This design comes from an exercise in tuning for small area on the open sky130 flow, not from production work.
In this exercise RTL edits were held to simulation tests only and were not proved equivalent to the original.
The series may have gaps, and a smaller design here may also do less where the tests do not look.
Power is estimated from default activity; no workload was simulated.

**Run 1: sequential cells colored by netlist name**

Scale bar: 100 um. Other sequential cells in the stronger gray, the rest of the logic in the fainter gray.
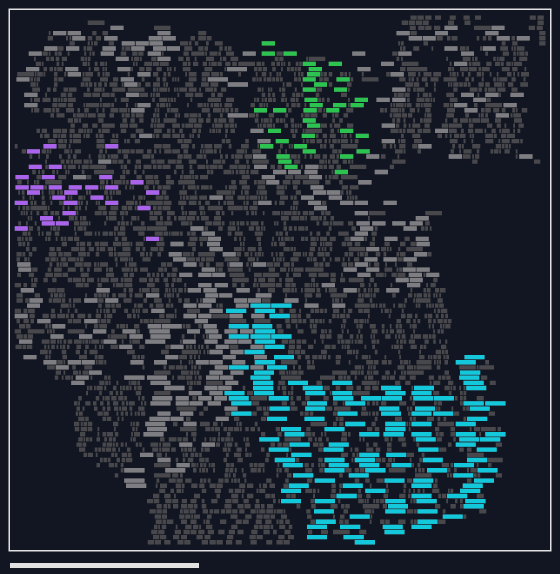
**Run 1: the clock tree on the layout**

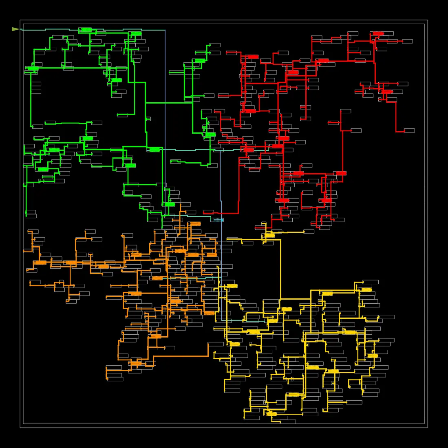
**Run 1: flops by top-level scope**

Other sequential cells in the stronger gray, the rest of the logic in the fainter gray.
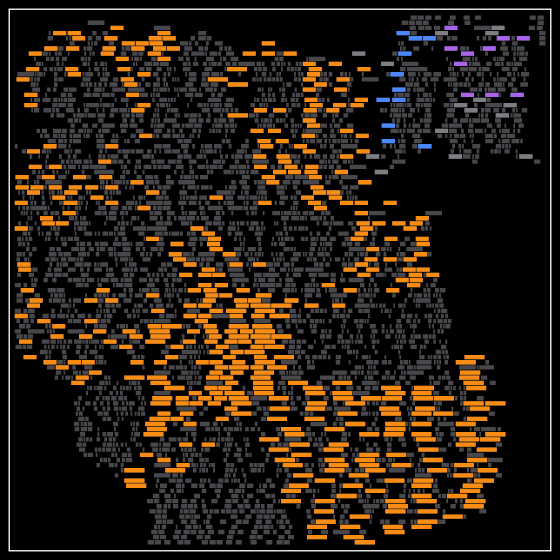
**Run 1: local utilization**

Scale bar: 100 um. 29 x 29 tiles, from white (low) to dark blue (high), 0 to 100% covered.
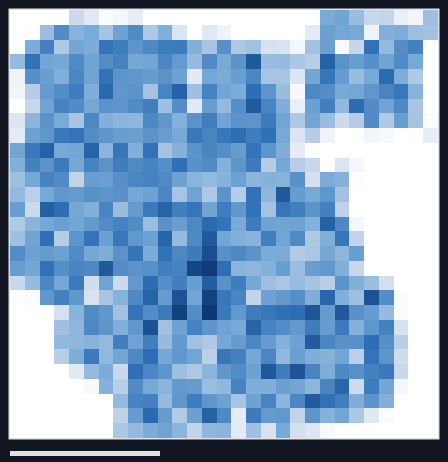
[flow/config.mk]
export PLATFORM = sky130hd
export DESIGN_NAME = lagtester_video
export DESIGN_NICKNAME = lagtester_video
export VERILOG_FILES = /design/flow/design.v
export SDC_FILE = /design/flow/constraint.sdc
export NUM_CORES = 4
export LEC_CHECK = 0
export CAP_MARGIN = 20
export CORE_MARGIN = 2
export CORE_UTILIZATION = 40
export SLEW_MARGIN = 20
[flow/constraint.sdc]
create_clock -name core_clock -period 6.7 [get_ports {clock}]
set_input_delay 1.3400 -clock core_clock [delete_from_list [all_inputs] [get_ports {clock}]]
set_output_delay 1.3400 -clock core_clock [all_outputs]
set_load 0.01 [all_outputs]
[flow/design.v]
package my_types;
typedef struct packed {
    reg [7:0] id;
    reg [11:0] h_total;
    reg [11:0] h_active;
    reg [11:0] h_front_porch;
    reg [11:0] h_sync;
    reg [11:0] h_back_porch;
    reg h_sync_pol;
    reg [11:0] v_active;
    reg [11:0] v_front_porch;
    reg [11:0] v_sync;
    reg [11:0] v_total_1;
    reg [11:0] v_back_porch_1;
    reg [11:0] v_pxl_offset_1;
    reg [11:0] v_total_2;
    reg [11:0] v_back_porch_2;
    reg [11:0] v_pxl_offset_2;
    reg v_sync_pol;
    reg [11:0] h_field_start;
    reg [11:0] h_field_end;
    reg [11:0] v_field1_start;
    reg [11:0] v_field1_end;
    reg [11:0] v_field2_start;
    reg [11:0] v_field2_end;
    reg [11:0] v_field3_start;
    reg [11:0] v_field3_end;
    reg [3:0] h_res_divider;
    reg [3:0] v_res_divider;
    reg [11:0] h_res_start;
    reg [3:0] h_lag_divider;
    reg [3:0] v_lag_divider;
    reg [11:0] h_lag_start;
    reg [11:0] v_lag_start;
} VideoMode;
endpackage
module tmds_encoder(
           input clk,
           input DE,
           input [7:0]D,
           input C1,
           input C0,
           output reg[9:0] q_out
       );
parameter LEGACY_DVI_CONTROL_LUT = 0;
function [3:0] N0;
    input [7:0] d;
    integer i;
    begin
        N0 = 0;
        for (i = 0; i < 8; i = i +1)
            N0 = N0 + !d[i];
    end
endfunction
function [3:0] N1;
    input [7:0] d;
    integer i;
    begin
        N1 = 0;
        for (i = 0; i < 8; i = i +1)
            N1 = N1 + d[i];
    end
endfunction
reg signed [7:0] cnt_prev;
reg signed [7:0] cnt;
reg [8:0] q_m;
always @(*) begin
    if ( (N1(D) > 4) | (N1(D) == 4) & (D[0] == 0) ) begin
        q_m[0] =           D[0];
        q_m[1] = q_m[0] ~^ D[1];
        q_m[2] = q_m[1] ~^ D[2];
        q_m[3] = q_m[2] ~^ D[3];
        q_m[4] = q_m[3] ~^ D[4];
        q_m[5] = q_m[4] ~^ D[5];
        q_m[6] = q_m[5] ~^ D[6];
        q_m[7] = q_m[6] ~^ D[7];
        q_m[8] = 1'b0;
    end else begin
        q_m[0] =          D[0];
        q_m[1] = q_m[0] ^ D[1];
        q_m[2] = q_m[1] ^ D[2];
        q_m[3] = q_m[2] ^ D[3];
        q_m[4] = q_m[3] ^ D[4];
        q_m[5] = q_m[4] ^ D[5];
        q_m[6] = q_m[5] ^ D[6];
        q_m[7] = q_m[6] ^ D[7];
        q_m[8] = 1'b1;
    end  
end
always @(posedge clk) begin
    if (DE) begin
       if ((cnt_prev == 0) | (N1(q_m[7:0]) == N0(q_m[7:0]))) begin
            q_out[9]   <= ~q_m[8];
            q_out[8]   <=  q_m[8];
            q_out[7:0] <= q_m[8] ? q_m[7:0] : ~q_m[7:0];
            if (q_m[8] == 0) begin
                cnt = cnt_prev + (N0(q_m[7:0]) - N1(q_m[7:0]));
            end else begin
                cnt = cnt_prev + (N1(q_m[7:0]) - N0(q_m[7:0]));
            end  
      end  else begin
            if ( (cnt_prev > 0 & (N1(q_m[7:0]) > N0(q_m[7:0]))) |
                    (cnt_prev < 0 & (N0(q_m[7:0]) > N1(q_m[7:0]))) ) begin
                q_out[9] <= 1;
                q_out[8] <= q_m[8];
                q_out[7:0] <= ~q_m[7:0];
                cnt = cnt_prev + 2*q_m[8] + (N0(q_m[7:0]) - N1(q_m[7:0]));
            end else begin
                q_out[9] <= 0;
                q_out[8] <= q_m[8];
                q_out[7:0] <= q_m[7:0];
                cnt = cnt_prev - {~q_m[8], 1'b0} + (N1(q_m[7:0]) - N0(q_m[7:0]));
            end 
        end  
    end else begin
        cnt = 0;
        case ({C1, C0})
            2'b00: q_out <= 10'b1101010100;
            2'b01: q_out <= 10'b0010101011;
            2'b10: q_out <= 10'b0101010100;
            2'b11: q_out <= 10'b1010101011;
        endcase
    end  
  cnt_prev <= cnt;
end
endmodule
`timescale 1 ns / 1 ns
module char_rom (
    input clock,
    input [7:0] address,
    output [7:0] q
);
reg[7:0] q_reg;
reg[7:0] q_reg_2;
assign q = q_reg_2;
always @(posedge clock) begin
    case (address)
        0000: q_reg <= 8'b00000000;
        0001: q_reg <= 8'b00000000;
        0002: q_reg <= 8'b00111100;
        0003: q_reg <= 8'b01000010;
        0004: q_reg <= 8'b01000010;
        0005: q_reg <= 8'b01000110;
        0006: q_reg <= 8'b01001010;
        0007: q_reg <= 8'b01010010;
        0008: q_reg <= 8'b01100010;
        0009: q_reg <= 8'b01000010;
        0010: q_reg <= 8'b01000010;
        0011: q_reg <= 8'b01000010;
        0012: q_reg <= 8'b00111100;
        0013: q_reg <= 8'b00000000;
        0014: q_reg <= 8'b00000000;
        0015: q_reg <= 8'b00000000;
        0016: q_reg <= 8'b00000000;
        0017: q_reg <= 8'b00000000;
        0018: q_reg <= 8'b00011000;
        0019: q_reg <= 8'b00101000;
        0020: q_reg <= 8'b00001000;
        0021: q_reg <= 8'b00001000;
        0022: q_reg <= 8'b00001000;
        0023: q_reg <= 8'b00001000;
        0024: q_reg <= 8'b00001000;
        0025: q_reg <= 8'b00001000;
        0026: q_reg <= 8'b00001000;
        0027: q_reg <= 8'b00001000;
        0028: q_reg <= 8'b00111110;
        0029: q_reg <= 8'b00000000;
        0030: q_reg <= 8'b00000000;
        0031: q_reg <= 8'b00000000;
        0032: q_reg <= 8'b00000000;
        0033: q_reg <= 8'b00000000;
        0034: q_reg <= 8'b00111100;
        0035: q_reg <= 8'b01000010;
        0036: q_reg <= 8'b00000010;
        0037: q_reg <= 8'b00000010;
        0038: q_reg <= 8'b00000010;
        0039: q_reg <= 8'b00000010;
        0040: q_reg <= 8'b00111100;
        0041: q_reg <= 8'b01000000;
        0042: q_reg <= 8'b01000000;
        0043: q_reg <= 8'b01000000;
        0044: q_reg <= 8'b01111110;
        0045: q_reg <= 8'b00000000;
        0046: q_reg <= 8'b00000000;
        0047: q_reg <= 8'b00000000;
        0048: q_reg <= 8'b00000000;
        0049: q_reg <= 8'b00000000;
        0050: q_reg <= 8'b00111100;
        0051: q_reg <= 8'b01000010;
        0052: q_reg <= 8'b00000010;
        0053: q_reg <= 8'b00000010;
        0054: q_reg <= 8'b00001100;
        0055: q_reg <= 8'b00000010;
        0056: q_reg <= 8'b00000010;
        0057: q_reg <= 8'b00000010;
        0058: q_reg <= 8'b00000010;
        0059: q_reg <= 8'b01000010;
        0060: q_reg <= 8'b00111100;
        0061: q_reg <= 8'b00000000;
        0062: q_reg <= 8'b00000000;
        0063: q_reg <= 8'b00000000;
        0064: q_reg <= 8'b00000000;
        0065: q_reg <= 8'b00000000;
        0066: q_reg <= 8'b00001000;
        0067: q_reg <= 8'b00001000;
        0068: q_reg <= 8'b00011000;
        0069: q_reg <= 8'b00011000;
        0070: q_reg <= 8'b00101000;
        0071: q_reg <= 8'b00101000;
        0072: q_reg <= 8'b01001000;
        0073: q_reg <= 8'b01001000;
        0074: q_reg <= 8'b01111110;
        0075: q_reg <= 8'b00001000;
        0076: q_reg <= 8'b00001000;
        0077: q_reg <= 8'b00000000;
        0078: q_reg <= 8'b00000000;
        0079: q_reg <= 8'b00000000;
        0080: q_reg <= 8'b00000000;
        0081: q_reg <= 8'b00000000;
        0082: q_reg <= 8'b01111110;
        0083: q_reg <= 8'b01000000;
        0084: q_reg <= 8'b01000000;
        0085: q_reg <= 8'b01000000;
        0086: q_reg <= 8'b01111100;
        0087: q_reg <= 8'b00000010;
        0088: q_reg <= 8'b00000010;
        0089: q_reg <= 8'b00000010;
        0090: q_reg <= 8'b00000010;
        0091: q_reg <= 8'b01000010;
        0092: q_reg <= 8'b00111100;
        0093: q_reg <= 8'b00000000;
        0094: q_reg <= 8'b00000000;
        0095: q_reg <= 8'b00000000;
        0096: q_reg <= 8'b00000000;
        0097: q_reg <= 8'b00000000;
        0098: q_reg <= 8'b00111100;
        0099: q_reg <= 8'b01000000;
        0100: q_reg <= 8'b01000000;
        0101: q_reg <= 8'b01000000;
        0102: q_reg <= 8'b01111100;
        0103: q_reg <= 8'b01000010;
        0104: q_reg <= 8'b01000010;
        0105: q_reg <= 8'b01000010;
        0106: q_reg <= 8'b01000010;
        0107: q_reg <= 8'b01000010;
        0108: q_reg <= 8'b00111100;
        0109: q_reg <= 8'b00000000;
        0110: q_reg <= 8'b00000000;
        0111: q_reg <= 8'b00000000;
        0112: q_reg <= 8'b00000000;
        0113: q_reg <= 8'b00000000;
        0114: q_reg <= 8'b01111110;
        0115: q_reg <= 8'b00000010;
        0116: q_reg <= 8'b00000010;
        0117: q_reg <= 8'b00000100;
        0118: q_reg <= 8'b00000100;
        0119: q_reg <= 8'b00001000;
        0120: q_reg <= 8'b00001000;
        0121: q_reg <= 8'b00010000;
        0122: q_reg <= 8'b00010000;
        0123: q_reg <= 8'b00010000;
        0124: q_reg <= 8'b00010000;
        0125: q_reg <= 8'b00000000;
        0126: q_reg <= 8'b00000000;
        0127: q_reg <= 8'b00000000;
        0128: q_reg <= 8'b00000000;
        0129: q_reg <= 8'b00000000;
        0130: q_reg <= 8'b00111100;
        0131: q_reg <= 8'b01000010;
        0132: q_reg <= 8'b01000010;
        0133: q_reg <= 8'b01000010;
        0134: q_reg <= 8'b00111100;
        0135: q_reg <= 8'b01000010;
        0136: q_reg <= 8'b01000010;
        0137: q_reg <= 8'b01000010;
        0138: q_reg <= 8'b01000010;
        0139: q_reg <= 8'b01000010;
        0140: q_reg <= 8'b00111100;
        0141: q_reg <= 8'b00000000;
        0142: q_reg <= 8'b00000000;
        0143: q_reg <= 8'b00000000;
        0144: q_reg <= 8'b00000000;
        0145: q_reg <= 8'b00000000;
        0146: q_reg <= 8'b00111100;
        0147: q_reg <= 8'b01000010;
        0148: q_reg <= 8'b01000010;
        0149: q_reg <= 8'b01000010;
        0150: q_reg <= 8'b01000010;
        0151: q_reg <= 8'b01000010;
        0152: q_reg <= 8'b00111110;
        0153: q_reg <= 8'b00000010;
        0154: q_reg <= 8'b00000010;
        0155: q_reg <= 8'b00000010;
        0156: q_reg <= 8'b00111100;
        0157: q_reg <= 8'b00000000;
        0158: q_reg <= 8'b00000000;
        0159: q_reg <= 8'b00000000;
    endcase
    q_reg_2 <= q_reg;
end
endmodule
module lagdisplay(
    input clock,
    input [3:0] addr,
    output [WIDTH-1:0] q
);
    parameter WIDTH = 512;
    reg [WIDTH-1:0] q_reg;
    reg [WIDTH-1:0] q_reg_2;
    always @(posedge clock) begin
        case (addr)
        00: q_reg <= 512'b00000000000000000000000000000000000000000000000000000000000000000000000000000000000000000000000000000000000000000000000000000000000000000000000000000000000000000000000000000000000000000000000000000000000000000000000000000000000000000000000000000000000000000000000000000000000000000000000000000000000000000000000000000000000000000000000000000000000000000000000000000000000000000000000000000000000000000000000000000000000000000000000000000000000000000000000000000000000000000000000000000000000000000000000000000000;
        01: q_reg <= 512'b00000000000000000000000000000000000000000000000000000000000000000000000000000000000000000000000000000000000000000000000000000000000000000000000000000000000000000000000000000000000000000000000000000000000000000000000000000000000000000000000000000000000000000000000000000000000000000000000000000000000000000000000000000000000000000000000000000000000000000000000000000000000000000000000000000000000000000000000000000000000000000000000000000000000000000000000000000000000000000000000000000000000000000000000000000000;
        02: q_reg <= 512'b01000000000000000000000000000000000100000000000000000000000000000000000000000000000000000000000000000000000000000000000000000000000100000000000000000000000000000000000000000000000000000000000000000000000000000001000000000000000000000000000000000000000000000000000000000000000000000000000000000000000000000000000000000000000000000000000000000000000000000000000000000000000000000000000000000000000000000000000000000000000000000000000000000000000000000000000000000000000000000000000000000000000000000000000000000000;
        03: q_reg <= 512'b01000000000000000000000000000000000000000000000000000000000000000000000000000000000000000000000000000000000000000000000000000000000100000000000000000000000000000000000000000000000000000000000000000000000000000000000000000000000000100000000000000000000000000000000000000000000000000000000000000000000000000000000000000000000000000000001000000000000000000000000000000000000000000000000000000000000000000000000000000000000000000000000000000000000000000000000000000000000000000000000000000000000000000000000000000000;
        04: q_reg <= 512'b01000000000000000000000000000000000000000000000000000000000000000000000000000000000000000000000000000000000000000000000000000000000100000000000000000000000000000000000000000000000000000000000000000000000000000000000000000000000000100000000000000000000000000000000000000000000000000000000000000000000000000000000000000000000000000000001000000000000000000000000000000000000000000000000000000000000000000000000000000000000000000000000000000000000000000000000000000000000000000000000000000000000000000000000000000000;
        05: q_reg <= 512'b01000000001110000011110000000000001100000111100000000000011010000011100000000000000111000100010000011100000111000011100001111000001110000000000000000000000000000000000000000000000000000000000000000000011010000011000001111000000001000110100000111000010001000000000000000000000000000000000000000000000000000000000000000000000000000000010000000000000000000000000000000000000000000000000000000000001110000100010000111000000111000011100000111100001110000000000000000000000000000000000000000000000000000000000000000000;
        06: q_reg <= 512'b01000000000001000100010000000000000100000100010000000000010101000100000000010000001000000100010000100000001000000100010001000100000100000001000000000000000000000000000000000000000000000000000000000000010101000001000001000100000001000101010000000100001010000001000000000000000000000000000000000000000000000000000000000000000000000000010000000000000000000000000000000000000000000000000000000000000001000100010001000100001000000000010001000100010001000001000000000000000000000000000000000000000000000000000000000000;
        07: q_reg <= 512'b01000000000001000100010000000000000100000100010000000000010101000100000000000000001000000100010000100000001000000100010001000100000100000000000000000000001111100011111000111110000000000011111000111110010101000001000001000100000010000101010000000100001010000000000000000000001111100011111000111110000000000011111000111110000000000000100000000000001111100011111000111110000000000011111000111110000001000100010001000100001000000000010001000100010001000000000000000000001111100011111000111110000000000011111000111110;
        08: q_reg <= 512'b01000000001111000100010000000000000100000100010000000000010101000011100000000000001000000100010000100000001000000111100001000100000100000000000000000000000000000000000000000000000000000000000000000000010101000001000001000100000010000101010000111100000100000000000000000000000000000000000000000000000000000000000000000000000000000000100000000000000000000000000000000000000000000000000000000000001111000100010001111000001000000011110001000100011110000000000000000000000000000000000000000000000000000000000000000000;
        09: q_reg <= 512'b01000000010001000100010000000000000100000100010000000000010101000000010000000000001000000100010000100000001000000100000001000100000100000000000000000000000000000000000000000000000000000000000000000000010101000001000001000100000100000101010001000100000100000000000000000000000000000000000000000000000000000000000000000000000000000001000000000000000000000000000000000000000000000000000000000000010001000010100001000000001000000100010001000100010000000000000000000000000000000000000000000000000000000000000000000000;
        10: q_reg <= 512'b01000000010001000100010000000000000100000100010000000000010101000000010000000000001000000100010000100000001000000100000001000100000100000000000000000000000000000000000000000000000000000000000000000000010101000001000001000100000100000101010001000100001010000000000000000000000000000000000000000000000000000000000000000000000000000001000000000000000000000000000000000000000000000000000000000000010001000010100001000000001000000100010001000100010000000000000000000000000000000000000000000000000000000000000000000000;
        11: q_reg <= 512'b01000000010001000100010000000000000100000100010000000000010101000000010000000000001000000100010000100000001000000100000001000100000100000000000000000000000000000000000000000000000000000000000000000000010101000001000001000100001000000101010001000100001010000000000000000000000000000000000000000000000000000000000000000000000000000010000000000000000000000000000000000000000000000000000000000000010001000001000001000000001000000100010001000100010000000000000000000000000000000000000000000000000000000000000000000000;
        12: q_reg <= 512'b01111110001111000011110000000000001110000100010000000000010101000111100000010000000111000011100000100000001000000011110001000100000011000001000000000000000000000000000000000000000100000000000000000000010101000011100001000100001000000101010000111100010001000001000000000000000000000000000000000000000100000000000000000000000000000010000000000000000000000000000000000000000100000000000000000000001111000001000000111100001000000011110000111100001111000001000000000000000000000000000000000000000100000000000000000000;
        13: q_reg <= 512'b00000000000000000000010000000000000000000000000000000000000000000000000000000000000000000000000000000000000000000000000000000000000000000000000000000000000000000000000000000000000000000000000000000000000000000000000000000000000000000000000000000000000000000000000000000000000000000000000000000000000000000000000000000000000000000000000000000000000000000000000000000000000000000000000000000000000000000000000000000000000000000000000000000100000000000000000000000000000000000000000000000000000000000000000000000000;
        14: q_reg <= 512'b00000000000000000000010000000000000000000000000000000000000000000000000000000000000000000000000000000000000000000000000000000000000000000000000000000000000000000000000000000000000000000000000000000000000000000000000000000000000000000000000000000000000000000000000000000000000000000000000000000000000000000000000000000000000000000000000000000000000000000000000000000000000000000000000000000000000000000000000000000000000000000000000000000100000000000000000000000000000000000000000000000000000000000000000000000000;
        15: q_reg <= 512'b00000000000000000011100000000000000000000000000000000000000000000000000000000000000000000000000000000000000000000000000000000000000000000000000000000000000000000000000000000000000000000000000000000000000000000000000000000000000000000000000000000000000000000000000000000000000000000000000000000000000000000000000000000000000000000000000000000000000000000000000000000000000000000000000000000000000000000000000000000000000000000000000000111000000000000000000000000000000000000000000000000000000000000000000000000000;
        endcase
        q_reg_2 <= q_reg;
    end
    assign q = q_reg_2;
endmodule 
module resolution(
    input clock,
    input my_types::VideoMode videoMode,
    input [3:0] addr,
    output [12'd136-1:0] q
);
    reg [12'd136-1:0] q_reg;
    always @(posedge clock) begin
        case (addr)
            00: q_reg <= 0;
            01: q_reg <= 0;
            02: q_reg <= { 96'b111111100001000000000000000000000000000000111100000100000000000000000000000100000100000000000000, (videoMode.id[3] ? 32'b00000000000010000011110000111100 : (videoMode.id[2] ? 32'b00000000011111100011110000111100 : 32'b00011000001111000011110000111100)), (videoMode.id[0] ? 8'b00010000 : 8'b00000000 ) };
            03: q_reg <= { 96'b000100000000000000000000000000000000000001000010000100000000000000000000000100000100000000000000, (videoMode.id[3] ? 32'b00000000000010000100001001000010 : (videoMode.id[2] ? 32'b00000000000000100100001001000010 : 32'b00101000010000100100001001000010)), (videoMode.id[0] ? 8'b00000000 : 8'b00000000 ) };
            04: q_reg <= { 96'b000100000000000000000000000000000000000001000000000100000000000000000000000100000100000000000000, (videoMode.id[3] ? 32'b00000000000110000100001001000010 : (videoMode.id[2] ? 32'b00000000000000100000001001000010 : 32'b00001000010000100100001001000010)), (videoMode.id[0] ? 8'b00000000 : 8'b00000000 ) };
            05: q_reg <= { 96'b000100000011000001101000001110000000000001000000000100000011100001000100001110000111100000000000, (videoMode.id[3] ? 32'b00000000000110000100001001000110 : (videoMode.id[2] ? 32'b00000000000001000000001001000110 : 32'b00001000010001100100001001000110)), (videoMode.id[0] ? 8'b00110000 : 8'b01111000 ) };
            06: q_reg <= { 96'b000100000001000001010100010001000000000000111100000100000100010001000100000100000100010000000000, (videoMode.id[3] ? 32'b00000000001010000011110001001010 : (videoMode.id[2] ? 32'b00000000000001000000001001001010 : 32'b00001000010010100011110001001010)), (videoMode.id[0] ? 8'b00010000 : 8'b01000100 ) };
            07: q_reg <= { 96'b000100000001000001010100010001000000000000000010000100000100010001000100000100000100010000000000, (videoMode.id[3] ? 32'b00000000001010000100001001010010 : (videoMode.id[2] ? 32'b00000000000010000000001001010010 : 32'b00001000010100100100001001010010)), (videoMode.id[0] ? 8'b00010000 : 8'b01000100 ) };
            08: q_reg <= { 96'b000100000001000001010100011110000000000000000010000100000111100001000100000100000100010000000000, (videoMode.id[3] ? 32'b00000000010010000100001001100010 : (videoMode.id[2] ? 32'b00000000000010000011110001100010 : 32'b00001000011000100100001001100010)), (videoMode.id[0] ? 8'b00010000 : 8'b01000100 ) };
            09: q_reg <= { 96'b000100000001000001010100010000000000000000000010000100000100000001000100000100000100010000000000, (videoMode.id[3] ? 32'b00000000010010000100001001000010 : (videoMode.id[2] ? 32'b00000000000100000100000001000010 : 32'b00001000010000100100001001000010)), (videoMode.id[0] ? 8'b00010000 : 8'b01000100 ) };
            10: q_reg <= { 96'b000100000001000001010100010000000000000000000010000100000100000001000100000100000100010000000000, (videoMode.id[3] ? 32'b00000000011111100100001001000010 : (videoMode.id[2] ? 32'b00000000000100000100000001000010 : 32'b00001000010000100100001001000010)), (videoMode.id[0] ? 8'b00010000 : 8'b01000100 ) };
            11: q_reg <= { 96'b000100000001000001010100010000000000000001000010000100000100000001000100000100000100010000000000, (videoMode.id[3] ? 32'b00000000000010000100001001000010 : (videoMode.id[2] ? 32'b00000000000100000100000001000010 : 32'b00001000010000100100001001000010)), (videoMode.id[0] ? 8'b00010000 : 8'b01000100 ) };
            12: q_reg <= { 96'b000100000011100001010100001111000000000000111100000011000011110000111000000011000100010000000000, (videoMode.id[3] ? 32'b00000000000010000011110000111100 : (videoMode.id[2] ? 32'b00000000000100000111111000111100 : 32'b00111110001111000011110000111100)), (videoMode.id[0] ? 8'b00111000 : 8'b01111000 ) };
            13: q_reg <= { 128'b0, (videoMode.id[0] ? 8'b00000000 : 8'b01000000 ) };
            14: q_reg <= { 128'b0, (videoMode.id[0] ? 8'b00000000 : 8'b01000000 ) };
            15: q_reg <= { 128'b0, (videoMode.id[0] ? 8'b00000000 : 8'b01000000 ) };
        endcase
    end
    assign q = q_reg;
endmodule 
module video_config(
    input clock,
    input reset,
    input [7:0] data_in,
    output my_types::VideoMode videoMode
);
    localparam my_types::VideoMode VIDEO_MODE_480P = {
        8'b0000_1000,  
        12'd858,    
        12'd720,    
        12'd16,     
        12'd62,     
        12'd60,     
        1'b0,       
        12'd480,    
        12'd9,      
        12'd6,      
        12'd525,    
        12'd30,     
        12'd0,      
        12'd525,    
        12'd30,     
        12'd0,      
        1'b0,       
        12'd40,     
        12'd200,    
        12'd0,      
        12'd40,     
        12'd220,    
        12'd260,    
        12'd440,    
        12'd480,    
        4'd0,       
        4'd0,       
        12'd720 - 12'd136,    
        4'd1,       
        4'd1,       
        12'd110,    
        12'd50      
    };
    localparam my_types::VideoMode VIDEO_MODE_480I = {
        8'b0000_1001,  
        12'd1716,   
        12'd1440,   
        12'd38,     
        12'd124,    
        12'd114,    
        1'b0,       
        12'd240,    
        12'd4,      
        12'd3,      
        12'd262,    
        12'd15,     
        12'd0,      
        12'd263,    
        12'd16,     
        12'd858,    
        1'b0,       
        12'd80,     
        12'd400,    
        12'd0,      
        12'd20,     
        12'd110,    
        12'd130,    
        12'd220,    
        12'd240,    
        4'd1,       
        4'd0,       
        12'd720 - 12'd136,    
        4'd2,       
        4'd0,       
        12'd110,    
        12'd25      
    };
    localparam my_types::VideoMode VIDEO_MODE_720P = {
        8'b0000_0100,   
        12'd1650,   
        12'd1280,   
        12'd110,    
        12'd40,     
        12'd220,    
        1'b1,       
        12'd720,    
        12'd5,      
        12'd5,      
        12'd750,    
        12'd20,     
        12'd0,      
        12'd750,    
        12'd20,     
        12'd0,      
        1'b1,       
        12'd80,     
        12'd400,    
        12'd0,      
        12'd60,     
        12'd330,    
        12'd390,    
        12'd660,    
        12'd720,    
        4'd1,       
        4'd1,       
        12'd640 - 12'd136,    
        4'd2,       
        4'd2,       
        12'd110,    
        12'd60      
    };
    localparam my_types::VideoMode VIDEO_MODE_1080P = {
        8'b0000_0010,  
        12'd1100,   
        12'd960,    
        12'd44,     
        12'd22,     
        12'd74,     
        1'b1,       
        12'd1080,   
        12'd4,      
        12'd5,      
        12'd1125,   
        12'd36,     
        12'd0,      
        12'd1125,   
        12'd36,     
        12'd0,      
        1'b1,       
        12'd60,     
        12'd300,    
        12'd0,      
        12'd90,     
        12'd495,    
        12'd585,    
        12'd990,    
        12'd1080,   
        4'd0,       
        4'd1,       
        12'd960 - 12'd136,    
        4'd1,       
        4'd2,       
        12'd180,     
        12'd120     
    };
    localparam my_types::VideoMode VIDEO_MODE_1080I = {
        8'b0000_0011,  
        12'd2200,   
        12'd1920,   
        12'd88,     
        12'd44,     
        12'd148,    
        1'b1,       
        12'd540,    
        12'd2,      
        12'd5,      
        12'd562,    
        12'd15,     
        12'd0,      
        12'd563,    
        12'd16,     
        12'd1100,   
        1'b1,       
        12'd120,    
        12'd600,    
        12'd0,      
        12'd45,     
        12'd247,    
        12'd292,    
        12'd495,    
        12'd540,   
        4'd1,       
        4'd0,       
        12'd960 - 12'd136,    
        4'd2,       
        4'd1,       
        12'd180,     
        12'd60     
    };
    reg [7:0] data_in_reg;
    my_types::VideoMode videoMode_reg;
    assign videoMode = videoMode_reg;
    always @(posedge clock) begin
        data_in_reg <= data_in;
        if (reset) begin
            data_in_reg <= 8'd0;
            videoMode_reg <= VIDEO_MODE_1080P;
        end else if (data_in_reg != data_in) begin
            case (data_in)
                8'b0000_0010: videoMode_reg <= VIDEO_MODE_1080P;
                8'b0000_0011: videoMode_reg <= VIDEO_MODE_1080I;
                8'b0000_0100: videoMode_reg <= VIDEO_MODE_720P;
                8'b0000_1000: videoMode_reg <= VIDEO_MODE_480P;
                8'b0000_1001: videoMode_reg <= VIDEO_MODE_480I;
            endcase
        end
    end
endmodule
module timingsgen(
    input clock,
    input reset,
    input my_types::VideoMode videoMode,
    output reg [11:0] counterX,
    output reg [11:0] counterY,
    output reg [11:0] visible_counterX,
    output reg [11:0] visible_counterY,
    output reg hsync,
    output reg vsync,
    output reg de,
    output reg state
);
    always @(posedge clock) begin
        if (reset) begin
            counterX <= 0;
            counterY <= 0;
            state <= 0;
        end else if (counterX < videoMode.h_total - 1) begin
            counterX <= counterX + 1'b1;
        end else begin
            counterX <= 0;
            if (counterY < (state ? videoMode.v_total_2 : videoMode.v_total_1) - 1) begin
                counterY <= counterY + 1'b1;
            end else begin
                counterY <= 0;
                state <= ~state;
            end
        end
    end 
    always @(posedge clock) begin
        visible_counterX <= counterX + 1'b1   - (videoMode.h_sync + videoMode.h_back_porch);
        visible_counterY <= counterY - (videoMode.v_sync + (state ? videoMode.v_back_porch_2 : videoMode.v_back_porch_1));
    end
    always @(posedge clock) begin
        if (counterX < videoMode.h_sync) begin
            hsync <= videoMode.h_sync_pol;
        end else begin
            hsync <= ~videoMode.h_sync_pol;
        end
    end
    always @(posedge clock) begin
        if (counterY <= videoMode.v_sync) begin
            if (counterY == 0 && counterX < (state ? videoMode.v_pxl_offset_2 : videoMode.v_pxl_offset_1)
             || counterY == videoMode.v_sync && counterX >= (state ? videoMode.v_pxl_offset_2 : videoMode.v_pxl_offset_1)) begin
                vsync <= ~videoMode.v_sync_pol;
            end else begin
                vsync <= videoMode.v_sync_pol;
            end
        end else begin
            vsync <= ~videoMode.v_sync_pol;
        end
    end
    always @(posedge clock) begin
        if (counterX >= videoMode.h_sync + videoMode.h_back_porch
         && counterY >= videoMode.v_sync + (state ? videoMode.v_back_porch_2 : videoMode.v_back_porch_1)
         && counterX < videoMode.h_sync + videoMode.h_back_porch + videoMode.h_active
         && counterY < videoMode.v_sync + (state ? videoMode.v_back_porch_2 : videoMode.v_back_porch_1) + videoMode.v_active)
        begin
            de <= 1'b1;
        end else begin
            de <= 0;
        end
    end
endmodule
module textgen(
    input clock,
    input reset,
    input my_types::VideoMode videoMode,
    input [11:0] counterX,
    input [11:0] visible_counterX,
    input [11:0] visible_counterY,
    input [79:0] bcdcount,
    output [12'd136-1:0] resolution_line,
    output reg [512-1:0] lagdisplay_line_out 
);
    wire [512-1:0] lagdisplay_line;
    reg trigger_write_lag;
    reg [5:0] write_lag_counter;
    reg [3:0] resolution_addr;
    reg [3:0] lagdisplay_addr;
    reg [7:0] char_addr;
    reg [7:0] char_data;
    char_rom char_rom_inst(
        .clock(clock),
        .address(char_addr),
        .q(char_data)
    );
    resolution resolution(
        .clock(clock),
        .videoMode(videoMode),
        .addr(resolution_addr),
        .q(resolution_line)
    );
    lagdisplay lagdisplay(
        .clock(clock),
        .addr(lagdisplay_addr),
        .q(lagdisplay_line)
    );
    always @(posedge clock) begin
        if (reset) begin
            trigger_write_lag <= 0;
        end else case (counterX)
            0: begin
                resolution_addr <= (visible_counterY + 1'b1) >> videoMode.v_res_divider;
                lagdisplay_addr <= (visible_counterY + 1'b1 - videoMode.v_lag_start) >> videoMode.v_lag_divider;
            end
            2: begin
                trigger_write_lag <= 1;
            end
            3: begin
                trigger_write_lag <= 0;
            end
        endcase
    end
    task idwc;
        begin
            write_lag_counter <= write_lag_counter + 1'b1;
        end
    endtask
    always @(posedge clock) begin
        if (reset) begin
            write_lag_counter <= 6'd0;
        end else if (trigger_write_lag) begin
            write_lag_counter <= 0;
        end else begin
            case (write_lag_counter)
                0: begin
                    lagdisplay_line_out <= lagdisplay_line;
                    idwc();
                end
                1: begin
                    if (bcdcount[19:0] == 20'h9_99_99) begin
                        write_lag_counter <= write_lag_counter + 6'd9;
                    end else begin
                        idwc();
                    end
                end
                2: begin
                    char_addr <= lagdisplay_addr + (bcdcount[3:0] << 4);
                    idwc();
                end
                3: begin
                    char_addr <= lagdisplay_addr + (bcdcount[7:4] << 4);
                    idwc();
                end
                4: begin
                    char_addr <= lagdisplay_addr + (bcdcount[11:8] << 4);
                    idwc();
                end
                5: begin
                    lagdisplay_line_out[319:312] <= char_data;
                    char_addr <= lagdisplay_addr + (bcdcount[15:12] << 4);
                    idwc();
                end
                6: begin
                    lagdisplay_line_out[327:320] <= char_data;
                    char_addr <= lagdisplay_addr + (bcdcount[19:16] << 4);
                    idwc();
                end
                7: begin
                    lagdisplay_line_out[343:336] <= char_data;
                    idwc();
                end
                8: begin
                    lagdisplay_line_out[351:344] <= char_data;
                    idwc();
                end
                9: begin
                    lagdisplay_line_out[360:352] <= char_data;
                    idwc();
                end
                10: begin
                    if (bcdcount[39:20] == 20'h9_99_99) begin
                        write_lag_counter <= write_lag_counter + 6'd9;
                    end else begin
                        idwc();
                    end
                end
                11: begin
                    char_addr <= lagdisplay_addr + (bcdcount[23:20] << 4);
                    idwc();
                end
                12: begin
                    char_addr <= lagdisplay_addr + (bcdcount[27:24] << 4);
                    idwc();
                end
                13: begin
                    char_addr <= lagdisplay_addr + (bcdcount[31:28] << 4);
                    idwc();
                end
                14: begin
                    lagdisplay_line_out[199:192] <= char_data;
                    char_addr <= lagdisplay_addr + (bcdcount[35:32] << 4);
                    idwc();
                end
                15: begin
                    lagdisplay_line_out[207:200] <= char_data;
                    char_addr <= lagdisplay_addr + (bcdcount[39:36] << 4);
                    idwc();
                end
                16: begin
                    lagdisplay_line_out[223:216] <= char_data;
                    idwc();
                end
                17: begin
                    lagdisplay_line_out[231:224] <= char_data;
                    idwc();
                end
                18: begin
                    lagdisplay_line_out[239:232] <= char_data;
                    idwc();
                end
                19: begin
                    if (bcdcount[59:40] == 0) begin
                        write_lag_counter <= write_lag_counter + 6'd9;
                    end else begin
                        idwc();
                    end
                end
                20: begin
                    char_addr <= lagdisplay_addr + (bcdcount[43:40] << 4);
                    idwc();
                end
                21: begin
                    char_addr <= lagdisplay_addr + (bcdcount[47:44] << 4);
                    idwc();
                end
                22: begin
                    char_addr <= lagdisplay_addr + (bcdcount[51:48] << 4);
                    idwc();
                end
                23: begin
                    lagdisplay_line_out[127:120] <= char_data;
                    char_addr <= lagdisplay_addr + (bcdcount[55:52] << 4);
                    idwc();
                end
                24: begin
                    lagdisplay_line_out[136:128] <= char_data;
                    char_addr <= lagdisplay_addr + (bcdcount[59:56] << 4);
                    idwc();
                end
                25: begin
                    lagdisplay_line_out[151:144] <= char_data;
                    idwc();
                end
                26: begin
                    lagdisplay_line_out[159:152] <= char_data;
                    idwc();
                end
                27: begin
                    lagdisplay_line_out[167:160] <= char_data;
                    idwc();
                end
                28: begin
                    if (bcdcount[79:60] == 20'h9_99_99) begin
                        write_lag_counter <= write_lag_counter + 6'd9;
                    end else begin
                        idwc();
                    end
                end
                29: begin
                    char_addr <= lagdisplay_addr + (bcdcount[63:60] << 4);
                    idwc();
                end
                30: begin
                    char_addr <= lagdisplay_addr + (bcdcount[67:64] << 4);
                    idwc();
                end
                31: begin
                    char_addr <= lagdisplay_addr + (bcdcount[71:68] << 4);
                    idwc();
                end
                32: begin
                    lagdisplay_line_out[7:0] <= char_data;
                    char_addr <= lagdisplay_addr + (bcdcount[75:72] << 4);
                    idwc();
                end
                33: begin
                    lagdisplay_line_out[15:8] <= char_data;
                    char_addr <= lagdisplay_addr + (bcdcount[79:76] << 4);
                    idwc();
                end
                34: begin
                    lagdisplay_line_out[31:24] <= char_data;
                    idwc();
                end
                35: begin
                    lagdisplay_line_out[39:32] <= char_data;
                    idwc();
                end
                36: begin
                    lagdisplay_line_out[47:40] <= char_data;
                    idwc();
                end
            endcase
        end
    end 
endmodule
module videogen(
    input clock,
    input reset,
    input my_types::VideoMode videoMode,
    input [11:0] counterX,
    input [11:0] counterY,
    input [11:0] visible_counterX,
    input [11:0] visible_counterY,
    input [12'd136-1:0] resolution_line,
    input [512-1:0] lagdisplay_line,
    input state,
    output reg starttrigger,
    output reg [23:0] data
);
    reg [5:0] frameCounter;
    reg displayFields;
    reg [2:0] metaCounter;
    always @(posedge clock) begin
        if (reset) begin
            frameCounter <= 0;
            displayFields <= 0;
            metaCounter <= 0;
            starttrigger <= 0;
        end else if (counterX == videoMode.h_sync + videoMode.h_back_porch
         && counterY == videoMode.v_sync + (state ? videoMode.v_back_porch_2 : videoMode.v_back_porch_1)) begin
            if (frameCounter < 20 - 1 + metaCounter) begin
                frameCounter <= frameCounter + 1'b1;
            end else begin
                frameCounter <= 0;
            end
            if (frameCounter == 0) begin
                starttrigger <= 1;
                displayFields <= 1;
            end else if (frameCounter > 15 - 1) begin
                displayFields <= 0;
            end
            metaCounter <= metaCounter + 1'b1;
        end else begin
            starttrigger <= 0;
        end
    end
    reg [11:0] xpos;
    reg [11:0] ypos;
    reg [11:0] resolution_hpos;
    reg [11:0] lagdisplay_hpos1  ;
    reg [11:0] lagdisplay_hpos2  ;
    reg [11:0] lagdisplay_hpos3  ;
    reg [11:0] lagdisplay_hpos4;
    reg test_area;
    reg text_area1;
    reg text_area2;
    reg text_area3;
    reg text_area4;
    reg res_area;
    reg rpos;
    reg pos1;
    reg pos2;
    reg pos3;
    reg pos4;
    always @(posedge clock) begin
        xpos <= visible_counterX;
        ypos <= visible_counterY;
        test_area <= (displayFields && 
                   (xpos >= videoMode.h_field_start && xpos < videoMode.h_field_end && 
                   ((ypos >= videoMode.v_field1_start && ypos < videoMode.v_field1_end)
                 || (ypos >= videoMode.v_field2_start && ypos < videoMode.v_field2_end)
                 || (ypos >= videoMode.v_field3_start && ypos < videoMode.v_field3_end))));
         res_area <= (ypos < (12'd16 << videoMode.v_res_divider) 
                    && (xpos >> videoMode.h_res_divider) >= videoMode.h_res_start);
         text_area1 <= (ypos >= videoMode.v_lag_start
            && ypos < videoMode.v_lag_start + (12'd16 << videoMode.v_lag_divider)
            && (xpos >> videoMode.h_lag_divider) >= videoMode.h_lag_start
            && (xpos >> videoMode.h_lag_divider) < videoMode.h_lag_start + 80);
         text_area2 <= (ypos >= videoMode.v_lag_start + (12'd16 << videoMode.v_lag_divider)
            && ypos < videoMode.v_lag_start + (12'd32 << videoMode.v_lag_divider)
            && (xpos >> videoMode.h_lag_divider) >= videoMode.h_lag_start
            && (xpos >> videoMode.h_lag_divider) < videoMode.h_lag_start + 120);
          text_area3 <= (ypos >= videoMode.v_lag_start + (12'd32 << videoMode.v_lag_divider)
            && ypos < videoMode.v_lag_start + (12'd48 << videoMode.v_lag_divider)
            && (xpos >> videoMode.h_lag_divider) >= videoMode.h_lag_start
            && (xpos >> videoMode.h_lag_divider) < videoMode.h_lag_start + 192);
           text_area4 <=  (ypos >= videoMode.v_lag_start + (12'd48 << videoMode.v_lag_divider)
            && ypos < videoMode.v_lag_start + (12'd64 << videoMode.v_lag_divider)
            && (xpos >> videoMode.h_lag_divider) >= videoMode.h_lag_start
            && (xpos >> videoMode.h_lag_divider) < videoMode.h_lag_start + 120);
     resolution_hpos <= ((12'd136 - 1) - ((visible_counterX >> videoMode.h_res_divider) - videoMode.h_res_start));
     lagdisplay_hpos1 <= ((512 - 1) - ((visible_counterX >> videoMode.h_lag_divider) - videoMode.h_lag_start));
     lagdisplay_hpos2 <= ((512 - 1) - ((visible_counterX >> videoMode.h_lag_divider) - videoMode.h_lag_start))-80;
     lagdisplay_hpos3 <= ((512 - 1) - ((visible_counterX >> videoMode.h_lag_divider) - videoMode.h_lag_start))-200;
     lagdisplay_hpos4 <= ((512 - 1) - ((visible_counterX >> videoMode.h_lag_divider) - videoMode.h_lag_start))-392;
     rpos <= (resolution_hpos < 12'd136) ? resolution_line[resolution_hpos[7:0]] : 1'b0;
     pos1 <= (lagdisplay_hpos1 < 512) ? lagdisplay_line[lagdisplay_hpos1[8:0]] : 1'b0;
     pos2 <= (lagdisplay_hpos2 < 512) ? lagdisplay_line[lagdisplay_hpos2[8:0]] : 1'b0;
     pos3 <= (lagdisplay_hpos3 < 512) ? lagdisplay_line[lagdisplay_hpos3[8:0]] : 1'b0;
     pos4 <= (lagdisplay_hpos4 < 512) ? lagdisplay_line[lagdisplay_hpos4[8:0]] : 1'b0;
    end
    always @(posedge clock) begin
        if (test_area)
        begin
            data <= 24'hFF_FF_FF;
        end else if (res_area)  begin  
            if (rpos) begin
                data <= 24'hFF_FF_FF;
            end else begin
                data <= 0;
            end
        end else if (text_area1)
        begin
            if (pos1) begin
                data <= 24'hFF_FF_FF;
            end else begin
                data <= 0;
            end
        end else if (text_area2) begin
            if (pos2) begin
                data <= 24'hFF_FF_FF;
            end else begin
                data <= 0;
            end
        end else if (text_area3) begin
            if (pos3) begin
                data <= 24'hFF_FF_FF;
            end else begin
                data <= 0;
            end
        end else if (text_area4) begin
            if (pos4) begin
                data <= 24'hFF_FF_FF;
            end else begin
                data <= 0;
            end
        end else begin
            data <= 0;
        end
    end
endmodule
module video(
    input clock,
    input reset,
    input [7:0] config_data,
    input [79:0] bcdcount,
    output [7:0] red,
    output [7:0] green,
    output [7:0] blue,
    output de,
    output hsync,
    output vsync,
    output starttrigger
);
    wire [11:0] counterX;
    wire [11:0] counterY;
    wire [11:0] visible_counterX;
    wire [11:0] visible_counterY;
    wire [12'd136-1:0] resolution_line;
    wire [512-1:0] lagdisplay_line;
    wire state;
    my_types::VideoMode videoMode;
    video_config video_config(
        .clock(clock),
        .reset(reset),
        .data_in(config_data),
        .videoMode(videoMode)
    );
    timingsgen timingsgen(
        .clock(clock),
        .reset(reset),
        .videoMode(videoMode),
        .counterX(counterX),
        .counterY(counterY),
        .visible_counterX(visible_counterX),
        .visible_counterY(visible_counterY),
        .hsync(hsync),
        .vsync(vsync),
        .de(de),
        .state(state)
    );
    textgen textgen(
        .clock(clock),
        .reset(reset),
        .videoMode(videoMode),
        .counterX(counterX),
        .visible_counterX(visible_counterX),
        .visible_counterY(visible_counterY),
        .bcdcount(bcdcount),
        .resolution_line(resolution_line),
        .lagdisplay_line_out(lagdisplay_line)
    );
    videogen videogen(
        .clock(clock),
        .reset(reset),
        .videoMode(videoMode),
        .counterX(counterX),
        .counterY(counterY),
        .visible_counterX(visible_counterX),
        .visible_counterY(visible_counterY),
        .resolution_line(resolution_line),
        .lagdisplay_line(lagdisplay_line),
        .state(state),
        .starttrigger(starttrigger),
        .data({ red, green, blue })
    );
endmodule
module lagtester_video(
    input  wire        clock,
    input  wire        reset,
    input  wire [7:0]  config_data,
    input  wire [79:0] bcdcount,
    output wire [9:0]  tmds_red,
    output wire [9:0]  tmds_green,
    output wire [9:0]  tmds_blue,
    output wire        starttrigger
);
    wire [7:0] DVI_RED;
    wire [7:0] DVI_GREEN;
    wire [7:0] DVI_BLUE;
    wire DVI_DE;
    wire DVI_HSYNC;
    wire DVI_VSYNC;
    video video(
        .clock(clock),
        .reset(reset),
        .config_data(config_data),
        .bcdcount(bcdcount),
        .red(DVI_RED),
        .green(DVI_GREEN),
        .blue(DVI_BLUE),
        .de(DVI_DE),
        .hsync(DVI_HSYNC),
        .vsync(DVI_VSYNC),
        .starttrigger(starttrigger)
    );
    reg  [7:0] rgb_r;
    reg  [7:0] rgb_g;
    reg  [7:0] rgb_b;
    reg  rgb_de;
    reg  rgb_vs;
    reg  rgb_hs;
    always @ (posedge clock) begin
        rgb_r <= DVI_RED;
        rgb_g <= DVI_GREEN;
        rgb_b <= DVI_BLUE;
        rgb_de <= DVI_DE;
        rgb_vs <= DVI_VSYNC;
        rgb_hs <= DVI_HSYNC;
    end
    tmds_encoder tmsds_encoder_i0(clock, rgb_de, rgb_r,  1'b0,     1'b0,     tmds_red);
    tmds_encoder tmsds_encoder_i1(clock, rgb_de, rgb_g,  1'b0,     1'b0,     tmds_green);
    tmds_encoder tmsds_encoder_i2(clock, rgb_de, rgb_b,  rgb_vs, rgb_hs, tmds_blue);
endmodule
[flow/run.sh]
#!/bin/bash
# synth_recipe.tcl (not shown) runs the flow's synth.tcl, then flattens the netlist and writes it again
# the make line also repeats each setting of config.mk as NAME=value (left out here)
make -C /OpenROAD-flow-scripts/flow DESIGN_CONFIG=/design/flow/config.mk WORK_HOME=/design/flow/orfs CLKGATE_MAP_FILE= SYNTH_SCRIPT=/design/flow/synth_recipe.tcl finish
==> reports/summary.txt, run 1 <==
CP Class: reg -> reg
Area grow syn2layout: 11.8%
Clock Path Buffers: 3
Antenna violations before repair: 0
Cell family with most CP delay: compound AO/OA/AOI/OAI gates
Cell Rows: 103
Post-CTS setup buffer count: 0
Launch point of the worst hold path: video.timingsgen.visible_counterY[10]
Grt met3 use: 2.61%
WP data required: 7.23 ns
Clk slew on worst S/H paths: 0.06 ns
Worst hold path class: reg -> reg
I/O Buffers: 120
Diode count: 0
Antenna viol nets, final: 0
Critical path's largest stage delay: 0.54 ns
Leading power group: registers
Met3 WL: 4480 um
Crit start category: flop
Sequential area share after synthesis: 35.9%
Final-report hold violation count: 0
Vias: 25500
Largest net degree at the start of global routing: 51
DR WL met2: 38600 um
Buffers & Inverters on Critical Path: 1
Reg2Reg Setup Slack: 2.08 ns
Fin worst setup slack: 2.08 ns
Busiest grt layer: met2
Skew final: 0.0311 ns
R2R Path Start: video.timingsgen.state
Crit path to: video.timingsgen.de
Hold slack: 0.325 ns
GR Util All Layers: 20.5%
Setup violators final: 0
Switching power: 0.00323 W
Commonest non-fill, non-tap cell in the layout: ha_1
Post-CTS Resized: 0
Worst R2R Path Depth: 23
Crit-path most repeated cell: a21oi_1
Ys Warns: 9
Worst-Skew Late Latency: 0.61 ns
Share of layout cells above drive strength 1: 6.24%
Die W: 286 um
Initial drt markers: 2027
Most frequent cells in the layout: ha_1, dfxtp_1, nand2_1
Number of flip-flops in the largest register: 144
Hold Crit Depth: 0
Met2 Usage GRT: 33.3%
Minimum clock period: 4.62 ns
Core box area: 0.0787 mm2
Synth unique cells: 96
Status: complete, no violations
Synth async-reset ratio: 0%
DRC: 0
Top Layer Used: met4
Vias/cell: 5.56
Pint: 0.00645 W
Seq pwr: 0.00404 W
PwrDens: 273 mW/mm2
Slew Viols, Final: 0
Fin crit share: 69.0%
Die Y: 286 um
Max_slew headroom: 28.1%
TritonCTS clock tree: done
Logic pwr share: 27.0%
WHS Endpoint: video.videogen.ypos[10]
Sequential share of power: 41.7%
Clk pwr share: 31.3%
Synthesized flop and latch total: 486
CP max-delay cell: dfxtp_1
Syn Area/Cell: 9.09 um2
Lkg Pwr: 14.7 nW
Initial core utilization: 40.3%
Hold Buf Count CTS: 0
Utilization after layout: 45.0%
Nature of the critical path endpoint: flop
Power Total: 0.00968 W
Met1 Wirelength: 40000 um
P_clk: 0.00303 W
Crit-path cells: mux2i_1, inv_1, ha_1, a21o_1, a21oi_1, xnor2_1, ha_1, a21o_1, a21oi_1, o21bai_1, a21oi_1, nor2_1, nand2_1, xnor2_1, ha_1, a21oi_1, nor2b_1, o21ai_0, nand2_1, nor3_1, o41a_1, o41ai_1, nor3_1
Worst slew pin tran: 1.08 ns
Post-synthesis cell count: 3487
Critical path depth: 23
Crit path max fanout: 9
Worst Setup SP: video.timingsgen.state
Comb group: 0.00261 W
Notes on 'sequential cells colored by netlist name' above:
legend:
  cyan:
    signal: video.textgen.lagdisplay_line_out
    placed_flops: 144
  purple:
    signal: video.video_config.videoMode_reg
    placed_flops: 30
  green:
    signal: video.textgen.resolution.q_reg
    placed_flops: 37
    where: north
not colored: 275

Notes on 'the clock tree on the layout' above:
CTS Buf Count: 54
CTS sink count: 486
flip-flop and latch count: 486
clock root cell: clkbuf_16
htree depth: 2

Notes on 'flops by top-level scope' above:
legend:
  orange:
    scope: video
    placed_flops: 450
    where: all over the die
  blue:
    scope: tmsds_encoder_i2
    placed_flops: 11
    where: north-east
  purple:
    scope: tmsds_encoder_i1
    placed_flops: 10
    where: north-east

Notes on 'local utilization' above:
tiles over 75% full: 5.2%
emptiest ninth of the die: east
fullest tile: 97%

[run 1: final cells by class]
cell class | count | area, um2
fill | 7526 | 43300
clock buffer | 73 | 1540
inverter | 210 | 788
clock inverter | 25 | 282
timing repair buffer | 150 | 1420
tap | 1050 | 1310
sequential | 486 | 11400
multi-input combinational | 2595 | 18700
[run 1: through the flow]
step | instance area (um2) | cells
6_report | 35400 | 4589
3_5_place_dp | 33600 | 4491
2_1_floorplan | 31700 | 3487
4_1_cts | 35400 | 4589
5_1_grt | 35400 | 4589
3_3_place_gp | 33600 | 4491
[run 1: cells by family after synthesis]
group	share of synthesized area [%]
muxes	5.32
DFF	35.9
AOI/OAI and AO/OA	18.7
adders and majority gates	13.6
xor gates and xnor gates	5.07
buffers and inverters	5.18
and+or+nand+nor	16.2
[run 1: Yosys cell counts (45+ instances only)]
master    instances  area (um2)
nor2b_1          96         601
inv_1           204         766
edfxtp_1        166        4980
nand3_1          76         380
clkbuf_1        139         522
a21oi_1         226        1130
xnor2_1         113         990
a21o_1           96         721
ha_1            325        4070
nor3_1           72         360
o21ai_0         188         941
xor2_1           67         587
nand2b_1         61         382
mux2_2           45         507
dfxtp_1         320        6410
nand2_1         271        1020
mux2i_1          76         761
nor2_1          256         961
--- run 2 (changed files replaced; the others as in run 1) ---
==> flow/design.v <==
module lagtester_video(
    input  wire        clock,
    input  wire        reset,
    input  wire [7:0]  config_data,
    input  wire [79:0] bcdcount,
    output wire [9:0]  tmds_red,
    output wire [9:0]  tmds_green,
    output wire [9:0]  tmds_blue,
    output wire        starttrigger
);
    localparam [2:0] P1080 = 3'd0, I1080 = 3'd1, P720 = 3'd2, P480 = 3'd3, I480 = 3'd4;
    function glyph_bit(input [5:0] fa_gid, input [3:0] fa_row, input [2:0] fa_col);
        reg [7:0] w;
        begin
        case ({fa_gid, fa_row})
            10'd2: w = 8'b00111100;
            10'd3: w = 8'b01000010;
            10'd4: w = 8'b01000010;
            10'd5: w = 8'b01000110;
            10'd6: w = 8'b01001010;
            10'd7: w = 8'b01010010;
            10'd8: w = 8'b01100010;
            10'd9: w = 8'b01000010;
            10'd10: w = 8'b01000010;
            10'd11: w = 8'b01000010;
            10'd12: w = 8'b00111100;
            10'd18: w = 8'b00011000;
            10'd19: w = 8'b00101000;
            10'd20: w = 8'b00001000;
            10'd21: w = 8'b00001000;
            10'd22: w = 8'b00001000;
            10'd23: w = 8'b00001000;
            10'd24: w = 8'b00001000;
            10'd25: w = 8'b00001000;
            10'd26: w = 8'b00001000;
            10'd27: w = 8'b00001000;
            10'd28: w = 8'b00111110;
            10'd34: w = 8'b00111100;
            10'd35: w = 8'b01000010;
            10'd36: w = 8'b00000010;
            10'd37: w = 8'b00000010;
            10'd38: w = 8'b00000010;
            10'd39: w = 8'b00000010;
            10'd40: w = 8'b00111100;
            10'd41: w = 8'b01000000;
            10'd42: w = 8'b01000000;
            10'd43: w = 8'b01000000;
            10'd44: w = 8'b01111110;
            10'd50: w = 8'b00111100;
            10'd51: w = 8'b01000010;
            10'd52: w = 8'b00000010;
            10'd53: w = 8'b00000010;
            10'd54: w = 8'b00001100;
            10'd55: w = 8'b00000010;
            10'd56: w = 8'b00000010;
            10'd57: w = 8'b00000010;
            10'd58: w = 8'b00000010;
            10'd59: w = 8'b01000010;
            10'd60: w = 8'b00111100;
            10'd66: w = 8'b00001000;
            10'd67: w = 8'b00001000;
            10'd68: w = 8'b00011000;
            10'd69: w = 8'b00011000;
            10'd70: w = 8'b00101000;
            10'd71: w = 8'b00101000;
            10'd72: w = 8'b01001000;
            10'd73: w = 8'b01001000;
            10'd74: w = 8'b01111110;
            10'd75: w = 8'b00001000;
            10'd76: w = 8'b00001000;
            10'd82: w = 8'b01111110;
            10'd83: w = 8'b01000000;
            10'd84: w = 8'b01000000;
            10'd85: w = 8'b01000000;
            10'd86: w = 8'b01111100;
            10'd87: w = 8'b00000010;
            10'd88: w = 8'b00000010;
            10'd89: w = 8'b00000010;
            10'd90: w = 8'b00000010;
            10'd91: w = 8'b01000010;
            10'd92: w = 8'b00111100;
            10'd98: w = 8'b00111100;
            10'd99: w = 8'b01000000;
            10'd100: w = 8'b01000000;
            10'd101: w = 8'b01000000;
            10'd102: w = 8'b01111100;
            10'd103: w = 8'b01000010;
            10'd104: w = 8'b01000010;
            10'd105: w = 8'b01000010;
            10'd106: w = 8'b01000010;
            10'd107: w = 8'b01000010;
            10'd108: w = 8'b00111100;
            10'd114: w = 8'b01111110;
            10'd115: w = 8'b00000010;
            10'd116: w = 8'b00000010;
            10'd117: w = 8'b00000100;
            10'd118: w = 8'b00000100;
            10'd119: w = 8'b00001000;
            10'd120: w = 8'b00001000;
            10'd121: w = 8'b00010000;
            10'd122: w = 8'b00010000;
            10'd123: w = 8'b00010000;
            10'd124: w = 8'b00010000;
            10'd130: w = 8'b00111100;
            10'd131: w = 8'b01000010;
            10'd132: w = 8'b01000010;
            10'd133: w = 8'b01000010;
            10'd134: w = 8'b00111100;
            10'd135: w = 8'b01000010;
            10'd136: w = 8'b01000010;
            10'd137: w = 8'b01000010;
            10'd138: w = 8'b01000010;
            10'd139: w = 8'b01000010;
            10'd140: w = 8'b00111100;
            10'd146: w = 8'b00111100;
            10'd147: w = 8'b01000010;
            10'd148: w = 8'b01000010;
            10'd149: w = 8'b01000010;
            10'd150: w = 8'b01000010;
            10'd151: w = 8'b01000010;
            10'd152: w = 8'b00111110;
            10'd153: w = 8'b00000010;
            10'd154: w = 8'b00000010;
            10'd155: w = 8'b00000010;
            10'd156: w = 8'b00111100;
            10'd178: w = 8'b01000000;
            10'd179: w = 8'b01000000;
            10'd180: w = 8'b01000000;
            10'd181: w = 8'b01000000;
            10'd182: w = 8'b01000000;
            10'd183: w = 8'b01000000;
            10'd184: w = 8'b01000000;
            10'd185: w = 8'b01000000;
            10'd186: w = 8'b01000000;
            10'd187: w = 8'b01000000;
            10'd188: w = 8'b01111110;
            10'd197: w = 8'b00111000;
            10'd198: w = 8'b00000100;
            10'd199: w = 8'b00000100;
            10'd200: w = 8'b00111100;
            10'd201: w = 8'b01000100;
            10'd202: w = 8'b01000100;
            10'd203: w = 8'b01000100;
            10'd204: w = 8'b00111100;
            10'd213: w = 8'b00111100;
            10'd214: w = 8'b01000100;
            10'd215: w = 8'b01000100;
            10'd216: w = 8'b01000100;
            10'd217: w = 8'b01000100;
            10'd218: w = 8'b01000100;
            10'd219: w = 8'b01000100;
            10'd220: w = 8'b00111100;
            10'd221: w = 8'b00000100;
            10'd222: w = 8'b00000100;
            10'd223: w = 8'b00111000;
            10'd226: w = 8'b00010000;
            10'd229: w = 8'b00110000;
            10'd230: w = 8'b00010000;
            10'd231: w = 8'b00010000;
            10'd232: w = 8'b00010000;
            10'd233: w = 8'b00010000;
            10'd234: w = 8'b00010000;
            10'd235: w = 8'b00010000;
            10'd236: w = 8'b00111000;
            10'd247: w = 8'b00111110;
            10'd261: w = 8'b01111000;
            10'd262: w = 8'b01000100;
            10'd263: w = 8'b01000100;
            10'd264: w = 8'b01000100;
            10'd265: w = 8'b01000100;
            10'd266: w = 8'b01000100;
            10'd267: w = 8'b01000100;
            10'd268: w = 8'b01000100;
            10'd277: w = 8'b01101000;
            10'd278: w = 8'b01010100;
            10'd279: w = 8'b01010100;
            10'd280: w = 8'b01010100;
            10'd281: w = 8'b01010100;
            10'd282: w = 8'b01010100;
            10'd283: w = 8'b01010100;
            10'd284: w = 8'b01010100;
            10'd293: w = 8'b00111000;
            10'd294: w = 8'b01000000;
            10'd295: w = 8'b01000000;
            10'd296: w = 8'b00111000;
            10'd297: w = 8'b00000100;
            10'd298: w = 8'b00000100;
            10'd299: w = 8'b00000100;
            10'd300: w = 8'b01111000;
            10'd310: w = 8'b00010000;
            10'd316: w = 8'b00010000;
            10'd325: w = 8'b00011100;
            10'd326: w = 8'b00100000;
            10'd327: w = 8'b00100000;
            10'd328: w = 8'b00100000;
            10'd329: w = 8'b00100000;
            10'd330: w = 8'b00100000;
            10'd331: w = 8'b00100000;
            10'd332: w = 8'b00011100;
            10'd341: w = 8'b01000100;
            10'd342: w = 8'b01000100;
            10'd343: w = 8'b01000100;
            10'd344: w = 8'b01000100;
            10'd345: w = 8'b01000100;
            10'd346: w = 8'b01000100;
            10'd347: w = 8'b01000100;
            10'd348: w = 8'b00111000;
            10'd357: w = 8'b00011100;
            10'd358: w = 8'b00100000;
            10'd359: w = 8'b00100000;
            10'd360: w = 8'b00100000;
            10'd361: w = 8'b00100000;
            10'd362: w = 8'b00100000;
            10'd363: w = 8'b00100000;
            10'd364: w = 8'b00100000;
            10'd373: w = 8'b00111000;
            10'd374: w = 8'b01000100;
            10'd375: w = 8'b01000100;
            10'd376: w = 8'b01111000;
            10'd377: w = 8'b01000000;
            10'd378: w = 8'b01000000;
            10'd379: w = 8'b01000000;
            10'd380: w = 8'b00111100;
            10'd386: w = 8'b00010000;
            10'd387: w = 8'b00010000;
            10'd388: w = 8'b00010000;
            10'd389: w = 8'b00111000;
            10'd390: w = 8'b00010000;
            10'd391: w = 8'b00010000;
            10'd392: w = 8'b00010000;
            10'd393: w = 8'b00010000;
            10'd394: w = 8'b00010000;
            10'd395: w = 8'b00010000;
            10'd396: w = 8'b00001100;
            10'd412: w = 8'b00010000;
            10'd419: w = 8'b00000010;
            10'd420: w = 8'b00000010;
            10'd421: w = 8'b00000100;
            10'd422: w = 8'b00000100;
            10'd423: w = 8'b00001000;
            10'd424: w = 8'b00001000;
            10'd425: w = 8'b00010000;
            10'd426: w = 8'b00010000;
            10'd427: w = 8'b00100000;
            10'd428: w = 8'b00100000;
            10'd437: w = 8'b01000100;
            10'd438: w = 8'b00101000;
            10'd439: w = 8'b00101000;
            10'd440: w = 8'b00010000;
            10'd441: w = 8'b00010000;
            10'd442: w = 8'b00101000;
            10'd443: w = 8'b00101000;
            10'd444: w = 8'b01000100;
            10'd453: w = 8'b01000100;
            10'd454: w = 8'b01000100;
            10'd455: w = 8'b01000100;
            10'd456: w = 8'b01000100;
            10'd457: w = 8'b00101000;
            10'd458: w = 8'b00101000;
            10'd459: w = 8'b00010000;
            10'd460: w = 8'b00010000;
            10'd466: w = 8'b11111110;
            10'd467: w = 8'b00010000;
            10'd468: w = 8'b00010000;
            10'd469: w = 8'b00010000;
            10'd470: w = 8'b00010000;
            10'd471: w = 8'b00010000;
            10'd472: w = 8'b00010000;
            10'd473: w = 8'b00010000;
            10'd474: w = 8'b00010000;
            10'd475: w = 8'b00010000;
            10'd476: w = 8'b00010000;
            10'd482: w = 8'b00111100;
            10'd483: w = 8'b01000010;
            10'd484: w = 8'b01000000;
            10'd485: w = 8'b01000000;
            10'd486: w = 8'b00111100;
            10'd487: w = 8'b00000010;
            10'd488: w = 8'b00000010;
            10'd489: w = 8'b00000010;
            10'd490: w = 8'b00000010;
            10'd491: w = 8'b01000010;
            10'd492: w = 8'b00111100;
            10'd498: w = 8'b00010000;
            10'd499: w = 8'b00010000;
            10'd500: w = 8'b00010000;
            10'd501: w = 8'b00010000;
            10'd502: w = 8'b00010000;
            10'd503: w = 8'b00010000;
            10'd504: w = 8'b00010000;
            10'd505: w = 8'b00010000;
            10'd506: w = 8'b00010000;
            10'd507: w = 8'b00010000;
            10'd508: w = 8'b00001100;
            10'd514: w = 8'b01000000;
            10'd515: w = 8'b01000000;
            10'd516: w = 8'b01000000;
            10'd517: w = 8'b01111000;
            10'd518: w = 8'b01000100;
            10'd519: w = 8'b01000100;
            10'd520: w = 8'b01000100;
            10'd521: w = 8'b01000100;
            10'd522: w = 8'b01000100;
            10'd523: w = 8'b01000100;
            10'd524: w = 8'b01000100;
            10'd533: w = 8'b01111000;
            10'd534: w = 8'b01000100;
            10'd535: w = 8'b01000100;
            10'd536: w = 8'b01000100;
            10'd537: w = 8'b01000100;
            10'd538: w = 8'b01000100;
            10'd539: w = 8'b01000100;
            10'd540: w = 8'b01111000;
            10'd541: w = 8'b01000000;
            10'd542: w = 8'b01000000;
            10'd543: w = 8'b01000000;
            default: w = 8'b0;
        endcase
        glyph_bit = w[~fa_col];
        end
    endfunction
    function [5:0] lag_glyph(input [5:0] fb_cell);
        case (fb_cell)
            6'd0: lag_glyph = 6'd11;
            6'd1: lag_glyph = 6'd12;
            6'd2: lag_glyph = 6'd13;
            6'd3: lag_glyph = 6'd10;
            6'd4: lag_glyph = 6'd14;
            6'd5: lag_glyph = 6'd16;
            6'd6: lag_glyph = 6'd10;
            6'd7: lag_glyph = 6'd17;
            6'd8: lag_glyph = 6'd18;
            6'd9: lag_glyph = 6'd19;
            6'd10: lag_glyph = 6'd20;
            6'd11: lag_glyph = 6'd21;
            6'd12: lag_glyph = 6'd22;
            6'd13: lag_glyph = 6'd22;
            6'd14: lag_glyph = 6'd23;
            6'd15: lag_glyph = 6'd16;
            6'd16: lag_glyph = 6'd24;
            6'd17: lag_glyph = 6'd19;
            6'd18: lag_glyph = 6'd10;
            6'd19: lag_glyph = 6'd15;
            6'd20: lag_glyph = 6'd15;
            6'd21: lag_glyph = 6'd15;
            6'd22: lag_glyph = 6'd25;
            6'd23: lag_glyph = 6'd15;
            6'd24: lag_glyph = 6'd15;
            6'd25: lag_glyph = 6'd17;
            6'd26: lag_glyph = 6'd14;
            6'd27: lag_glyph = 6'd16;
            6'd28: lag_glyph = 6'd26;
            6'd29: lag_glyph = 6'd17;
            6'd30: lag_glyph = 6'd12;
            6'd31: lag_glyph = 6'd27;
            6'd32: lag_glyph = 6'd19;
            6'd33: lag_glyph = 6'd10;
            6'd34: lag_glyph = 6'd15;
            6'd35: lag_glyph = 6'd15;
            6'd36: lag_glyph = 6'd15;
            6'd37: lag_glyph = 6'd25;
            6'd38: lag_glyph = 6'd15;
            6'd39: lag_glyph = 6'd15;
            6'd40: lag_glyph = 6'd10;
            6'd41: lag_glyph = 6'd26;
            6'd42: lag_glyph = 6'd10;
            6'd43: lag_glyph = 6'd15;
            6'd44: lag_glyph = 6'd15;
            6'd45: lag_glyph = 6'd15;
            6'd46: lag_glyph = 6'd25;
            6'd47: lag_glyph = 6'd15;
            6'd48: lag_glyph = 6'd15;
            6'd49: lag_glyph = 6'd12;
            6'd50: lag_glyph = 6'd28;
            6'd51: lag_glyph = 6'd23;
            6'd52: lag_glyph = 6'd22;
            6'd53: lag_glyph = 6'd12;
            6'd54: lag_glyph = 6'd13;
            6'd55: lag_glyph = 6'd23;
            6'd56: lag_glyph = 6'd19;
            6'd57: lag_glyph = 6'd10;
            6'd58: lag_glyph = 6'd15;
            6'd59: lag_glyph = 6'd15;
            6'd60: lag_glyph = 6'd15;
            6'd61: lag_glyph = 6'd25;
            6'd62: lag_glyph = 6'd15;
            6'd63: lag_glyph = 6'd15;
        endcase
    endfunction
    function [5:0] res_glyph(input [2:0] fc_mode, input [4:0] fc_cell);
        case (fc_cell)
            5'd0: res_glyph = 6'd29;
            5'd1: res_glyph = 6'd14;
            5'd2: res_glyph = 6'd17;
            5'd3: res_glyph = 6'd23;
            5'd4: res_glyph = 6'd10;
            5'd5: res_glyph = 6'd30;
            5'd6: res_glyph = 6'd31;
            5'd7: res_glyph = 6'd23;
            5'd8: res_glyph = 6'd21;
            5'd9: res_glyph = 6'd24;
            5'd10: res_glyph = 6'd32;
            5'd11: res_glyph = 6'd10;
            5'd12: case (fc_mode)
                I1080: res_glyph = 6'd1;
                P720: res_glyph = 6'd10;
                P480: res_glyph = 6'd10;
                I480: res_glyph = 6'd10;
                default: res_glyph = 6'd1;
            endcase
            5'd13: case (fc_mode)
                I1080: res_glyph = 6'd0;
                P720: res_glyph = 6'd7;
                P480: res_glyph = 6'd4;
                I480: res_glyph = 6'd4;
                default: res_glyph = 6'd0;
            endcase
            5'd14: case (fc_mode)
                I1080: res_glyph = 6'd8;
                P720: res_glyph = 6'd2;
                P480: res_glyph = 6'd8;
                I480: res_glyph = 6'd8;
                default: res_glyph = 6'd8;
            endcase
            5'd15: res_glyph = 6'd0;
            5'd16: case (fc_mode)
                I1080: res_glyph = 6'd14;
                P720: res_glyph = 6'd33;
                P480: res_glyph = 6'd33;
                I480: res_glyph = 6'd14;
                default: res_glyph = 6'd33;
            endcase
            default: res_glyph = 6'd10;
        endcase
    endfunction
    function ge12(input [11:0] v, input [11:0] c);
        integer i;
        reg gt, eq;
        begin
            gt = 0;
            eq = 1;
            for (i = 11; i >= 0; i = i - 1) begin
                gt = gt | (eq & v[i] & ~c[i]);
                eq = eq & (v[i] ~^ c[i]);
            end
            ge12 = gt | eq;
        end
    endfunction
    function gem(input [2:0] m, input [11:0] v,
                 input [11:0] c0, input [11:0] c1, input [11:0] c2, input [11:0] c3, input [11:0] c4);
        case (m)
            I1080:   gem = ge12(v, c1);
            P720:    gem = ge12(v, c2);
            P480:    gem = ge12(v, c3);
            I480:    gem = ge12(v, c4);
            default: gem = ge12(v, c0);
        endcase
    endfunction
    function eqm(input [2:0] m, input [11:0] v,
                 input [11:0] c0, input [11:0] c1, input [11:0] c2, input [11:0] c3, input [11:0] c4);
        case (m)
            I1080:   eqm = v == c1;
            P720:    eqm = v == c2;
            P480:    eqm = v == c3;
            I480:    eqm = v == c4;
            default: eqm = v == c0;
        endcase
    endfunction
    reg [2:0] mode, mode_p, mode_pp;
    always @(posedge clock) begin
        if (reset) mode <= P1080;
        else case (config_data)
            8'h02: mode <= P1080;
            8'h03: mode <= I1080;
            8'h04: mode <= P720;
            8'h08: mode <= P480;
            8'h09: mode <= I480;
            default: ;
        endcase
        mode_p <= mode;
        mode_pp <= mode_p;
    end
    reg [11:0] cx;
    reg [10:0] cy;
    reg        state;
    wire [11:0] cy12 = {1'b0, cy};
    wire x_end = gem(mode, cx, 1099, 2199, 1649, 857, 1715);
    wire y_end = state ? gem(mode, cy12, 1124, 562, 749, 524, 262)
                       : gem(mode, cy12, 1124, 561, 749, 524, 261);
    always @(posedge clock) begin
        if (reset) begin
            cx <= 0;
            cy <= 0;
            state <= 0;
        end else if (!x_end) begin
            cx <= cx + 1'b1;
        end else begin
            cx <= 0;
            if (!y_end) begin
                cy <= cy + 1'b1;
            end else begin
                cy <= 0;
                state <= ~state;
            end
        end
    end
    wire pol = mode == P1080 || mode == I1080 || mode == P720;
    wire hsync_on = !gem(mode, cx, 22, 44, 40, 62, 124);
    wire in_vsync = !gem(mode, cy12, 6, 6, 6, 7, 4);               
    wire at_vsync = eqm(mode, cy12, 5, 5, 5, 6, 3);                
    wire before_off = state && (mode == I1080 ? !ge12(cx, 1100) :
                                mode == I480  ? !ge12(cx, 858) : 1'b0);
    wire vsync_off = (cy == 0 && before_off) || (at_vsync && !before_off);
    wire vsync_on = in_vsync && !vsync_off;
    wire de_x = gem(mode, cx, 96, 192, 260, 122, 238) && !gem(mode, cx, 1056, 2112, 1540, 842, 1678);
    wire de_y = state ? gem(mode, cy12, 41, 21, 25, 36, 19) && !gem(mode, cy12, 1121, 561, 745, 516, 259)
                      : gem(mode, cy12, 41, 20, 25, 36, 18) && !gem(mode, cy12, 1121, 560, 745, 516, 258);
    reg hs1, vs1, de1, hs2, vs2, de2;
    always @(posedge clock) begin
        hs1 <= hsync_on ~^ pol;
        vs1 <= vsync_on ~^ pol;
        de1 <= de_x && de_y;
        hs2 <= hs1;
        vs2 <= vs1;
        de2 <= de1;
    end
    reg [4:0] frame_cnt;
    reg       fields_on;
    reg [2:0] meta_cnt;
    reg       trig;
    assign starttrigger = trig;
    wire frame_start = eqm(mode, cx, 96, 192, 260, 122, 238) &&
        (state ? eqm(mode, cy12, 41, 21, 25, 36, 19) : eqm(mode, cy12, 41, 20, 25, 36, 18));
    always @(posedge clock) begin
        if (reset) begin
            frame_cnt <= 0;
            fields_on <= 0;
            meta_cnt <= 0;
            trig <= 0;
        end else if (frame_start) begin
            if (frame_cnt < 19 + meta_cnt)
                frame_cnt <= frame_cnt + 1'b1;
            else
                frame_cnt <= 0;
            if (frame_cnt == 0) begin
                trig <= 1;
                fields_on <= 1;
            end else if (frame_cnt > 14) begin
                fields_on <= 0;
            end
            meta_cnt <= meta_cnt + 1'b1;
        end else begin
            trig <= 0;
        end
    end
    reg [3:0] res_addr, lag_addr;
    reg [5:0] vsbp_p, vls;
    always @(*) begin
        case (mode_p)
            I1080: vsbp_p = state ? 21 : 20;
            P720:  vsbp_p = 25;
            P480:  vsbp_p = 36;
            I480:  vsbp_p = state ? 19 : 18;
            default: vsbp_p = 41;
        endcase
        case (mode)
            I1080: vls = 60;
            P720:  vls = 60;
            P480:  vls = 50;
            I480:  vls = 25;
            default: vls = 120 - 64;
        endcase
    end
    wire [5:0] line_y = cy[5:0] - vsbp_p;
    wire [5:0] lag_line_y = line_y - vls;
    always @(posedge clock) begin
        if (!reset && cx == 0) begin
            case (mode)
                P1080, P720: res_addr <= line_y[4:1];
                default:     res_addr <= line_y[3:0];
            endcase
            case (mode)
                P1080, P720: lag_addr <= lag_line_y[5:2];
                I480:        lag_addr <= lag_line_y[3:0];
                default:     lag_addr <= lag_line_y[4:1];
            endcase
        end
    end
    reg [1:0] fld;
    reg [3:0] ph;
    reg [79:0] dg;
    wire [3:0] fnone = {bcdcount[79:60] == 20'h99999, bcdcount[59:40] == 20'h0,
                        bcdcount[39:20] == 20'h99999, bcdcount[19:0] == 20'h99999};
    wire finvalid = fnone[fld];
    always @(posedge clock) begin
        if (cx == 4) begin
            fld <= 0;
            ph <= 0;
        end else if (ph == 0) begin
            if (finvalid) begin
                fld <= fld + 1'b1;
                if (fld == 3) ph <= 15;
            end else begin
                ph <= 1;
            end
        end else if (ph == 8) begin
            fld <= fld + 1'b1;
            ph <= (fld == 3) ? 4'd15 : 4'd0;
        end else if (ph < 8) begin
            ph <= ph + 1'b1;
        end
    end
    genvar gf, gd;
    generate
        for (gf = 0; gf < 4; gf = gf + 1) begin : g_f
            for (gd = 0; gd < 5; gd = gd + 1) begin : g_d
                always @(posedge clock) begin
                    if (fld == gf && ph == gd + 1)
                        dg[(gf*5+gd)*4 +: 4] <= bcdcount[gf*20 + gd*4 +: 4];
                    else if (gd == 0 && fld == gf && ph == 0 && finvalid)
                        dg[(gf*5+gd)*4 +: 4] <= 4'hf;
                end
            end
        end
    endgenerate
    reg [11:0] kx;
    reg [5:0]  vsbp_pp;
    always @(*) begin
        case (mode_pp)
            I1080: begin kx = -12'd193; vsbp_pp = state ? 21 : 20; end
            P720:  begin kx = -12'd261; vsbp_pp = 25; end
            P480:  begin kx = -12'd123; vsbp_pp = 36; end
            I480:  begin kx = -12'd239; vsbp_pp = state ? 19 : 18; end
            default: begin kx = -12'd97; vsbp_pp = 41; end
        endcase
    end
    wire [11:0] x = cx + kx;
    wire [11:0] y = cy12 - vsbp_pp;
    wire test_area = fields_on &&
        gem(mode, x, 60, 120, 80, 40, 80) && !gem(mode, x, 300, 600, 400, 200, 400) &&
        (!gem(mode, y, 90, 45, 60, 40, 20) ||
         (gem(mode, y, 495, 247, 330, 220, 110) && !gem(mode, y, 585, 292, 390, 260, 130)) ||
         (gem(mode, y, 990, 495, 660, 440, 220) && !gem(mode, y, 1080, 540, 720, 480, 240)));
    wire res_area = !gem(mode, y, 32, 16, 32, 16, 16) && gem(mode, x, 824, 1648, 1008, 584, 1168);
    wire yr0 = gem(mode, y, 120, 60, 60, 50, 25);
    wire yr1 = gem(mode, y, 184, 92, 124, 82, 41);
    wire yr2 = gem(mode, y, 248, 124, 188, 114, 57);
    wire yr3 = gem(mode, y, 312, 156, 252, 146, 73);
    wire yr4 = gem(mode, y, 376, 188, 316, 178, 89);
    wire row0 = yr0 && !yr1;
    wire row1 = yr1 && !yr2;
    wire row2 = yr2 && !yr3;
    wire row3 = yr3 && !yr4;
    wire xl1 = gem(mode, x, 520, 1040, 760, 380, 760);
    wire xl2 = gem(mode, x, 600, 1200, 920, 460, 920);
    wire xl3 = gem(mode, x, 744, 1488, 1208, 604, 1208);
    wire text_area = gem(mode, x, 360, 720, 440, 220, 440) &&
        ((row0 && !xl1) || (row1 && !xl2) || (row2 && !xl3) || (row3 && !xl2));
    wire rhalf = !(mode_p == P1080 || mode_p == P480);
    wire [7:0] rx = rhalf ? x[8:1] : x[7:0];
    wire res_in = gem(mode_p, x, 824, 1648, 1008, 584, 1168) && !gem(mode_p, x, 960, 1920, 1280, 720, 1440);
    wire lquarter = !(mode_p == P1080 || mode_p == P480);
    wire lwide = mode_p == P1080 || mode_p == I1080;
    wire [10:0] xs = lquarter ? {1'b0, x[11:2]} : x[11:1];
    reg  [11:0] ld;
    always @(*) begin
        case ({lwide, row0, row1, row2})
            4'b1100: ld = 12'd0 - 12'd180;
            4'b1010: ld = 12'd80 - 12'd180;
            4'b1001: ld = 12'd200 - 12'd180;
            4'b1000: ld = 12'd392 - 12'd180;
            4'b0100: ld = 12'd0 - 12'd110;
            4'b0010: ld = 12'd80 - 12'd110;
            4'b0001: ld = 12'd200 - 12'd110;
            default: ld = 12'd392 - 12'd110;
        endcase
    end
    wire [11:0] lq = {1'b0, xs} + ld;
    wire [5:0] lcell = lq[8:3];
    reg [4:0] rc0;
    always @(*) begin
        case (mode_p)
            P720:       rc0 = 504 >> 3;
            P480, I480: rc0 = 584 >> 3;
            default:    rc0 = 824 >> 3;
        endcase
    end
    wire [4:0] rcell = rx[7:3] - rc0;
    reg       sa_test, sa_res, sa_valid;
    reg [5:0] sa_cell;
    reg [2:0] sa_col;
    always @(posedge clock) begin
        sa_test <= test_area;
        sa_res <= res_area;
        sa_valid <= res_area ? res_in : (text_area && lq[11:9] == 0);
        sa_cell <= res_area ? {1'b0, rcell} : lcell;
        sa_col <= res_area ? rx[2:0] : lq[2:0];
    end
    reg  [3:0] sdig, sd0;
    always @(*) begin
        case (sa_cell)
            24: sdig = dg[3:0];   23: sdig = dg[7:4];   21: sdig = dg[11:8];  20: sdig = dg[15:12]; 19: sdig = dg[19:16];
            39: sdig = dg[23:20]; 38: sdig = dg[27:24]; 36: sdig = dg[31:28]; 35: sdig = dg[35:32]; 34: sdig = dg[39:36];
            48: sdig = dg[43:40]; 47: sdig = dg[47:44]; 45: sdig = dg[51:48]; 44: sdig = dg[55:52]; 43: sdig = dg[59:56];
            63: sdig = dg[63:60]; 62: sdig = dg[67:64]; 60: sdig = dg[71:68]; 59: sdig = dg[75:72]; 58: sdig = dg[79:76];
            default: sdig = 4'hf;
        endcase
        case (sa_cell)
            24, 23, 21, 20, 19: sd0 = dg[3:0];
            39, 38, 36, 35, 34: sd0 = dg[23:20];
            48, 47, 45, 44, 43: sd0 = dg[43:40];
            default:            sd0 = dg[63:60];
        endcase
    end
    wire [5:0] lgid = lag_glyph(sa_cell);
    wire [5:0] lag_gid = (lgid == 15) ? {2'b00, sdig | {4{sd0 == 4'hf}}} : lgid;
    wire [5:0] gid = sa_res ? res_glyph(mode_pp, sa_cell[4:0]) : lag_gid;
    wire [3:0] grow = sa_res ? res_addr : lag_addr;
    wire gbit = glyph_bit(gid, grow, sa_col);
    wire pix = sa_test || (sa_valid && gbit);
    reg pix4, pix5;
    always @(posedge clock) begin
        pix4 <= pix;
        pix5 <= pix4;
    end
    reg signed [3:0] disp;
    reg o_de, o_a, o_b, o_c;
    always @(posedge clock) begin
        if (!de2)
            disp <= 0;
        else if (disp == 0)
            disp <= -4;
        else if (disp < 0)
            disp <= disp + (pix5 ? 4'sd3 : 4'sd5);
        else
            disp <= disp - 4'sd4;
        o_de <= de2;
        o_a <= de2 ? pix5 : hs2;
        o_b <= de2 ? disp[3] : hs2;
        o_c <= de2 ? (pix5 ^ disp[3]) : ~(vs2 ^ hs2);
    end
    wire [9:0] sym_rg = {~o_de | o_c, ~(o_de & o_a),
                         o_de & o_b, ~o_de | o_b, o_de & o_b, ~o_de | o_b,
                         o_de & o_b, ~o_de | o_b, o_de & o_b, o_de & o_b};
    wire o_bx = ~(o_b ^ o_de);
    assign tmds_red = sym_rg;
    assign tmds_green = sym_rg;
    assign tmds_blue = {o_c, ~o_a, o_b, o_bx, o_b, o_bx, o_b, o_bx, o_b, o_b};
endmodule
==> flow/config.mk <==
export PLATFORM = sky130hd
export DESIGN_NAME = lagtester_video
export DESIGN_NICKNAME = lagtester_video
export VERILOG_FILES = /design/flow/design.v
export SDC_FILE = /design/flow/constraint.sdc
export NUM_CORES = 4
export LEC_CHECK = 0
export ABC_AREA = 1
export CAP_MARGIN = 20
export CORE_MARGIN = 2
export CORE_UTILIZATION = 40
export SLEW_MARGIN = 20
export SYNTH_MEMORY_MAX_BITS = 16384
==> run 2 against run 1 <==
  * Still clean
  * Utilization rose by 1.4 points
  * Final area fell by 49%
  * Fmax fell by 25%
  * Die area fell by 50%
  * Worst hold slack improved by 0.0040 ns
  * Register-to-register slack got worse by 1.5 ns
  * Critical path depth rose by 24
  * Worst setup slack got worse by 1.5 ns
  * Clock-buffer cell count fell by 54
==> reports/summary.txt, run 2 <==
CP Class: reg -> reg (unchanged)
GRT Residual Overflow: 0 (unchanged)
Switching share of power: 45.7% (was 33.4%)
R2R Path Start: mode_pp[1] (was video.timingsgen.state)
Met3 WL: 4240 um (was 4480 um)
RR Endpoint: sa_valid (was video.timingsgen.de)
Utilization after layout: 46.4% (was 45.0%)
Launch point of the worst hold path: vs1 (was video.timingsgen.visible_counterY[10])
Initial core utilization: 40.4% (was 40.3%)
DRC: 0 (unchanged)
Grt met3 use: 3.85% (was 2.61%)
Vias: 17500 (was 25500)
Worst R2R Path Depth: 47 (was 23)
Die Y: 202 um (was 286 um)
Synth top area cells: edfxtp_1, nand2_1, dfxtp_1 (was dfxtp_1, edfxtp_1, ha_1)
Pint: 0.00234 W (was 0.00645 W)
Vias/cell: 5.61 (was 5.56)
Crit start category: flop (unchanged)
Hold Buf Count CTS: 0 (unchanged)
Antenna violations before repair: 0 (unchanged)
Minimum clock period: 6.15 ns (was 4.62 ns)
WHS Endpoint: vs2 (was video.videogen.ypos[10])
Sequential area share after synthesis: 26.8% (was 35.9%)
Met1 Wirelength: 24400 um (was 40000 um)
Clock Path Buffers: 2 (was 3)
I/O Buffers: 120 (unchanged)
Cell Rows: 72 (was 103)
Largest family of logic cells by synthesized area: simple AND/OR/NAND/NOR gates (was compound AO/OA/AOI/OAI gates)
Post-CTS Resized: 0 (unchanged)
Xor/xnor cell area share of the yosys netlist: 1.95% (was 5.07%)
Diode count: 0 (unchanged)
Comb group: 0.00207 W (was 0.00261 W)
Post-Synth Simple-Gate Area: 39.2% (was 16.2%)
Share of layout cells above drive strength 1: 6.16% (was 6.24%)
Critical path's largest stage delay: 0.40 ns (was 0.54 ns)
CTS Buf Count: 17 (was 54)
Seq pwr: 0.00122 W (was 0.00404 W)
Crit-path most repeated cell: nand2_1 (was a21oi_1)
CP max-delay cell: fa_1 (was dfxtp_1)
Placed cell count: 3078 (was 4491)
Fin crit share: 91.9% (was 69.0%)
Commonest non-fill, non-tap cell in the layout: nand2_1 (was ha_1)
Nature of the critical path endpoint: flop (unchanged)
Slew Viols, Final: 0 (unchanged)
Clock root cell: clkbuf_16 (unchanged)
P_clk: 0.00102 W (was 0.00303 W)
Synth area leader: edfxtp_1 (was dfxtp_1)
Hold slack: 0.329 ns (was 0.325 ns)
Max_slew headroom: 37.1% (was 28.1%)
List of most frequent post-synthesis cells: nand2_1, nor2_1, inv_1, nand3_1, o21ai_0 (was ha_1, dfxtp_1, nand2_1, nor2_1, a21oi_1)
Busiest grt layer: met2 (unchanged)
Post-Layout Cell Count: 3116 (was 4589)
Final-report hold violation count: 0 (unchanged)
Synth unique cells: 61 (was 96)
Lkg Pwr: 7.95 nW (was 14.7 nW)
GR Util All Layers: 27.6% (was 20.5%)
Sequential share of power: 28.2% (was 41.7%)
Crit path max fanout: 8 (was 9)
Synthesized-area fraction occupied by adder cells: 6.66% (was 13.6%)
WP data required: 7.15 ns (was 7.23 ns)
TritonCTS clock tree: done (unchanged)
PwrDens: 241 mW/mm2 (was 273 mW/mm2)
Post-synthesis cell count: 2501 (was 3487)
Synthesized Nets: 2670 (was 3915)
Clk pwr share: 23.7% (was 31.3%)
Skew final: 0.0419 ns (was 0.0311 ns)
Area grow syn2layout: 14.8% (was 11.8%)
Yosys top cell area share: 16.9% (was 20.2%)
Switching power: 0.00197 W (was 0.00323 W)
Worst slew pin tran: 0.934 ns (was 1.08 ns)
Synthesized flop and latch total: 165 (was 486)
Met2 Usage GRT: 44.7% (was 33.3%)
Setup violators final: 0 (unchanged)
Top Layer Used: met4 (unchanged)
Ys Warns: 1 (was 9)
Logic pwr share: 48.0% (was 27.0%)
Multiplexer share of the synthesized area: 0% (was 5.32%)
Hold Crit Depth: 0 (unchanged)
Synth async-reset ratio: 0% (unchanged)
Number of flip-flops in the largest register: 80 (was 144)
Post-synthesis compound-gate area fraction: 14.4% (was 18.7%)
Antenna viol nets, final: 0 (unchanged)
Initial drt markers: 1458 (was 2027)
Die W: 202 um (was 286 um)
Most frequent cells in the layout: nand2_1, nor2_1, inv_1 (was ha_1, dfxtp_1, nand2_1)
Most common cell in the netlist: nand2_1 (was ha_1)
VDD IR max: 0.000189 V (was 0.000207 V)
Worst-Skew Late Latency: 0.50 ns (was 0.61 ns)
Leading power group: combinational logic (was registers)
DR WL met2: 25900 um (was 38600 um)
Worst hold path class: reg -> reg (unchanged)
Core box area: 0.0386 mm2 (was 0.0787 mm2)
Status: complete, no violations (unchanged)
## run 2: critical path, delay by kind of cell, from the launching register on
family / cells / cell delay [ns]
fa+ha+maj: 3 / 0.83
compound gates: 9 / 1.24
simple gates: 28 / 3.02
flops: 1 / 0.36
buf+inv: 7 / 0.63
## run 2: metrics by stage
step	area [um2]	setup WS (ns)	power, W	setup TNS (ns)
finish	17900	0.546	0.00432	0
global route	17900	-0.0741	0.00464	-0.0741
CTS	17800	0.145	0.00429	0
detailed placement	17200	0.139	0.00326	0
global placement	17200	0.340	0.00325	0
floorplan	15600	1.01	0.00273	0
## run 2: layout make-up
class,instances,area [um2]
clock buffer,19,443
tap,518,648
fill,4106,20700
clock inverter,13,161
sequential,165,4190
multi-input combinational,1929,9850
inverter,318,1190
timing repair buffer,154,1460
## run 2: how the worst max path moves through the flow
stage                           from       end  slack, ns  cells after the start
after floorplan           mode_pp[1]  sa_valid       1.01                     47
after global placement    mode_pp[2]  sa_valid       0.34                     48
after detailed placement  mode_pp[2]  sa_valid       0.14                     48
after CTS                 mode_pp[2]  sa_valid       0.15                     48
after global routing      mode_pp[0]  sa_valid      -0.07                     49
final                     mode_pp[1]  sa_valid       0.55                     47
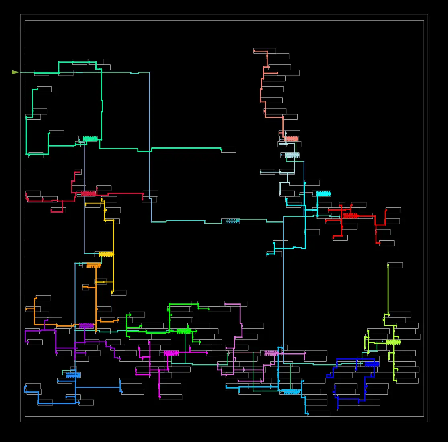
**Above:** run 2 (the clock tree on the layout).
CTS sink count: 165
htree depth: 4
flip-flop and latch count: 165

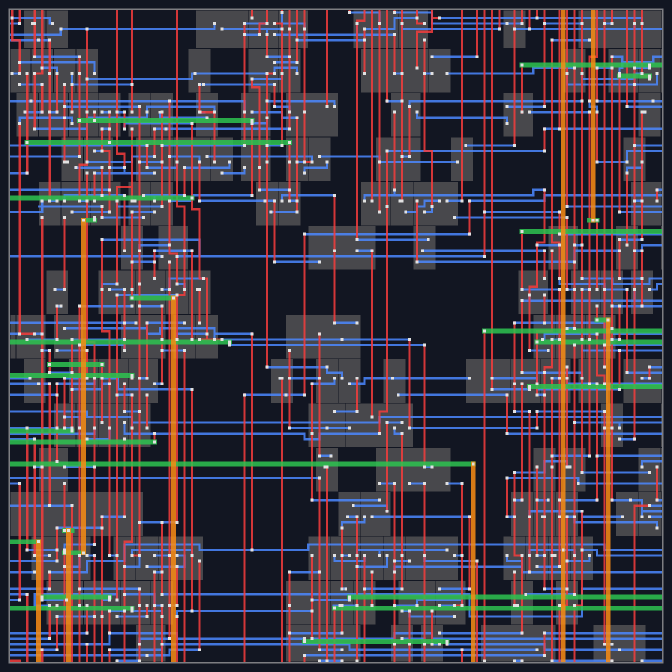
**Above:** run 2 (a small window of the routed layout).
Window x 30 to 70, y 131 to 171 um. Cells in gray, sequential cells in the stronger gray; small squares are vias.
legend:
  red:
    layer: metal 2
  green:
    layer: metal 3
  orange:
    layer: metal 4
  blue:
    layer: metal 1
sequential cells in the window: 0
cells with their middle in the window: 142
most frequent: inv_1 (26), nand2_1 (26), nor2_1 (20)

==> run 2 -> run 3 <==
--- a/flow/design.v
+++ b/flow/design.v
@@ -625,15 +625,18 @@
     endgenerate
-    reg [11:0] kx;
-    reg [5:0]  vsbp_pp;
+    reg [11:0] hsbp_p;
+    reg [5:0]  vsbp_p2;
     always @(*) begin
-        case (mode_pp)
-            I1080: begin kx = -12'd193; vsbp_pp = state ? 21 : 20; end
-            P720:  begin kx = -12'd261; vsbp_pp = 25; end
-            P480:  begin kx = -12'd123; vsbp_pp = 36; end
-            I480:  begin kx = -12'd239; vsbp_pp = state ? 19 : 18; end
-            default: begin kx = -12'd97; vsbp_pp = 41; end
+        case (mode_p)
+            I1080: begin hsbp_p = 192; vsbp_p2 = state ? 21 : 20; end
+            P720:  begin hsbp_p = 260; vsbp_p2 = 25; end
+            P480:  begin hsbp_p = 122; vsbp_p2 = 36; end
+            I480:  begin hsbp_p = 238; vsbp_p2 = state ? 19 : 18; end
+            default: begin hsbp_p = 96; vsbp_p2 = 41; end
         endcase
     end
-    wire [11:0] x = cx + kx;
-    wire [11:0] y = cy12 - vsbp_pp;
+    reg [11:0] x, y;
+    always @(posedge clock) begin
+        x <= cx - hsbp_p;
+        y <= cy12 - vsbp_p2;
+    end
     wire test_area = fields_on &&
==> flow/flow/run.sh (new file) <==
#!/bin/bash
# Layout flow: the standard synthesis, its combinational logic re-mapped for
# area (flip-flops untouched), then the standard layout steps, with 1x port
# buffers. Each tool's output goes to a log of its own in this folder.
set -euo pipefail
W=$(pwd)
F=$W/flow
R=$W/orfs/results/${FLOW_PLATFORM}/lagtester_video/base
YOSYS=$(command -v yosys || echo "$FLOW_HOME/../tools/install/yosys/bin/yosys")

# 1. standard synthesis
bash standard.sh synth > "$W/step1_synth.log" 2>&1

# 2. re-map the combinational logic
cp "$R/1_2_yosys.v" "$W/std_synth.v"
REMAP_LIB="$FLOW_HOME/platforms/${FLOW_PLATFORM}/lib/sky130_fd_sc_hd__tt_025C_1v80.lib" \
REMAP_DONT_USE="$F/dont_use.txt" REMAP_SCRIPT="$F/remap.abc" \
REMAP_IN="$W/std_synth.v" REMAP_OUT="$W/remap.v" REMAP_REPORT="$W/remap_stat.txt" \
  "$YOSYS" -c "$F/remap.tcl" > "$W/step2_remap.log" 2>&1
"$YOSYS" -p "read_liberty -lib $FLOW_HOME/platforms/${FLOW_PLATFORM}/lib/sky130_fd_sc_hd__tt_025C_1v80.lib; read_verilog $W/remap.v; hierarchy -check -top ${FLOW_TOP}; check -assert -mapped" > "$W/step2_check.log" 2>&1
cp "$W/remap.v" "$R/1_2_yosys.v"
rm -f "$R/1_synth.odb" "$R/1_synth.sdc"

# 3. the standard layout from the re-mapped netlist; ports get 1x buffers
BUFFER_PORTS_ARGS="-buffer_cell sky130_fd_sc_hd__buf_1" bash standard.sh finish > "$W/step3_layout.log" 2>&1
test -f "$W/out/final.def"
==> flow/flow/dont_use.txt (new file) <==
sky130_fd_sc_hd__lpflow_bleeder_1
sky130_fd_sc_hd__lpflow_clkbufkapwr_1
sky130_fd_sc_hd__lpflow_clkbufkapwr_16
sky130_fd_sc_hd__lpflow_clkbufkapwr_2
sky130_fd_sc_hd__lpflow_clkbufkapwr_4
sky130_fd_sc_hd__lpflow_clkbufkapwr_8
sky130_fd_sc_hd__lpflow_clkinvkapwr_1
sky130_fd_sc_hd__lpflow_clkinvkapwr_16
sky130_fd_sc_hd__lpflow_clkinvkapwr_2
sky130_fd_sc_hd__lpflow_clkinvkapwr_4
sky130_fd_sc_hd__lpflow_clkinvkapwr_8
sky130_fd_sc_hd__lpflow_decapkapwr_12
sky130_fd_sc_hd__lpflow_decapkapwr_3
sky130_fd_sc_hd__lpflow_decapkapwr_4
sky130_fd_sc_hd__lpflow_decapkapwr_6
sky130_fd_sc_hd__lpflow_decapkapwr_8
sky130_fd_sc_hd__lpflow_inputiso0n_1
sky130_fd_sc_hd__lpflow_inputiso0p_1
sky130_fd_sc_hd__lpflow_inputiso1n_1
sky130_fd_sc_hd__lpflow_inputiso1p_1
sky130_fd_sc_hd__lpflow_inputisolatch_1
sky130_fd_sc_hd__lpflow_isobufsrc_1
sky130_fd_sc_hd__lpflow_isobufsrc_16
sky130_fd_sc_hd__lpflow_isobufsrc_2
sky130_fd_sc_hd__lpflow_isobufsrc_4
sky130_fd_sc_hd__lpflow_isobufsrc_8
sky130_fd_sc_hd__lpflow_isobufsrckapwr_16
sky130_fd_sc_hd__lpflow_lsbuf_lh_hl_isowell_tap_1
sky130_fd_sc_hd__lpflow_lsbuf_lh_hl_isowell_tap_2
sky130_fd_sc_hd__lpflow_lsbuf_lh_hl_isowell_tap_4
sky130_fd_sc_hd__lpflow_lsbuf_lh_isowell_4
sky130_fd_sc_hd__lpflow_lsbuf_lh_isowell_tap_1
sky130_fd_sc_hd__lpflow_lsbuf_lh_isowell_tap_2
sky130_fd_sc_hd__lpflow_lsbuf_lh_isowell_tap_4
sky130_fd_sc_hd__probe_p_8
sky130_fd_sc_hd__probec_p_8
==> flow/flow/remap.abc (new file) <==
strash
&get -n
&deepsyn -T 60
&put
dch -f
amap
==> flow/flow/remap.tcl (new file) <==
# Re-maps the combinational logic of the standard synthesis netlist for area.
# Every flip-flop instance of the netlist is kept as it is (same name, same
# cell), so the registers stay those of the standard synthesis.
yosys -import
set lib $::env(REMAP_LIB)
set top $::env(FLOW_TOP)
set dont_use {}
foreach c [split [string trim [read [open $::env(REMAP_DONT_USE)]]] "\n"] {
  lappend dont_use -dont_use $c
}
read_liberty -wb -ignore_miss_func $lib
read_verilog -sv $::env(REMAP_IN)
hierarchy -top $top
# keep the flip-flops (and any other sequential cell) as cell instances
blackbox =sky130_fd_sc_hd__*df* =sky130_fd_sc_hd__*dl* =sky130_fd_sc_hd__*sdf*
flatten -wb
opt_clean
tee -o $::env(REMAP_REPORT).before stat -liberty $lib
abc -script $::env(REMAP_SCRIPT) -liberty $lib {*}$dont_use
opt_clean -purge
hilomap -singleton -hicell sky130_fd_sc_hd__conb_1 HI -locell sky130_fd_sc_hd__conb_1 LO
insbuf -buf sky130_fd_sc_hd__buf_1 A X
opt_clean -purge
tee -o $::env(REMAP_REPORT) stat -liberty $lib
select $top
write_verilog -noattr -nohex -nodec -selected $::env(REMAP_OUT)
==> flow/standard.sh (new file) <==
#!/bin/bash
# synth_recipe.tcl (not shown) runs the flow's synth.tcl, then flattens the netlist and writes it again
# the make line also repeats each setting of config.mk as NAME=value (left out here)
make -C /OpenROAD-flow-scripts/flow DESIGN_CONFIG=/design/flow/config.mk WORK_HOME=/design/flow/orfs CLKGATE_MAP_FILE= SYNTH_SCRIPT=/design/flow/synth_recipe.tcl "${@:-finish}"
--- a/flow/config.mk
+++ b/flow/config.mk
@@ -8,6 +8,7 @@
 export ABC_AREA = 1
-export CAP_MARGIN = 20
+export CAP_MARGIN = 0
 export CORE_MARGIN = 2
 export CORE_UTILIZATION = 40
-export SLEW_MARGIN = 20
+export CTS_BUF_LIST = sky130_fd_sc_hd__clkbuf_8
+export SLEW_MARGIN = 0
 export SYNTH_MEMORY_MAX_BITS = 16384
removed: flow/run.sh
==> run 3 against run 2 <==
  * Synthesized cell count fell by 33%
  * Total power is 14% lower
  * Via count decreased by 22%
  * Fmax rose by 2.0%
  * Die area is 23% lower
  * Global-route usage grew 2.0 points
  * Critical path type unchanged
  * Critical endpoint unchanged
==> reports/summary.txt, run 3 <==
Status: complete, no violations (unchanged)
Diode count: 0 (unchanged)
Fin worst setup slack: 0.669 ns (was 0.546 ns)
Commonest non-fill, non-tap cell in the layout: nor2_1 (was nand2_1)
Core box area: 0.0296 mm2 (was 0.0386 mm2)
Number of flip-flops in the largest register: 80 (unchanged)
Worst-Skew Late Latency: 0.51 ns (was 0.50 ns)
Setup violators final: 0 (unchanged)
Post-Layout Cell Count: 2227 (was 3116)
Crit start category: flop (unchanged)
Syn Area/Cell: 7.19 um2 (was 6.25 um2)
TritonCTS clock tree: done (unchanged)
CP max-delay cell: dfxtp_1 (was fa_1)
Initial core utilization: 40.6% (was 40.4%)
I/O Buffers: 120 (unchanged)
Slew Viols, Final: 0 (unchanged)
DP Worst Slack: 0.586 ns (was 0.139 ns)
Finished Cell Area: 0.0135 mm2 (was 0.0179 mm2)
CP Class: reg -> reg (unchanged)
Max_slew headroom: 39.0% (was 37.1%)
Die Y: 177 um (was 202 um)
Worst slew pin tran: 0.906 ns (was 0.934 ns)
PwrDens: 274 mW/mm2 (was 241 mW/mm2)
WP data required: 7.08 ns (was 7.15 ns)
Lkg Pwr: 4.33 nW (was 7.95 nW)
Worst R2R Path Depth: 32 (was 47)
Reg2Reg Setup Slack: 0.67 ns (was 0.55 ns)
GR Util All Layers: 29.6% (was 27.6%)
Most frequent cells in the layout: nor2_1, clkinv_1, nand2_1 (was nand2_1, nor2_1, inv_1)
Power Total: 0.00371 W (was 0.00432 W)
Final-report hold violation count: 0 (unchanged)
Skew final: 0.0204 ns (was 0.0419 ns)
Share of layout cells above drive strength 1: 3.92% (was 6.16%)
CTS sink count: 189 (was 165)
Initial drt markers: 1952 (was 1458)
Vias: 13700 (was 17500)
Htree depth: 4 (unchanged)
Utilization after layout: 45.7% (was 46.4%)
VDD IR max: 0.000164 V (was 0.000189 V)
Minimum clock period: 6.03 ns (was 6.15 ns)
Antenna viol nets, final: 0 (unchanged)
DRC: 0 (unchanged)
GRT Residual Overflow: 0 (unchanged)
Post-synthesis cell count: 1671 (was 2501)
Hold slack: 0.335 ns (was 0.329 ns)
Post-CTS Resized: 0 (unchanged)
Vias/cell: 6.15 (was 5.61)
Synthesized Nets: 1761 (was 2670)
CTS Buf Count: 17 (unchanged)
Largest net degree at the start of global routing: 24 (was 43)
Clock root cell: clkbuf_8 (was clkbuf_16)
R2R Path Start: mode_p[0] (was mode_pp[1])
Fin crit share: 90.0% (was 91.9%)
Placed cell count: 2195 (was 3078)
Area grow syn2layout: 12.7% (was 14.8%)
Ys Warns: 1 (unchanged)
Die W: 177 um (was 202 um)
Crit-path most repeated cell: nor2_1 (was nand2_1)
Critical path's largest stage delay: 0.45 ns (was 0.40 ns)
Sum of negative setup slack: 0 ns (unchanged)
Launch point of the worst hold path: hs1 (was vs1)
Nature of the critical path endpoint: flop (unchanged)
Clk slew on worst S/H paths: 0.10 ns (was 0.08 ns)
==> run 3: routing by layer <==
metal  GRT usage (%)  up-vias  wire, um
li1                -     6399         -
met1            37.3     6255     18500
met2            48.5      841     21400
met3            4.35      201      3750
met4            16.6        0      2680
met5               0        -         0
==> run 3: path summary, 6_finish.rpt <==
check / end
worst max-delay path: sa_valid
worst min-delay path: hs2
worst max register to register: sa_valid
worst min register to register: hs2
==> run 3: cell type report <==
| class | count | area (um2) |
|---|---|---|
| fillers | 3088 | 16100 |
| flip-flops and latches | 189 | 4660 |
| clock buffers | 18 | 248 |
| inverters | 194 | 728 |
| clock inverters | 14 | 136 |
| well taps | 390 | 488 |
| repair buffers | 158 | 736 |
| multi-input cells | 1264 | 6550 |
==> run 3: worst max-delay path, delay by kind of cell (launching register included) <==
kind            cells  cell delay, ns
simple gates       19            3.33
compound gates     10            1.34
buf+inv             3            0.76
flops               1            0.45
==> run 3: where the power goes <==
| group | switching, W | total (W) | internal [W] |
|---|---|---|---|
| logic | 0.00108 | 0.00159 | 0.000503 |
| clock network | 0.000473 | 0.000752 | 0.000280 |
| registers | 0.0000799 | 0.00137 | 0.00129 |
| total | 0.00164 | 0.00371 | 0.00208 |
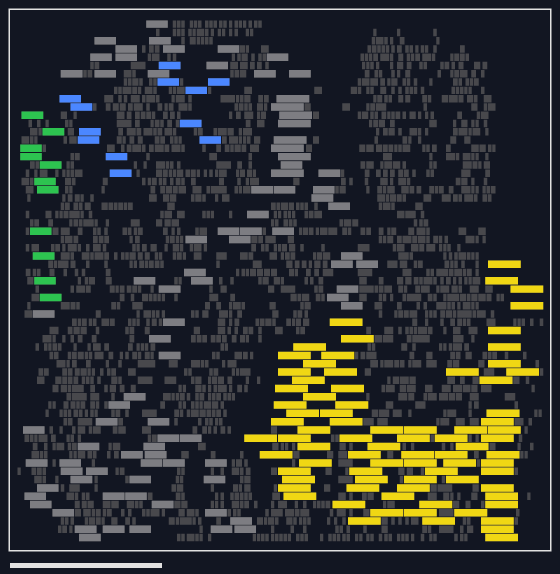
**Above:** run 3 (sequential cells colored by netlist name).
Scale bar: 50 um. Other sequential cells in the stronger gray, the rest of the logic in the fainter gray.
legend:
  yellow:
    signal: dg
    placed_flops: 80
  blue:
    signal: y
    placed_flops: 12
    where: north-west
  green:
    signal: cy
    placed_flops: 11
not colored: 86

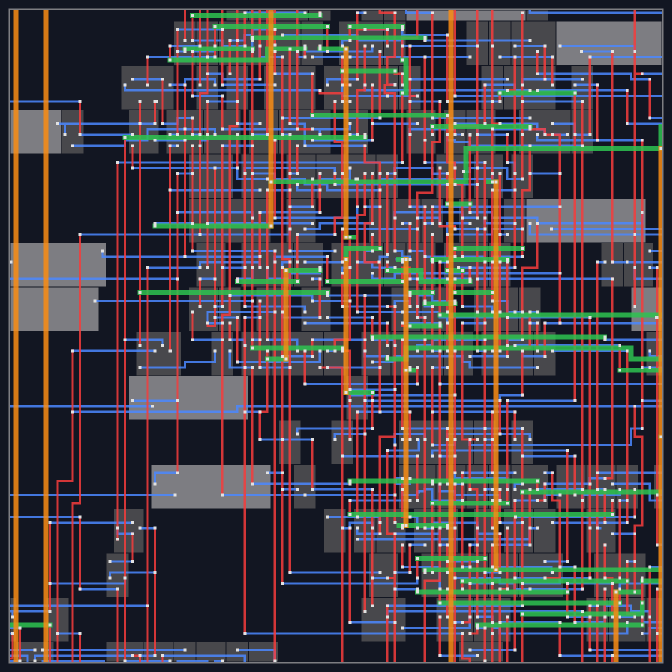
**Above:** run 3 (a small window of the routed layout).
Window x 24 to 64, y 113 to 153 um. Cells in gray, sequential cells in the stronger gray; small squares are vias.
legend:
  orange:
    layer: metal 4
  green:
    layer: metal 3
  blue:
    layer: metal 1
  red:
    layer: metal 2
netlist names of flops here include: y (6)
cells with their middle in the window: 124
most frequent: nor2_1 (27), clkinv_1 (18), o21ai_0 (14)
sequential cells in the window: 6

==> run 3 -> run 4 <==
--- a/flow/config.mk
+++ b/flow/config.mk
@@ -11,3 +11,3 @@
 export CORE_UTILIZATION = 40
-export CTS_BUF_LIST = sky130_fd_sc_hd__clkbuf_8
+export GPL_TIMING_DRIVEN = 0
 export SLEW_MARGIN = 0
==> run 4 against run 3 <==
  * Highest routed layer unchanged
  * Global-route usage down 0.42 points
  * Synthesized cell count unchanged
  * Register-to-register slack worse by 0.38 ns
  * Non-clock buffer count rose by 2
  * Clock power increased by 45%
  * Clock-buffer cell count fell by 1
  * Total power grew 8.9%
==> reports/summary.txt, run 4 <==
Status: complete, no violations (unchanged)
Vias/cell: 6.15 (about the same)
GRT Residual Overflow: 0 (unchanged)
Busiest grt layer: met2 (unchanged)
Final-report hold violation count: 0 (unchanged)
Post-CTS Resized: 15 (was 0)
Syn Area/Cell: 7.19 um2 (unchanged)
PwrDens: 292 mW/mm2 (was 274 mW/mm2)
Sequential share of power: 34.5% (was 37.0%)
Post-Route WL: 45700 um (was 46400 um)
Die ar.: 0.0315 mm2 (unchanged)
Share of layout cells above drive strength 1: 4.46% (was 3.92%)
Slew Viols, Final: 0 (unchanged)
Number of flip-flops in the largest register: 80 (unchanged)
Initial core utilization: 40.6% (unchanged)
P_clk: 0.00109 W (was 0.000752 W)
Crit path max fanout: 20 (was 12)
Post-Layout Cell Count: 2229 (was 2227)
Lkg Pwr: 4.41 nW (was 4.33 nW)
Worst-Skew Late Latency: 0.46 ns (was 0.51 ns)
DP Worst Slack: -1.16 ns (was 0.586 ns)
Vias in the first global route: 12600 (was 12800)
Die W: 177 um (unchanged)
RSZ-0062 raised after global routing: yes (was no)
Skew final: 0.0158 ns (was 0.0204 ns)
Drt first pass iters: 7 (was 6)
Critical path's largest stage delay: 0.51 ns (was 0.45 ns)
DRC: 0 (unchanged)
Area grow syn2layout: 15.3% (was 12.7%)
Logic pwr share: 38.5% (was 42.8%)
Met3 WL: 3640 um (was 3750 um)
Nets: 1916 (was 1914)
Crit start category: flop (unchanged)
Grt met1 use: 37.4% (was 37.3%)
Largest net degree at the start of global routing: 21 (was 24)
Nature of the critical path endpoint: flop (unchanged)
Antenna viol nets, final: 0 (unchanged)
Most flop-heavy register: dg (unchanged)
Switching share of power: 42.1% (was 44.1%)
Htree depth: 4 (unchanged)
Core box area: 0.0296 mm2 (unchanged)
Initial drt markers: 1719 (was 1952)
Clock root cell: clkbuf_16 (was clkbuf_8)
Utilization after layout: 46.8% (was 45.7%)
Synthesized Nets: 1761 (unchanged)
Mapped Area: 0.0120 mm2 (unchanged)
Fmax: 156 MHz (was 166 MHz)
DP HPWL: 35200 um (was 36200 um)
Pint: 0.00234 W (was 0.00208 W)
GR Util All Layers: 29.2% (was 29.6%)
Placed cell count: 2183 (was 2195)
Setup violators final: 0 (unchanged)
Max_cap viols: 0 (unchanged)
Post-CTS setup buffer count: 0 (unchanged)
Fin crit share: 95.7% (was 90.0%)
Worst slew pin tran: 1.08 ns (was 0.906 ns)
Commonest non-fill, non-tap cell in the layout: nor2_1 (unchanged)
Vias: 13700 (about the same)
Leading power group: combinational logic (unchanged)
Ys Warns: 1 (unchanged)
Clock Path Buffers: 2 (unchanged)
WP data required: 7.03 ns (was 7.08 ns)
Worst hold path class: reg -> reg (unchanged)
Met1 Wirelength: 18900 um (was 18500 um)
CP max-delay cell: dfxtp_4 (was dfxtp_1)
Clk slew on worst S/H paths: 0.07 ns (was 0.10 ns)
Data arrival, critical path: 6.74 ns (was 6.41 ns)
Comb group: 0.00156 W (was 0.00159 W)
Diode count: 0 (unchanged)
Crit-path most repeated cell: nor3_1 (was nor2_1)
TritonCTS clock tree: done (unchanged)
Top Layer Used: met4 (unchanged)
Minimum clock period: 6.41 ns (was 6.03 ns)
CP Class: reg -> reg (unchanged)
DR WL met2: 21000 um (was 21400 um)
Fillers: 3104 (was 3088)
Routed wire per std cell: 20.5 um (was 20.8 um)
Fin worst setup slack: 0.289 ns (was 0.669 ns)
I/O Buffers: 120 (unchanged)
Met2 Usage GRT: 47.9% (was 48.5%)
Grt met3 use: 4.54% (was 4.35%)
Most frequent cells in the layout: nor2_1, clkinv_1, buf_1 (was nor2_1, clkinv_1, nand2_1)
IO Count: 121 (unchanged)
Clk pwr share: 27.0% (was 20.3%)
Hold Buf Count CTS: 0 (unchanged)
VDD IR max: 0.000208 V (was 0.000164 V)
Seq pwr: 0.00140 W (was 0.00137 W)
Max_slew headroom: 27.4% (was 39.0%)
Power Total: 0.00404 W (was 0.00371 W)
Antenna violations before repair: 0 (unchanged)
Cell Rows: 63 (unchanged)
Reg area: 0.00467 mm2 (was 0.00466 mm2)
Global-route wire length before repair: 71100 um (was 71800 um)
Switching power: 0.00170 W (was 0.00164 W)
Area occupied by multi-input gates: 0.00664 mm2 (was 0.00655 mm2)
Die Y: 177 um (unchanged)
GP Congestion: 0.990 (was 1.02)
Post-synthesis cell count: 1671 (unchanged)
run 4: final timing paths:
check | slack [ns] | endpoint | start | cells past startpoint
hold / removal | 0.33 | de2 | de1 | 0
setup reg to reg | 0.29 | pix4 | sa_cell[3] | 28
setup / recovery | 0.29 | pix4 | sa_cell[3] | 28
hold reg to reg | 0.33 | de2 | de1 | 0
run 4: worst max-delay path: cells and delay by family (launching register included):
family	cells	cell delay, ns
simple gates	15	3.03
compound gates	8	1.78
buf+inv	5	0.96
flops	1	0.51
run 4: cell type report:
cell class	instances	share of cell area [%]
multi-input combinational	1264	47.9
sequential	189	33.7
inverter	194	5.46
timing repair buffer	136	4.17
tap	390	3.52
clock buffer	17	3.07
clock inverter	15	1.54
buffer	24	0.650
run 4: metrics by stage:
| step | hold WS [ns] | instance area [um2] | setup TNS (ns) |
|---|---|---|---|
| after floorplan | 0.310 | 12000 | 0 |
| after global placement | 0.312 | 13000 | -12.76 |
| after detailed placement | 0.314 | 13000 | -2.18 |
| after CTS | 0.333 | 13700 | 0 |
| after global routing | 0.337 | 13900 | -0.0240 |
| final | 0.331 | 13900 | 0 |
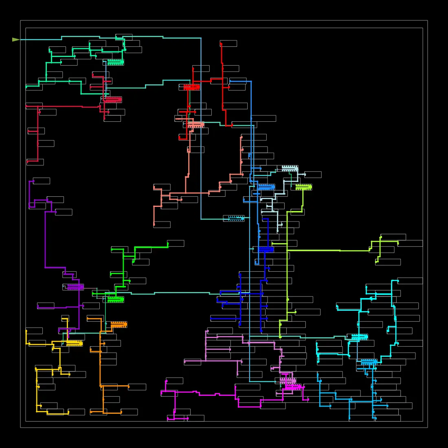
**Above:** run 4 (the clock tree on the layout).
CTS sink count: 189
flip-flop and latch count: 189
CTS Buf Count: 17

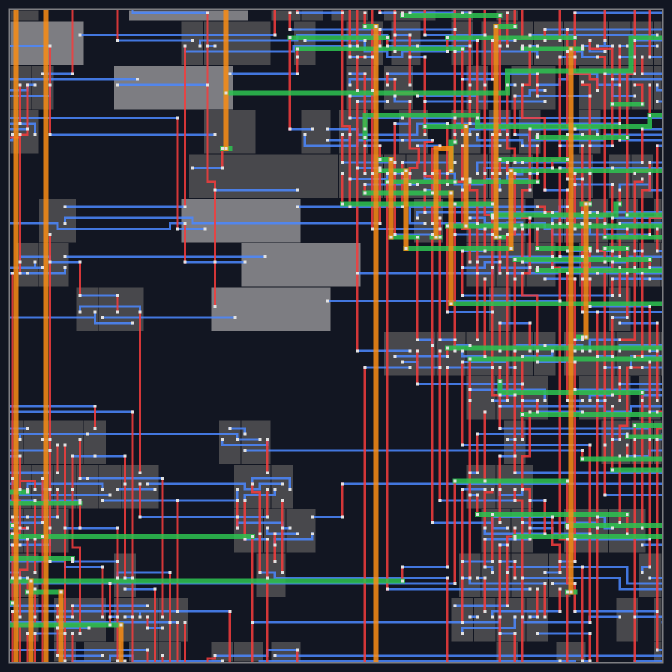
**Above:** run 4 (a small window of the routed layout).
Window x 24 to 64, y 113 to 153 um. Cells in gray, sequential cells in the stronger gray; small squares are vias.
legend:
  green:
    layer: metal 3
  orange:
    layer: metal 4
  blue:
    layer: metal 1
  red:
    layer: metal 2
most frequent: nor2_1 (26), clkinv_1 (16), o21ai_0 (14)
cells with their middle in the window: 118
netlist names of flops here include: y (5)
sequential cells in the window: 5

==> run 4 -> run 5 <==
--- a/flow/config.mk
+++ b/flow/config.mk
@@ -8,7 +8,6 @@
 export ABC_AREA = 1
-export CAP_MARGIN = 0
+export CAP_MARGIN = 20
 export CORE_MARGIN = 2
 export CORE_UTILIZATION = 40
-export GPL_TIMING_DRIVEN = 0
-export SLEW_MARGIN = 0
+export SLEW_MARGIN = 20
 export SYNTH_MEMORY_MAX_BITS = 16384
==> run 5 against run 4 <==
  * Cell count about the same
  * Synthesized cell count unchanged
  * Fmax rose by 6.9%
  * Worst setup slack improved by 0.41 ns
  * Register-to-register slack gained 0.41 ns
  * Synthesized area is the same
  * Clock-buffer cell count is 1 higher
  * Combinational power about the same
  * Total power decreased by 1.8%
  * Final area is 0.89% lower
  * Global-route usage up 0.50 points
  * Critical path type unchanged
  * Critical endpoint is now sa_valid
==> reports/summary.txt, run 5 <==
PwrDens: 289 mW/mm2 (was 292 mW/mm2)
WP data required: 7.04 ns (was 7.03 ns)
Critical path's largest stage delay: 0.44 ns (was 0.51 ns)
Grt met1 use: 37.2% (was 37.4%)
GR Util All Layers: 29.7% (was 29.2%)
Grt met3 use: 4.63% (was 4.54%)
Hold Crit Depth: 0 (unchanged)
Crit-path most repeated cell: nor2_1 (was nor3_1)
TritonCTS clock tree: done (unchanged)
Cell Rows: 63 (unchanged)
CTS Buf Count: 17 (unchanged)
CP max-delay cell: dfxtp_1 (was dfxtp_4)
Die ar.: 0.0315 mm2 (unchanged)
Fmax: 167 MHz (was 156 MHz)
Core box area: 0.0296 mm2 (unchanged)
Switching share of power: 42.2% (was 42.1%)
Tapcells inserted: 390 (unchanged)
Utilization after layout: 46.4% (was 46.8%)
Worst hold path class: reg -> reg (unchanged)
Fin worst setup slack: 0.703 ns (was 0.289 ns)
DP Worst Slack: 0.586 ns (was -1.16 ns)
Cell family with most CP delay: simple AND/OR/NAND/NOR gates (unchanged)
Die W: 177 um (unchanged)
Worst slew pin tran: 0.965 ns (was 1.08 ns)
IO Count: 121 (unchanged)
Sequential share of power: 34.6% (was 34.5%)
Switching power: 0.00168 W (was 0.00170 W)
Largest net degree at the start of global routing: 24 (was 21)
Mapped Area: 0.0120 mm2 (unchanged)
Flip-flop and latch count: 189 (unchanged)
Routed wire per std cell: 20.9 um (was 20.5 um)
Nets: 1914 (was 1916)
Signal buffers share of area: 5.35% (was 4.82%)
DRC: 0 (unchanged)
I/O Buffers: 120 (unchanged)
Met2 Usage GRT: 49.1% (was 47.9%)
Vias: 13700 (about the same)
Multi-input combinational area share: 47.7% (was 47.9%)
Clock buf count: 18 (was 17)
Htree depth: 4 (unchanged)
Ys Warns: 1 (unchanged)
Initial core utilization: 40.6% (unchanged)
Max-area cell class: multi-input gates (unchanged)
GP Congestion: 1.02 (was 0.990)
Max_cap viols: 0 (unchanged)
Diode count: 0 (unchanged)
Lkg Pwr: 4.42 nW (was 4.41 nW)
DP HPWL: 36200 um (was 35200 um)
Buffers & Inverters on Critical Path: 3 (was 5)
Worst R2R Path Depth: 32 (was 28)
CTS sink count: 189 (unchanged)
Pint: 0.00229 W (was 0.00234 W)
Top Layer Used: met4 (unchanged)
Setup violators final: 0 (unchanged)
Clk cell area share: 4.19% (was 4.61%)
Clk slew on worst S/H paths: 0.07 ns (about the same)
Nature of the critical path endpoint: flop (unchanged)
RSZ-0062 raised after global routing: no (was yes)
Clk pwr share: 25.4% (was 27.0%)
Status: complete, no violations (unchanged)
Synthesized Nets: 1761 (unchanged)
Vias/cell: 6.14 (was 6.15)
Clock root cell: clkbuf_16 (unchanged)
Placed cell count: 2195 (was 2183)
Syn Area/Cell: 7.19 um2 (unchanged)
Crit path max fanout: 12 (was 20)
Area occupied by multi-input gates: 0.00655 mm2 (was 0.00664 mm2)
Fin crit share: 89.5% (was 95.7%)
GRT Residual Overflow: 0 (unchanged)
Antenna viol nets, final: 0 (unchanged)
Reg area: 0.00466 mm2 (was 0.00467 mm2)
DR WL met2: 21600 um (was 21000 um)
==> run 5: repair_timing <==
action / in CTS / in global routing
gates resized for setup: 0 / 1
setup endpoints to repair: 0 / 1
setup buffers: 0 / 0
hold buffers: 0 / 0
endpoints found under the hold margin: 0 / 0
==> run 5: power groups by stage <==
stage / combinational [W] / clock, W / sequential [W]
6_report: 0.00159 / 0.00101 / 0.00137
5_1_grt: 0.00172 / 0.00106 / 0.00138
4_1_cts: 0.00152 / 0.00102 / 0.00137
3_5_place_dp: 0.00151 / 0 / 0.00139
3_3_place_gp: 0.00157 / 0 / 0.00140
2_1_floorplan: 0.000991 / 0 / 0.00137
==> run 5: worst paths after layout <==
kind              startpoint  endpoint  slack [ns]
setup / recovery   mode_p[0]  sa_valid        0.70
hold / removal           vs1       vs2        0.33
setup reg to reg   mode_p[0]  sa_valid        0.70
hold reg to reg          vs1       vs2        0.33
==> run 5: metrics by stage <==
| step | hold WS (ns) | cell area (um2) |
|---|---|---|
| 6_report | 0.329 | 13700 |
| 3_3_place_gp | 0.312 | 13200 |
| 5_1_grt | 0.344 | 13700 |
| 4_1_cts | 0.330 | 13700 |
| 2_1_floorplan | 0.310 | 12000 |
| 3_5_place_dp | 0.313 | 13200 |
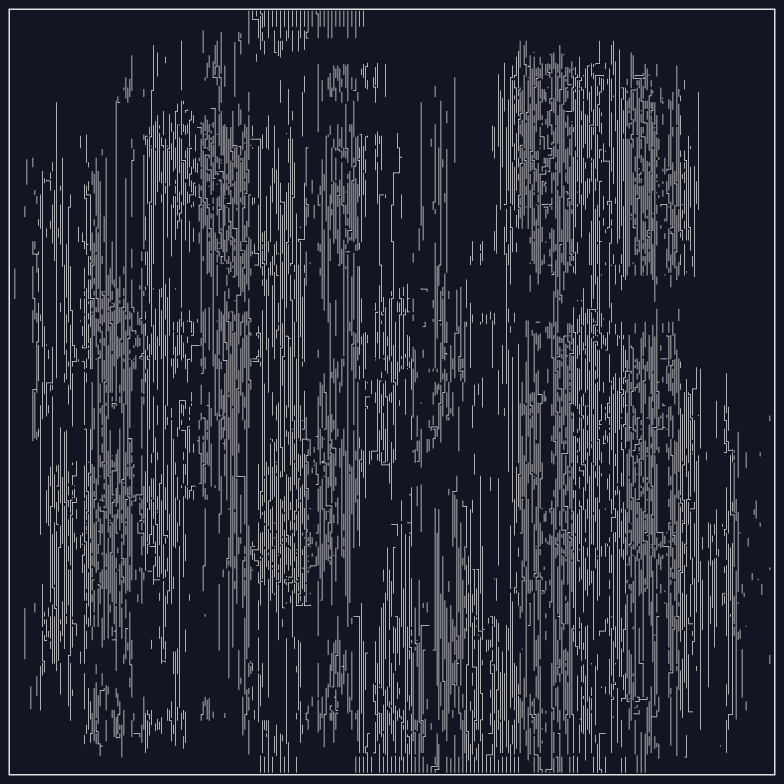
**Above:** run 5 (M2 wires).
share of all routed wire: 46%
wire length on this layer: 21.6 mm
main direction: vertical

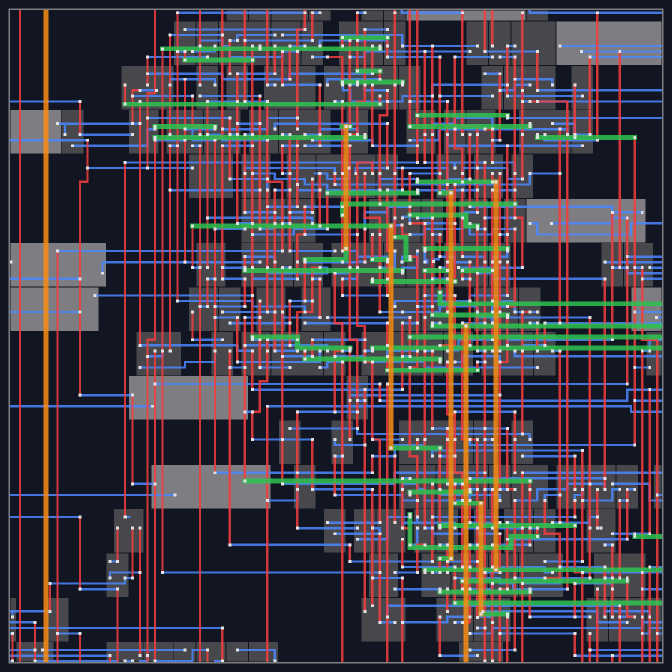
**Above:** run 5 (a small window of the routed layout).
Window x 24 to 64, y 113 to 153 um. Cells in gray, sequential cells in the stronger gray; small squares are vias.
legend:
  green:
    layer: metal 3
  red:
    layer: metal 2
  orange:
    layer: metal 4
  blue:
    layer: metal 1
sequential cells in the window: 6
netlist names of flops here include: y (6)
most frequent: nor2_1 (27), clkinv_1 (18), o21ai_0 (14)
cells with their middle in the window: 124

==> run 5 -> run 6 <==
--- a/flow/design.v
+++ b/flow/design.v
@@ -469,12 +469,16 @@
     reg [2:0] mode, mode_p, mode_pp;
-    always @(posedge clock) begin
-        if (reset) mode <= P1080;
+    reg [2:0] mode_d;
+    always @(*) begin
+        if (reset) mode_d = P1080;
         else case (config_data)
-            8'h02: mode <= P1080;
-            8'h03: mode <= I1080;
-            8'h04: mode <= P720;
-            8'h08: mode <= P480;
-            8'h09: mode <= I480;
-            default: ;
+            8'h02: mode_d = P1080;
+            8'h03: mode_d = I1080;
+            8'h04: mode_d = P720;
+            8'h08: mode_d = P480;
+            8'h09: mode_d = I480;
+            default: mode_d = mode;
         endcase
+    end
+    always @(posedge clock) begin
+        mode <= mode_d;
         mode_p <= mode;
@@ -636,22 +640,29 @@
     end
-    reg [11:0] x, y;
+    wire [11:0] yn = cy12 - vsbp_p2;
+    wire yn_test = !gem(mode_d, yn, 90, 45, 60, 40, 20) ||
+         (gem(mode_d, yn, 495, 247, 330, 220, 110) && !gem(mode_d, yn, 585, 292, 390, 260, 130)) ||
+         (gem(mode_d, yn, 990, 495, 660, 440, 220) && !gem(mode_d, yn, 1080, 540, 720, 480, 240));
+    wire yn_res = !gem(mode_d, yn, 32, 16, 32, 16, 16);
+    wire yr0 = gem(mode_d, yn, 120, 60, 60, 50, 25);
+    wire yr1 = gem(mode_d, yn, 184, 92, 124, 82, 41);
+    wire yr2 = gem(mode_d, yn, 248, 124, 188, 114, 57);
+    wire yr3 = gem(mode_d, yn, 312, 156, 252, 146, 73);
+    wire yr4 = gem(mode_d, yn, 376, 188, 316, 178, 89);
+    reg [11:0] x;
+    reg y_test, y_res, y_text;
+    reg [1:0] y_row;
     always @(posedge clock) begin
         x <= cx - hsbp_p;
-        y <= cy12 - vsbp_p2;
-    end
-    wire test_area = fields_on &&
-        gem(mode, x, 60, 120, 80, 40, 80) && !gem(mode, x, 300, 600, 400, 200, 400) &&
-        (!gem(mode, y, 90, 45, 60, 40, 20) ||
-         (gem(mode, y, 495, 247, 330, 220, 110) && !gem(mode, y, 585, 292, 390, 260, 130)) ||
-         (gem(mode, y, 990, 495, 660, 440, 220) && !gem(mode, y, 1080, 540, 720, 480, 240)));
-    wire res_area = !gem(mode, y, 32, 16, 32, 16, 16) && gem(mode, x, 824, 1648, 1008, 584, 1168);
-    wire yr0 = gem(mode, y, 120, 60, 60, 50, 25);
-    wire yr1 = gem(mode, y, 184, 92, 124, 82, 41);
-    wire yr2 = gem(mode, y, 248, 124, 188, 114, 57);
-    wire yr3 = gem(mode, y, 312, 156, 252, 146, 73);
-    wire yr4 = gem(mode, y, 376, 188, 316, 178, 89);
-    wire row0 = yr0 && !yr1;
-    wire row1 = yr1 && !yr2;
-    wire row2 = yr2 && !yr3;
-    wire row3 = yr3 && !yr4;
+        y_test <= yn_test;
+        y_res <= yn_res;
+        y_text <= yr0 && !yr4;
+        y_row <= !yr1 ? 2'd0 : !yr2 ? 2'd1 : !yr3 ? 2'd2 : 2'd3;
+    end
+    wire row0 = y_text && y_row == 0;
+    wire row1 = y_text && y_row == 1;
+    wire row2 = y_text && y_row == 2;
+    wire row3 = y_text && y_row == 3;
+    wire test_area = fields_on && y_test &&
+        gem(mode, x, 60, 120, 80, 40, 80) && !gem(mode, x, 300, 600, 400, 200, 400);
+    wire res_area = y_res && gem(mode, x, 824, 1648, 1008, 584, 1168);
     wire xl1 = gem(mode, x, 520, 1040, 760, 380, 760);
==> flow/flow/run.sh (replaced) <==
#!/bin/bash
# Layout flow: the standard synthesis, its combinational logic re-mapped for
# area (flip-flops untouched), then the standard layout steps, with 1x port
# buffers. Each tool's output goes to a log of its own in this folder.
set -euo pipefail
W=$(pwd)
F=$W/flow
R=$W/orfs/results/${FLOW_PLATFORM}/lagtester_video/base
LIB=$FLOW_HOME/platforms/${FLOW_PLATFORM}/lib/sky130_fd_sc_hd__tt_025C_1v80.lib
YOSYS=$(command -v yosys || echo "$FLOW_HOME/../tools/install/yosys/bin/yosys")

# 1. standard synthesis
bash standard.sh synth > "$W/step1_synth.log" 2>&1

# 2. re-map the combinational logic; keep it only if it is a clean netlist of
#    library cells that yosys proves equivalent to the standard one
cp "$R/1_2_yosys.v" "$W/std_synth.v"
use=std_synth.v
if REMAP_LIB="$LIB" REMAP_DONT_USE="$F/dont_use.txt" REMAP_SCRIPT="$F/remap.abc" \
     REMAP_IN="$W/std_synth.v" REMAP_OUT="$W/remap.v" REMAP_REPORT="$W/remap_stat.txt" \
     "$YOSYS" -c "$F/remap.tcl" > "$W/step2_remap.log" 2>&1 &&
   "$YOSYS" -p "read_liberty -lib $LIB; read_verilog $W/remap.v; hierarchy -check -top ${FLOW_TOP}; check -assert -mapped" \
     > "$W/step2_check.log" 2>&1 &&
   "$YOSYS" -p "read_liberty -wb -ignore_miss_func $LIB; read_verilog $W/std_synth.v; rename ${FLOW_TOP} gold; read_verilog $W/remap.v; rename ${FLOW_TOP} gate; hierarchy -check; flatten -wb -noscopeinfo gold gate; opt_clean; equiv_make gold gate equiv; hierarchy -top equiv; equiv_simple -undef; equiv_induct -undef; equiv_status -assert" \
     > "$W/step2_equiv.log" 2>&1; then
  use=remap.v
fi
echo "netlist used for the layout: $use" > "$W/step2_result.txt"
if [[ $use == remap.v ]]; then
  cp "$W/remap.v" "$R/1_2_yosys.v"
  rm -f "$R/1_synth.odb" "$R/1_synth.sdc"
fi

# 3. the standard layout from that netlist; ports get 1x buffers
BUFFER_PORTS_ARGS="-buffer_cell sky130_fd_sc_hd__buf_1" bash standard.sh finish > "$W/step3_layout.log" 2>&1
test -f "$W/out/final.def"
==> run 6 against run 5 <==
  * Worst setup slack got worse by 0.096 ns
  * Sequential power decreased by 4%
  * Non-clock buffer count increased by 10
  * Largest cell class unchanged
  * Fmax decreased by 1.6%
  * Largest power group unchanged
==> reports/summary.txt, run 6 <==
Status: complete, no violations (unchanged)
Worst hold path class: reg -> reg (unchanged)
Diode count: 0 (unchanged)
Minimum clock period: 6.09 ns (was 6.00 ns)
RSZ-0062 raised after global routing: no (unchanged)
Buffers & Inverters on Critical Path: 4 (was 3)
Drt first pass iters: 6 (unchanged)
WP data required: 7.11 ns (was 7.04 ns)
DP Worst Slack: 0.654 ns (was 0.586 ns)
Vias in the first global route: 12800 (about the same)
Global-route wire length before repair: 72300 um (was 71900 um)
Lkg Pwr: 4.41 nW (was 4.42 nW)
Commonest non-fill, non-tap cell in the layout: nor2_1 (unchanged)
CP Class: reg -> reg (unchanged)
Post-Layout Cell Count: 2214 (was 2227)
DR WL met2: 22100 um (was 21600 um)
Crit start category: flop (unchanged)
Area occupied by multi-input gates: 0.00660 mm2 (was 0.00655 mm2)
VDD IR max: 0.000193 V (was 0.000190 V)
Crit path max fanout: 11 (was 12)
Nature of the critical path endpoint: flop (unchanged)
GRT Residual Overflow: 0 (unchanged)
Initial core utilization: 40.5% (was 40.6%)
IO Count: 121 (unchanged)
CTS Buf Count: 17 (unchanged)
Worst slew pin tran: 1.06 ns (was 0.965 ns)
Crit-path cells: clkinv_1, nor2_1, clkinv_1, o22ai_1, o41ai_1, or3_1, or3_1, nor4_1, o32ai_2, buf_4, o21ai_0, nor2_1, nor2_1, nor2_1, a2111oi_0, o31ai_1, a21oi_1, o21ai_0, nand2_1, clkinv_1, o31a_1, nand2b_1, nand2b_1
Met2 Usage GRT: 50.1% (was 49.1%)
Syn Area/Cell: 7.24 um2 (was 7.19 um2)
Most frequent cells in the layout: nor2_1, clkinv_1, nand2_1 (unchanged)
Placed cell count: 2182 (was 2195)
CP max-delay cell: nor2_1 (was dfxtp_1)
Routed wire per std cell: 20.9 um (about the same)
Largest net degree at the start of global routing: 23 (was 24)
Worst-Skew Late Latency: 0.46 ns (was 0.47 ns)
Busiest grt layer: met2 (unchanged)
Cell family with most CP delay: simple AND/OR/NAND/NOR gates (unchanged)
Skew final: 0.0212 ns (was 0.0141 ns)
Max_cap viols: 0 (unchanged)
Clk slew on worst S/H paths: 0.08 ns (was 0.07 ns)
GR Util All Layers: 29.7% (about the same)
Mapped Area: 0.0119 mm2 (was 0.0120 mm2)
Post-CTS Resized: 0 (unchanged)
Top Layer Used: met4 (unchanged)
Post-Route WL: 46300 um (was 46600 um)
TritonCTS clock tree: done (unchanged)
Data arrival, critical path: 6.50 ns (was 6.33 ns)
PwrDens: 304 mW/mm2 (was 289 mW/mm2)
Post-CTS setup buffer count: 0 (unchanged)
Most flop-heavy register: dg (unchanged)
Clock root cell: clkbuf_16 (unchanged)
Vias: 13700 (about the same)
Antenna violations before repair: 0 (unchanged)
Slew Viols, Final: 0 (unchanged)
Die W: 177 um (about the same)
Number of flip-flops in the largest register: 80 (unchanged)
Fillers: 3011 (was 3071)
Max_slew headroom: 28.6% (was 35.0%)
Vias/cell: 6.20 (was 6.14)
Initial drt markers: 1379 (was 1906)
Die Y: 177 um (about the same)
Sum of negative setup slack: 0 ns (unchanged)
Met3 WL: 3310 um (was 3790 um)
Area grow syn2layout: 15.3% (was 14.3%)
Core box area: 0.0295 mm2 (was 0.0296 mm2)
Ys Warns: 1 (unchanged)
Setup violators final: 0 (unchanged)
Die ar.: 0.0312 mm2 (was 0.0315 mm2)
Reg area: 0.00452 mm2 (was 0.00466 mm2)
Grt met3 use: 3.65% (was 4.63%)
Synthesized Nets: 1738 (was 1761)
Fmax: 164 MHz (was 167 MHz)
DRC: 0 (unchanged)
Post-synthesis cell count: 1648 (was 1671)
Critical path's largest stage delay: 0.69 ns (was 0.44 ns)
Fin crit share: 90.9% (was 89.5%)
GP Congestion: 0.997 (was 1.02)
Share of layout cells above drive strength 1: 4.50% (was 3.92%)
Htree depth: 4 (unchanged)
Crit-path most repeated cell: nor2_1 (unchanged)
Grt met1 use: 39.3% (was 37.2%)
Cell Rows: 63 (unchanged)
I/O Buffers: 120 (unchanged)
Antenna viol nets, final: 0 (unchanged)
Clock Path Buffers: 2 (unchanged)
Nets: 1901 (was 1914)
Hold Buf Count CTS: 0 (unchanged)
DP HPWL: 36500 um (was 36200 um)
Reg2Reg Setup Slack: 0.61 ns (was 0.70 ns)
Fin worst setup slack: 0.607 ns (was 0.703 ns)
Met1 Wirelength: 19300 um (was 18700 um)
Final-report hold violation count: 0 (unchanged)
## run 6: power by group
group / switching, W / leakage [nW] / internal [W]
Clock: 0.000526 / 0.291 / 0.000504
Combinational: 0.00123 / 2.58 / 0.000606
Sequential: 0.0000726 / 1.54 / 0.00124
Total: 0.00183 / 4.41 / 0.00235
## run 6: stage by stage
step / instance area (um2) / hold slack (ns) / util (%) / power, W
final: 13700 / 0.331 / 46.6 / 0.00418
after global routing: 13700 / 0.338 / 46.6 / 0.00440
after CTS: 13700 / 0.333 / 46.6 / 0.00412
after detailed placement: 13100 / 0.315 / 44.6 / 0.00309
after global placement: 13100 / 0.313 / 44.6 / 0.00315
after floorplan: 11900 / 0.310 / - / 0.00242
## run 6: path summary, 6_finish.rpt
path	from	to	cells after the start
min	vs1	vs2	0
min reg2reg	vs1	vs2	0
max	sa_cell[2]	pix4	23
max reg2reg	sa_cell[2]	pix4	23
## run 6: final cells by class
cell class / count / share of cell area, %
inverter: 195 / 5.32
timing repair buffer: 168 / 5.90
tap: 390 / 3.55
clock buffer: 17 / 3.09
clock inverter: 15 / 1.25
multi-input combinational: 1247 / 48.0
sequential: 182 / 32.9
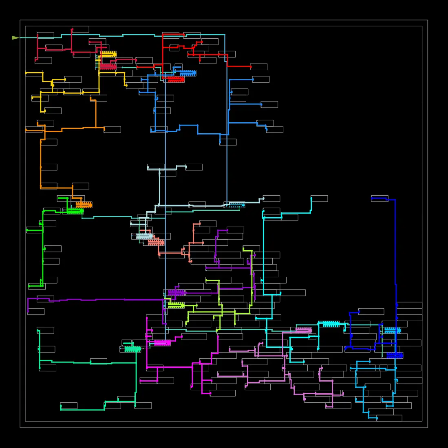
**Above:** run 6 (the clock tree on the layout).
CTS sink count: 182
flip-flop and latch count: 182

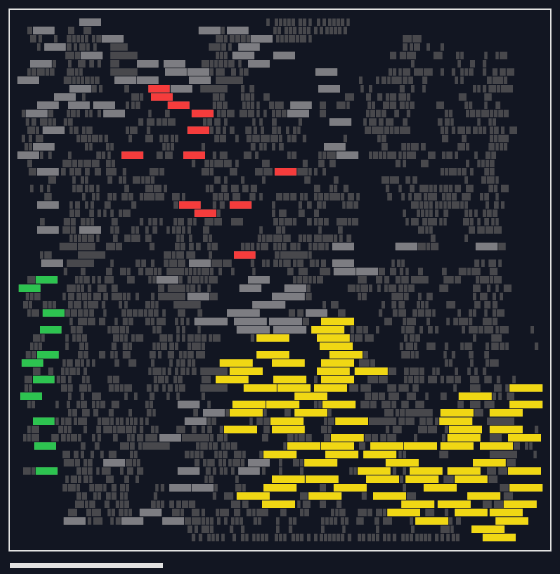
**Above:** run 6 (sequential cells colored by netlist name).
Scale bar: 50 um. Other sequential cells in the stronger gray, the rest of the logic in the fainter gray.
legend:
  green:
    signal: cy
    placed_flops: 11
  yellow:
    signal: dg
    placed_flops: 80
  red:
    signal: x
    placed_flops: 12

==> run 6 -> run 7 <==
--- a/flow/flow/run.sh
+++ b/flow/flow/run.sh
@@ -33,3 +33,5 @@
 
-# 3. the standard layout from that netlist; ports get 1x buffers
+# 3. the standard layout from that netlist; ports get 1x buffers, and the
+#    clock tree no dummy loads
+CTS_ARGS="-sink_clustering_enable -repair_clock_nets -dont_use_dummy_load" \
 BUFFER_PORTS_ARGS="-buffer_cell sky130_fd_sc_hd__buf_1" bash standard.sh finish > "$W/step3_layout.log" 2>&1
==> run 7 against run 6 <==
  * Sequential cell count did not move
  * Worst hold slack got worse by 0.0051 ns
  * Global-route usage rose by 0.12 points
  * Clock-buffer cell count did not move
  * Via count barely moved
  * Still clean
  * Worst setup slack improved by 0.010 ns
==> reports/summary.txt, run 7 <==
Status: complete, no violations (unchanged)
Post-CTS setup buffer count: 0 (unchanged)
Die W: 177 um (about the same)
Final-report hold violation count: 0 (unchanged)
Worst-Skew Late Latency: 0.46 ns (about the same)
Vias: 13700 (about the same)
Antenna violations before repair: 0 (unchanged)
Routed wire per std cell: 21.2 um (was 20.9 um)
R2R Path Start: sa_cell[1] (was sa_cell[2])
CP max-delay cell: dfxtp_1 (was nor2_1)
Clk pwr share: 25.6% (was 24.6%)
Ys Warns: 1 (unchanged)
Sum of negative setup slack: 0 ns (unchanged)
GRT Residual Overflow: 0 (unchanged)
Reg2Reg Setup Slack: 0.62 ns (was 0.61 ns)
Core box area: 0.0296 mm2 (was 0.0295 mm2)
Worst Setup SP: sa_cell[1] (was sa_cell[2])
Clock Path Buffers: 2 (unchanged)
Crit start category: flop (unchanged)
Max_cap viols: 0 (unchanged)
Number of flip-flops in the largest register: 80 (unchanged)
GP Congestion: 0.996 (was 0.997)
Post-synthesis cell count: 1658 (was 1648)
Drt first pass iters: 6 (unchanged)
Buffers & Inverters on Critical Path: 6 (was 4)
CP Class: reg -> reg (unchanged)
Vias in the first global route: 12700 (was 12800)
RR Endpoint: pix4 (unchanged)
DRC: 0 (unchanged)
Mapped Area: 0.0120 mm2 (was 0.0119 mm2)
Utilization after layout: 45.9% (was 46.6%)
Setup violators final: 0 (unchanged)
Worst slew pin tran: 1.09 ns (was 1.06 ns)
Switching share of power: 37.9% (was 43.8%)
I/O Buffers: 120 (unchanged)
IO Count: 121 (unchanged)
Vias/cell: 6.23 (was 6.20)
Crit path max fanout: 14 (was 11)
Most frequent cells in the layout: nor2_1, clkinv_1, nand2_1 (unchanged)
Hold Buf Count CTS: 0 (unchanged)
Diode count: 0 (unchanged)
Placed cell count: 2186 (was 2182)
Global-route wire length before repair: 72200 um (was 72300 um)
Seq pwr: 0.00130 W (was 0.00131 W)
Critical path's largest stage delay: 0.62 ns (was 0.69 ns)
Fin crit share: 90.8% (was 90.9%)
Data arrival, critical path: 6.41 ns (was 6.50 ns)
Cell family with most CP delay: compound AO/OA/AOI/OAI gates (was simple AND/OR/NAND/NOR gates)
DP HPWL: 36800 um (was 36500 um)
Pint: 0.00203 W (was 0.00235 W)
Crit-path most repeated cell: nor2_1 (unchanged)
Fin worst setup slack: 0.617 ns (was 0.607 ns)
WHS Endpoint: hs2 (was vs2)
Initial drt markers: 1771 (was 1379)
Die ar.: 0.0313 mm2 (was 0.0312 mm2)
Synthesized Nets: 1748 (was 1738)
Most flop-heavy register: dg (unchanged)
run 7: cell count changes in the layout (fill, tap and decap cells not counted), moves of 7 or more:
cell / previous run / this run
a2111oi_0: 9 / 17
nand2_1: 128 / 135
nand4_1: 15 / 5
nor3_1: 87 / 74
o22ai_1: 41 / 48
o32a_1: 10 / 3
o32ai_1: 6 / 14
run 7: how the worst max path moves through the flow:
stage,cells past startpoint,slack [ns],to
detailed placement,30,0.78,pix4
CTS,30,0.78,pix4
global placement,29,0.92,pix4
floorplan,26,0.58,pix4
global route,30,0.003,pix4
finish,30,0.62,pix4
run 7: final cells by class:
class                      instances  area, um2
multi-input combinational       1252       6610
sequential                       182       4520
inverter                         200        751
timing repair buffer             162        766
tap                              390        488
fill                            3098      16000
clock buffer                      17        425
run 7: worst register-to-register path: cells and delay by family (launching register included):
family                 cells  cell delay, ns
buffers and inverters      6            1.07
DFF                        1            0.62
and+or+nand+nor           13            1.98
AOI/OAI and AO/OA         11            2.32
run 7: routing by layer:
metal	share of wire (%)	track usage [%]	up-vias
met5	0	0	-
met4	4.8	15.4	0
met3	8.1	5.33	166
met2	46	47.6	812
met1	41	38.7	6373
li1	-	-	6363
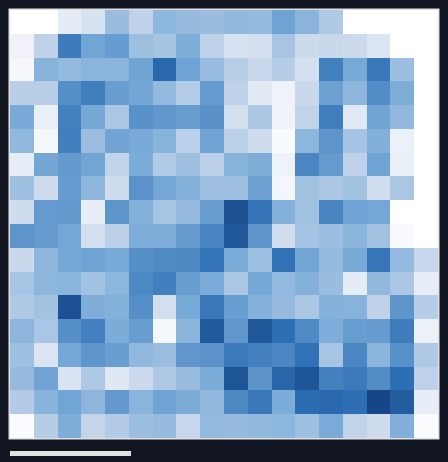
**Above:** run 7 (local utilization).
Scale bar: 50 um. 18 x 18 tiles, from white (low) to dark blue (high), 0 to 100% covered.
tiles over 75% full: 4.3%
nearly empty tiles: 5.6%
fullest tile: 91%
mean over tiles: 42%

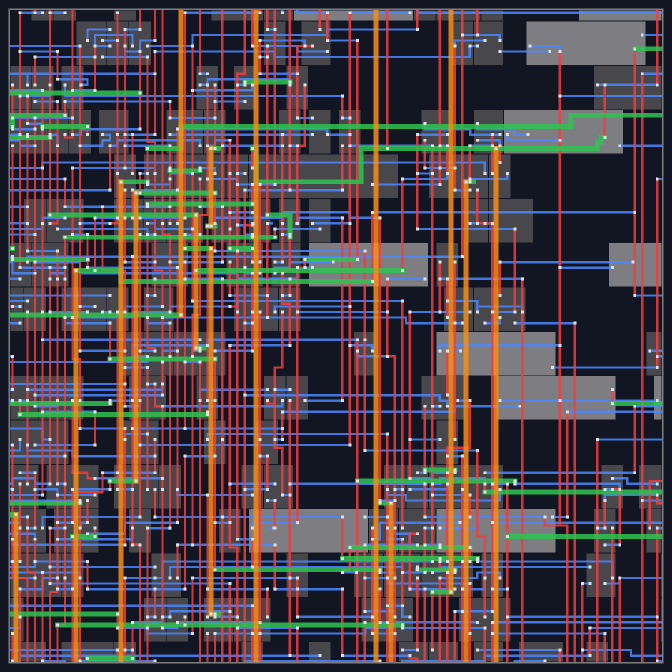
**Above:** run 7 (a small window of the routed layout).
Window x 24 to 64, y 113 to 153 um. Cells in gray, sequential cells in the stronger gray; small squares are vias.
legend:
  blue:
    layer: metal 1
  red:
    layer: metal 2
  orange:
    layer: metal 4
  green:
    layer: metal 3
cells with their middle in the window: 117
most frequent: nor2_1 (28), nand2_1 (17), clkinv_1 (11)
netlist names of flops here include: x (5), cx (2)
sequential cells in the window: 7

--- run 8 (changed files replaced; the others as in run 7) ---
==> flow/design.v <==
module lagtester_video(
    input  wire        clock,
    input  wire        reset,
    input  wire [7:0]  config_data,
    input  wire [79:0] bcdcount,
    output wire [9:0]  tmds_red,
    output wire [9:0]  tmds_green,
    output wire [9:0]  tmds_blue,
    output wire        starttrigger
);
    localparam [2:0] P1080 = 3'd0, I1080 = 3'd1, P720 = 3'd2, P480 = 3'd3, I480 = 3'd4;
    function [3:0] glyph_l(input [5:0] fa_gid, input [3:0] fa_row);
        case ({fa_gid, fa_row})
            10'd2: glyph_l = 4'b0011;
            10'd3: glyph_l = 4'b0100;
            10'd4: glyph_l = 4'b0100;
            10'd5: glyph_l = 4'b0100;
            10'd6: glyph_l = 4'b0100;
            10'd7: glyph_l = 4'b0101;
            10'd8: glyph_l = 4'b0110;
            10'd9: glyph_l = 4'b0100;
            10'd10: glyph_l = 4'b0100;
            10'd11: glyph_l = 4'b0100;
            10'd12: glyph_l = 4'b0011;
            10'd18: glyph_l = 4'b0001;
            10'd19: glyph_l = 4'b0010;
            10'd28: glyph_l = 4'b0011;
            10'd34: glyph_l = 4'b0011;
            10'd35: glyph_l = 4'b0100;
            10'd40: glyph_l = 4'b0011;
            10'd41: glyph_l = 4'b0100;
            10'd42: glyph_l = 4'b0100;
            10'd43: glyph_l = 4'b0100;
            10'd44: glyph_l = 4'b0111;
            10'd50: glyph_l = 4'b0011;
            10'd51: glyph_l = 4'b0100;
            10'd59: glyph_l = 4'b0100;
            10'd60: glyph_l = 4'b0011;
            10'd68: glyph_l = 4'b0001;
            10'd69: glyph_l = 4'b0001;
            10'd70: glyph_l = 4'b0010;
            10'd71: glyph_l = 4'b0010;
            10'd72: glyph_l = 4'b0100;
            10'd73: glyph_l = 4'b0100;
            10'd74: glyph_l = 4'b0111;
            10'd82: glyph_l = 4'b0111;
            10'd83: glyph_l = 4'b0100;
            10'd84: glyph_l = 4'b0100;
            10'd85: glyph_l = 4'b0100;
            10'd86: glyph_l = 4'b0111;
            10'd91: glyph_l = 4'b0100;
            10'd92: glyph_l = 4'b0011;
            10'd98: glyph_l = 4'b0011;
            10'd99: glyph_l = 4'b0100;
            10'd100: glyph_l = 4'b0100;
            10'd101: glyph_l = 4'b0100;
            10'd102: glyph_l = 4'b0111;
            10'd103: glyph_l = 4'b0100;
            10'd104: glyph_l = 4'b0100;
            10'd105: glyph_l = 4'b0100;
            10'd106: glyph_l = 4'b0100;
            10'd107: glyph_l = 4'b0100;
            10'd108: glyph_l = 4'b0011;
            10'd114: glyph_l = 4'b0111;
            10'd121: glyph_l = 4'b0001;
            10'd122: glyph_l = 4'b0001;
            10'd123: glyph_l = 4'b0001;
            10'd124: glyph_l = 4'b0001;
            10'd130: glyph_l = 4'b0011;
            10'd131: glyph_l = 4'b0100;
            10'd132: glyph_l = 4'b0100;
            10'd133: glyph_l = 4'b0100;
            10'd134: glyph_l = 4'b0011;
            10'd135: glyph_l = 4'b0100;
            10'd136: glyph_l = 4'b0100;
            10'd137: glyph_l = 4'b0100;
            10'd138: glyph_l = 4'b0100;
            10'd139: glyph_l = 4'b0100;
            10'd140: glyph_l = 4'b0011;
            10'd146: glyph_l = 4'b0011;
            10'd147: glyph_l = 4'b0100;
            10'd148: glyph_l = 4'b0100;
            10'd149: glyph_l = 4'b0100;
            10'd150: glyph_l = 4'b0100;
            10'd151: glyph_l = 4'b0100;
            10'd152: glyph_l = 4'b0011;
            10'd156: glyph_l = 4'b0011;
            10'd178: glyph_l = 4'b0100;
            10'd179: glyph_l = 4'b0100;
            10'd180: glyph_l = 4'b0100;
            10'd181: glyph_l = 4'b0100;
            10'd182: glyph_l = 4'b0100;
            10'd183: glyph_l = 4'b0100;
            10'd184: glyph_l = 4'b0100;
            10'd185: glyph_l = 4'b0100;
            10'd186: glyph_l = 4'b0100;
            10'd187: glyph_l = 4'b0100;
            10'd188: glyph_l = 4'b0111;
            10'd197: glyph_l = 4'b0011;
            10'd200: glyph_l = 4'b0011;
            10'd201: glyph_l = 4'b0100;
            10'd202: glyph_l = 4'b0100;
            10'd203: glyph_l = 4'b0100;
            10'd204: glyph_l = 4'b0011;
            10'd213: glyph_l = 4'b0011;
            10'd214: glyph_l = 4'b0100;
            10'd215: glyph_l = 4'b0100;
            10'd216: glyph_l = 4'b0100;
            10'd217: glyph_l = 4'b0100;
            10'd218: glyph_l = 4'b0100;
            10'd219: glyph_l = 4'b0100;
            10'd220: glyph_l = 4'b0011;
            10'd223: glyph_l = 4'b0011;
            10'd226: glyph_l = 4'b0001;
            10'd229: glyph_l = 4'b0011;
            10'd230: glyph_l = 4'b0001;
            10'd231: glyph_l = 4'b0001;
            10'd232: glyph_l = 4'b0001;
            10'd233: glyph_l = 4'b0001;
            10'd234: glyph_l = 4'b0001;
            10'd235: glyph_l = 4'b0001;
            10'd236: glyph_l = 4'b0011;
            10'd247: glyph_l = 4'b0011;
            10'd261: glyph_l = 4'b0111;
            10'd262: glyph_l = 4'b0100;
            10'd263: glyph_l = 4'b0100;
            10'd264: glyph_l = 4'b0100;
            10'd265: glyph_l = 4'b0100;
            10'd266: glyph_l = 4'b0100;
            10'd267: glyph_l = 4'b0100;
            10'd268: glyph_l = 4'b0100;
            10'd277: glyph_l = 4'b0110;
            10'd278: glyph_l = 4'b0101;
            10'd279: glyph_l = 4'b0101;
            10'd280: glyph_l = 4'b0101;
            10'd281: glyph_l = 4'b0101;
            10'd282: glyph_l = 4'b0101;
            10'd283: glyph_l = 4'b0101;
            10'd284: glyph_l = 4'b0101;
            10'd293: glyph_l = 4'b0011;
            10'd294: glyph_l = 4'b0100;
            10'd295: glyph_l = 4'b0100;
            10'd296: glyph_l = 4'b0011;
            10'd300: glyph_l = 4'b0111;
            10'd310: glyph_l = 4'b0001;
            10'd316: glyph_l = 4'b0001;
            10'd325: glyph_l = 4'b0001;
            10'd326: glyph_l = 4'b0010;
            10'd327: glyph_l = 4'b0010;
            10'd328: glyph_l = 4'b0010;
            10'd329: glyph_l = 4'b0010;
            10'd330: glyph_l = 4'b0010;
            10'd331: glyph_l = 4'b0010;
            10'd332: glyph_l = 4'b0001;
            10'd341: glyph_l = 4'b0100;
            10'd342: glyph_l = 4'b0100;
            10'd343: glyph_l = 4'b0100;
            10'd344: glyph_l = 4'b0100;
            10'd345: glyph_l = 4'b0100;
            10'd346: glyph_l = 4'b0100;
            10'd347: glyph_l = 4'b0100;
            10'd348: glyph_l = 4'b0011;
            10'd357: glyph_l = 4'b0001;
            10'd358: glyph_l = 4'b0010;
            10'd359: glyph_l = 4'b0010;
            10'd360: glyph_l = 4'b0010;
            10'd361: glyph_l = 4'b0010;
            10'd362: glyph_l = 4'b0010;
            10'd363: glyph_l = 4'b0010;
            10'd364: glyph_l = 4'b0010;
            10'd373: glyph_l = 4'b0011;
            10'd374: glyph_l = 4'b0100;
            10'd375: glyph_l = 4'b0100;
            10'd376: glyph_l = 4'b0111;
            10'd377: glyph_l = 4'b0100;
            10'd378: glyph_l = 4'b0100;
            10'd379: glyph_l = 4'b0100;
            10'd380: glyph_l = 4'b0011;
            10'd386: glyph_l = 4'b0001;
            10'd387: glyph_l = 4'b0001;
            10'd388: glyph_l = 4'b0001;
            10'd389: glyph_l = 4'b0011;
            10'd390: glyph_l = 4'b0001;
            10'd391: glyph_l = 4'b0001;
            10'd392: glyph_l = 4'b0001;
            10'd393: glyph_l = 4'b0001;
            10'd394: glyph_l = 4'b0001;
            10'd395: glyph_l = 4'b0001;
            10'd412: glyph_l = 4'b0001;
            10'd425: glyph_l = 4'b0001;
            10'd426: glyph_l = 4'b0001;
            10'd427: glyph_l = 4'b0010;
            10'd428: glyph_l = 4'b0010;
            10'd437: glyph_l = 4'b0100;
            10'd438: glyph_l = 4'b0010;
            10'd439: glyph_l = 4'b0010;
            10'd440: glyph_l = 4'b0001;
            10'd441: glyph_l = 4'b0001;
            10'd442: glyph_l = 4'b0010;
            10'd443: glyph_l = 4'b0010;
            10'd444: glyph_l = 4'b0100;
            10'd453: glyph_l = 4'b0100;
            10'd454: glyph_l = 4'b0100;
            10'd455: glyph_l = 4'b0100;
            10'd456: glyph_l = 4'b0100;
            10'd457: glyph_l = 4'b0010;
            10'd458: glyph_l = 4'b0010;
            10'd459: glyph_l = 4'b0001;
            10'd460: glyph_l = 4'b0001;
            10'd466: glyph_l = 4'b1111;
            10'd467: glyph_l = 4'b0001;
            10'd468: glyph_l = 4'b0001;
            10'd469: glyph_l = 4'b0001;
            10'd470: glyph_l = 4'b0001;
            10'd471: glyph_l = 4'b0001;
            10'd472: glyph_l = 4'b0001;
            10'd473: glyph_l = 4'b0001;
            10'd474: glyph_l = 4'b0001;
            10'd475: glyph_l = 4'b0001;
            10'd476: glyph_l = 4'b0001;
            10'd482: glyph_l = 4'b0011;
            10'd483: glyph_l = 4'b0100;
            10'd484: glyph_l = 4'b0100;
            10'd485: glyph_l = 4'b0100;
            10'd486: glyph_l = 4'b0011;
            10'd491: glyph_l = 4'b0100;
            10'd492: glyph_l = 4'b0011;
            10'd498: glyph_l = 4'b0001;
            10'd499: glyph_l = 4'b0001;
            10'd500: glyph_l = 4'b0001;
            10'd501: glyph_l = 4'b0001;
            10'd502: glyph_l = 4'b0001;
            10'd503: glyph_l = 4'b0001;
            10'd504: glyph_l = 4'b0001;
            10'd505: glyph_l = 4'b0001;
            10'd506: glyph_l = 4'b0001;
            10'd507: glyph_l = 4'b0001;
            10'd514: glyph_l = 4'b0100;
            10'd515: glyph_l = 4'b0100;
            10'd516: glyph_l = 4'b0100;
            10'd517: glyph_l = 4'b0111;
            10'd518: glyph_l = 4'b0100;
            10'd519: glyph_l = 4'b0100;
            10'd520: glyph_l = 4'b0100;
            10'd521: glyph_l = 4'b0100;
            10'd522: glyph_l = 4'b0100;
            10'd523: glyph_l = 4'b0100;
            10'd524: glyph_l = 4'b0100;
            10'd533: glyph_l = 4'b0111;
            10'd534: glyph_l = 4'b0100;
            10'd535: glyph_l = 4'b0100;
            10'd536: glyph_l = 4'b0100;
            10'd537: glyph_l = 4'b0100;
            10'd538: glyph_l = 4'b0100;
            10'd539: glyph_l = 4'b0100;
            10'd540: glyph_l = 4'b0111;
            10'd541: glyph_l = 4'b0100;
            10'd542: glyph_l = 4'b0100;
            10'd543: glyph_l = 4'b0100;
            default: glyph_l = 4'b0;
        endcase
    endfunction
    function [3:0] glyph_r(input [5:0] fa_gid, input [3:0] fa_row);
        case ({fa_gid, fa_row})
            10'd2: glyph_r = 4'b1100;
            10'd3: glyph_r = 4'b0010;
            10'd4: glyph_r = 4'b0010;
            10'd5: glyph_r = 4'b0110;
            10'd6: glyph_r = 4'b1010;
            10'd7: glyph_r = 4'b0010;
            10'd8: glyph_r = 4'b0010;
            10'd9: glyph_r = 4'b0010;
            10'd10: glyph_r = 4'b0010;
            10'd11: glyph_r = 4'b0010;
            10'd12: glyph_r = 4'b1100;
            10'd18: glyph_r = 4'b1000;
            10'd19: glyph_r = 4'b1000;
            10'd20: glyph_r = 4'b1000;
            10'd21: glyph_r = 4'b1000;
            10'd22: glyph_r = 4'b1000;
            10'd23: glyph_r = 4'b1000;
            10'd24: glyph_r = 4'b1000;
            10'd25: glyph_r = 4'b1000;
            10'd26: glyph_r = 4'b1000;
            10'd27: glyph_r = 4'b1000;
            10'd28: glyph_r = 4'b1110;
            10'd34: glyph_r = 4'b1100;
            10'd35: glyph_r = 4'b0010;
            10'd36: glyph_r = 4'b0010;
            10'd37: glyph_r = 4'b0010;
            10'd38: glyph_r = 4'b0010;
            10'd39: glyph_r = 4'b0010;
            10'd40: glyph_r = 4'b1100;
            10'd44: glyph_r = 4'b1110;
            10'd50: glyph_r = 4'b1100;
            10'd51: glyph_r = 4'b0010;
            10'd52: glyph_r = 4'b0010;
            10'd53: glyph_r = 4'b0010;
            10'd54: glyph_r = 4'b1100;
            10'd55: glyph_r = 4'b0010;
            10'd56: glyph_r = 4'b0010;
            10'd57: glyph_r = 4'b0010;
            10'd58: glyph_r = 4'b0010;
            10'd59: glyph_r = 4'b0010;
            10'd60: glyph_r = 4'b1100;
            10'd66: glyph_r = 4'b1000;
            10'd67: glyph_r = 4'b1000;
            10'd68: glyph_r = 4'b1000;
            10'd69: glyph_r = 4'b1000;
            10'd70: glyph_r = 4'b1000;
            10'd71: glyph_r = 4'b1000;
            10'd72: glyph_r = 4'b1000;
            10'd73: glyph_r = 4'b1000;
            10'd74: glyph_r = 4'b1110;
            10'd75: glyph_r = 4'b1000;
            10'd76: glyph_r = 4'b1000;
            10'd82: glyph_r = 4'b1110;
            10'd86: glyph_r = 4'b1100;
            10'd87: glyph_r = 4'b0010;
            10'd88: glyph_r = 4'b0010;
            10'd89: glyph_r = 4'b0010;
            10'd90: glyph_r = 4'b0010;
            10'd91: glyph_r = 4'b0010;
            10'd92: glyph_r = 4'b1100;
            10'd98: glyph_r = 4'b1100;
            10'd102: glyph_r = 4'b1100;
            10'd103: glyph_r = 4'b0010;
            10'd104: glyph_r = 4'b0010;
            10'd105: glyph_r = 4'b0010;
            10'd106: glyph_r = 4'b0010;
            10'd107: glyph_r = 4'b0010;
            10'd108: glyph_r = 4'b1100;
            10'd114: glyph_r = 4'b1110;
            10'd115: glyph_r = 4'b0010;
            10'd116: glyph_r = 4'b0010;
            10'd117: glyph_r = 4'b0100;
            10'd118: glyph_r = 4'b0100;
            10'd119: glyph_r = 4'b1000;
            10'd120: glyph_r = 4'b1000;
            10'd130: glyph_r = 4'b1100;
            10'd131: glyph_r = 4'b0010;
            10'd132: glyph_r = 4'b0010;
            10'd133: glyph_r = 4'b0010;
            10'd134: glyph_r = 4'b1100;
            10'd135: glyph_r = 4'b0010;
            10'd136: glyph_r = 4'b0010;
            10'd137: glyph_r = 4'b0010;
            10'd138: glyph_r = 4'b0010;
            10'd139: glyph_r = 4'b0010;
            10'd140: glyph_r = 4'b1100;
            10'd146: glyph_r = 4'b1100;
            10'd147: glyph_r = 4'b0010;
            10'd148: glyph_r = 4'b0010;
            10'd149: glyph_r = 4'b0010;
            10'd150: glyph_r = 4'b0010;
            10'd151: glyph_r = 4'b0010;
            10'd152: glyph_r = 4'b1110;
            10'd153: glyph_r = 4'b0010;
            10'd154: glyph_r = 4'b0010;
            10'd155: glyph_r = 4'b0010;
            10'd156: glyph_r = 4'b1100;
            10'd188: glyph_r = 4'b1110;
            10'd197: glyph_r = 4'b1000;
            10'd198: glyph_r = 4'b0100;
            10'd199: glyph_r = 4'b0100;
            10'd200: glyph_r = 4'b1100;
            10'd201: glyph_r = 4'b0100;
            10'd202: glyph_r = 4'b0100;
            10'd203: glyph_r = 4'b0100;
            10'd204: glyph_r = 4'b1100;
            10'd213: glyph_r = 4'b1100;
            10'd214: glyph_r = 4'b0100;
            10'd215: glyph_r = 4'b0100;
            10'd216: glyph_r = 4'b0100;
            10'd217: glyph_r = 4'b0100;
            10'd218: glyph_r = 4'b0100;
            10'd219: glyph_r = 4'b0100;
            10'd220: glyph_r = 4'b1100;
            10'd221: glyph_r = 4'b0100;
            10'd222: glyph_r = 4'b0100;
            10'd223: glyph_r = 4'b1000;
            10'd236: glyph_r = 4'b1000;
            10'd247: glyph_r = 4'b1110;
            10'd261: glyph_r = 4'b1000;
            10'd262: glyph_r = 4'b0100;
            10'd263: glyph_r = 4'b0100;
            10'd264: glyph_r = 4'b0100;
            10'd265: glyph_r = 4'b0100;
            10'd266: glyph_r = 4'b0100;
            10'd267: glyph_r = 4'b0100;
            10'd268: glyph_r = 4'b0100;
            10'd277: glyph_r = 4'b1000;
            10'd278: glyph_r = 4'b0100;
            10'd279: glyph_r = 4'b0100;
            10'd280: glyph_r = 4'b0100;
            10'd281: glyph_r = 4'b0100;
            10'd282: glyph_r = 4'b0100;
            10'd283: glyph_r = 4'b0100;
            10'd284: glyph_r = 4'b0100;
            10'd293: glyph_r = 4'b1000;
            10'd296: glyph_r = 4'b1000;
            10'd297: glyph_r = 4'b0100;
            10'd298: glyph_r = 4'b0100;
            10'd299: glyph_r = 4'b0100;
            10'd300: glyph_r = 4'b1000;
            10'd325: glyph_r = 4'b1100;
            10'd332: glyph_r = 4'b1100;
            10'd341: glyph_r = 4'b0100;
            10'd342: glyph_r = 4'b0100;
            10'd343: glyph_r = 4'b0100;
            10'd344: glyph_r = 4'b0100;
            10'd345: glyph_r = 4'b0100;
            10'd346: glyph_r = 4'b0100;
            10'd347: glyph_r = 4'b0100;
            10'd348: glyph_r = 4'b1000;
            10'd357: glyph_r = 4'b1100;
            10'd373: glyph_r = 4'b1000;
            10'd374: glyph_r = 4'b0100;
            10'd375: glyph_r = 4'b0100;
            10'd376: glyph_r = 4'b1000;
            10'd380: glyph_r = 4'b1100;
            10'd389: glyph_r = 4'b1000;
            10'd396: glyph_r = 4'b1100;
            10'd419: glyph_r = 4'b0010;
            10'd420: glyph_r = 4'b0010;
            10'd421: glyph_r = 4'b0100;
            10'd422: glyph_r = 4'b0100;
            10'd423: glyph_r = 4'b1000;
            10'd424: glyph_r = 4'b1000;
            10'd437: glyph_r = 4'b0100;
            10'd438: glyph_r = 4'b1000;
            10'd439: glyph_r = 4'b1000;
            10'd442: glyph_r = 4'b1000;
            10'd443: glyph_r = 4'b1000;
            10'd444: glyph_r = 4'b0100;
            10'd453: glyph_r = 4'b0100;
            10'd454: glyph_r = 4'b0100;
            10'd455: glyph_r = 4'b0100;
            10'd456: glyph_r = 4'b0100;
            10'd457: glyph_r = 4'b1000;
            10'd458: glyph_r = 4'b1000;
            10'd466: glyph_r = 4'b1110;
            10'd482: glyph_r = 4'b1100;
            10'd483: glyph_r = 4'b0010;
            10'd486: glyph_r = 4'b1100;
            10'd487: glyph_r = 4'b0010;
            10'd488: glyph_r = 4'b0010;
            10'd489: glyph_r = 4'b0010;
            10'd490: glyph_r = 4'b0010;
            10'd491: glyph_r = 4'b0010;
            10'd492: glyph_r = 4'b1100;
            10'd508: glyph_r = 4'b1100;
            10'd517: glyph_r = 4'b1000;
            10'd518: glyph_r = 4'b0100;
            10'd519: glyph_r = 4'b0100;
            10'd520: glyph_r = 4'b0100;
            10'd521: glyph_r = 4'b0100;
            10'd522: glyph_r = 4'b0100;
            10'd523: glyph_r = 4'b0100;
            10'd524: glyph_r = 4'b0100;
            10'd533: glyph_r = 4'b1000;
            10'd534: glyph_r = 4'b0100;
            10'd535: glyph_r = 4'b0100;
            10'd536: glyph_r = 4'b0100;
            10'd537: glyph_r = 4'b0100;
            10'd538: glyph_r = 4'b0100;
            10'd539: glyph_r = 4'b0100;
            10'd540: glyph_r = 4'b1000;
            default: glyph_r = 4'b0;
        endcase
    endfunction
    function glyph_bit(input [5:0] fa_gid, input [3:0] fa_row, input [2:0] fa_col);
        reg [3:0] w;
        begin
            w = fa_col[2] ? glyph_r(fa_gid, fa_row) : glyph_l(fa_gid, fa_row);
            glyph_bit = w[~fa_col[1:0]];
        end
    endfunction
    function [5:0] lag_glyph(input [5:0] fb_cell);
        case (fb_cell)
            6'd0: lag_glyph = 6'd11;
            6'd1: lag_glyph = 6'd12;
            6'd2: lag_glyph = 6'd13;
            6'd3: lag_glyph = 6'd10;
            6'd4: lag_glyph = 6'd14;
            6'd5: lag_glyph = 6'd16;
            6'd6: lag_glyph = 6'd10;
            6'd7: lag_glyph = 6'd17;
            6'd8: lag_glyph = 6'd18;
            6'd9: lag_glyph = 6'd19;
            6'd10: lag_glyph = 6'd20;
            6'd11: lag_glyph = 6'd21;
            6'd12: lag_glyph = 6'd22;
            6'd13: lag_glyph = 6'd22;
            6'd14: lag_glyph = 6'd23;
            6'd15: lag_glyph = 6'd16;
            6'd16: lag_glyph = 6'd24;
            6'd17: lag_glyph = 6'd19;
            6'd18: lag_glyph = 6'd10;
            6'd19: lag_glyph = 6'd15;
            6'd20: lag_glyph = 6'd15;
            6'd21: lag_glyph = 6'd15;
            6'd22: lag_glyph = 6'd25;
            6'd23: lag_glyph = 6'd15;
            6'd24: lag_glyph = 6'd15;
            6'd25: lag_glyph = 6'd17;
            6'd26: lag_glyph = 6'd14;
            6'd27: lag_glyph = 6'd16;
            6'd28: lag_glyph = 6'd26;
            6'd29: lag_glyph = 6'd17;
            6'd30: lag_glyph = 6'd12;
            6'd31: lag_glyph = 6'd27;
            6'd32: lag_glyph = 6'd19;
            6'd33: lag_glyph = 6'd10;
            6'd34: lag_glyph = 6'd15;
            6'd35: lag_glyph = 6'd15;
            6'd36: lag_glyph = 6'd15;
            6'd37: lag_glyph = 6'd25;
            6'd38: lag_glyph = 6'd15;
            6'd39: lag_glyph = 6'd15;
            6'd40: lag_glyph = 6'd10;
            6'd41: lag_glyph = 6'd26;
            6'd42: lag_glyph = 6'd10;
            6'd43: lag_glyph = 6'd15;
            6'd44: lag_glyph = 6'd15;
            6'd45: lag_glyph = 6'd15;
            6'd46: lag_glyph = 6'd25;
            6'd47: lag_glyph = 6'd15;
            6'd48: lag_glyph = 6'd15;
            6'd49: lag_glyph = 6'd12;
            6'd50: lag_glyph = 6'd28;
            6'd51: lag_glyph = 6'd23;
            6'd52: lag_glyph = 6'd22;
            6'd53: lag_glyph = 6'd12;
            6'd54: lag_glyph = 6'd13;
            6'd55: lag_glyph = 6'd23;
            6'd56: lag_glyph = 6'd19;
            6'd57: lag_glyph = 6'd10;
            6'd58: lag_glyph = 6'd15;
            6'd59: lag_glyph = 6'd15;
            6'd60: lag_glyph = 6'd15;
            6'd61: lag_glyph = 6'd25;
            6'd62: lag_glyph = 6'd15;
            6'd63: lag_glyph = 6'd15;
        endcase
    endfunction
    function [5:0] res_glyph(input [2:0] fc_mode, input [4:0] fc_cell);
        case (fc_cell)
            5'd0: res_glyph = 6'd29;
            5'd1: res_glyph = 6'd14;
            5'd2: res_glyph = 6'd17;
            5'd3: res_glyph = 6'd23;
            5'd4: res_glyph = 6'd10;
            5'd5: res_glyph = 6'd30;
            5'd6: res_glyph = 6'd31;
            5'd7: res_glyph = 6'd23;
            5'd8: res_glyph = 6'd21;
            5'd9: res_glyph = 6'd24;
            5'd10: res_glyph = 6'd32;
            5'd11: res_glyph = 6'd10;
            5'd12: case (fc_mode)
                I1080: res_glyph = 6'd1;
                P720: res_glyph = 6'd10;
                P480: res_glyph = 6'd10;
                I480: res_glyph = 6'd10;
                default: res_glyph = 6'd1;
            endcase
            5'd13: case (fc_mode)
                I1080: res_glyph = 6'd0;
                P720: res_glyph = 6'd7;
                P480: res_glyph = 6'd4;
                I480: res_glyph = 6'd4;
                default: res_glyph = 6'd0;
            endcase
            5'd14: case (fc_mode)
                I1080: res_glyph = 6'd8;
                P720: res_glyph = 6'd2;
                P480: res_glyph = 6'd8;
                I480: res_glyph = 6'd8;
                default: res_glyph = 6'd8;
            endcase
            5'd15: res_glyph = 6'd0;
            5'd16: case (fc_mode)
                I1080: res_glyph = 6'd14;
                P720: res_glyph = 6'd33;
                P480: res_glyph = 6'd33;
                I480: res_glyph = 6'd14;
                default: res_glyph = 6'd33;
            endcase
            default: res_glyph = 6'd10;
        endcase
    endfunction
    function ge12(input [11:0] v, input [11:0] c);
        integer i;
        reg gt, eq;
        begin
            gt = 0;
            eq = 1;
            for (i = 11; i >= 0; i = i - 1) begin
                gt = gt | (eq & v[i] & ~c[i]);
                eq = eq & (v[i] ~^ c[i]);
            end
            ge12 = gt | eq;
        end
    endfunction
    function gem(input [2:0] m, input [11:0] v,
                 input [11:0] c0, input [11:0] c1, input [11:0] c2, input [11:0] c3, input [11:0] c4);
        case (m)
            I1080:   gem = ge12(v, c1);
            P720:    gem = ge12(v, c2);
            P480:    gem = ge12(v, c3);
            I480:    gem = ge12(v, c4);
            default: gem = ge12(v, c0);
        endcase
    endfunction
    function eqm(input [2:0] m, input [11:0] v,
                 input [11:0] c0, input [11:0] c1, input [11:0] c2, input [11:0] c3, input [11:0] c4);
        case (m)
            I1080:   eqm = v == c1;
            P720:    eqm = v == c2;
            P480:    eqm = v == c3;
            I480:    eqm = v == c4;
            default: eqm = v == c0;
        endcase
    endfunction
    reg [2:0] mode, mode_p, mode_pp;
    reg [2:0] mode_d;
    always @(*) begin
        if (reset) mode_d = P1080;
        else case (config_data)
            8'h02: mode_d = P1080;
            8'h03: mode_d = I1080;
            8'h04: mode_d = P720;
            8'h08: mode_d = P480;
            8'h09: mode_d = I480;
            default: mode_d = mode;
        endcase
    end
    always @(posedge clock) begin
        mode <= mode_d;
        mode_p <= mode;
        mode_pp <= mode_p;
    end
    reg [11:0] cx;
    reg [10:0] cy;
    reg        state;
    wire [11:0] cy12 = {1'b0, cy};
    wire x_end = gem(mode, cx, 1099, 2199, 1649, 857, 1715);
    wire y_end = state ? gem(mode, cy12, 1124, 562, 749, 524, 262)
                       : gem(mode, cy12, 1124, 561, 749, 524, 261);
    always @(posedge clock) begin
        if (reset) begin
            cx <= 0;
            cy <= 0;
            state <= 0;
        end else if (!x_end) begin
            cx <= cx + 1'b1;
        end else begin
            cx <= 0;
            if (!y_end) begin
                cy <= cy + 1'b1;
            end else begin
                cy <= 0;
                state <= ~state;
            end
        end
    end
    wire pol = mode == P1080 || mode == I1080 || mode == P720;
    wire hsync_on = !gem(mode, cx, 22, 44, 40, 62, 124);
    wire in_vsync = !gem(mode, cy12, 6, 6, 6, 7, 4);               
    wire at_vsync = eqm(mode, cy12, 5, 5, 5, 6, 3);                
    wire before_off = state && (mode == I1080 ? !ge12(cx, 1100) :
                                mode == I480  ? !ge12(cx, 858) : 1'b0);
    wire vsync_off = (cy == 0 && before_off) || (at_vsync && !before_off);
    wire vsync_on = in_vsync && !vsync_off;
    wire de_x = gem(mode, cx, 96, 192, 260, 122, 238) && !gem(mode, cx, 1056, 2112, 1540, 842, 1678);
    wire de_y = state ? gem(mode, cy12, 41, 21, 25, 36, 19) && !gem(mode, cy12, 1121, 561, 745, 516, 259)
                      : gem(mode, cy12, 41, 20, 25, 36, 18) && !gem(mode, cy12, 1121, 560, 745, 516, 258);
    reg hs1, vs1, de1, hs2, vs2, de2;
    always @(posedge clock) begin
        hs1 <= hsync_on ~^ pol;
        vs1 <= vsync_on ~^ pol;
        de1 <= de_x && de_y;
        hs2 <= hs1;
        vs2 <= vs1;
        de2 <= de1;
    end
    reg [4:0] frame_cnt;
    reg       fields_on;
    reg [2:0] meta_cnt;
    reg       trig;
    assign starttrigger = trig;
    wire frame_start = eqm(mode, cx, 96, 192, 260, 122, 238) &&
        (state ? eqm(mode, cy12, 41, 21, 25, 36, 19) : eqm(mode, cy12, 41, 20, 25, 36, 18));
    always @(posedge clock) begin
        if (reset) begin
            frame_cnt <= 0;
            fields_on <= 0;
            meta_cnt <= 0;
            trig <= 0;
        end else if (frame_start) begin
            if (frame_cnt < 19 + meta_cnt)
                frame_cnt <= frame_cnt + 1'b1;
            else
                frame_cnt <= 0;
            if (frame_cnt == 0) begin
                trig <= 1;
                fields_on <= 1;
            end else if (frame_cnt > 14) begin
                fields_on <= 0;
            end
            meta_cnt <= meta_cnt + 1'b1;
        end else begin
            trig <= 0;
        end
    end
    reg [3:0] res_addr, lag_addr;
    reg [5:0] vsbp_p, vls;
    always @(*) begin
        case (mode_p)
            I1080: vsbp_p = state ? 21 : 20;
            P720:  vsbp_p = 25;
            P480:  vsbp_p = 36;
            I480:  vsbp_p = state ? 19 : 18;
            default: vsbp_p = 41;
        endcase
        case (mode)
            I1080: vls = 60;
            P720:  vls = 60;
            P480:  vls = 50;
            I480:  vls = 25;
            default: vls = 120 - 64;
        endcase
    end
    wire [5:0] line_y = cy[5:0] - vsbp_p;
    wire [5:0] lag_line_y = line_y - vls;
    always @(posedge clock) begin
        if (!reset && cx == 0) begin
            case (mode)
                P1080, P720: res_addr <= line_y[4:1];
                default:     res_addr <= line_y[3:0];
            endcase
            case (mode)
                P1080, P720: lag_addr <= lag_line_y[5:2];
                I480:        lag_addr <= lag_line_y[3:0];
                default:     lag_addr <= lag_line_y[4:1];
            endcase
        end
    end
    reg [1:0] fld;
    reg [3:0] ph;
    reg [79:0] dg;
    wire [3:0] fnone = {bcdcount[79:60] == 20'h99999, bcdcount[59:40] == 20'h0,
                        bcdcount[39:20] == 20'h99999, bcdcount[19:0] == 20'h99999};
    wire finvalid = fnone[fld];
    always @(posedge clock) begin
        if (cx == 4) begin
            fld <= 0;
            ph <= 0;
        end else if (ph == 0) begin
            if (finvalid) begin
                fld <= fld + 1'b1;
                if (fld == 3) ph <= 15;
            end else begin
                ph <= 1;
            end
        end else if (ph == 8) begin
            fld <= fld + 1'b1;
            ph <= (fld == 3) ? 4'd15 : 4'd0;
        end else if (ph < 8) begin
            ph <= ph + 1'b1;
        end
    end
    genvar gf, gd;
    generate
        for (gf = 0; gf < 4; gf = gf + 1) begin : g_f
            for (gd = 0; gd < 5; gd = gd + 1) begin : g_d
                always @(posedge clock) begin
                    if (fld == gf && ph == gd + 1)
                        dg[(gf*5+gd)*4 +: 4] <= bcdcount[gf*20 + gd*4 +: 4];
                    else if (gd == 0 && fld == gf && ph == 0 && finvalid)
                        dg[(gf*5+gd)*4 +: 4] <= 4'hf;
                end
            end
        end
    endgenerate
    reg [11:0] hsbp_p;
    reg [5:0]  vsbp_p2;
    always @(*) begin
        case (mode_p)
            I1080: begin hsbp_p = 192; vsbp_p2 = state ? 21 : 20; end
            P720:  begin hsbp_p = 260; vsbp_p2 = 25; end
            P480:  begin hsbp_p = 122; vsbp_p2 = 36; end
            I480:  begin hsbp_p = 238; vsbp_p2 = state ? 19 : 18; end
            default: begin hsbp_p = 96; vsbp_p2 = 41; end
        endcase
    end
    wire [11:0] yn = cy12 - vsbp_p2;
    wire yn_test = !gem(mode_d, yn, 90, 45, 60, 40, 20) ||
         (gem(mode_d, yn, 495, 247, 330, 220, 110) && !gem(mode_d, yn, 585, 292, 390, 260, 130)) ||
         (gem(mode_d, yn, 990, 495, 660, 440, 220) && !gem(mode_d, yn, 1080, 540, 720, 480, 240));
    wire yn_res = !gem(mode_d, yn, 32, 16, 32, 16, 16);
    wire yr0 = gem(mode_d, yn, 120, 60, 60, 50, 25);
    wire yr1 = gem(mode_d, yn, 184, 92, 124, 82, 41);
    wire yr2 = gem(mode_d, yn, 248, 124, 188, 114, 57);
    wire yr3 = gem(mode_d, yn, 312, 156, 252, 146, 73);
    wire yr4 = gem(mode_d, yn, 376, 188, 316, 178, 89);
    reg [11:0] x;
    reg y_test, y_res, y_text;
    reg [1:0] y_row;
    always @(posedge clock) begin
        x <= cx - hsbp_p;
        y_test <= yn_test;
        y_res <= yn_res;
        y_text <= yr0 && !yr4;
        y_row <= !yr1 ? 2'd0 : !yr2 ? 2'd1 : !yr3 ? 2'd2 : 2'd3;
    end
    wire row0 = y_text && y_row == 0;
    wire row1 = y_text && y_row == 1;
    wire row2 = y_text && y_row == 2;
    wire row3 = y_text && y_row == 3;
    wire test_area = fields_on && y_test &&
        gem(mode, x, 60, 120, 80, 40, 80) && !gem(mode, x, 300, 600, 400, 200, 400);
    wire res_area = y_res && gem(mode, x, 824, 1648, 1008, 584, 1168);
    wire xl1 = gem(mode, x, 520, 1040, 760, 380, 760);
    wire xl2 = gem(mode, x, 600, 1200, 920, 460, 920);
    wire xl3 = gem(mode, x, 744, 1488, 1208, 604, 1208);
    wire text_area = gem(mode, x, 360, 720, 440, 220, 440) &&
        ((row0 && !xl1) || (row1 && !xl2) || (row2 && !xl3) || (row3 && !xl2));
    wire rhalf = !(mode_p == P1080 || mode_p == P480);
    wire [7:0] rx = rhalf ? x[8:1] : x[7:0];
    wire res_in = gem(mode_p, x, 824, 1648, 1008, 584, 1168) && !gem(mode_p, x, 960, 1920, 1280, 720, 1440);
    wire lquarter = !(mode_p == P1080 || mode_p == P480);
    wire lwide = mode_p == P1080 || mode_p == I1080;
    wire [10:0] xs = lquarter ? {1'b0, x[11:2]} : x[11:1];
    reg  [11:0] ld;
    always @(*) begin
        case ({lwide, row0, row1, row2})
            4'b1100: ld = 12'd0 - 12'd180;
            4'b1010: ld = 12'd80 - 12'd180;
            4'b1001: ld = 12'd200 - 12'd180;
            4'b1000: ld = 12'd392 - 12'd180;
            4'b0100: ld = 12'd0 - 12'd110;
            4'b0010: ld = 12'd80 - 12'd110;
            4'b0001: ld = 12'd200 - 12'd110;
            default: ld = 12'd392 - 12'd110;
        endcase
    end
    wire [11:0] lq = {1'b0, xs} + ld;
    wire [5:0] lcell = lq[8:3];
    reg [4:0] rc0;
    always @(*) begin
        case (mode_p)
            P720:       rc0 = 504 >> 3;
            P480, I480: rc0 = 584 >> 3;
            default:    rc0 = 824 >> 3;
        endcase
    end
    wire [4:0] rcell = rx[7:3] - rc0;
    reg       sa_test, sa_res, sa_valid;
    reg [5:0] sa_cell;
    reg [2:0] sa_col;
    always @(posedge clock) begin
        sa_test <= test_area;
        sa_res <= res_area;
        sa_valid <= res_area ? res_in : (text_area && lq[11:9] == 0);
        sa_cell <= res_area ? {1'b0, rcell} : lcell;
        sa_col <= res_area ? rx[2:0] : lq[2:0];
    end
    reg  [3:0] sdig, sd0;
    always @(*) begin
        case (sa_cell)
            24: sdig = dg[3:0];   23: sdig = dg[7:4];   21: sdig = dg[11:8];  20: sdig = dg[15:12]; 19: sdig = dg[19:16];
            39: sdig = dg[23:20]; 38: sdig = dg[27:24]; 36: sdig = dg[31:28]; 35: sdig = dg[35:32]; 34: sdig = dg[39:36];
            48: sdig = dg[43:40]; 47: sdig = dg[47:44]; 45: sdig = dg[51:48]; 44: sdig = dg[55:52]; 43: sdig = dg[59:56];
            63: sdig = dg[63:60]; 62: sdig = dg[67:64]; 60: sdig = dg[71:68]; 59: sdig = dg[75:72]; 58: sdig = dg[79:76];
            default: sdig = 4'hf;
        endcase
        case (sa_cell)
            24, 23, 21, 20, 19: sd0 = dg[3:0];
            39, 38, 36, 35, 34: sd0 = dg[23:20];
            48, 47, 45, 44, 43: sd0 = dg[43:40];
            default:            sd0 = dg[63:60];
        endcase
    end
    wire [5:0] lgid = lag_glyph(sa_cell);
    wire [5:0] lag_gid = (lgid == 15) ? {2'b00, sdig | {4{sd0 == 4'hf}}} : lgid;
    wire [5:0] gid = sa_res ? res_glyph(mode_pp, sa_cell[4:0]) : lag_gid;
    wire [3:0] grow = sa_res ? res_addr : lag_addr;
    wire gbit = glyph_bit(gid, grow, sa_col);
    wire pix = sa_test || (sa_valid && gbit);
    reg pix4, pix5;
    always @(posedge clock) begin
        pix4 <= pix;
        pix5 <= pix4;
    end
    reg signed [3:0] disp;
    reg o_de, o_a, o_b, o_c;
    always @(posedge clock) begin
        if (!de2)
            disp <= 0;
        else if (disp == 0)
            disp <= -4;
        else if (disp < 0)
            disp <= disp + (pix5 ? 4'sd3 : 4'sd5);
        else
            disp <= disp - 4'sd4;
        o_de <= de2;
        o_a <= de2 ? pix5 : hs2;
        o_b <= de2 ? disp[3] : hs2;
        o_c <= de2 ? (pix5 ^ disp[3]) : ~(vs2 ^ hs2);
    end
    wire [9:0] sym_rg = {~o_de | o_c, ~(o_de & o_a),
                         o_de & o_b, ~o_de | o_b, o_de & o_b, ~o_de | o_b,
                         o_de & o_b, ~o_de | o_b, o_de & o_b, o_de & o_b};
    wire o_bx = ~(o_b ^ o_de);
    assign tmds_red = sym_rg;
    assign tmds_green = sym_rg;
    assign tmds_blue = {o_c, ~o_a, o_b, o_bx, o_b, o_bx, o_b, o_bx, o_b, o_b};
endmodule
==> flow/config.mk <==
export PLATFORM = sky130hd
export DESIGN_NAME = lagtester_video
export DESIGN_NICKNAME = lagtester_video
export VERILOG_FILES = /design/flow/design.v
export SDC_FILE = /design/flow/constraint.sdc
export NUM_CORES = 4
export LEC_CHECK = 0
export ABC_AREA = 1
export CAP_MARGIN = 20
export CORE_MARGIN = 2
export CORE_UTILIZATION = 40
export SLEW_MARGIN = 20
==> run 8 against run 7 <==
  * Final area shrank 1.3%
  * Non-clock buffer count shrank 8
  * Critical endpoint unchanged
  * Highest routed layer unchanged
  * Critical path type unchanged
  * Worst setup slack gained 0.074 ns
==> reports/summary.txt, run 8 <==
Data arrival, critical path: 6.33 ns (was 6.41 ns)
CTS sink count: 182 (unchanged)
Max_cap viols: 0 (unchanged)
Vias in the first global route: 12200 (was 12700)
Diode count: 0 (unchanged)
Cell Rows: 63 (unchanged)
Worst slew pin tran: 1.15 ns (was 1.09 ns)
Hold Buf Count CTS: 0 (unchanged)
I/O Buffers: 120 (unchanged)
Die Y: 176 um (was 177 um)
Die ar.: 0.0310 mm2 (was 0.0313 mm2)
DP HPWL: 36500 um (was 36800 um)
CP Class: reg -> reg (unchanged)
Core box area: 0.0294 mm2 (was 0.0296 mm2)
Met3 WL: 4200 um (was 3790 um)
Area after DPL: 0.0130 mm2 (was 0.0131 mm2)
Final-report hold violation count: 0 (unchanged)
Drt first pass iters: 6 (unchanged)
Grt met3 use: 5.96% (was 5.33%)
Antenna violations before repair: 0 (unchanged)
DR WL met2: 20600 um (was 21400 um)
Fmax: 166 MHz (was 164 MHz)
GR Util All Layers: 29.3% (was 29.9%)
Launch point of the worst hold path: de1 (was hs1)
Global-route wire length before repair: 70400 um (was 72200 um)
PwrDens: 245 mW/mm2 (was 241 mW/mm2)
Clock Path Buffers: 2 (unchanged)
Post-CTS Resized: 0 (unchanged)
VDD IR max: 0.000214 V (was 0.000186 V)
Synthesized Nets: 1734 (was 1748)
Post-Layout Cell Count: 2181 (was 2203)
Crit-path most repeated cell: nor2_1 (unchanged)
Worst hold path class: reg -> reg (unchanged)
Routed wire per std cell: 21.1 um (was 21.2 um)
DRC: 0 (unchanged)
WP data required: 7.02 ns (about the same)
Minimum clock period: 6.01 ns (was 6.08 ns)
Max_slew headroom: 22.6% (was 26.7%)
Post-Route WL: 46000 um (was 46700 um)
Worst R2R Path Depth: 28 (was 30)
GP Congestion: 1.04 (was 0.996)
Fin crit share: 89.7% (was 90.8%)
Vias: 13500 (was 13700)
Crit path max fanout: 12 (was 14)
IO Count: 121 (unchanged)
Initial core utilization: 40.3% (was 40.5%)
Placed cell count: 2164 (was 2186)
Most frequent cells in the layout: nor2_1, clkinv_1, nand2_1 (unchanged)
Post-CTS setup buffer count: 0 (unchanged)
R2R Path Start: sa_cell[4] (was sa_cell[1])
Post-synthesis cell count: 1644 (was 1658)
Crit start category: flop (unchanged)
DP Worst Slack: 0.762 ns (was 0.782 ns)
Most flop-heavy register: dg (unchanged)
Htree depth: 4 (unchanged)
Die W: 176 um (was 177 um)
Mapped Area: 0.0119 mm2 (was 0.0120 mm2)
Met1 Wirelength: 19300 um (was 19200 um)
Finished Cell Area: 0.0134 mm2 (was 0.0136 mm2)
Lkg Pwr: 4.21 nW (was 4.39 nW)
Setup violators final: 0 (unchanged)
Hold Crit Depth: 0 (unchanged)
GRT Residual Overflow: 0 (unchanged)
Grt met1 use: 39.4% (was 38.7%)
Skew final: 0.0300 ns (was 0.0309 ns)
CTS Buf Count: 17 (unchanged)
CP max-delay cell: dfxtp_1 (unchanged)
RSZ-0062 raised after global routing: no (unchanged)
Commonest non-fill, non-tap cell in the layout: nor2_1 (unchanged)
Vias/cell: 6.17 (was 6.23)
Area grow syn2layout: 12.9% (was 13.3%)
Initial drt markers: 1835 (was 1771)
Met2 Usage GRT: 46.4% (was 47.6%)
Clock root cell: clkbuf_16 (unchanged)
Critical path's largest stage delay: 0.58 ns (was 0.62 ns)
Worst Setup SP: sa_cell[4] (was sa_cell[1])
Top Layer Used: met4 (unchanged)
Busiest grt layer: met2 (unchanged)
Power Total: 0.00328 W (was 0.00327 W)
Largest net degree at the start of global routing: 22 (was 23)
Status: complete, no violations (unchanged)
Share of layout cells above drive strength 1: 2.90% (was 3.25%)
Worst-Skew Late Latency: 0.45 ns (was 0.46 ns)
TritonCTS clock tree: done (unchanged)
Fin worst setup slack: 0.690 ns (was 0.617 ns)
Sum of negative setup slack: 0 ns (unchanged)
Nature of the critical path endpoint: flop (unchanged)
Nets: 1883 (was 1905)
Antenna viol nets, final: 0 (unchanged)
Number of flip-flops in the largest register: 80 (unchanged)
Clk slew on worst S/H paths: 0.06 ns (about the same)
Slew Viols, Final: 0 (unchanged)
==> run 8: stage by stage <==
step / util [%] / hold WS (ns)
after floorplan: - / 0.310
after global placement: 44.1 / 0.310
after detailed placement: 44.1 / 0.323
after CTS: 45.5 / 0.338
after global routing: 45.5 / 0.341
final: 45.5 / 0.334
==> run 8: where the power goes <==
part	switching [W]	internal [W]	leakage, nW	total, W
clock	0.000377	0.000441	0.209	0.000818
combinational	0.000775	0.000359	2.47	0.00113
sequential	0.0000763	0.00125	1.53	0.00133
total	0.00123	0.00205	4.21	0.00328
==> run 8: critical path: cells and delay by family (launching register included) <==
kind / cells / cell delay, ns
simple gates: 17 / 2.60
compound gates: 8 / 1.72
flops: 1 / 0.58
buf+inv: 3 / 0.96
==> run 8: worst paths after layout <==
kind | endpoint | slack, ns
worst min register to register | de2 | 0.33
worst max register to register | pix4 | 0.69
worst min-delay path | de2 | 0.33
worst max-delay path | pix4 | 0.69
==> run 8: final cells by class <==
class,count,area [um2]
Multi-Input combinational cell,1235,6490
Clock buffer,17,425
Sequential cell,182,4520
Timing Repair Buffer,154,706
Fill cell,3055,16000
Tap cell,390,488
Inverter,203,762
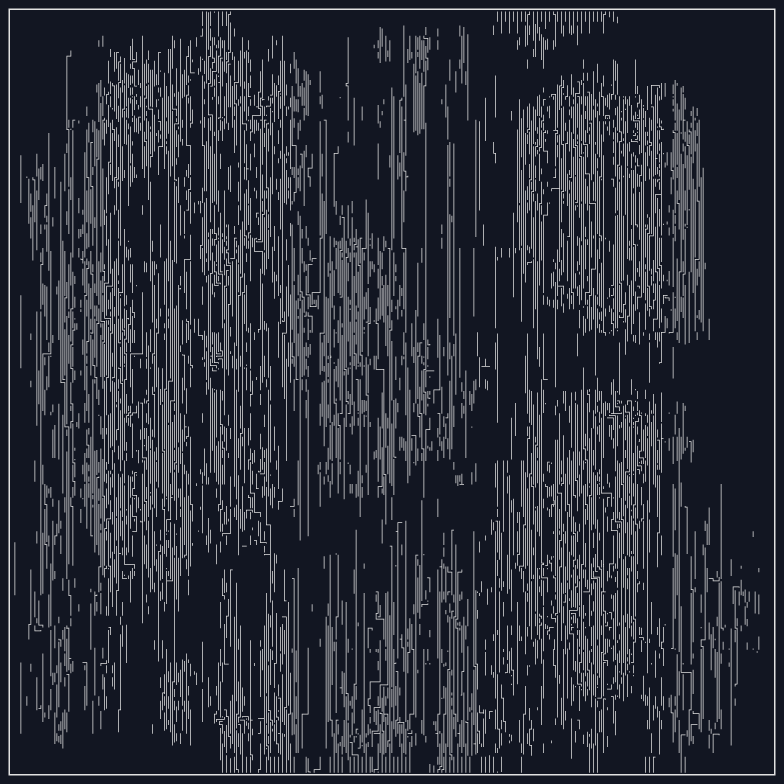
**Above:** run 8 (M2 wires).
nets with wire on the layer: 1625
wire length on this layer: 20.6 mm
share of all routed wire: 45%
main direction: vertical

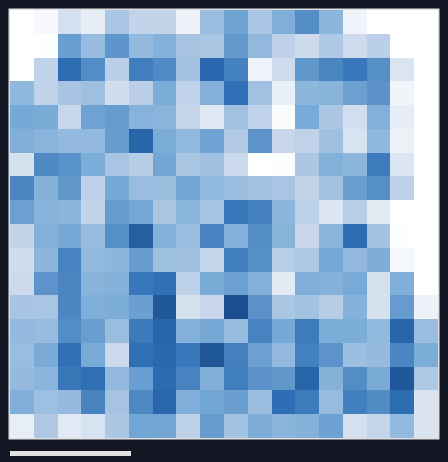
**Above:** run 8 (local utilization).
Scale bar: 50 um. 18 x 18 tiles, from white (low) to dark blue (high), 0 to 100% covered.
mean over tiles: 42%
densest ninth of the die: south
fullest tile: 88%
nearly empty tiles: 7.1%
tiles over 75% full: 4.9%

==> run 8 -> run 9 <==
--- a/flow/design.v
+++ b/flow/design.v
@@ -625,3 +625,3 @@
     endfunction
-    reg [2:0] mode, mode_p, mode_pp;
+    reg [2:0] mode, mode_p;
     reg [2:0] mode_d;
@@ -641,3 +641,2 @@
         mode_p <= mode;
-        mode_pp <= mode_p;
     end
@@ -678,8 +677,9 @@
                       : gem(mode, cy12, 41, 20, 25, 36, 18) && !gem(mode, cy12, 1121, 560, 745, 516, 258);
-    reg hs1, vs1, de1, hs2, vs2, de2;
+    reg hp1, vs1, de1, hp2, vs2, de2;
+    wire pix;
     always @(posedge clock) begin
-        hs1 <= hsync_on ~^ pol;
+        hp1 <= (de_x && de_y) ? pix : hsync_on ~^ pol;
         vs1 <= vsync_on ~^ pol;
         de1 <= de_x && de_y;
-        hs2 <= hs1;
+        hp2 <= hp1;
         vs2 <= vs1;
@@ -866,3 +866,3 @@
         sa_valid <= res_area ? res_in : (text_area && lq[11:9] == 0);
-        sa_cell <= res_area ? {1'b0, rcell} : lcell;
+        sa_cell <= res_area ? res_glyph(mode_p, rcell) : lcell;
         sa_col <= res_area ? rx[2:0] : lq[2:0];
@@ -887,11 +887,6 @@
     wire [5:0] lag_gid = (lgid == 15) ? {2'b00, sdig | {4{sd0 == 4'hf}}} : lgid;
-    wire [5:0] gid = sa_res ? res_glyph(mode_pp, sa_cell[4:0]) : lag_gid;
+    wire [5:0] gid = sa_res ? sa_cell : lag_gid;
     wire [3:0] grow = sa_res ? res_addr : lag_addr;
     wire gbit = glyph_bit(gid, grow, sa_col);
-    wire pix = sa_test || (sa_valid && gbit);
-    reg pix4, pix5;
-    always @(posedge clock) begin
-        pix4 <= pix;
-        pix5 <= pix4;
-    end
+    assign pix = sa_test || (sa_valid && gbit);
     reg signed [3:0] disp;
@@ -904,3 +899,3 @@
         else if (disp < 0)
-            disp <= disp + (pix5 ? 4'sd3 : 4'sd5);
+            disp <= disp + (hp2 ? 4'sd3 : 4'sd5);
         else
@@ -908,5 +903,5 @@
         o_de <= de2;
-        o_a <= de2 ? pix5 : hs2;
-        o_b <= de2 ? disp[3] : hs2;
-        o_c <= de2 ? (pix5 ^ disp[3]) : ~(vs2 ^ hs2);
+        o_a <= hp2;
+        o_b <= de2 ? disp[3] : hp2;
+        o_c <= de2 ? (hp2 ^ disp[3]) : ~(vs2 ^ hp2);
     end
==> run 9 against run 8 <==
  * Via count increased by 3.5%
  * Largest cell class unchanged
  * Sequential share of layout area decreased by 1.0 points
  * Largest power group unchanged
  * Register-to-register slack lost 0.12 ns
  * Still clean
  * Clock skew about the same
  * Die area rose by 2.3%
  * Clock-buffer cell count stayed put
  * Clock power increased by 0.7%
==> reports/summary.txt, run 9 <==
Critical path's largest stage delay: 0.35 ns (was 0.58 ns)
Crit path max fanout: 6 (was 12)
Initial drt markers: 1440 (was 1835)
Syn Area/Cell: 7.14 um2 (was 7.21 um2)
Data arrival, critical path: 6.45 ns (was 6.33 ns)
GR Util All Layers: 30.6% (was 29.3%)
Clock root cell: clkbuf_16 (unchanged)
PwrDens: 225 mW/mm2 (was 245 mW/mm2)
Synthesized Nets: 1789 (was 1734)
CP Class: reg -> reg (unchanged)
Reg2Reg Setup Slack: 0.57 ns (was 0.69 ns)
Sum of negative setup slack: 0 ns (unchanged)
WHS Endpoint: de2 (unchanged)
Hold Buf Count CTS: 0 (unchanged)
Power Total: 0.00310 W (was 0.00328 W)
Global-route wire length before repair: 74200 um (was 70400 um)
R2R Path Start: mode_p[1] (was sa_cell[4])
Most frequent cells in the layout: nor2_1, clkinv_1, nand2_1 (unchanged)
DRC: 0 (unchanged)
Worst slew pin tran: 0.980 ns (was 1.15 ns)
Crit path to: lgid[0] (was pix4)
Most flop-heavy register: dg (unchanged)
Htree depth: 4 (unchanged)
VDD IR max: 0.000210 V (was 0.000214 V)
Fin worst setup slack: 0.567 ns (was 0.690 ns)
Diode count: 0 (unchanged)
Finished Cell Area: 0.0138 mm2 (was 0.0134 mm2)
Crit start category: flop (unchanged)
GRT Residual Overflow: 0 (unchanged)
CTS sink count: 182 (unchanged)
Largest net degree at the start of global routing: 22 (unchanged)
Crit-path most repeated cell: nor2_1 (unchanged)
Post-Route WL: 48300 um (was 46000 um)
Nets: 1954 (was 1883)
Die W: 178 um (was 176 um)
Vias in the first global route: 13100 (was 12200)
Post-Layout Cell Count: 2252 (was 2181)
Core box area: 0.0298 mm2 (was 0.0294 mm2)
Mapped Area: 0.0121 mm2 (was 0.0119 mm2)
Number of flip-flops in the largest register: 80 (unchanged)
Antenna viol nets, final: 0 (unchanged)
Fmax: 163 MHz (was 166 MHz)
Final-report hold violation count: 0 (unchanged)
Worst Setup SP: mode_p[1] (was sa_cell[4])
Minimum clock period: 6.13 ns (was 6.01 ns)
Hold slack: 0.334 ns (about the same)
GP Congestion: 0.963 (was 1.04)
I/O Buffers: 120 (unchanged)
Die Y: 178 um (was 176 um)
Setup violators final: 0 (unchanged)
Nature of the critical path endpoint: flop (unchanged)
Clk slew on worst S/H paths: 0.07 ns (was 0.06 ns)
Worst R2R Path Depth: 35 (was 28)
Lkg Pwr: 4.38 nW (was 4.21 nW)
Critical path depth: 35 (was 28)
Buffers & Inverters on Critical Path: 8 (was 3)
CP max-delay cell: dfxtp_1 (unchanged)
Worst hold path class: reg -> reg (unchanged)
Vias: 13900 (was 13500)
IO Count: 121 (unchanged)
Launch point of the worst hold path: de1 (unchanged)
TritonCTS clock tree: done (unchanged)
DP Worst Slack: 0.483 ns (was 0.762 ns)
Fillers: 3048 (was 3055)
Status: complete, no violations (unchanged)
DP HPWL: 38100 um (was 36500 um)
Ys Warns: 1 (unchanged)
Routed wire per std cell: 21.5 um (was 21.1 um)
Cell family with most CP delay: compound AO/OA/AOI/OAI gates (was simple AND/OR/NAND/NOR gates)
Vias/cell: 6.18 (was 6.17)
Area after DPL: 0.0134 mm2 (was 0.0130 mm2)
Post-synthesis cell count: 1699 (was 1644)
WP data required: 7.02 ns (about the same)
Max_cap viols: 0 (unchanged)
Placed cell count: 2234 (was 2164)
Slew Viols, Final: 0 (unchanged)
Utilization after layout: 46.3% (was 45.5%)
Share of layout cells above drive strength 1: 3.81% (was 2.90%)
Area grow syn2layout: 13.8% (was 12.9%)
Initial core utilization: 40.7% (was 40.3%)
Cell Rows: 63 (unchanged)
Worst-Skew Late Latency: 0.45 ns (about the same)
Die ar.: 0.0317 mm2 (was 0.0310 mm2)
Max_slew headroom: 34.2% (was 22.6%)
CTS Buf Count: 17 (unchanged)
Antenna violations before repair: 0 (unchanged)
Clock Path Buffers: 2 (unchanged)
Drt first pass iters: 6 (unchanged)
Hold Crit Depth: 0 (unchanged)
RR Endpoint: lgid[0] (was pix4)
Fin crit share: 91.5% (was 89.7%)
Commonest non-fill, non-tap cell in the layout: nor2_1 (unchanged)
Skew final: 0.0300 ns (about the same)
==> run 9: worst reg2reg max path, delay by kind of cell (launching register included) <==
family / cells / cell delay (ns)
compound gates: 12 / 2.37
flops: 1 / 0.35
buf+inv: 8 / 1.30
simple gates: 15 / 1.99
==> run 9: area by class of cell <==
type	instances	area (um2)	area share, %
sequential	182	4520	32.8
multi-input combinational	1281	6750	48.9
timing repair buffer	170	826	5.98
clock buffer	17	425	3.08
inverter	212	796	5.76
tap	390	488	3.53
==> run 9: repair_timing <==
item / 4_1_cts / 5_1_grt
setup buffers: 0 / 1
hold endpoints to repair: 0 / 0
endpoints found under the setup margin: 0 / 3
resized for setup: 0 / 4
==> run 9: layer usage <==
metal / track usage [%] / up-vias / wire length, um
met1: 38.4 / 6408 / 19700
met2: 52.5 / 810 / 22900
li1: - / 6524 / -
met3: 4.65 / 177 / 3580
met5: 0 / - / 0
met4: 12.8 / 0 / 2220
==> run 9: power breakdown <==
group / internal (W) / total, W / switching (W) / leakage, nW
clock network: 0.000441 / 0.000824 / 0.000383 / 0.209
logic: 0.000293 / 0.000957 / 0.000664 / 2.65
registers: 0.00125 / 0.00132 / 0.0000660 / 1.53
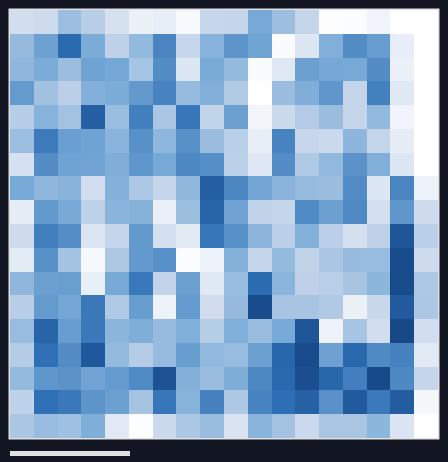
**Above:** run 9 (local utilization).
Scale bar: 50 um. 18 x 18 tiles, from white (low) to dark blue (high), 0 to 100% covered.
nearly empty tiles: 4.3%
mean over tiles: 42%
fullest tile: 90%
emptiest ninth of the die: north-east
tiles over 75% full: 7.7%

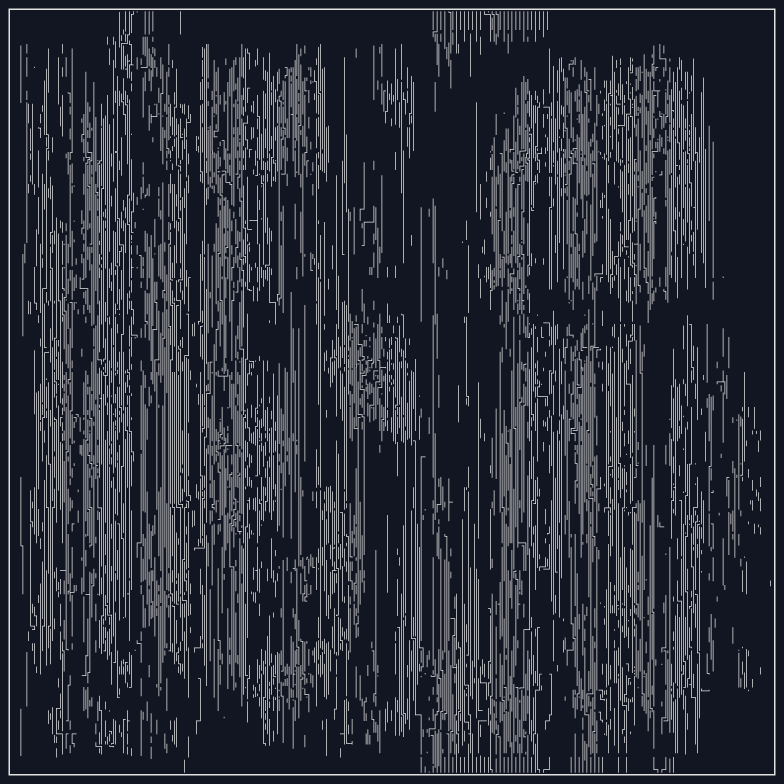
**Above:** run 9 (M2 wires).
share of all routed wire: 47%
longest straight run: 59.8 um
nets with wire on the layer: 1687
wire length on this layer: 22.9 mm

--- run 10: outline of the changes from run 9 ---
flow/design.v: 915 -> 1421 lines; modules unchanged: 0
  lagtester_video: edited, 915 -> 1421 lines
==> flow/run.sh (new file) <==
#!/bin/bash
# synth_recipe.tcl (not shown) runs the flow's synth.tcl, then flattens the netlist and writes it again
# the make line also repeats each setting of config.mk as NAME=value (left out here)
make -C /OpenROAD-flow-scripts/flow DESIGN_CONFIG=/design/flow/config.mk WORK_HOME=/design/flow/orfs CLKGATE_MAP_FILE= SYNTH_SCRIPT=/design/flow/synth_recipe.tcl finish
--- a/flow/config.mk
+++ b/flow/config.mk
@@ -6,7 +6,7 @@
 export NUM_CORES = 4
 export LEC_CHECK = 0
-export ABC_AREA = 1
 export CAP_MARGIN = 20
 export CORE_MARGIN = 2
 export CORE_UTILIZATION = 40
 export SLEW_MARGIN = 20
+export SYNTH_MEMORY_MAX_BITS = 16384
removed: flow/flow/run.sh
removed: flow/flow/dont_use.txt
removed: flow/flow/remap.abc
removed: flow/flow/remap.tcl
removed: flow/standard.sh
==> run 10 against run 9 <==
  * Routed wire length rose by 64%
  * Critical endpoint is now pix3
  * Clock power rose by 24%
  * Die area rose by 56%
  * Largest power group is now combinational logic
  * The layout now fails its checks (negative setup slack)
==> reports/summary.txt, run 10 <==
Switching power: 0.00292 W (was 0.00111 W)
Synthesized flop and latch total: 154
Switching share of power: 45.6% (was 35.9%)
WHS Endpoint: hs2 (was de2)
Buffers & Inverters on Critical Path: 6 (was 8)
Post-Synth Simple-Gate Area: 22.7%
Share of layout cells above drive strength 1: 22.2% (was 3.81%)
Vias in the first global route: 20900 (was 13100)
Nature of the critical path endpoint: flop (unchanged)
Most common cell in the netlist: ha_1
R2R Path Start: mode_pp[0] (was mode_p[1])
Setup violators final: 1 (was 0)
Data arrival, critical path: 8.77 ns (was 6.45 ns)
Post-synthesis compound-gate area fraction: 26.4%
Cell Rows: 80 (was 63)
Status: complete, but fails checks (was complete, no violations)
Grt met3 use: 3.76% (was 4.65%)
Minimum clock period: 8.40 ns (was 6.13 ns)
Busiest grt layer: met2 (unchanged)
Commonest non-fill, non-tap cell in the layout: buf_4 (was nor2_1)
Crit path to: pix3 (was lgid[0])
Sequential share of power: 17.4% (was 42.6%)
Violated checks: negative setup slack
CP max-delay cell: or4_4 (was dfxtp_1)
Nets: 3273 (was 1954)
Max_slew headroom: 25.6% (was 34.2%)
Initial drt markers: 2320 (was 1440)
Yosys top cell area share: 15.4%
Crit start category: flop (unchanged)
Post-Route WL: 79100 um (was 48300 um)
Sequential area share after synthesis: 20.7%
Most flop-heavy register: dg (unchanged)
Met3 WL: 5180 um (was 3580 um)
WP data required: 7.07 ns (was 7.02 ns)
RR Endpoint: pix3 (was lgid[0])
Reg2Reg Setup Slack: -1.70 ns (was 0.57 ns)
CTS Buf Count: 17 (unchanged)
Clock root cell: clkbuf_16 (unchanged)
Synth top area cells: ha_1, edfxtp_1, dfxtp_1
Utilization after layout: 53.0% (was 46.3%)
Xor/xnor cell area share of the yosys netlist: 4.58%
List of most frequent post-synthesis cells: ha_1, nor2_1, nand2_1, a21oi_1, o21ai_0
Synth async-reset ratio: 0%
Die Y: 223 um (was 178 um)
Fin crit share: 125% (was 91.5%)
Critical path depth: 40 (was 35)
CTS sink count: 154 (was 182)
Skew final: 0.0145 ns (was 0.0300 ns)
Hold Crit Depth: 0 (unchanged)
TritonCTS clock tree: done (unchanged)
Clk slew on worst S/H paths: 0.08 ns (was 0.07 ns)
Worst-Skew Late Latency: 0.48 ns (was 0.45 ns)
I/O Buffers: 120 (unchanged)
Worst hold path class: reg -> reg (unchanged)
Cell family with most CP delay: compound AO/OA/AOI/OAI gates (unchanged)
Max_cap viols: 0 (unchanged)
GR Util All Layers: 31.6% (was 30.6%)
GRT Residual Overflow: 0 (unchanged)
DR WL met2: 35800 um (was 22900 um)
Critical path's largest stage delay: 0.53 ns (was 0.35 ns)
Number of flip-flops in the largest register: 80 (unchanged)
Grt met1 use: 43.2% (was 38.4%)
VDD IR max: 0.000318 V (was 0.000210 V)
Post-synthesis cell count: 2436 (was 1699)
Antenna violations before repair: 0 (unchanged)
Area grow syn2layout: 31.4% (was 13.8%)
Core box area: 0.0474 mm2 (was 0.0298 mm2)
Drt first pass iters: 6 (unchanged)
Worst slew pin tran: 1.10 ns (was 0.980 ns)
Routed wire per std cell: 22.2 um (was 21.5 um)
Multiplexer share of the synthesized area: 3.56%
Placed cell count: 3522 (was 2234)
Largest net degree at the start of global routing: 34 (was 22)
Worst R2R Path Depth: 40 (was 35)
Fin worst setup slack: -1.70 ns (was 0.567 ns)
DP HPWL: 63900 um (was 38100 um)
[run 10: timing repair]
item / in CTS / in global routing
hold buffers: 0 / 0
gates resized for setup: 8 / 40
setup buffers: 1 / 12
setup endpoints to repair: 1 / 1
pin swaps: 3 / 17
[run 10: final cells by class]
class	instances	area, um2
Tap cell	615	769
Timing Repair Buffer	619	4990
Inverter	116	448
Sequential cell	154	3970
Multi-Input combinational cell	2031	14400
Clock buffer	17	425
Clock inverter	15	181
Fill cell	4565	22300
[run 10: power groups by stage]
stage          clock network (W)  logic (W)  registers (W)
2_1_floorplan                  0    0.00224        0.00109
3_3_place_gp                   0    0.00402        0.00114
3_5_place_dp                   0    0.00399        0.00114
4_1_cts                  0.00103    0.00403        0.00111
5_1_grt                  0.00107    0.00457        0.00112
6_report                 0.00102    0.00426        0.00112
[run 10: per-stage QoR]
stage               setup slack [ns]  TNS (ns)  area (um2)  hold WS, ns  total power, W
floorplan                      -1.28     -1.28       19300        0.310         0.00333
global placement               -1.67     -1.67       24300        0.312         0.00515
detailed placement             -1.80     -1.80       24300        0.323         0.00513
CTS                            -1.63     -1.63       24900        0.342         0.00618
global route                   -2.10     -2.10       25100        0.342         0.00676
finish                         -1.70     -1.70       25100        0.337         0.00640
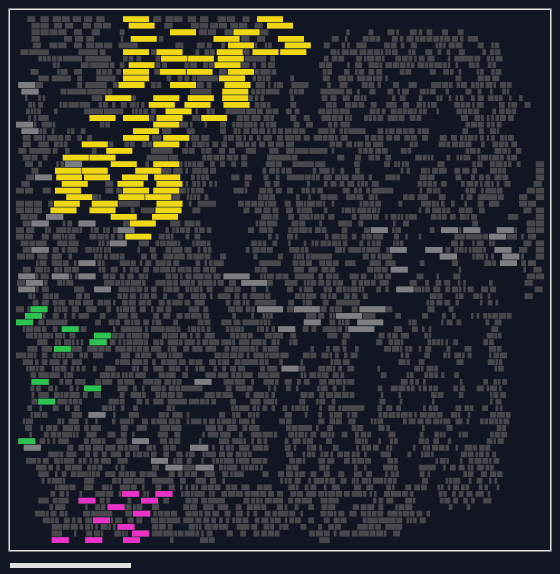
**Above:** run 10 (sequential cells colored by netlist name).
Scale bar: 50 um. Other sequential cells in the stronger gray, the rest of the logic in the fainter gray.
legend:
  green:
    signal: cy
    placed_flops: 11
    where: west
  magenta:
    signal: cx
    placed_flops: 12
    where: south-west
  yellow:
    signal: dg
    placed_flops: 80
not colored: 51

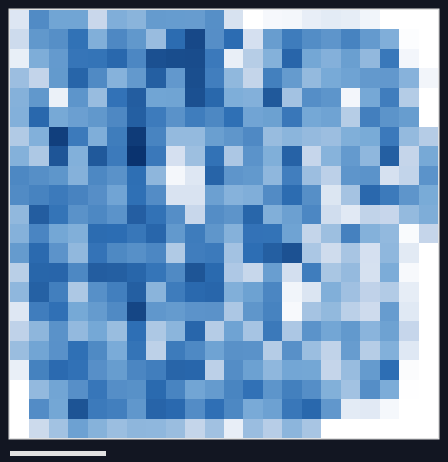
**Above:** run 10 (local utilization).
Scale bar: 50 um. 22 x 22 tiles, from white (low) to dark blue (high), 0 to 100% covered.
densest ninth of the die: west
emptiest ninth of the die: south-east
mean over tiles: 49%
tiles over 75% full: 12%
fullest tile: 99%
nearly empty tiles: 6.2%

==> run 10 -> run 11 <==
--- a/flow/config.mk
+++ b/flow/config.mk
@@ -11,2 +11 @@
 export SLEW_MARGIN = 20
-export SYNTH_MEMORY_MAX_BITS = 16384
==> run 11 against run 10 <==
  * The flow now stops in synthesis
==> reports/summary.txt, run 11 <==
Ys Warns: 1 (unchanged)
Error msg: ERROR: TCL interpreter returned an error: Source files actually used in the design:
Status: did not finish (was complete, but fails checks)
Halt Stage: synthesis

==> gallery <==
A small window of the routed layout.
(a)
Window x 25 to 65, y 114 to 154 um. Cells in gray, sequential cells in the stronger gray; small squares are vias.
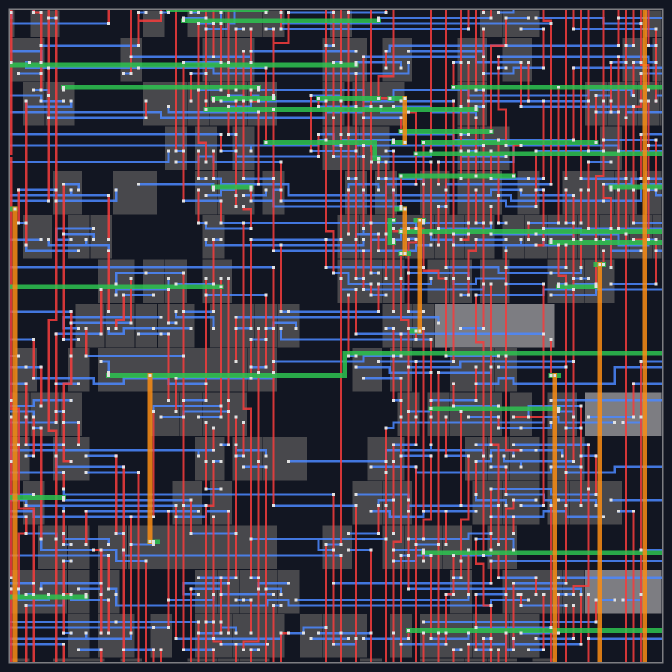
(b)
Window x 51 to 91, y 194 to 234 um. Cells in gray, sequential cells in the stronger gray; small squares are vias.
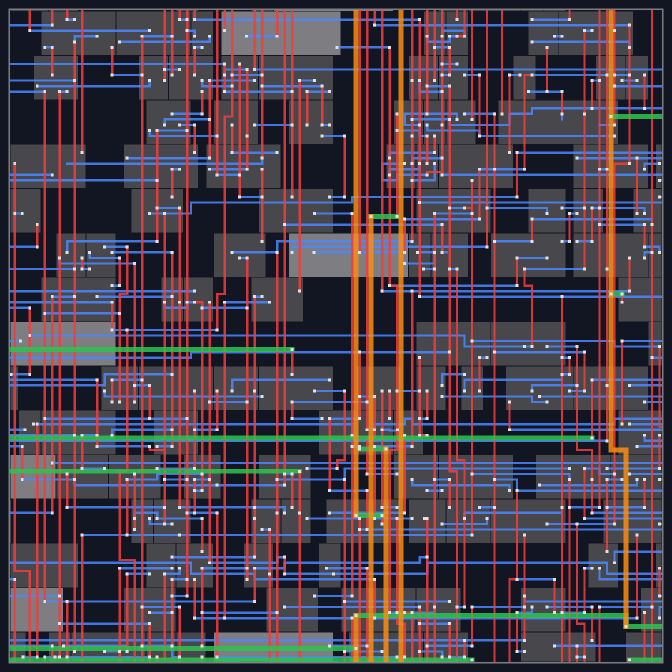
(c)
Window x 24 to 64, y 112 to 152 um. Cells in gray, sequential cells in the stronger gray; small squares are vias.
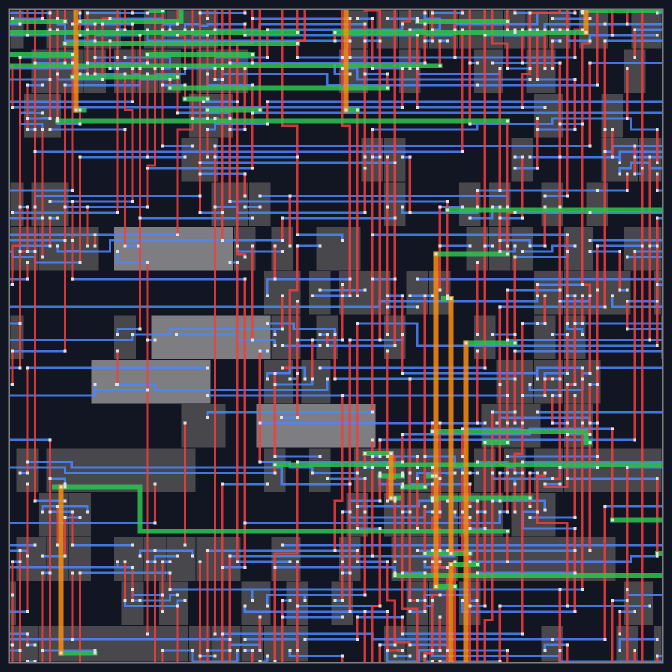
(d)
Window x 36 to 76, y 147 to 187 um. Cells in gray, sequential cells in the stronger gray; small squares are vias.
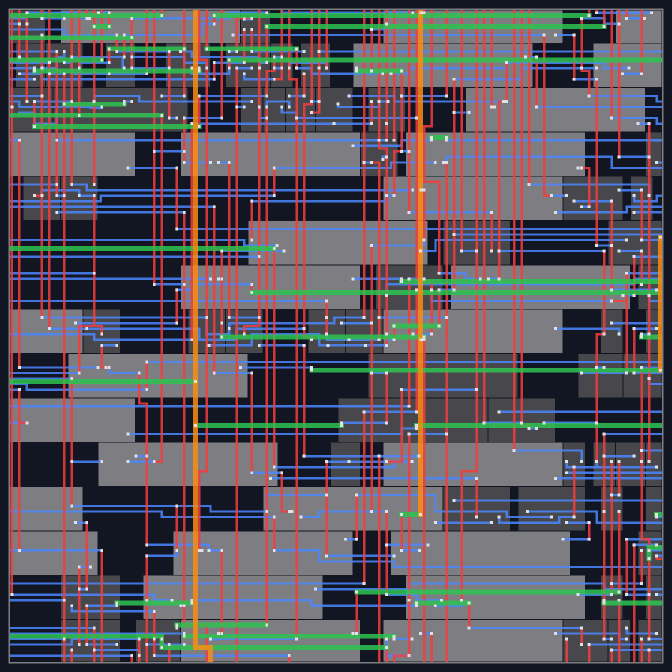
(e)
Window x 24 to 64, y 113 to 153 um. Cells in gray, sequential cells in the stronger gray; small squares are vias.
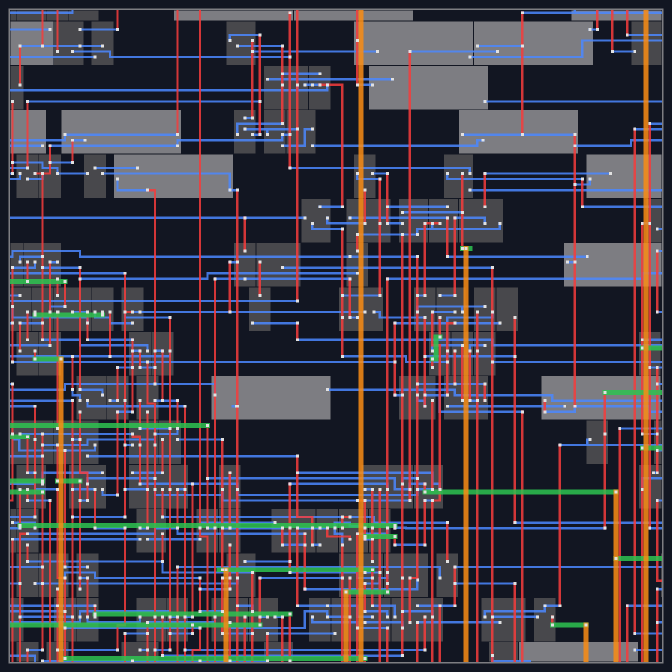
(d): run 10
(a): run 9
(c): run 8
(e): run 6
(b): run 1

Key to (e):
legend:
  green:
    layer: metal 3
  orange:
    layer: metal 4
  blue:
    layer: metal 1
  red:
    layer: metal 2
netlist names of flops here include: x (7), cx (2)
most frequent: nor2_1 (26), clkinv_1 (14), dfxtp_1 (10)
sequential cells in the window: 10
cells with their middle in the window: 98


==> layout pictures side by side <==
M2 wires.
image #1
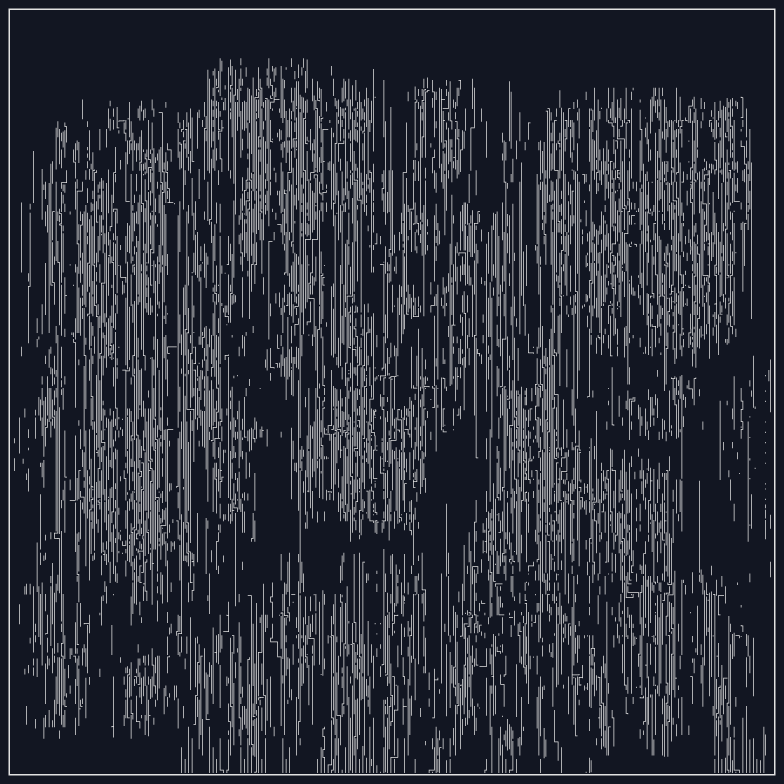
image #2
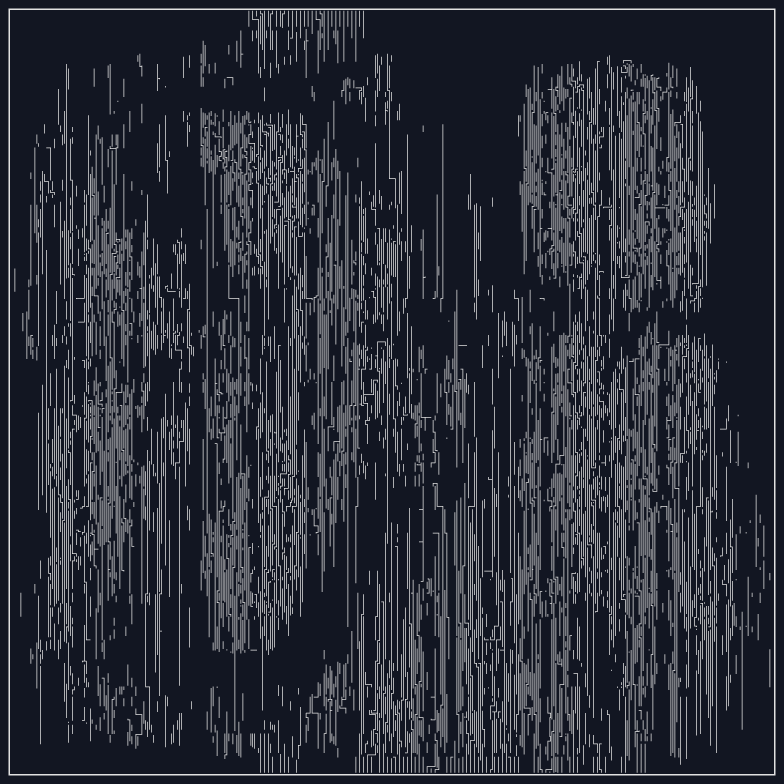
image #3
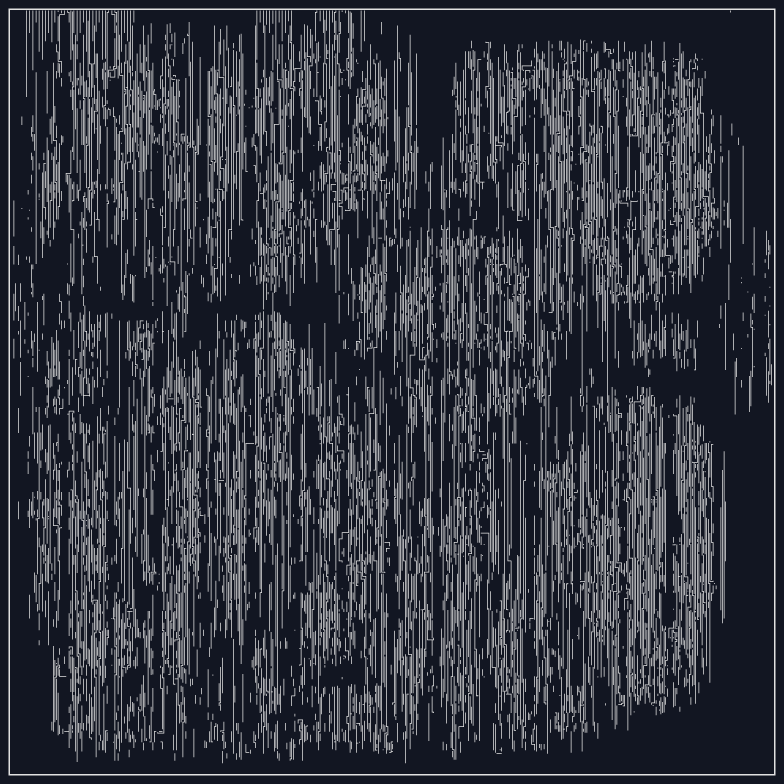
image #4
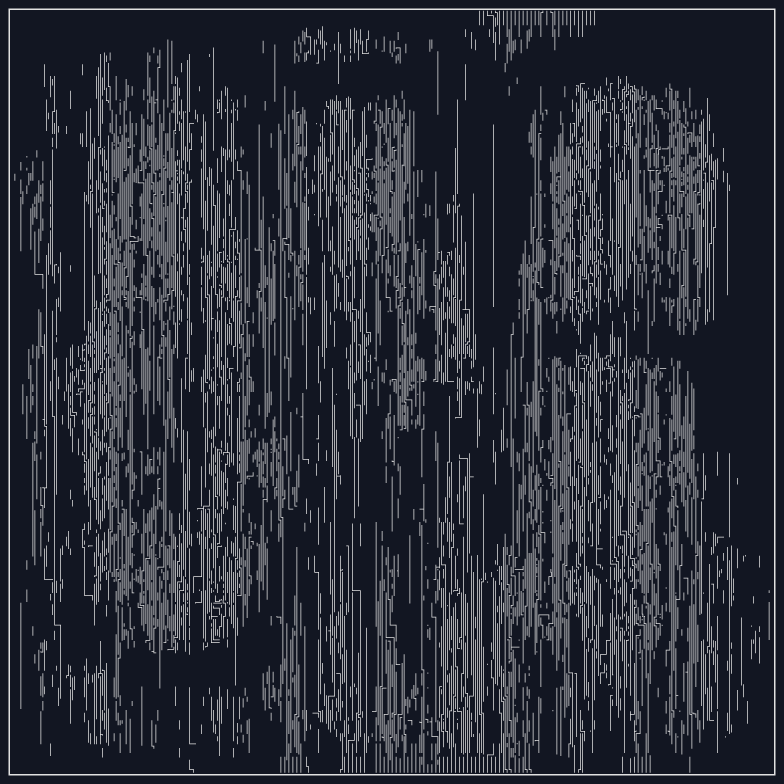
image #5
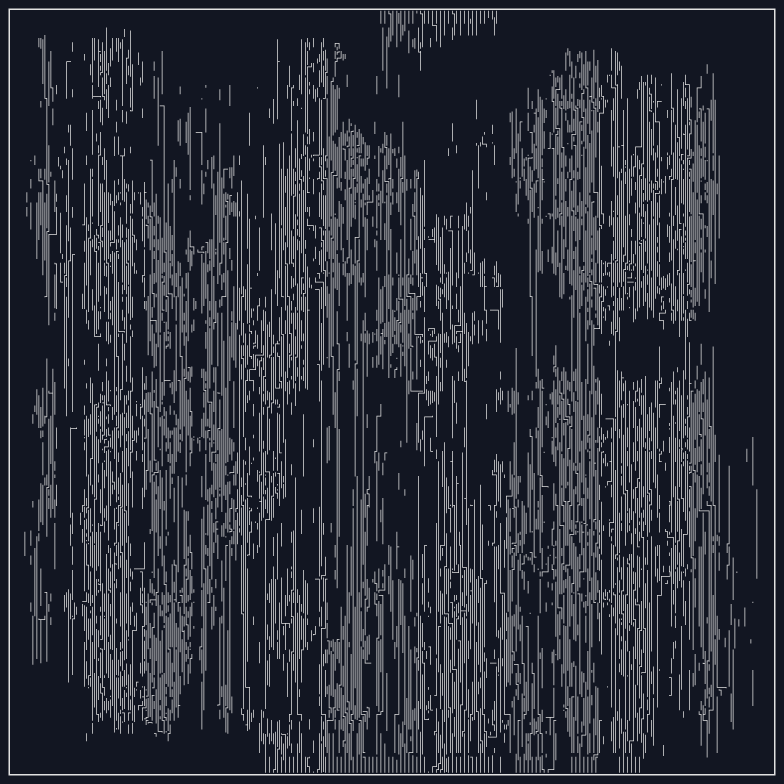
For run 2, see image #1.
For run 6, see image #5.
For run 10, see image #3.
For run 7, see image #4.
For run 4, see image #2.

Key to image #1:
longest straight run: 85.8 um
nets with wire on the layer: 2230
wire length on this layer: 25.9 mm
share of all routed wire: 46%

re-timing with driven ports:
No port has a modelled driver above. Below, the same layouts with a new extraction and two added sets of constraints.
Step 1 (the two cells are an assumption about what drives the block):
set clk [get_ports {clock}]
set_driving_cell -lib_cell sky130_fd_sc_hd__clkbuf_16 $clk
set_driving_cell -lib_cell sky130_fd_sc_hd__buf_2 [delete_from_list [all_inputs] $clk]
Step 2 adds t to the input delays and takes it off the output delays; t is the mean of the earliest and latest rising clock arrival at the registers after step 1. Input paths then give back, and output paths get back, about the clock's delay inside the block.
Three values: no drivers, after step 1, after step 2; two values: the first two.
| run | t (ns) | slack for setup (ns) | worst setup path after step 2 |
|---|---|---|---|
| run 1 | 0.661 | 2.080 / 2.080 / 2.080 | register to register |
| run 2 | 0.530 | 0.546 / 0.546 / 0.546 | register to register |
| run 3 | 0.551 | 0.669 / 0.669 / 0.669 | register to register |
| run 4 | 0.501 | 0.289 / 0.289 / 0.289 | register to register |
| run 5 | 0.510 | 0.703 / 0.703 / 0.703 | register to register |
| run 6 | 0.498 | 0.607 / 0.607 / 0.607 | register to register |
| run 7 | 0.494 | 0.617 / 0.617 / 0.617 | register to register |
| run 8 | 0.485 | 0.690 / 0.690 / 0.690 | register to register |
| run 9 | 0.490 | 0.567 / 0.567 / 0.567 | register to register |
| run 10 | 0.528 | -1.701 / -1.701 / -1.701 | register to register |
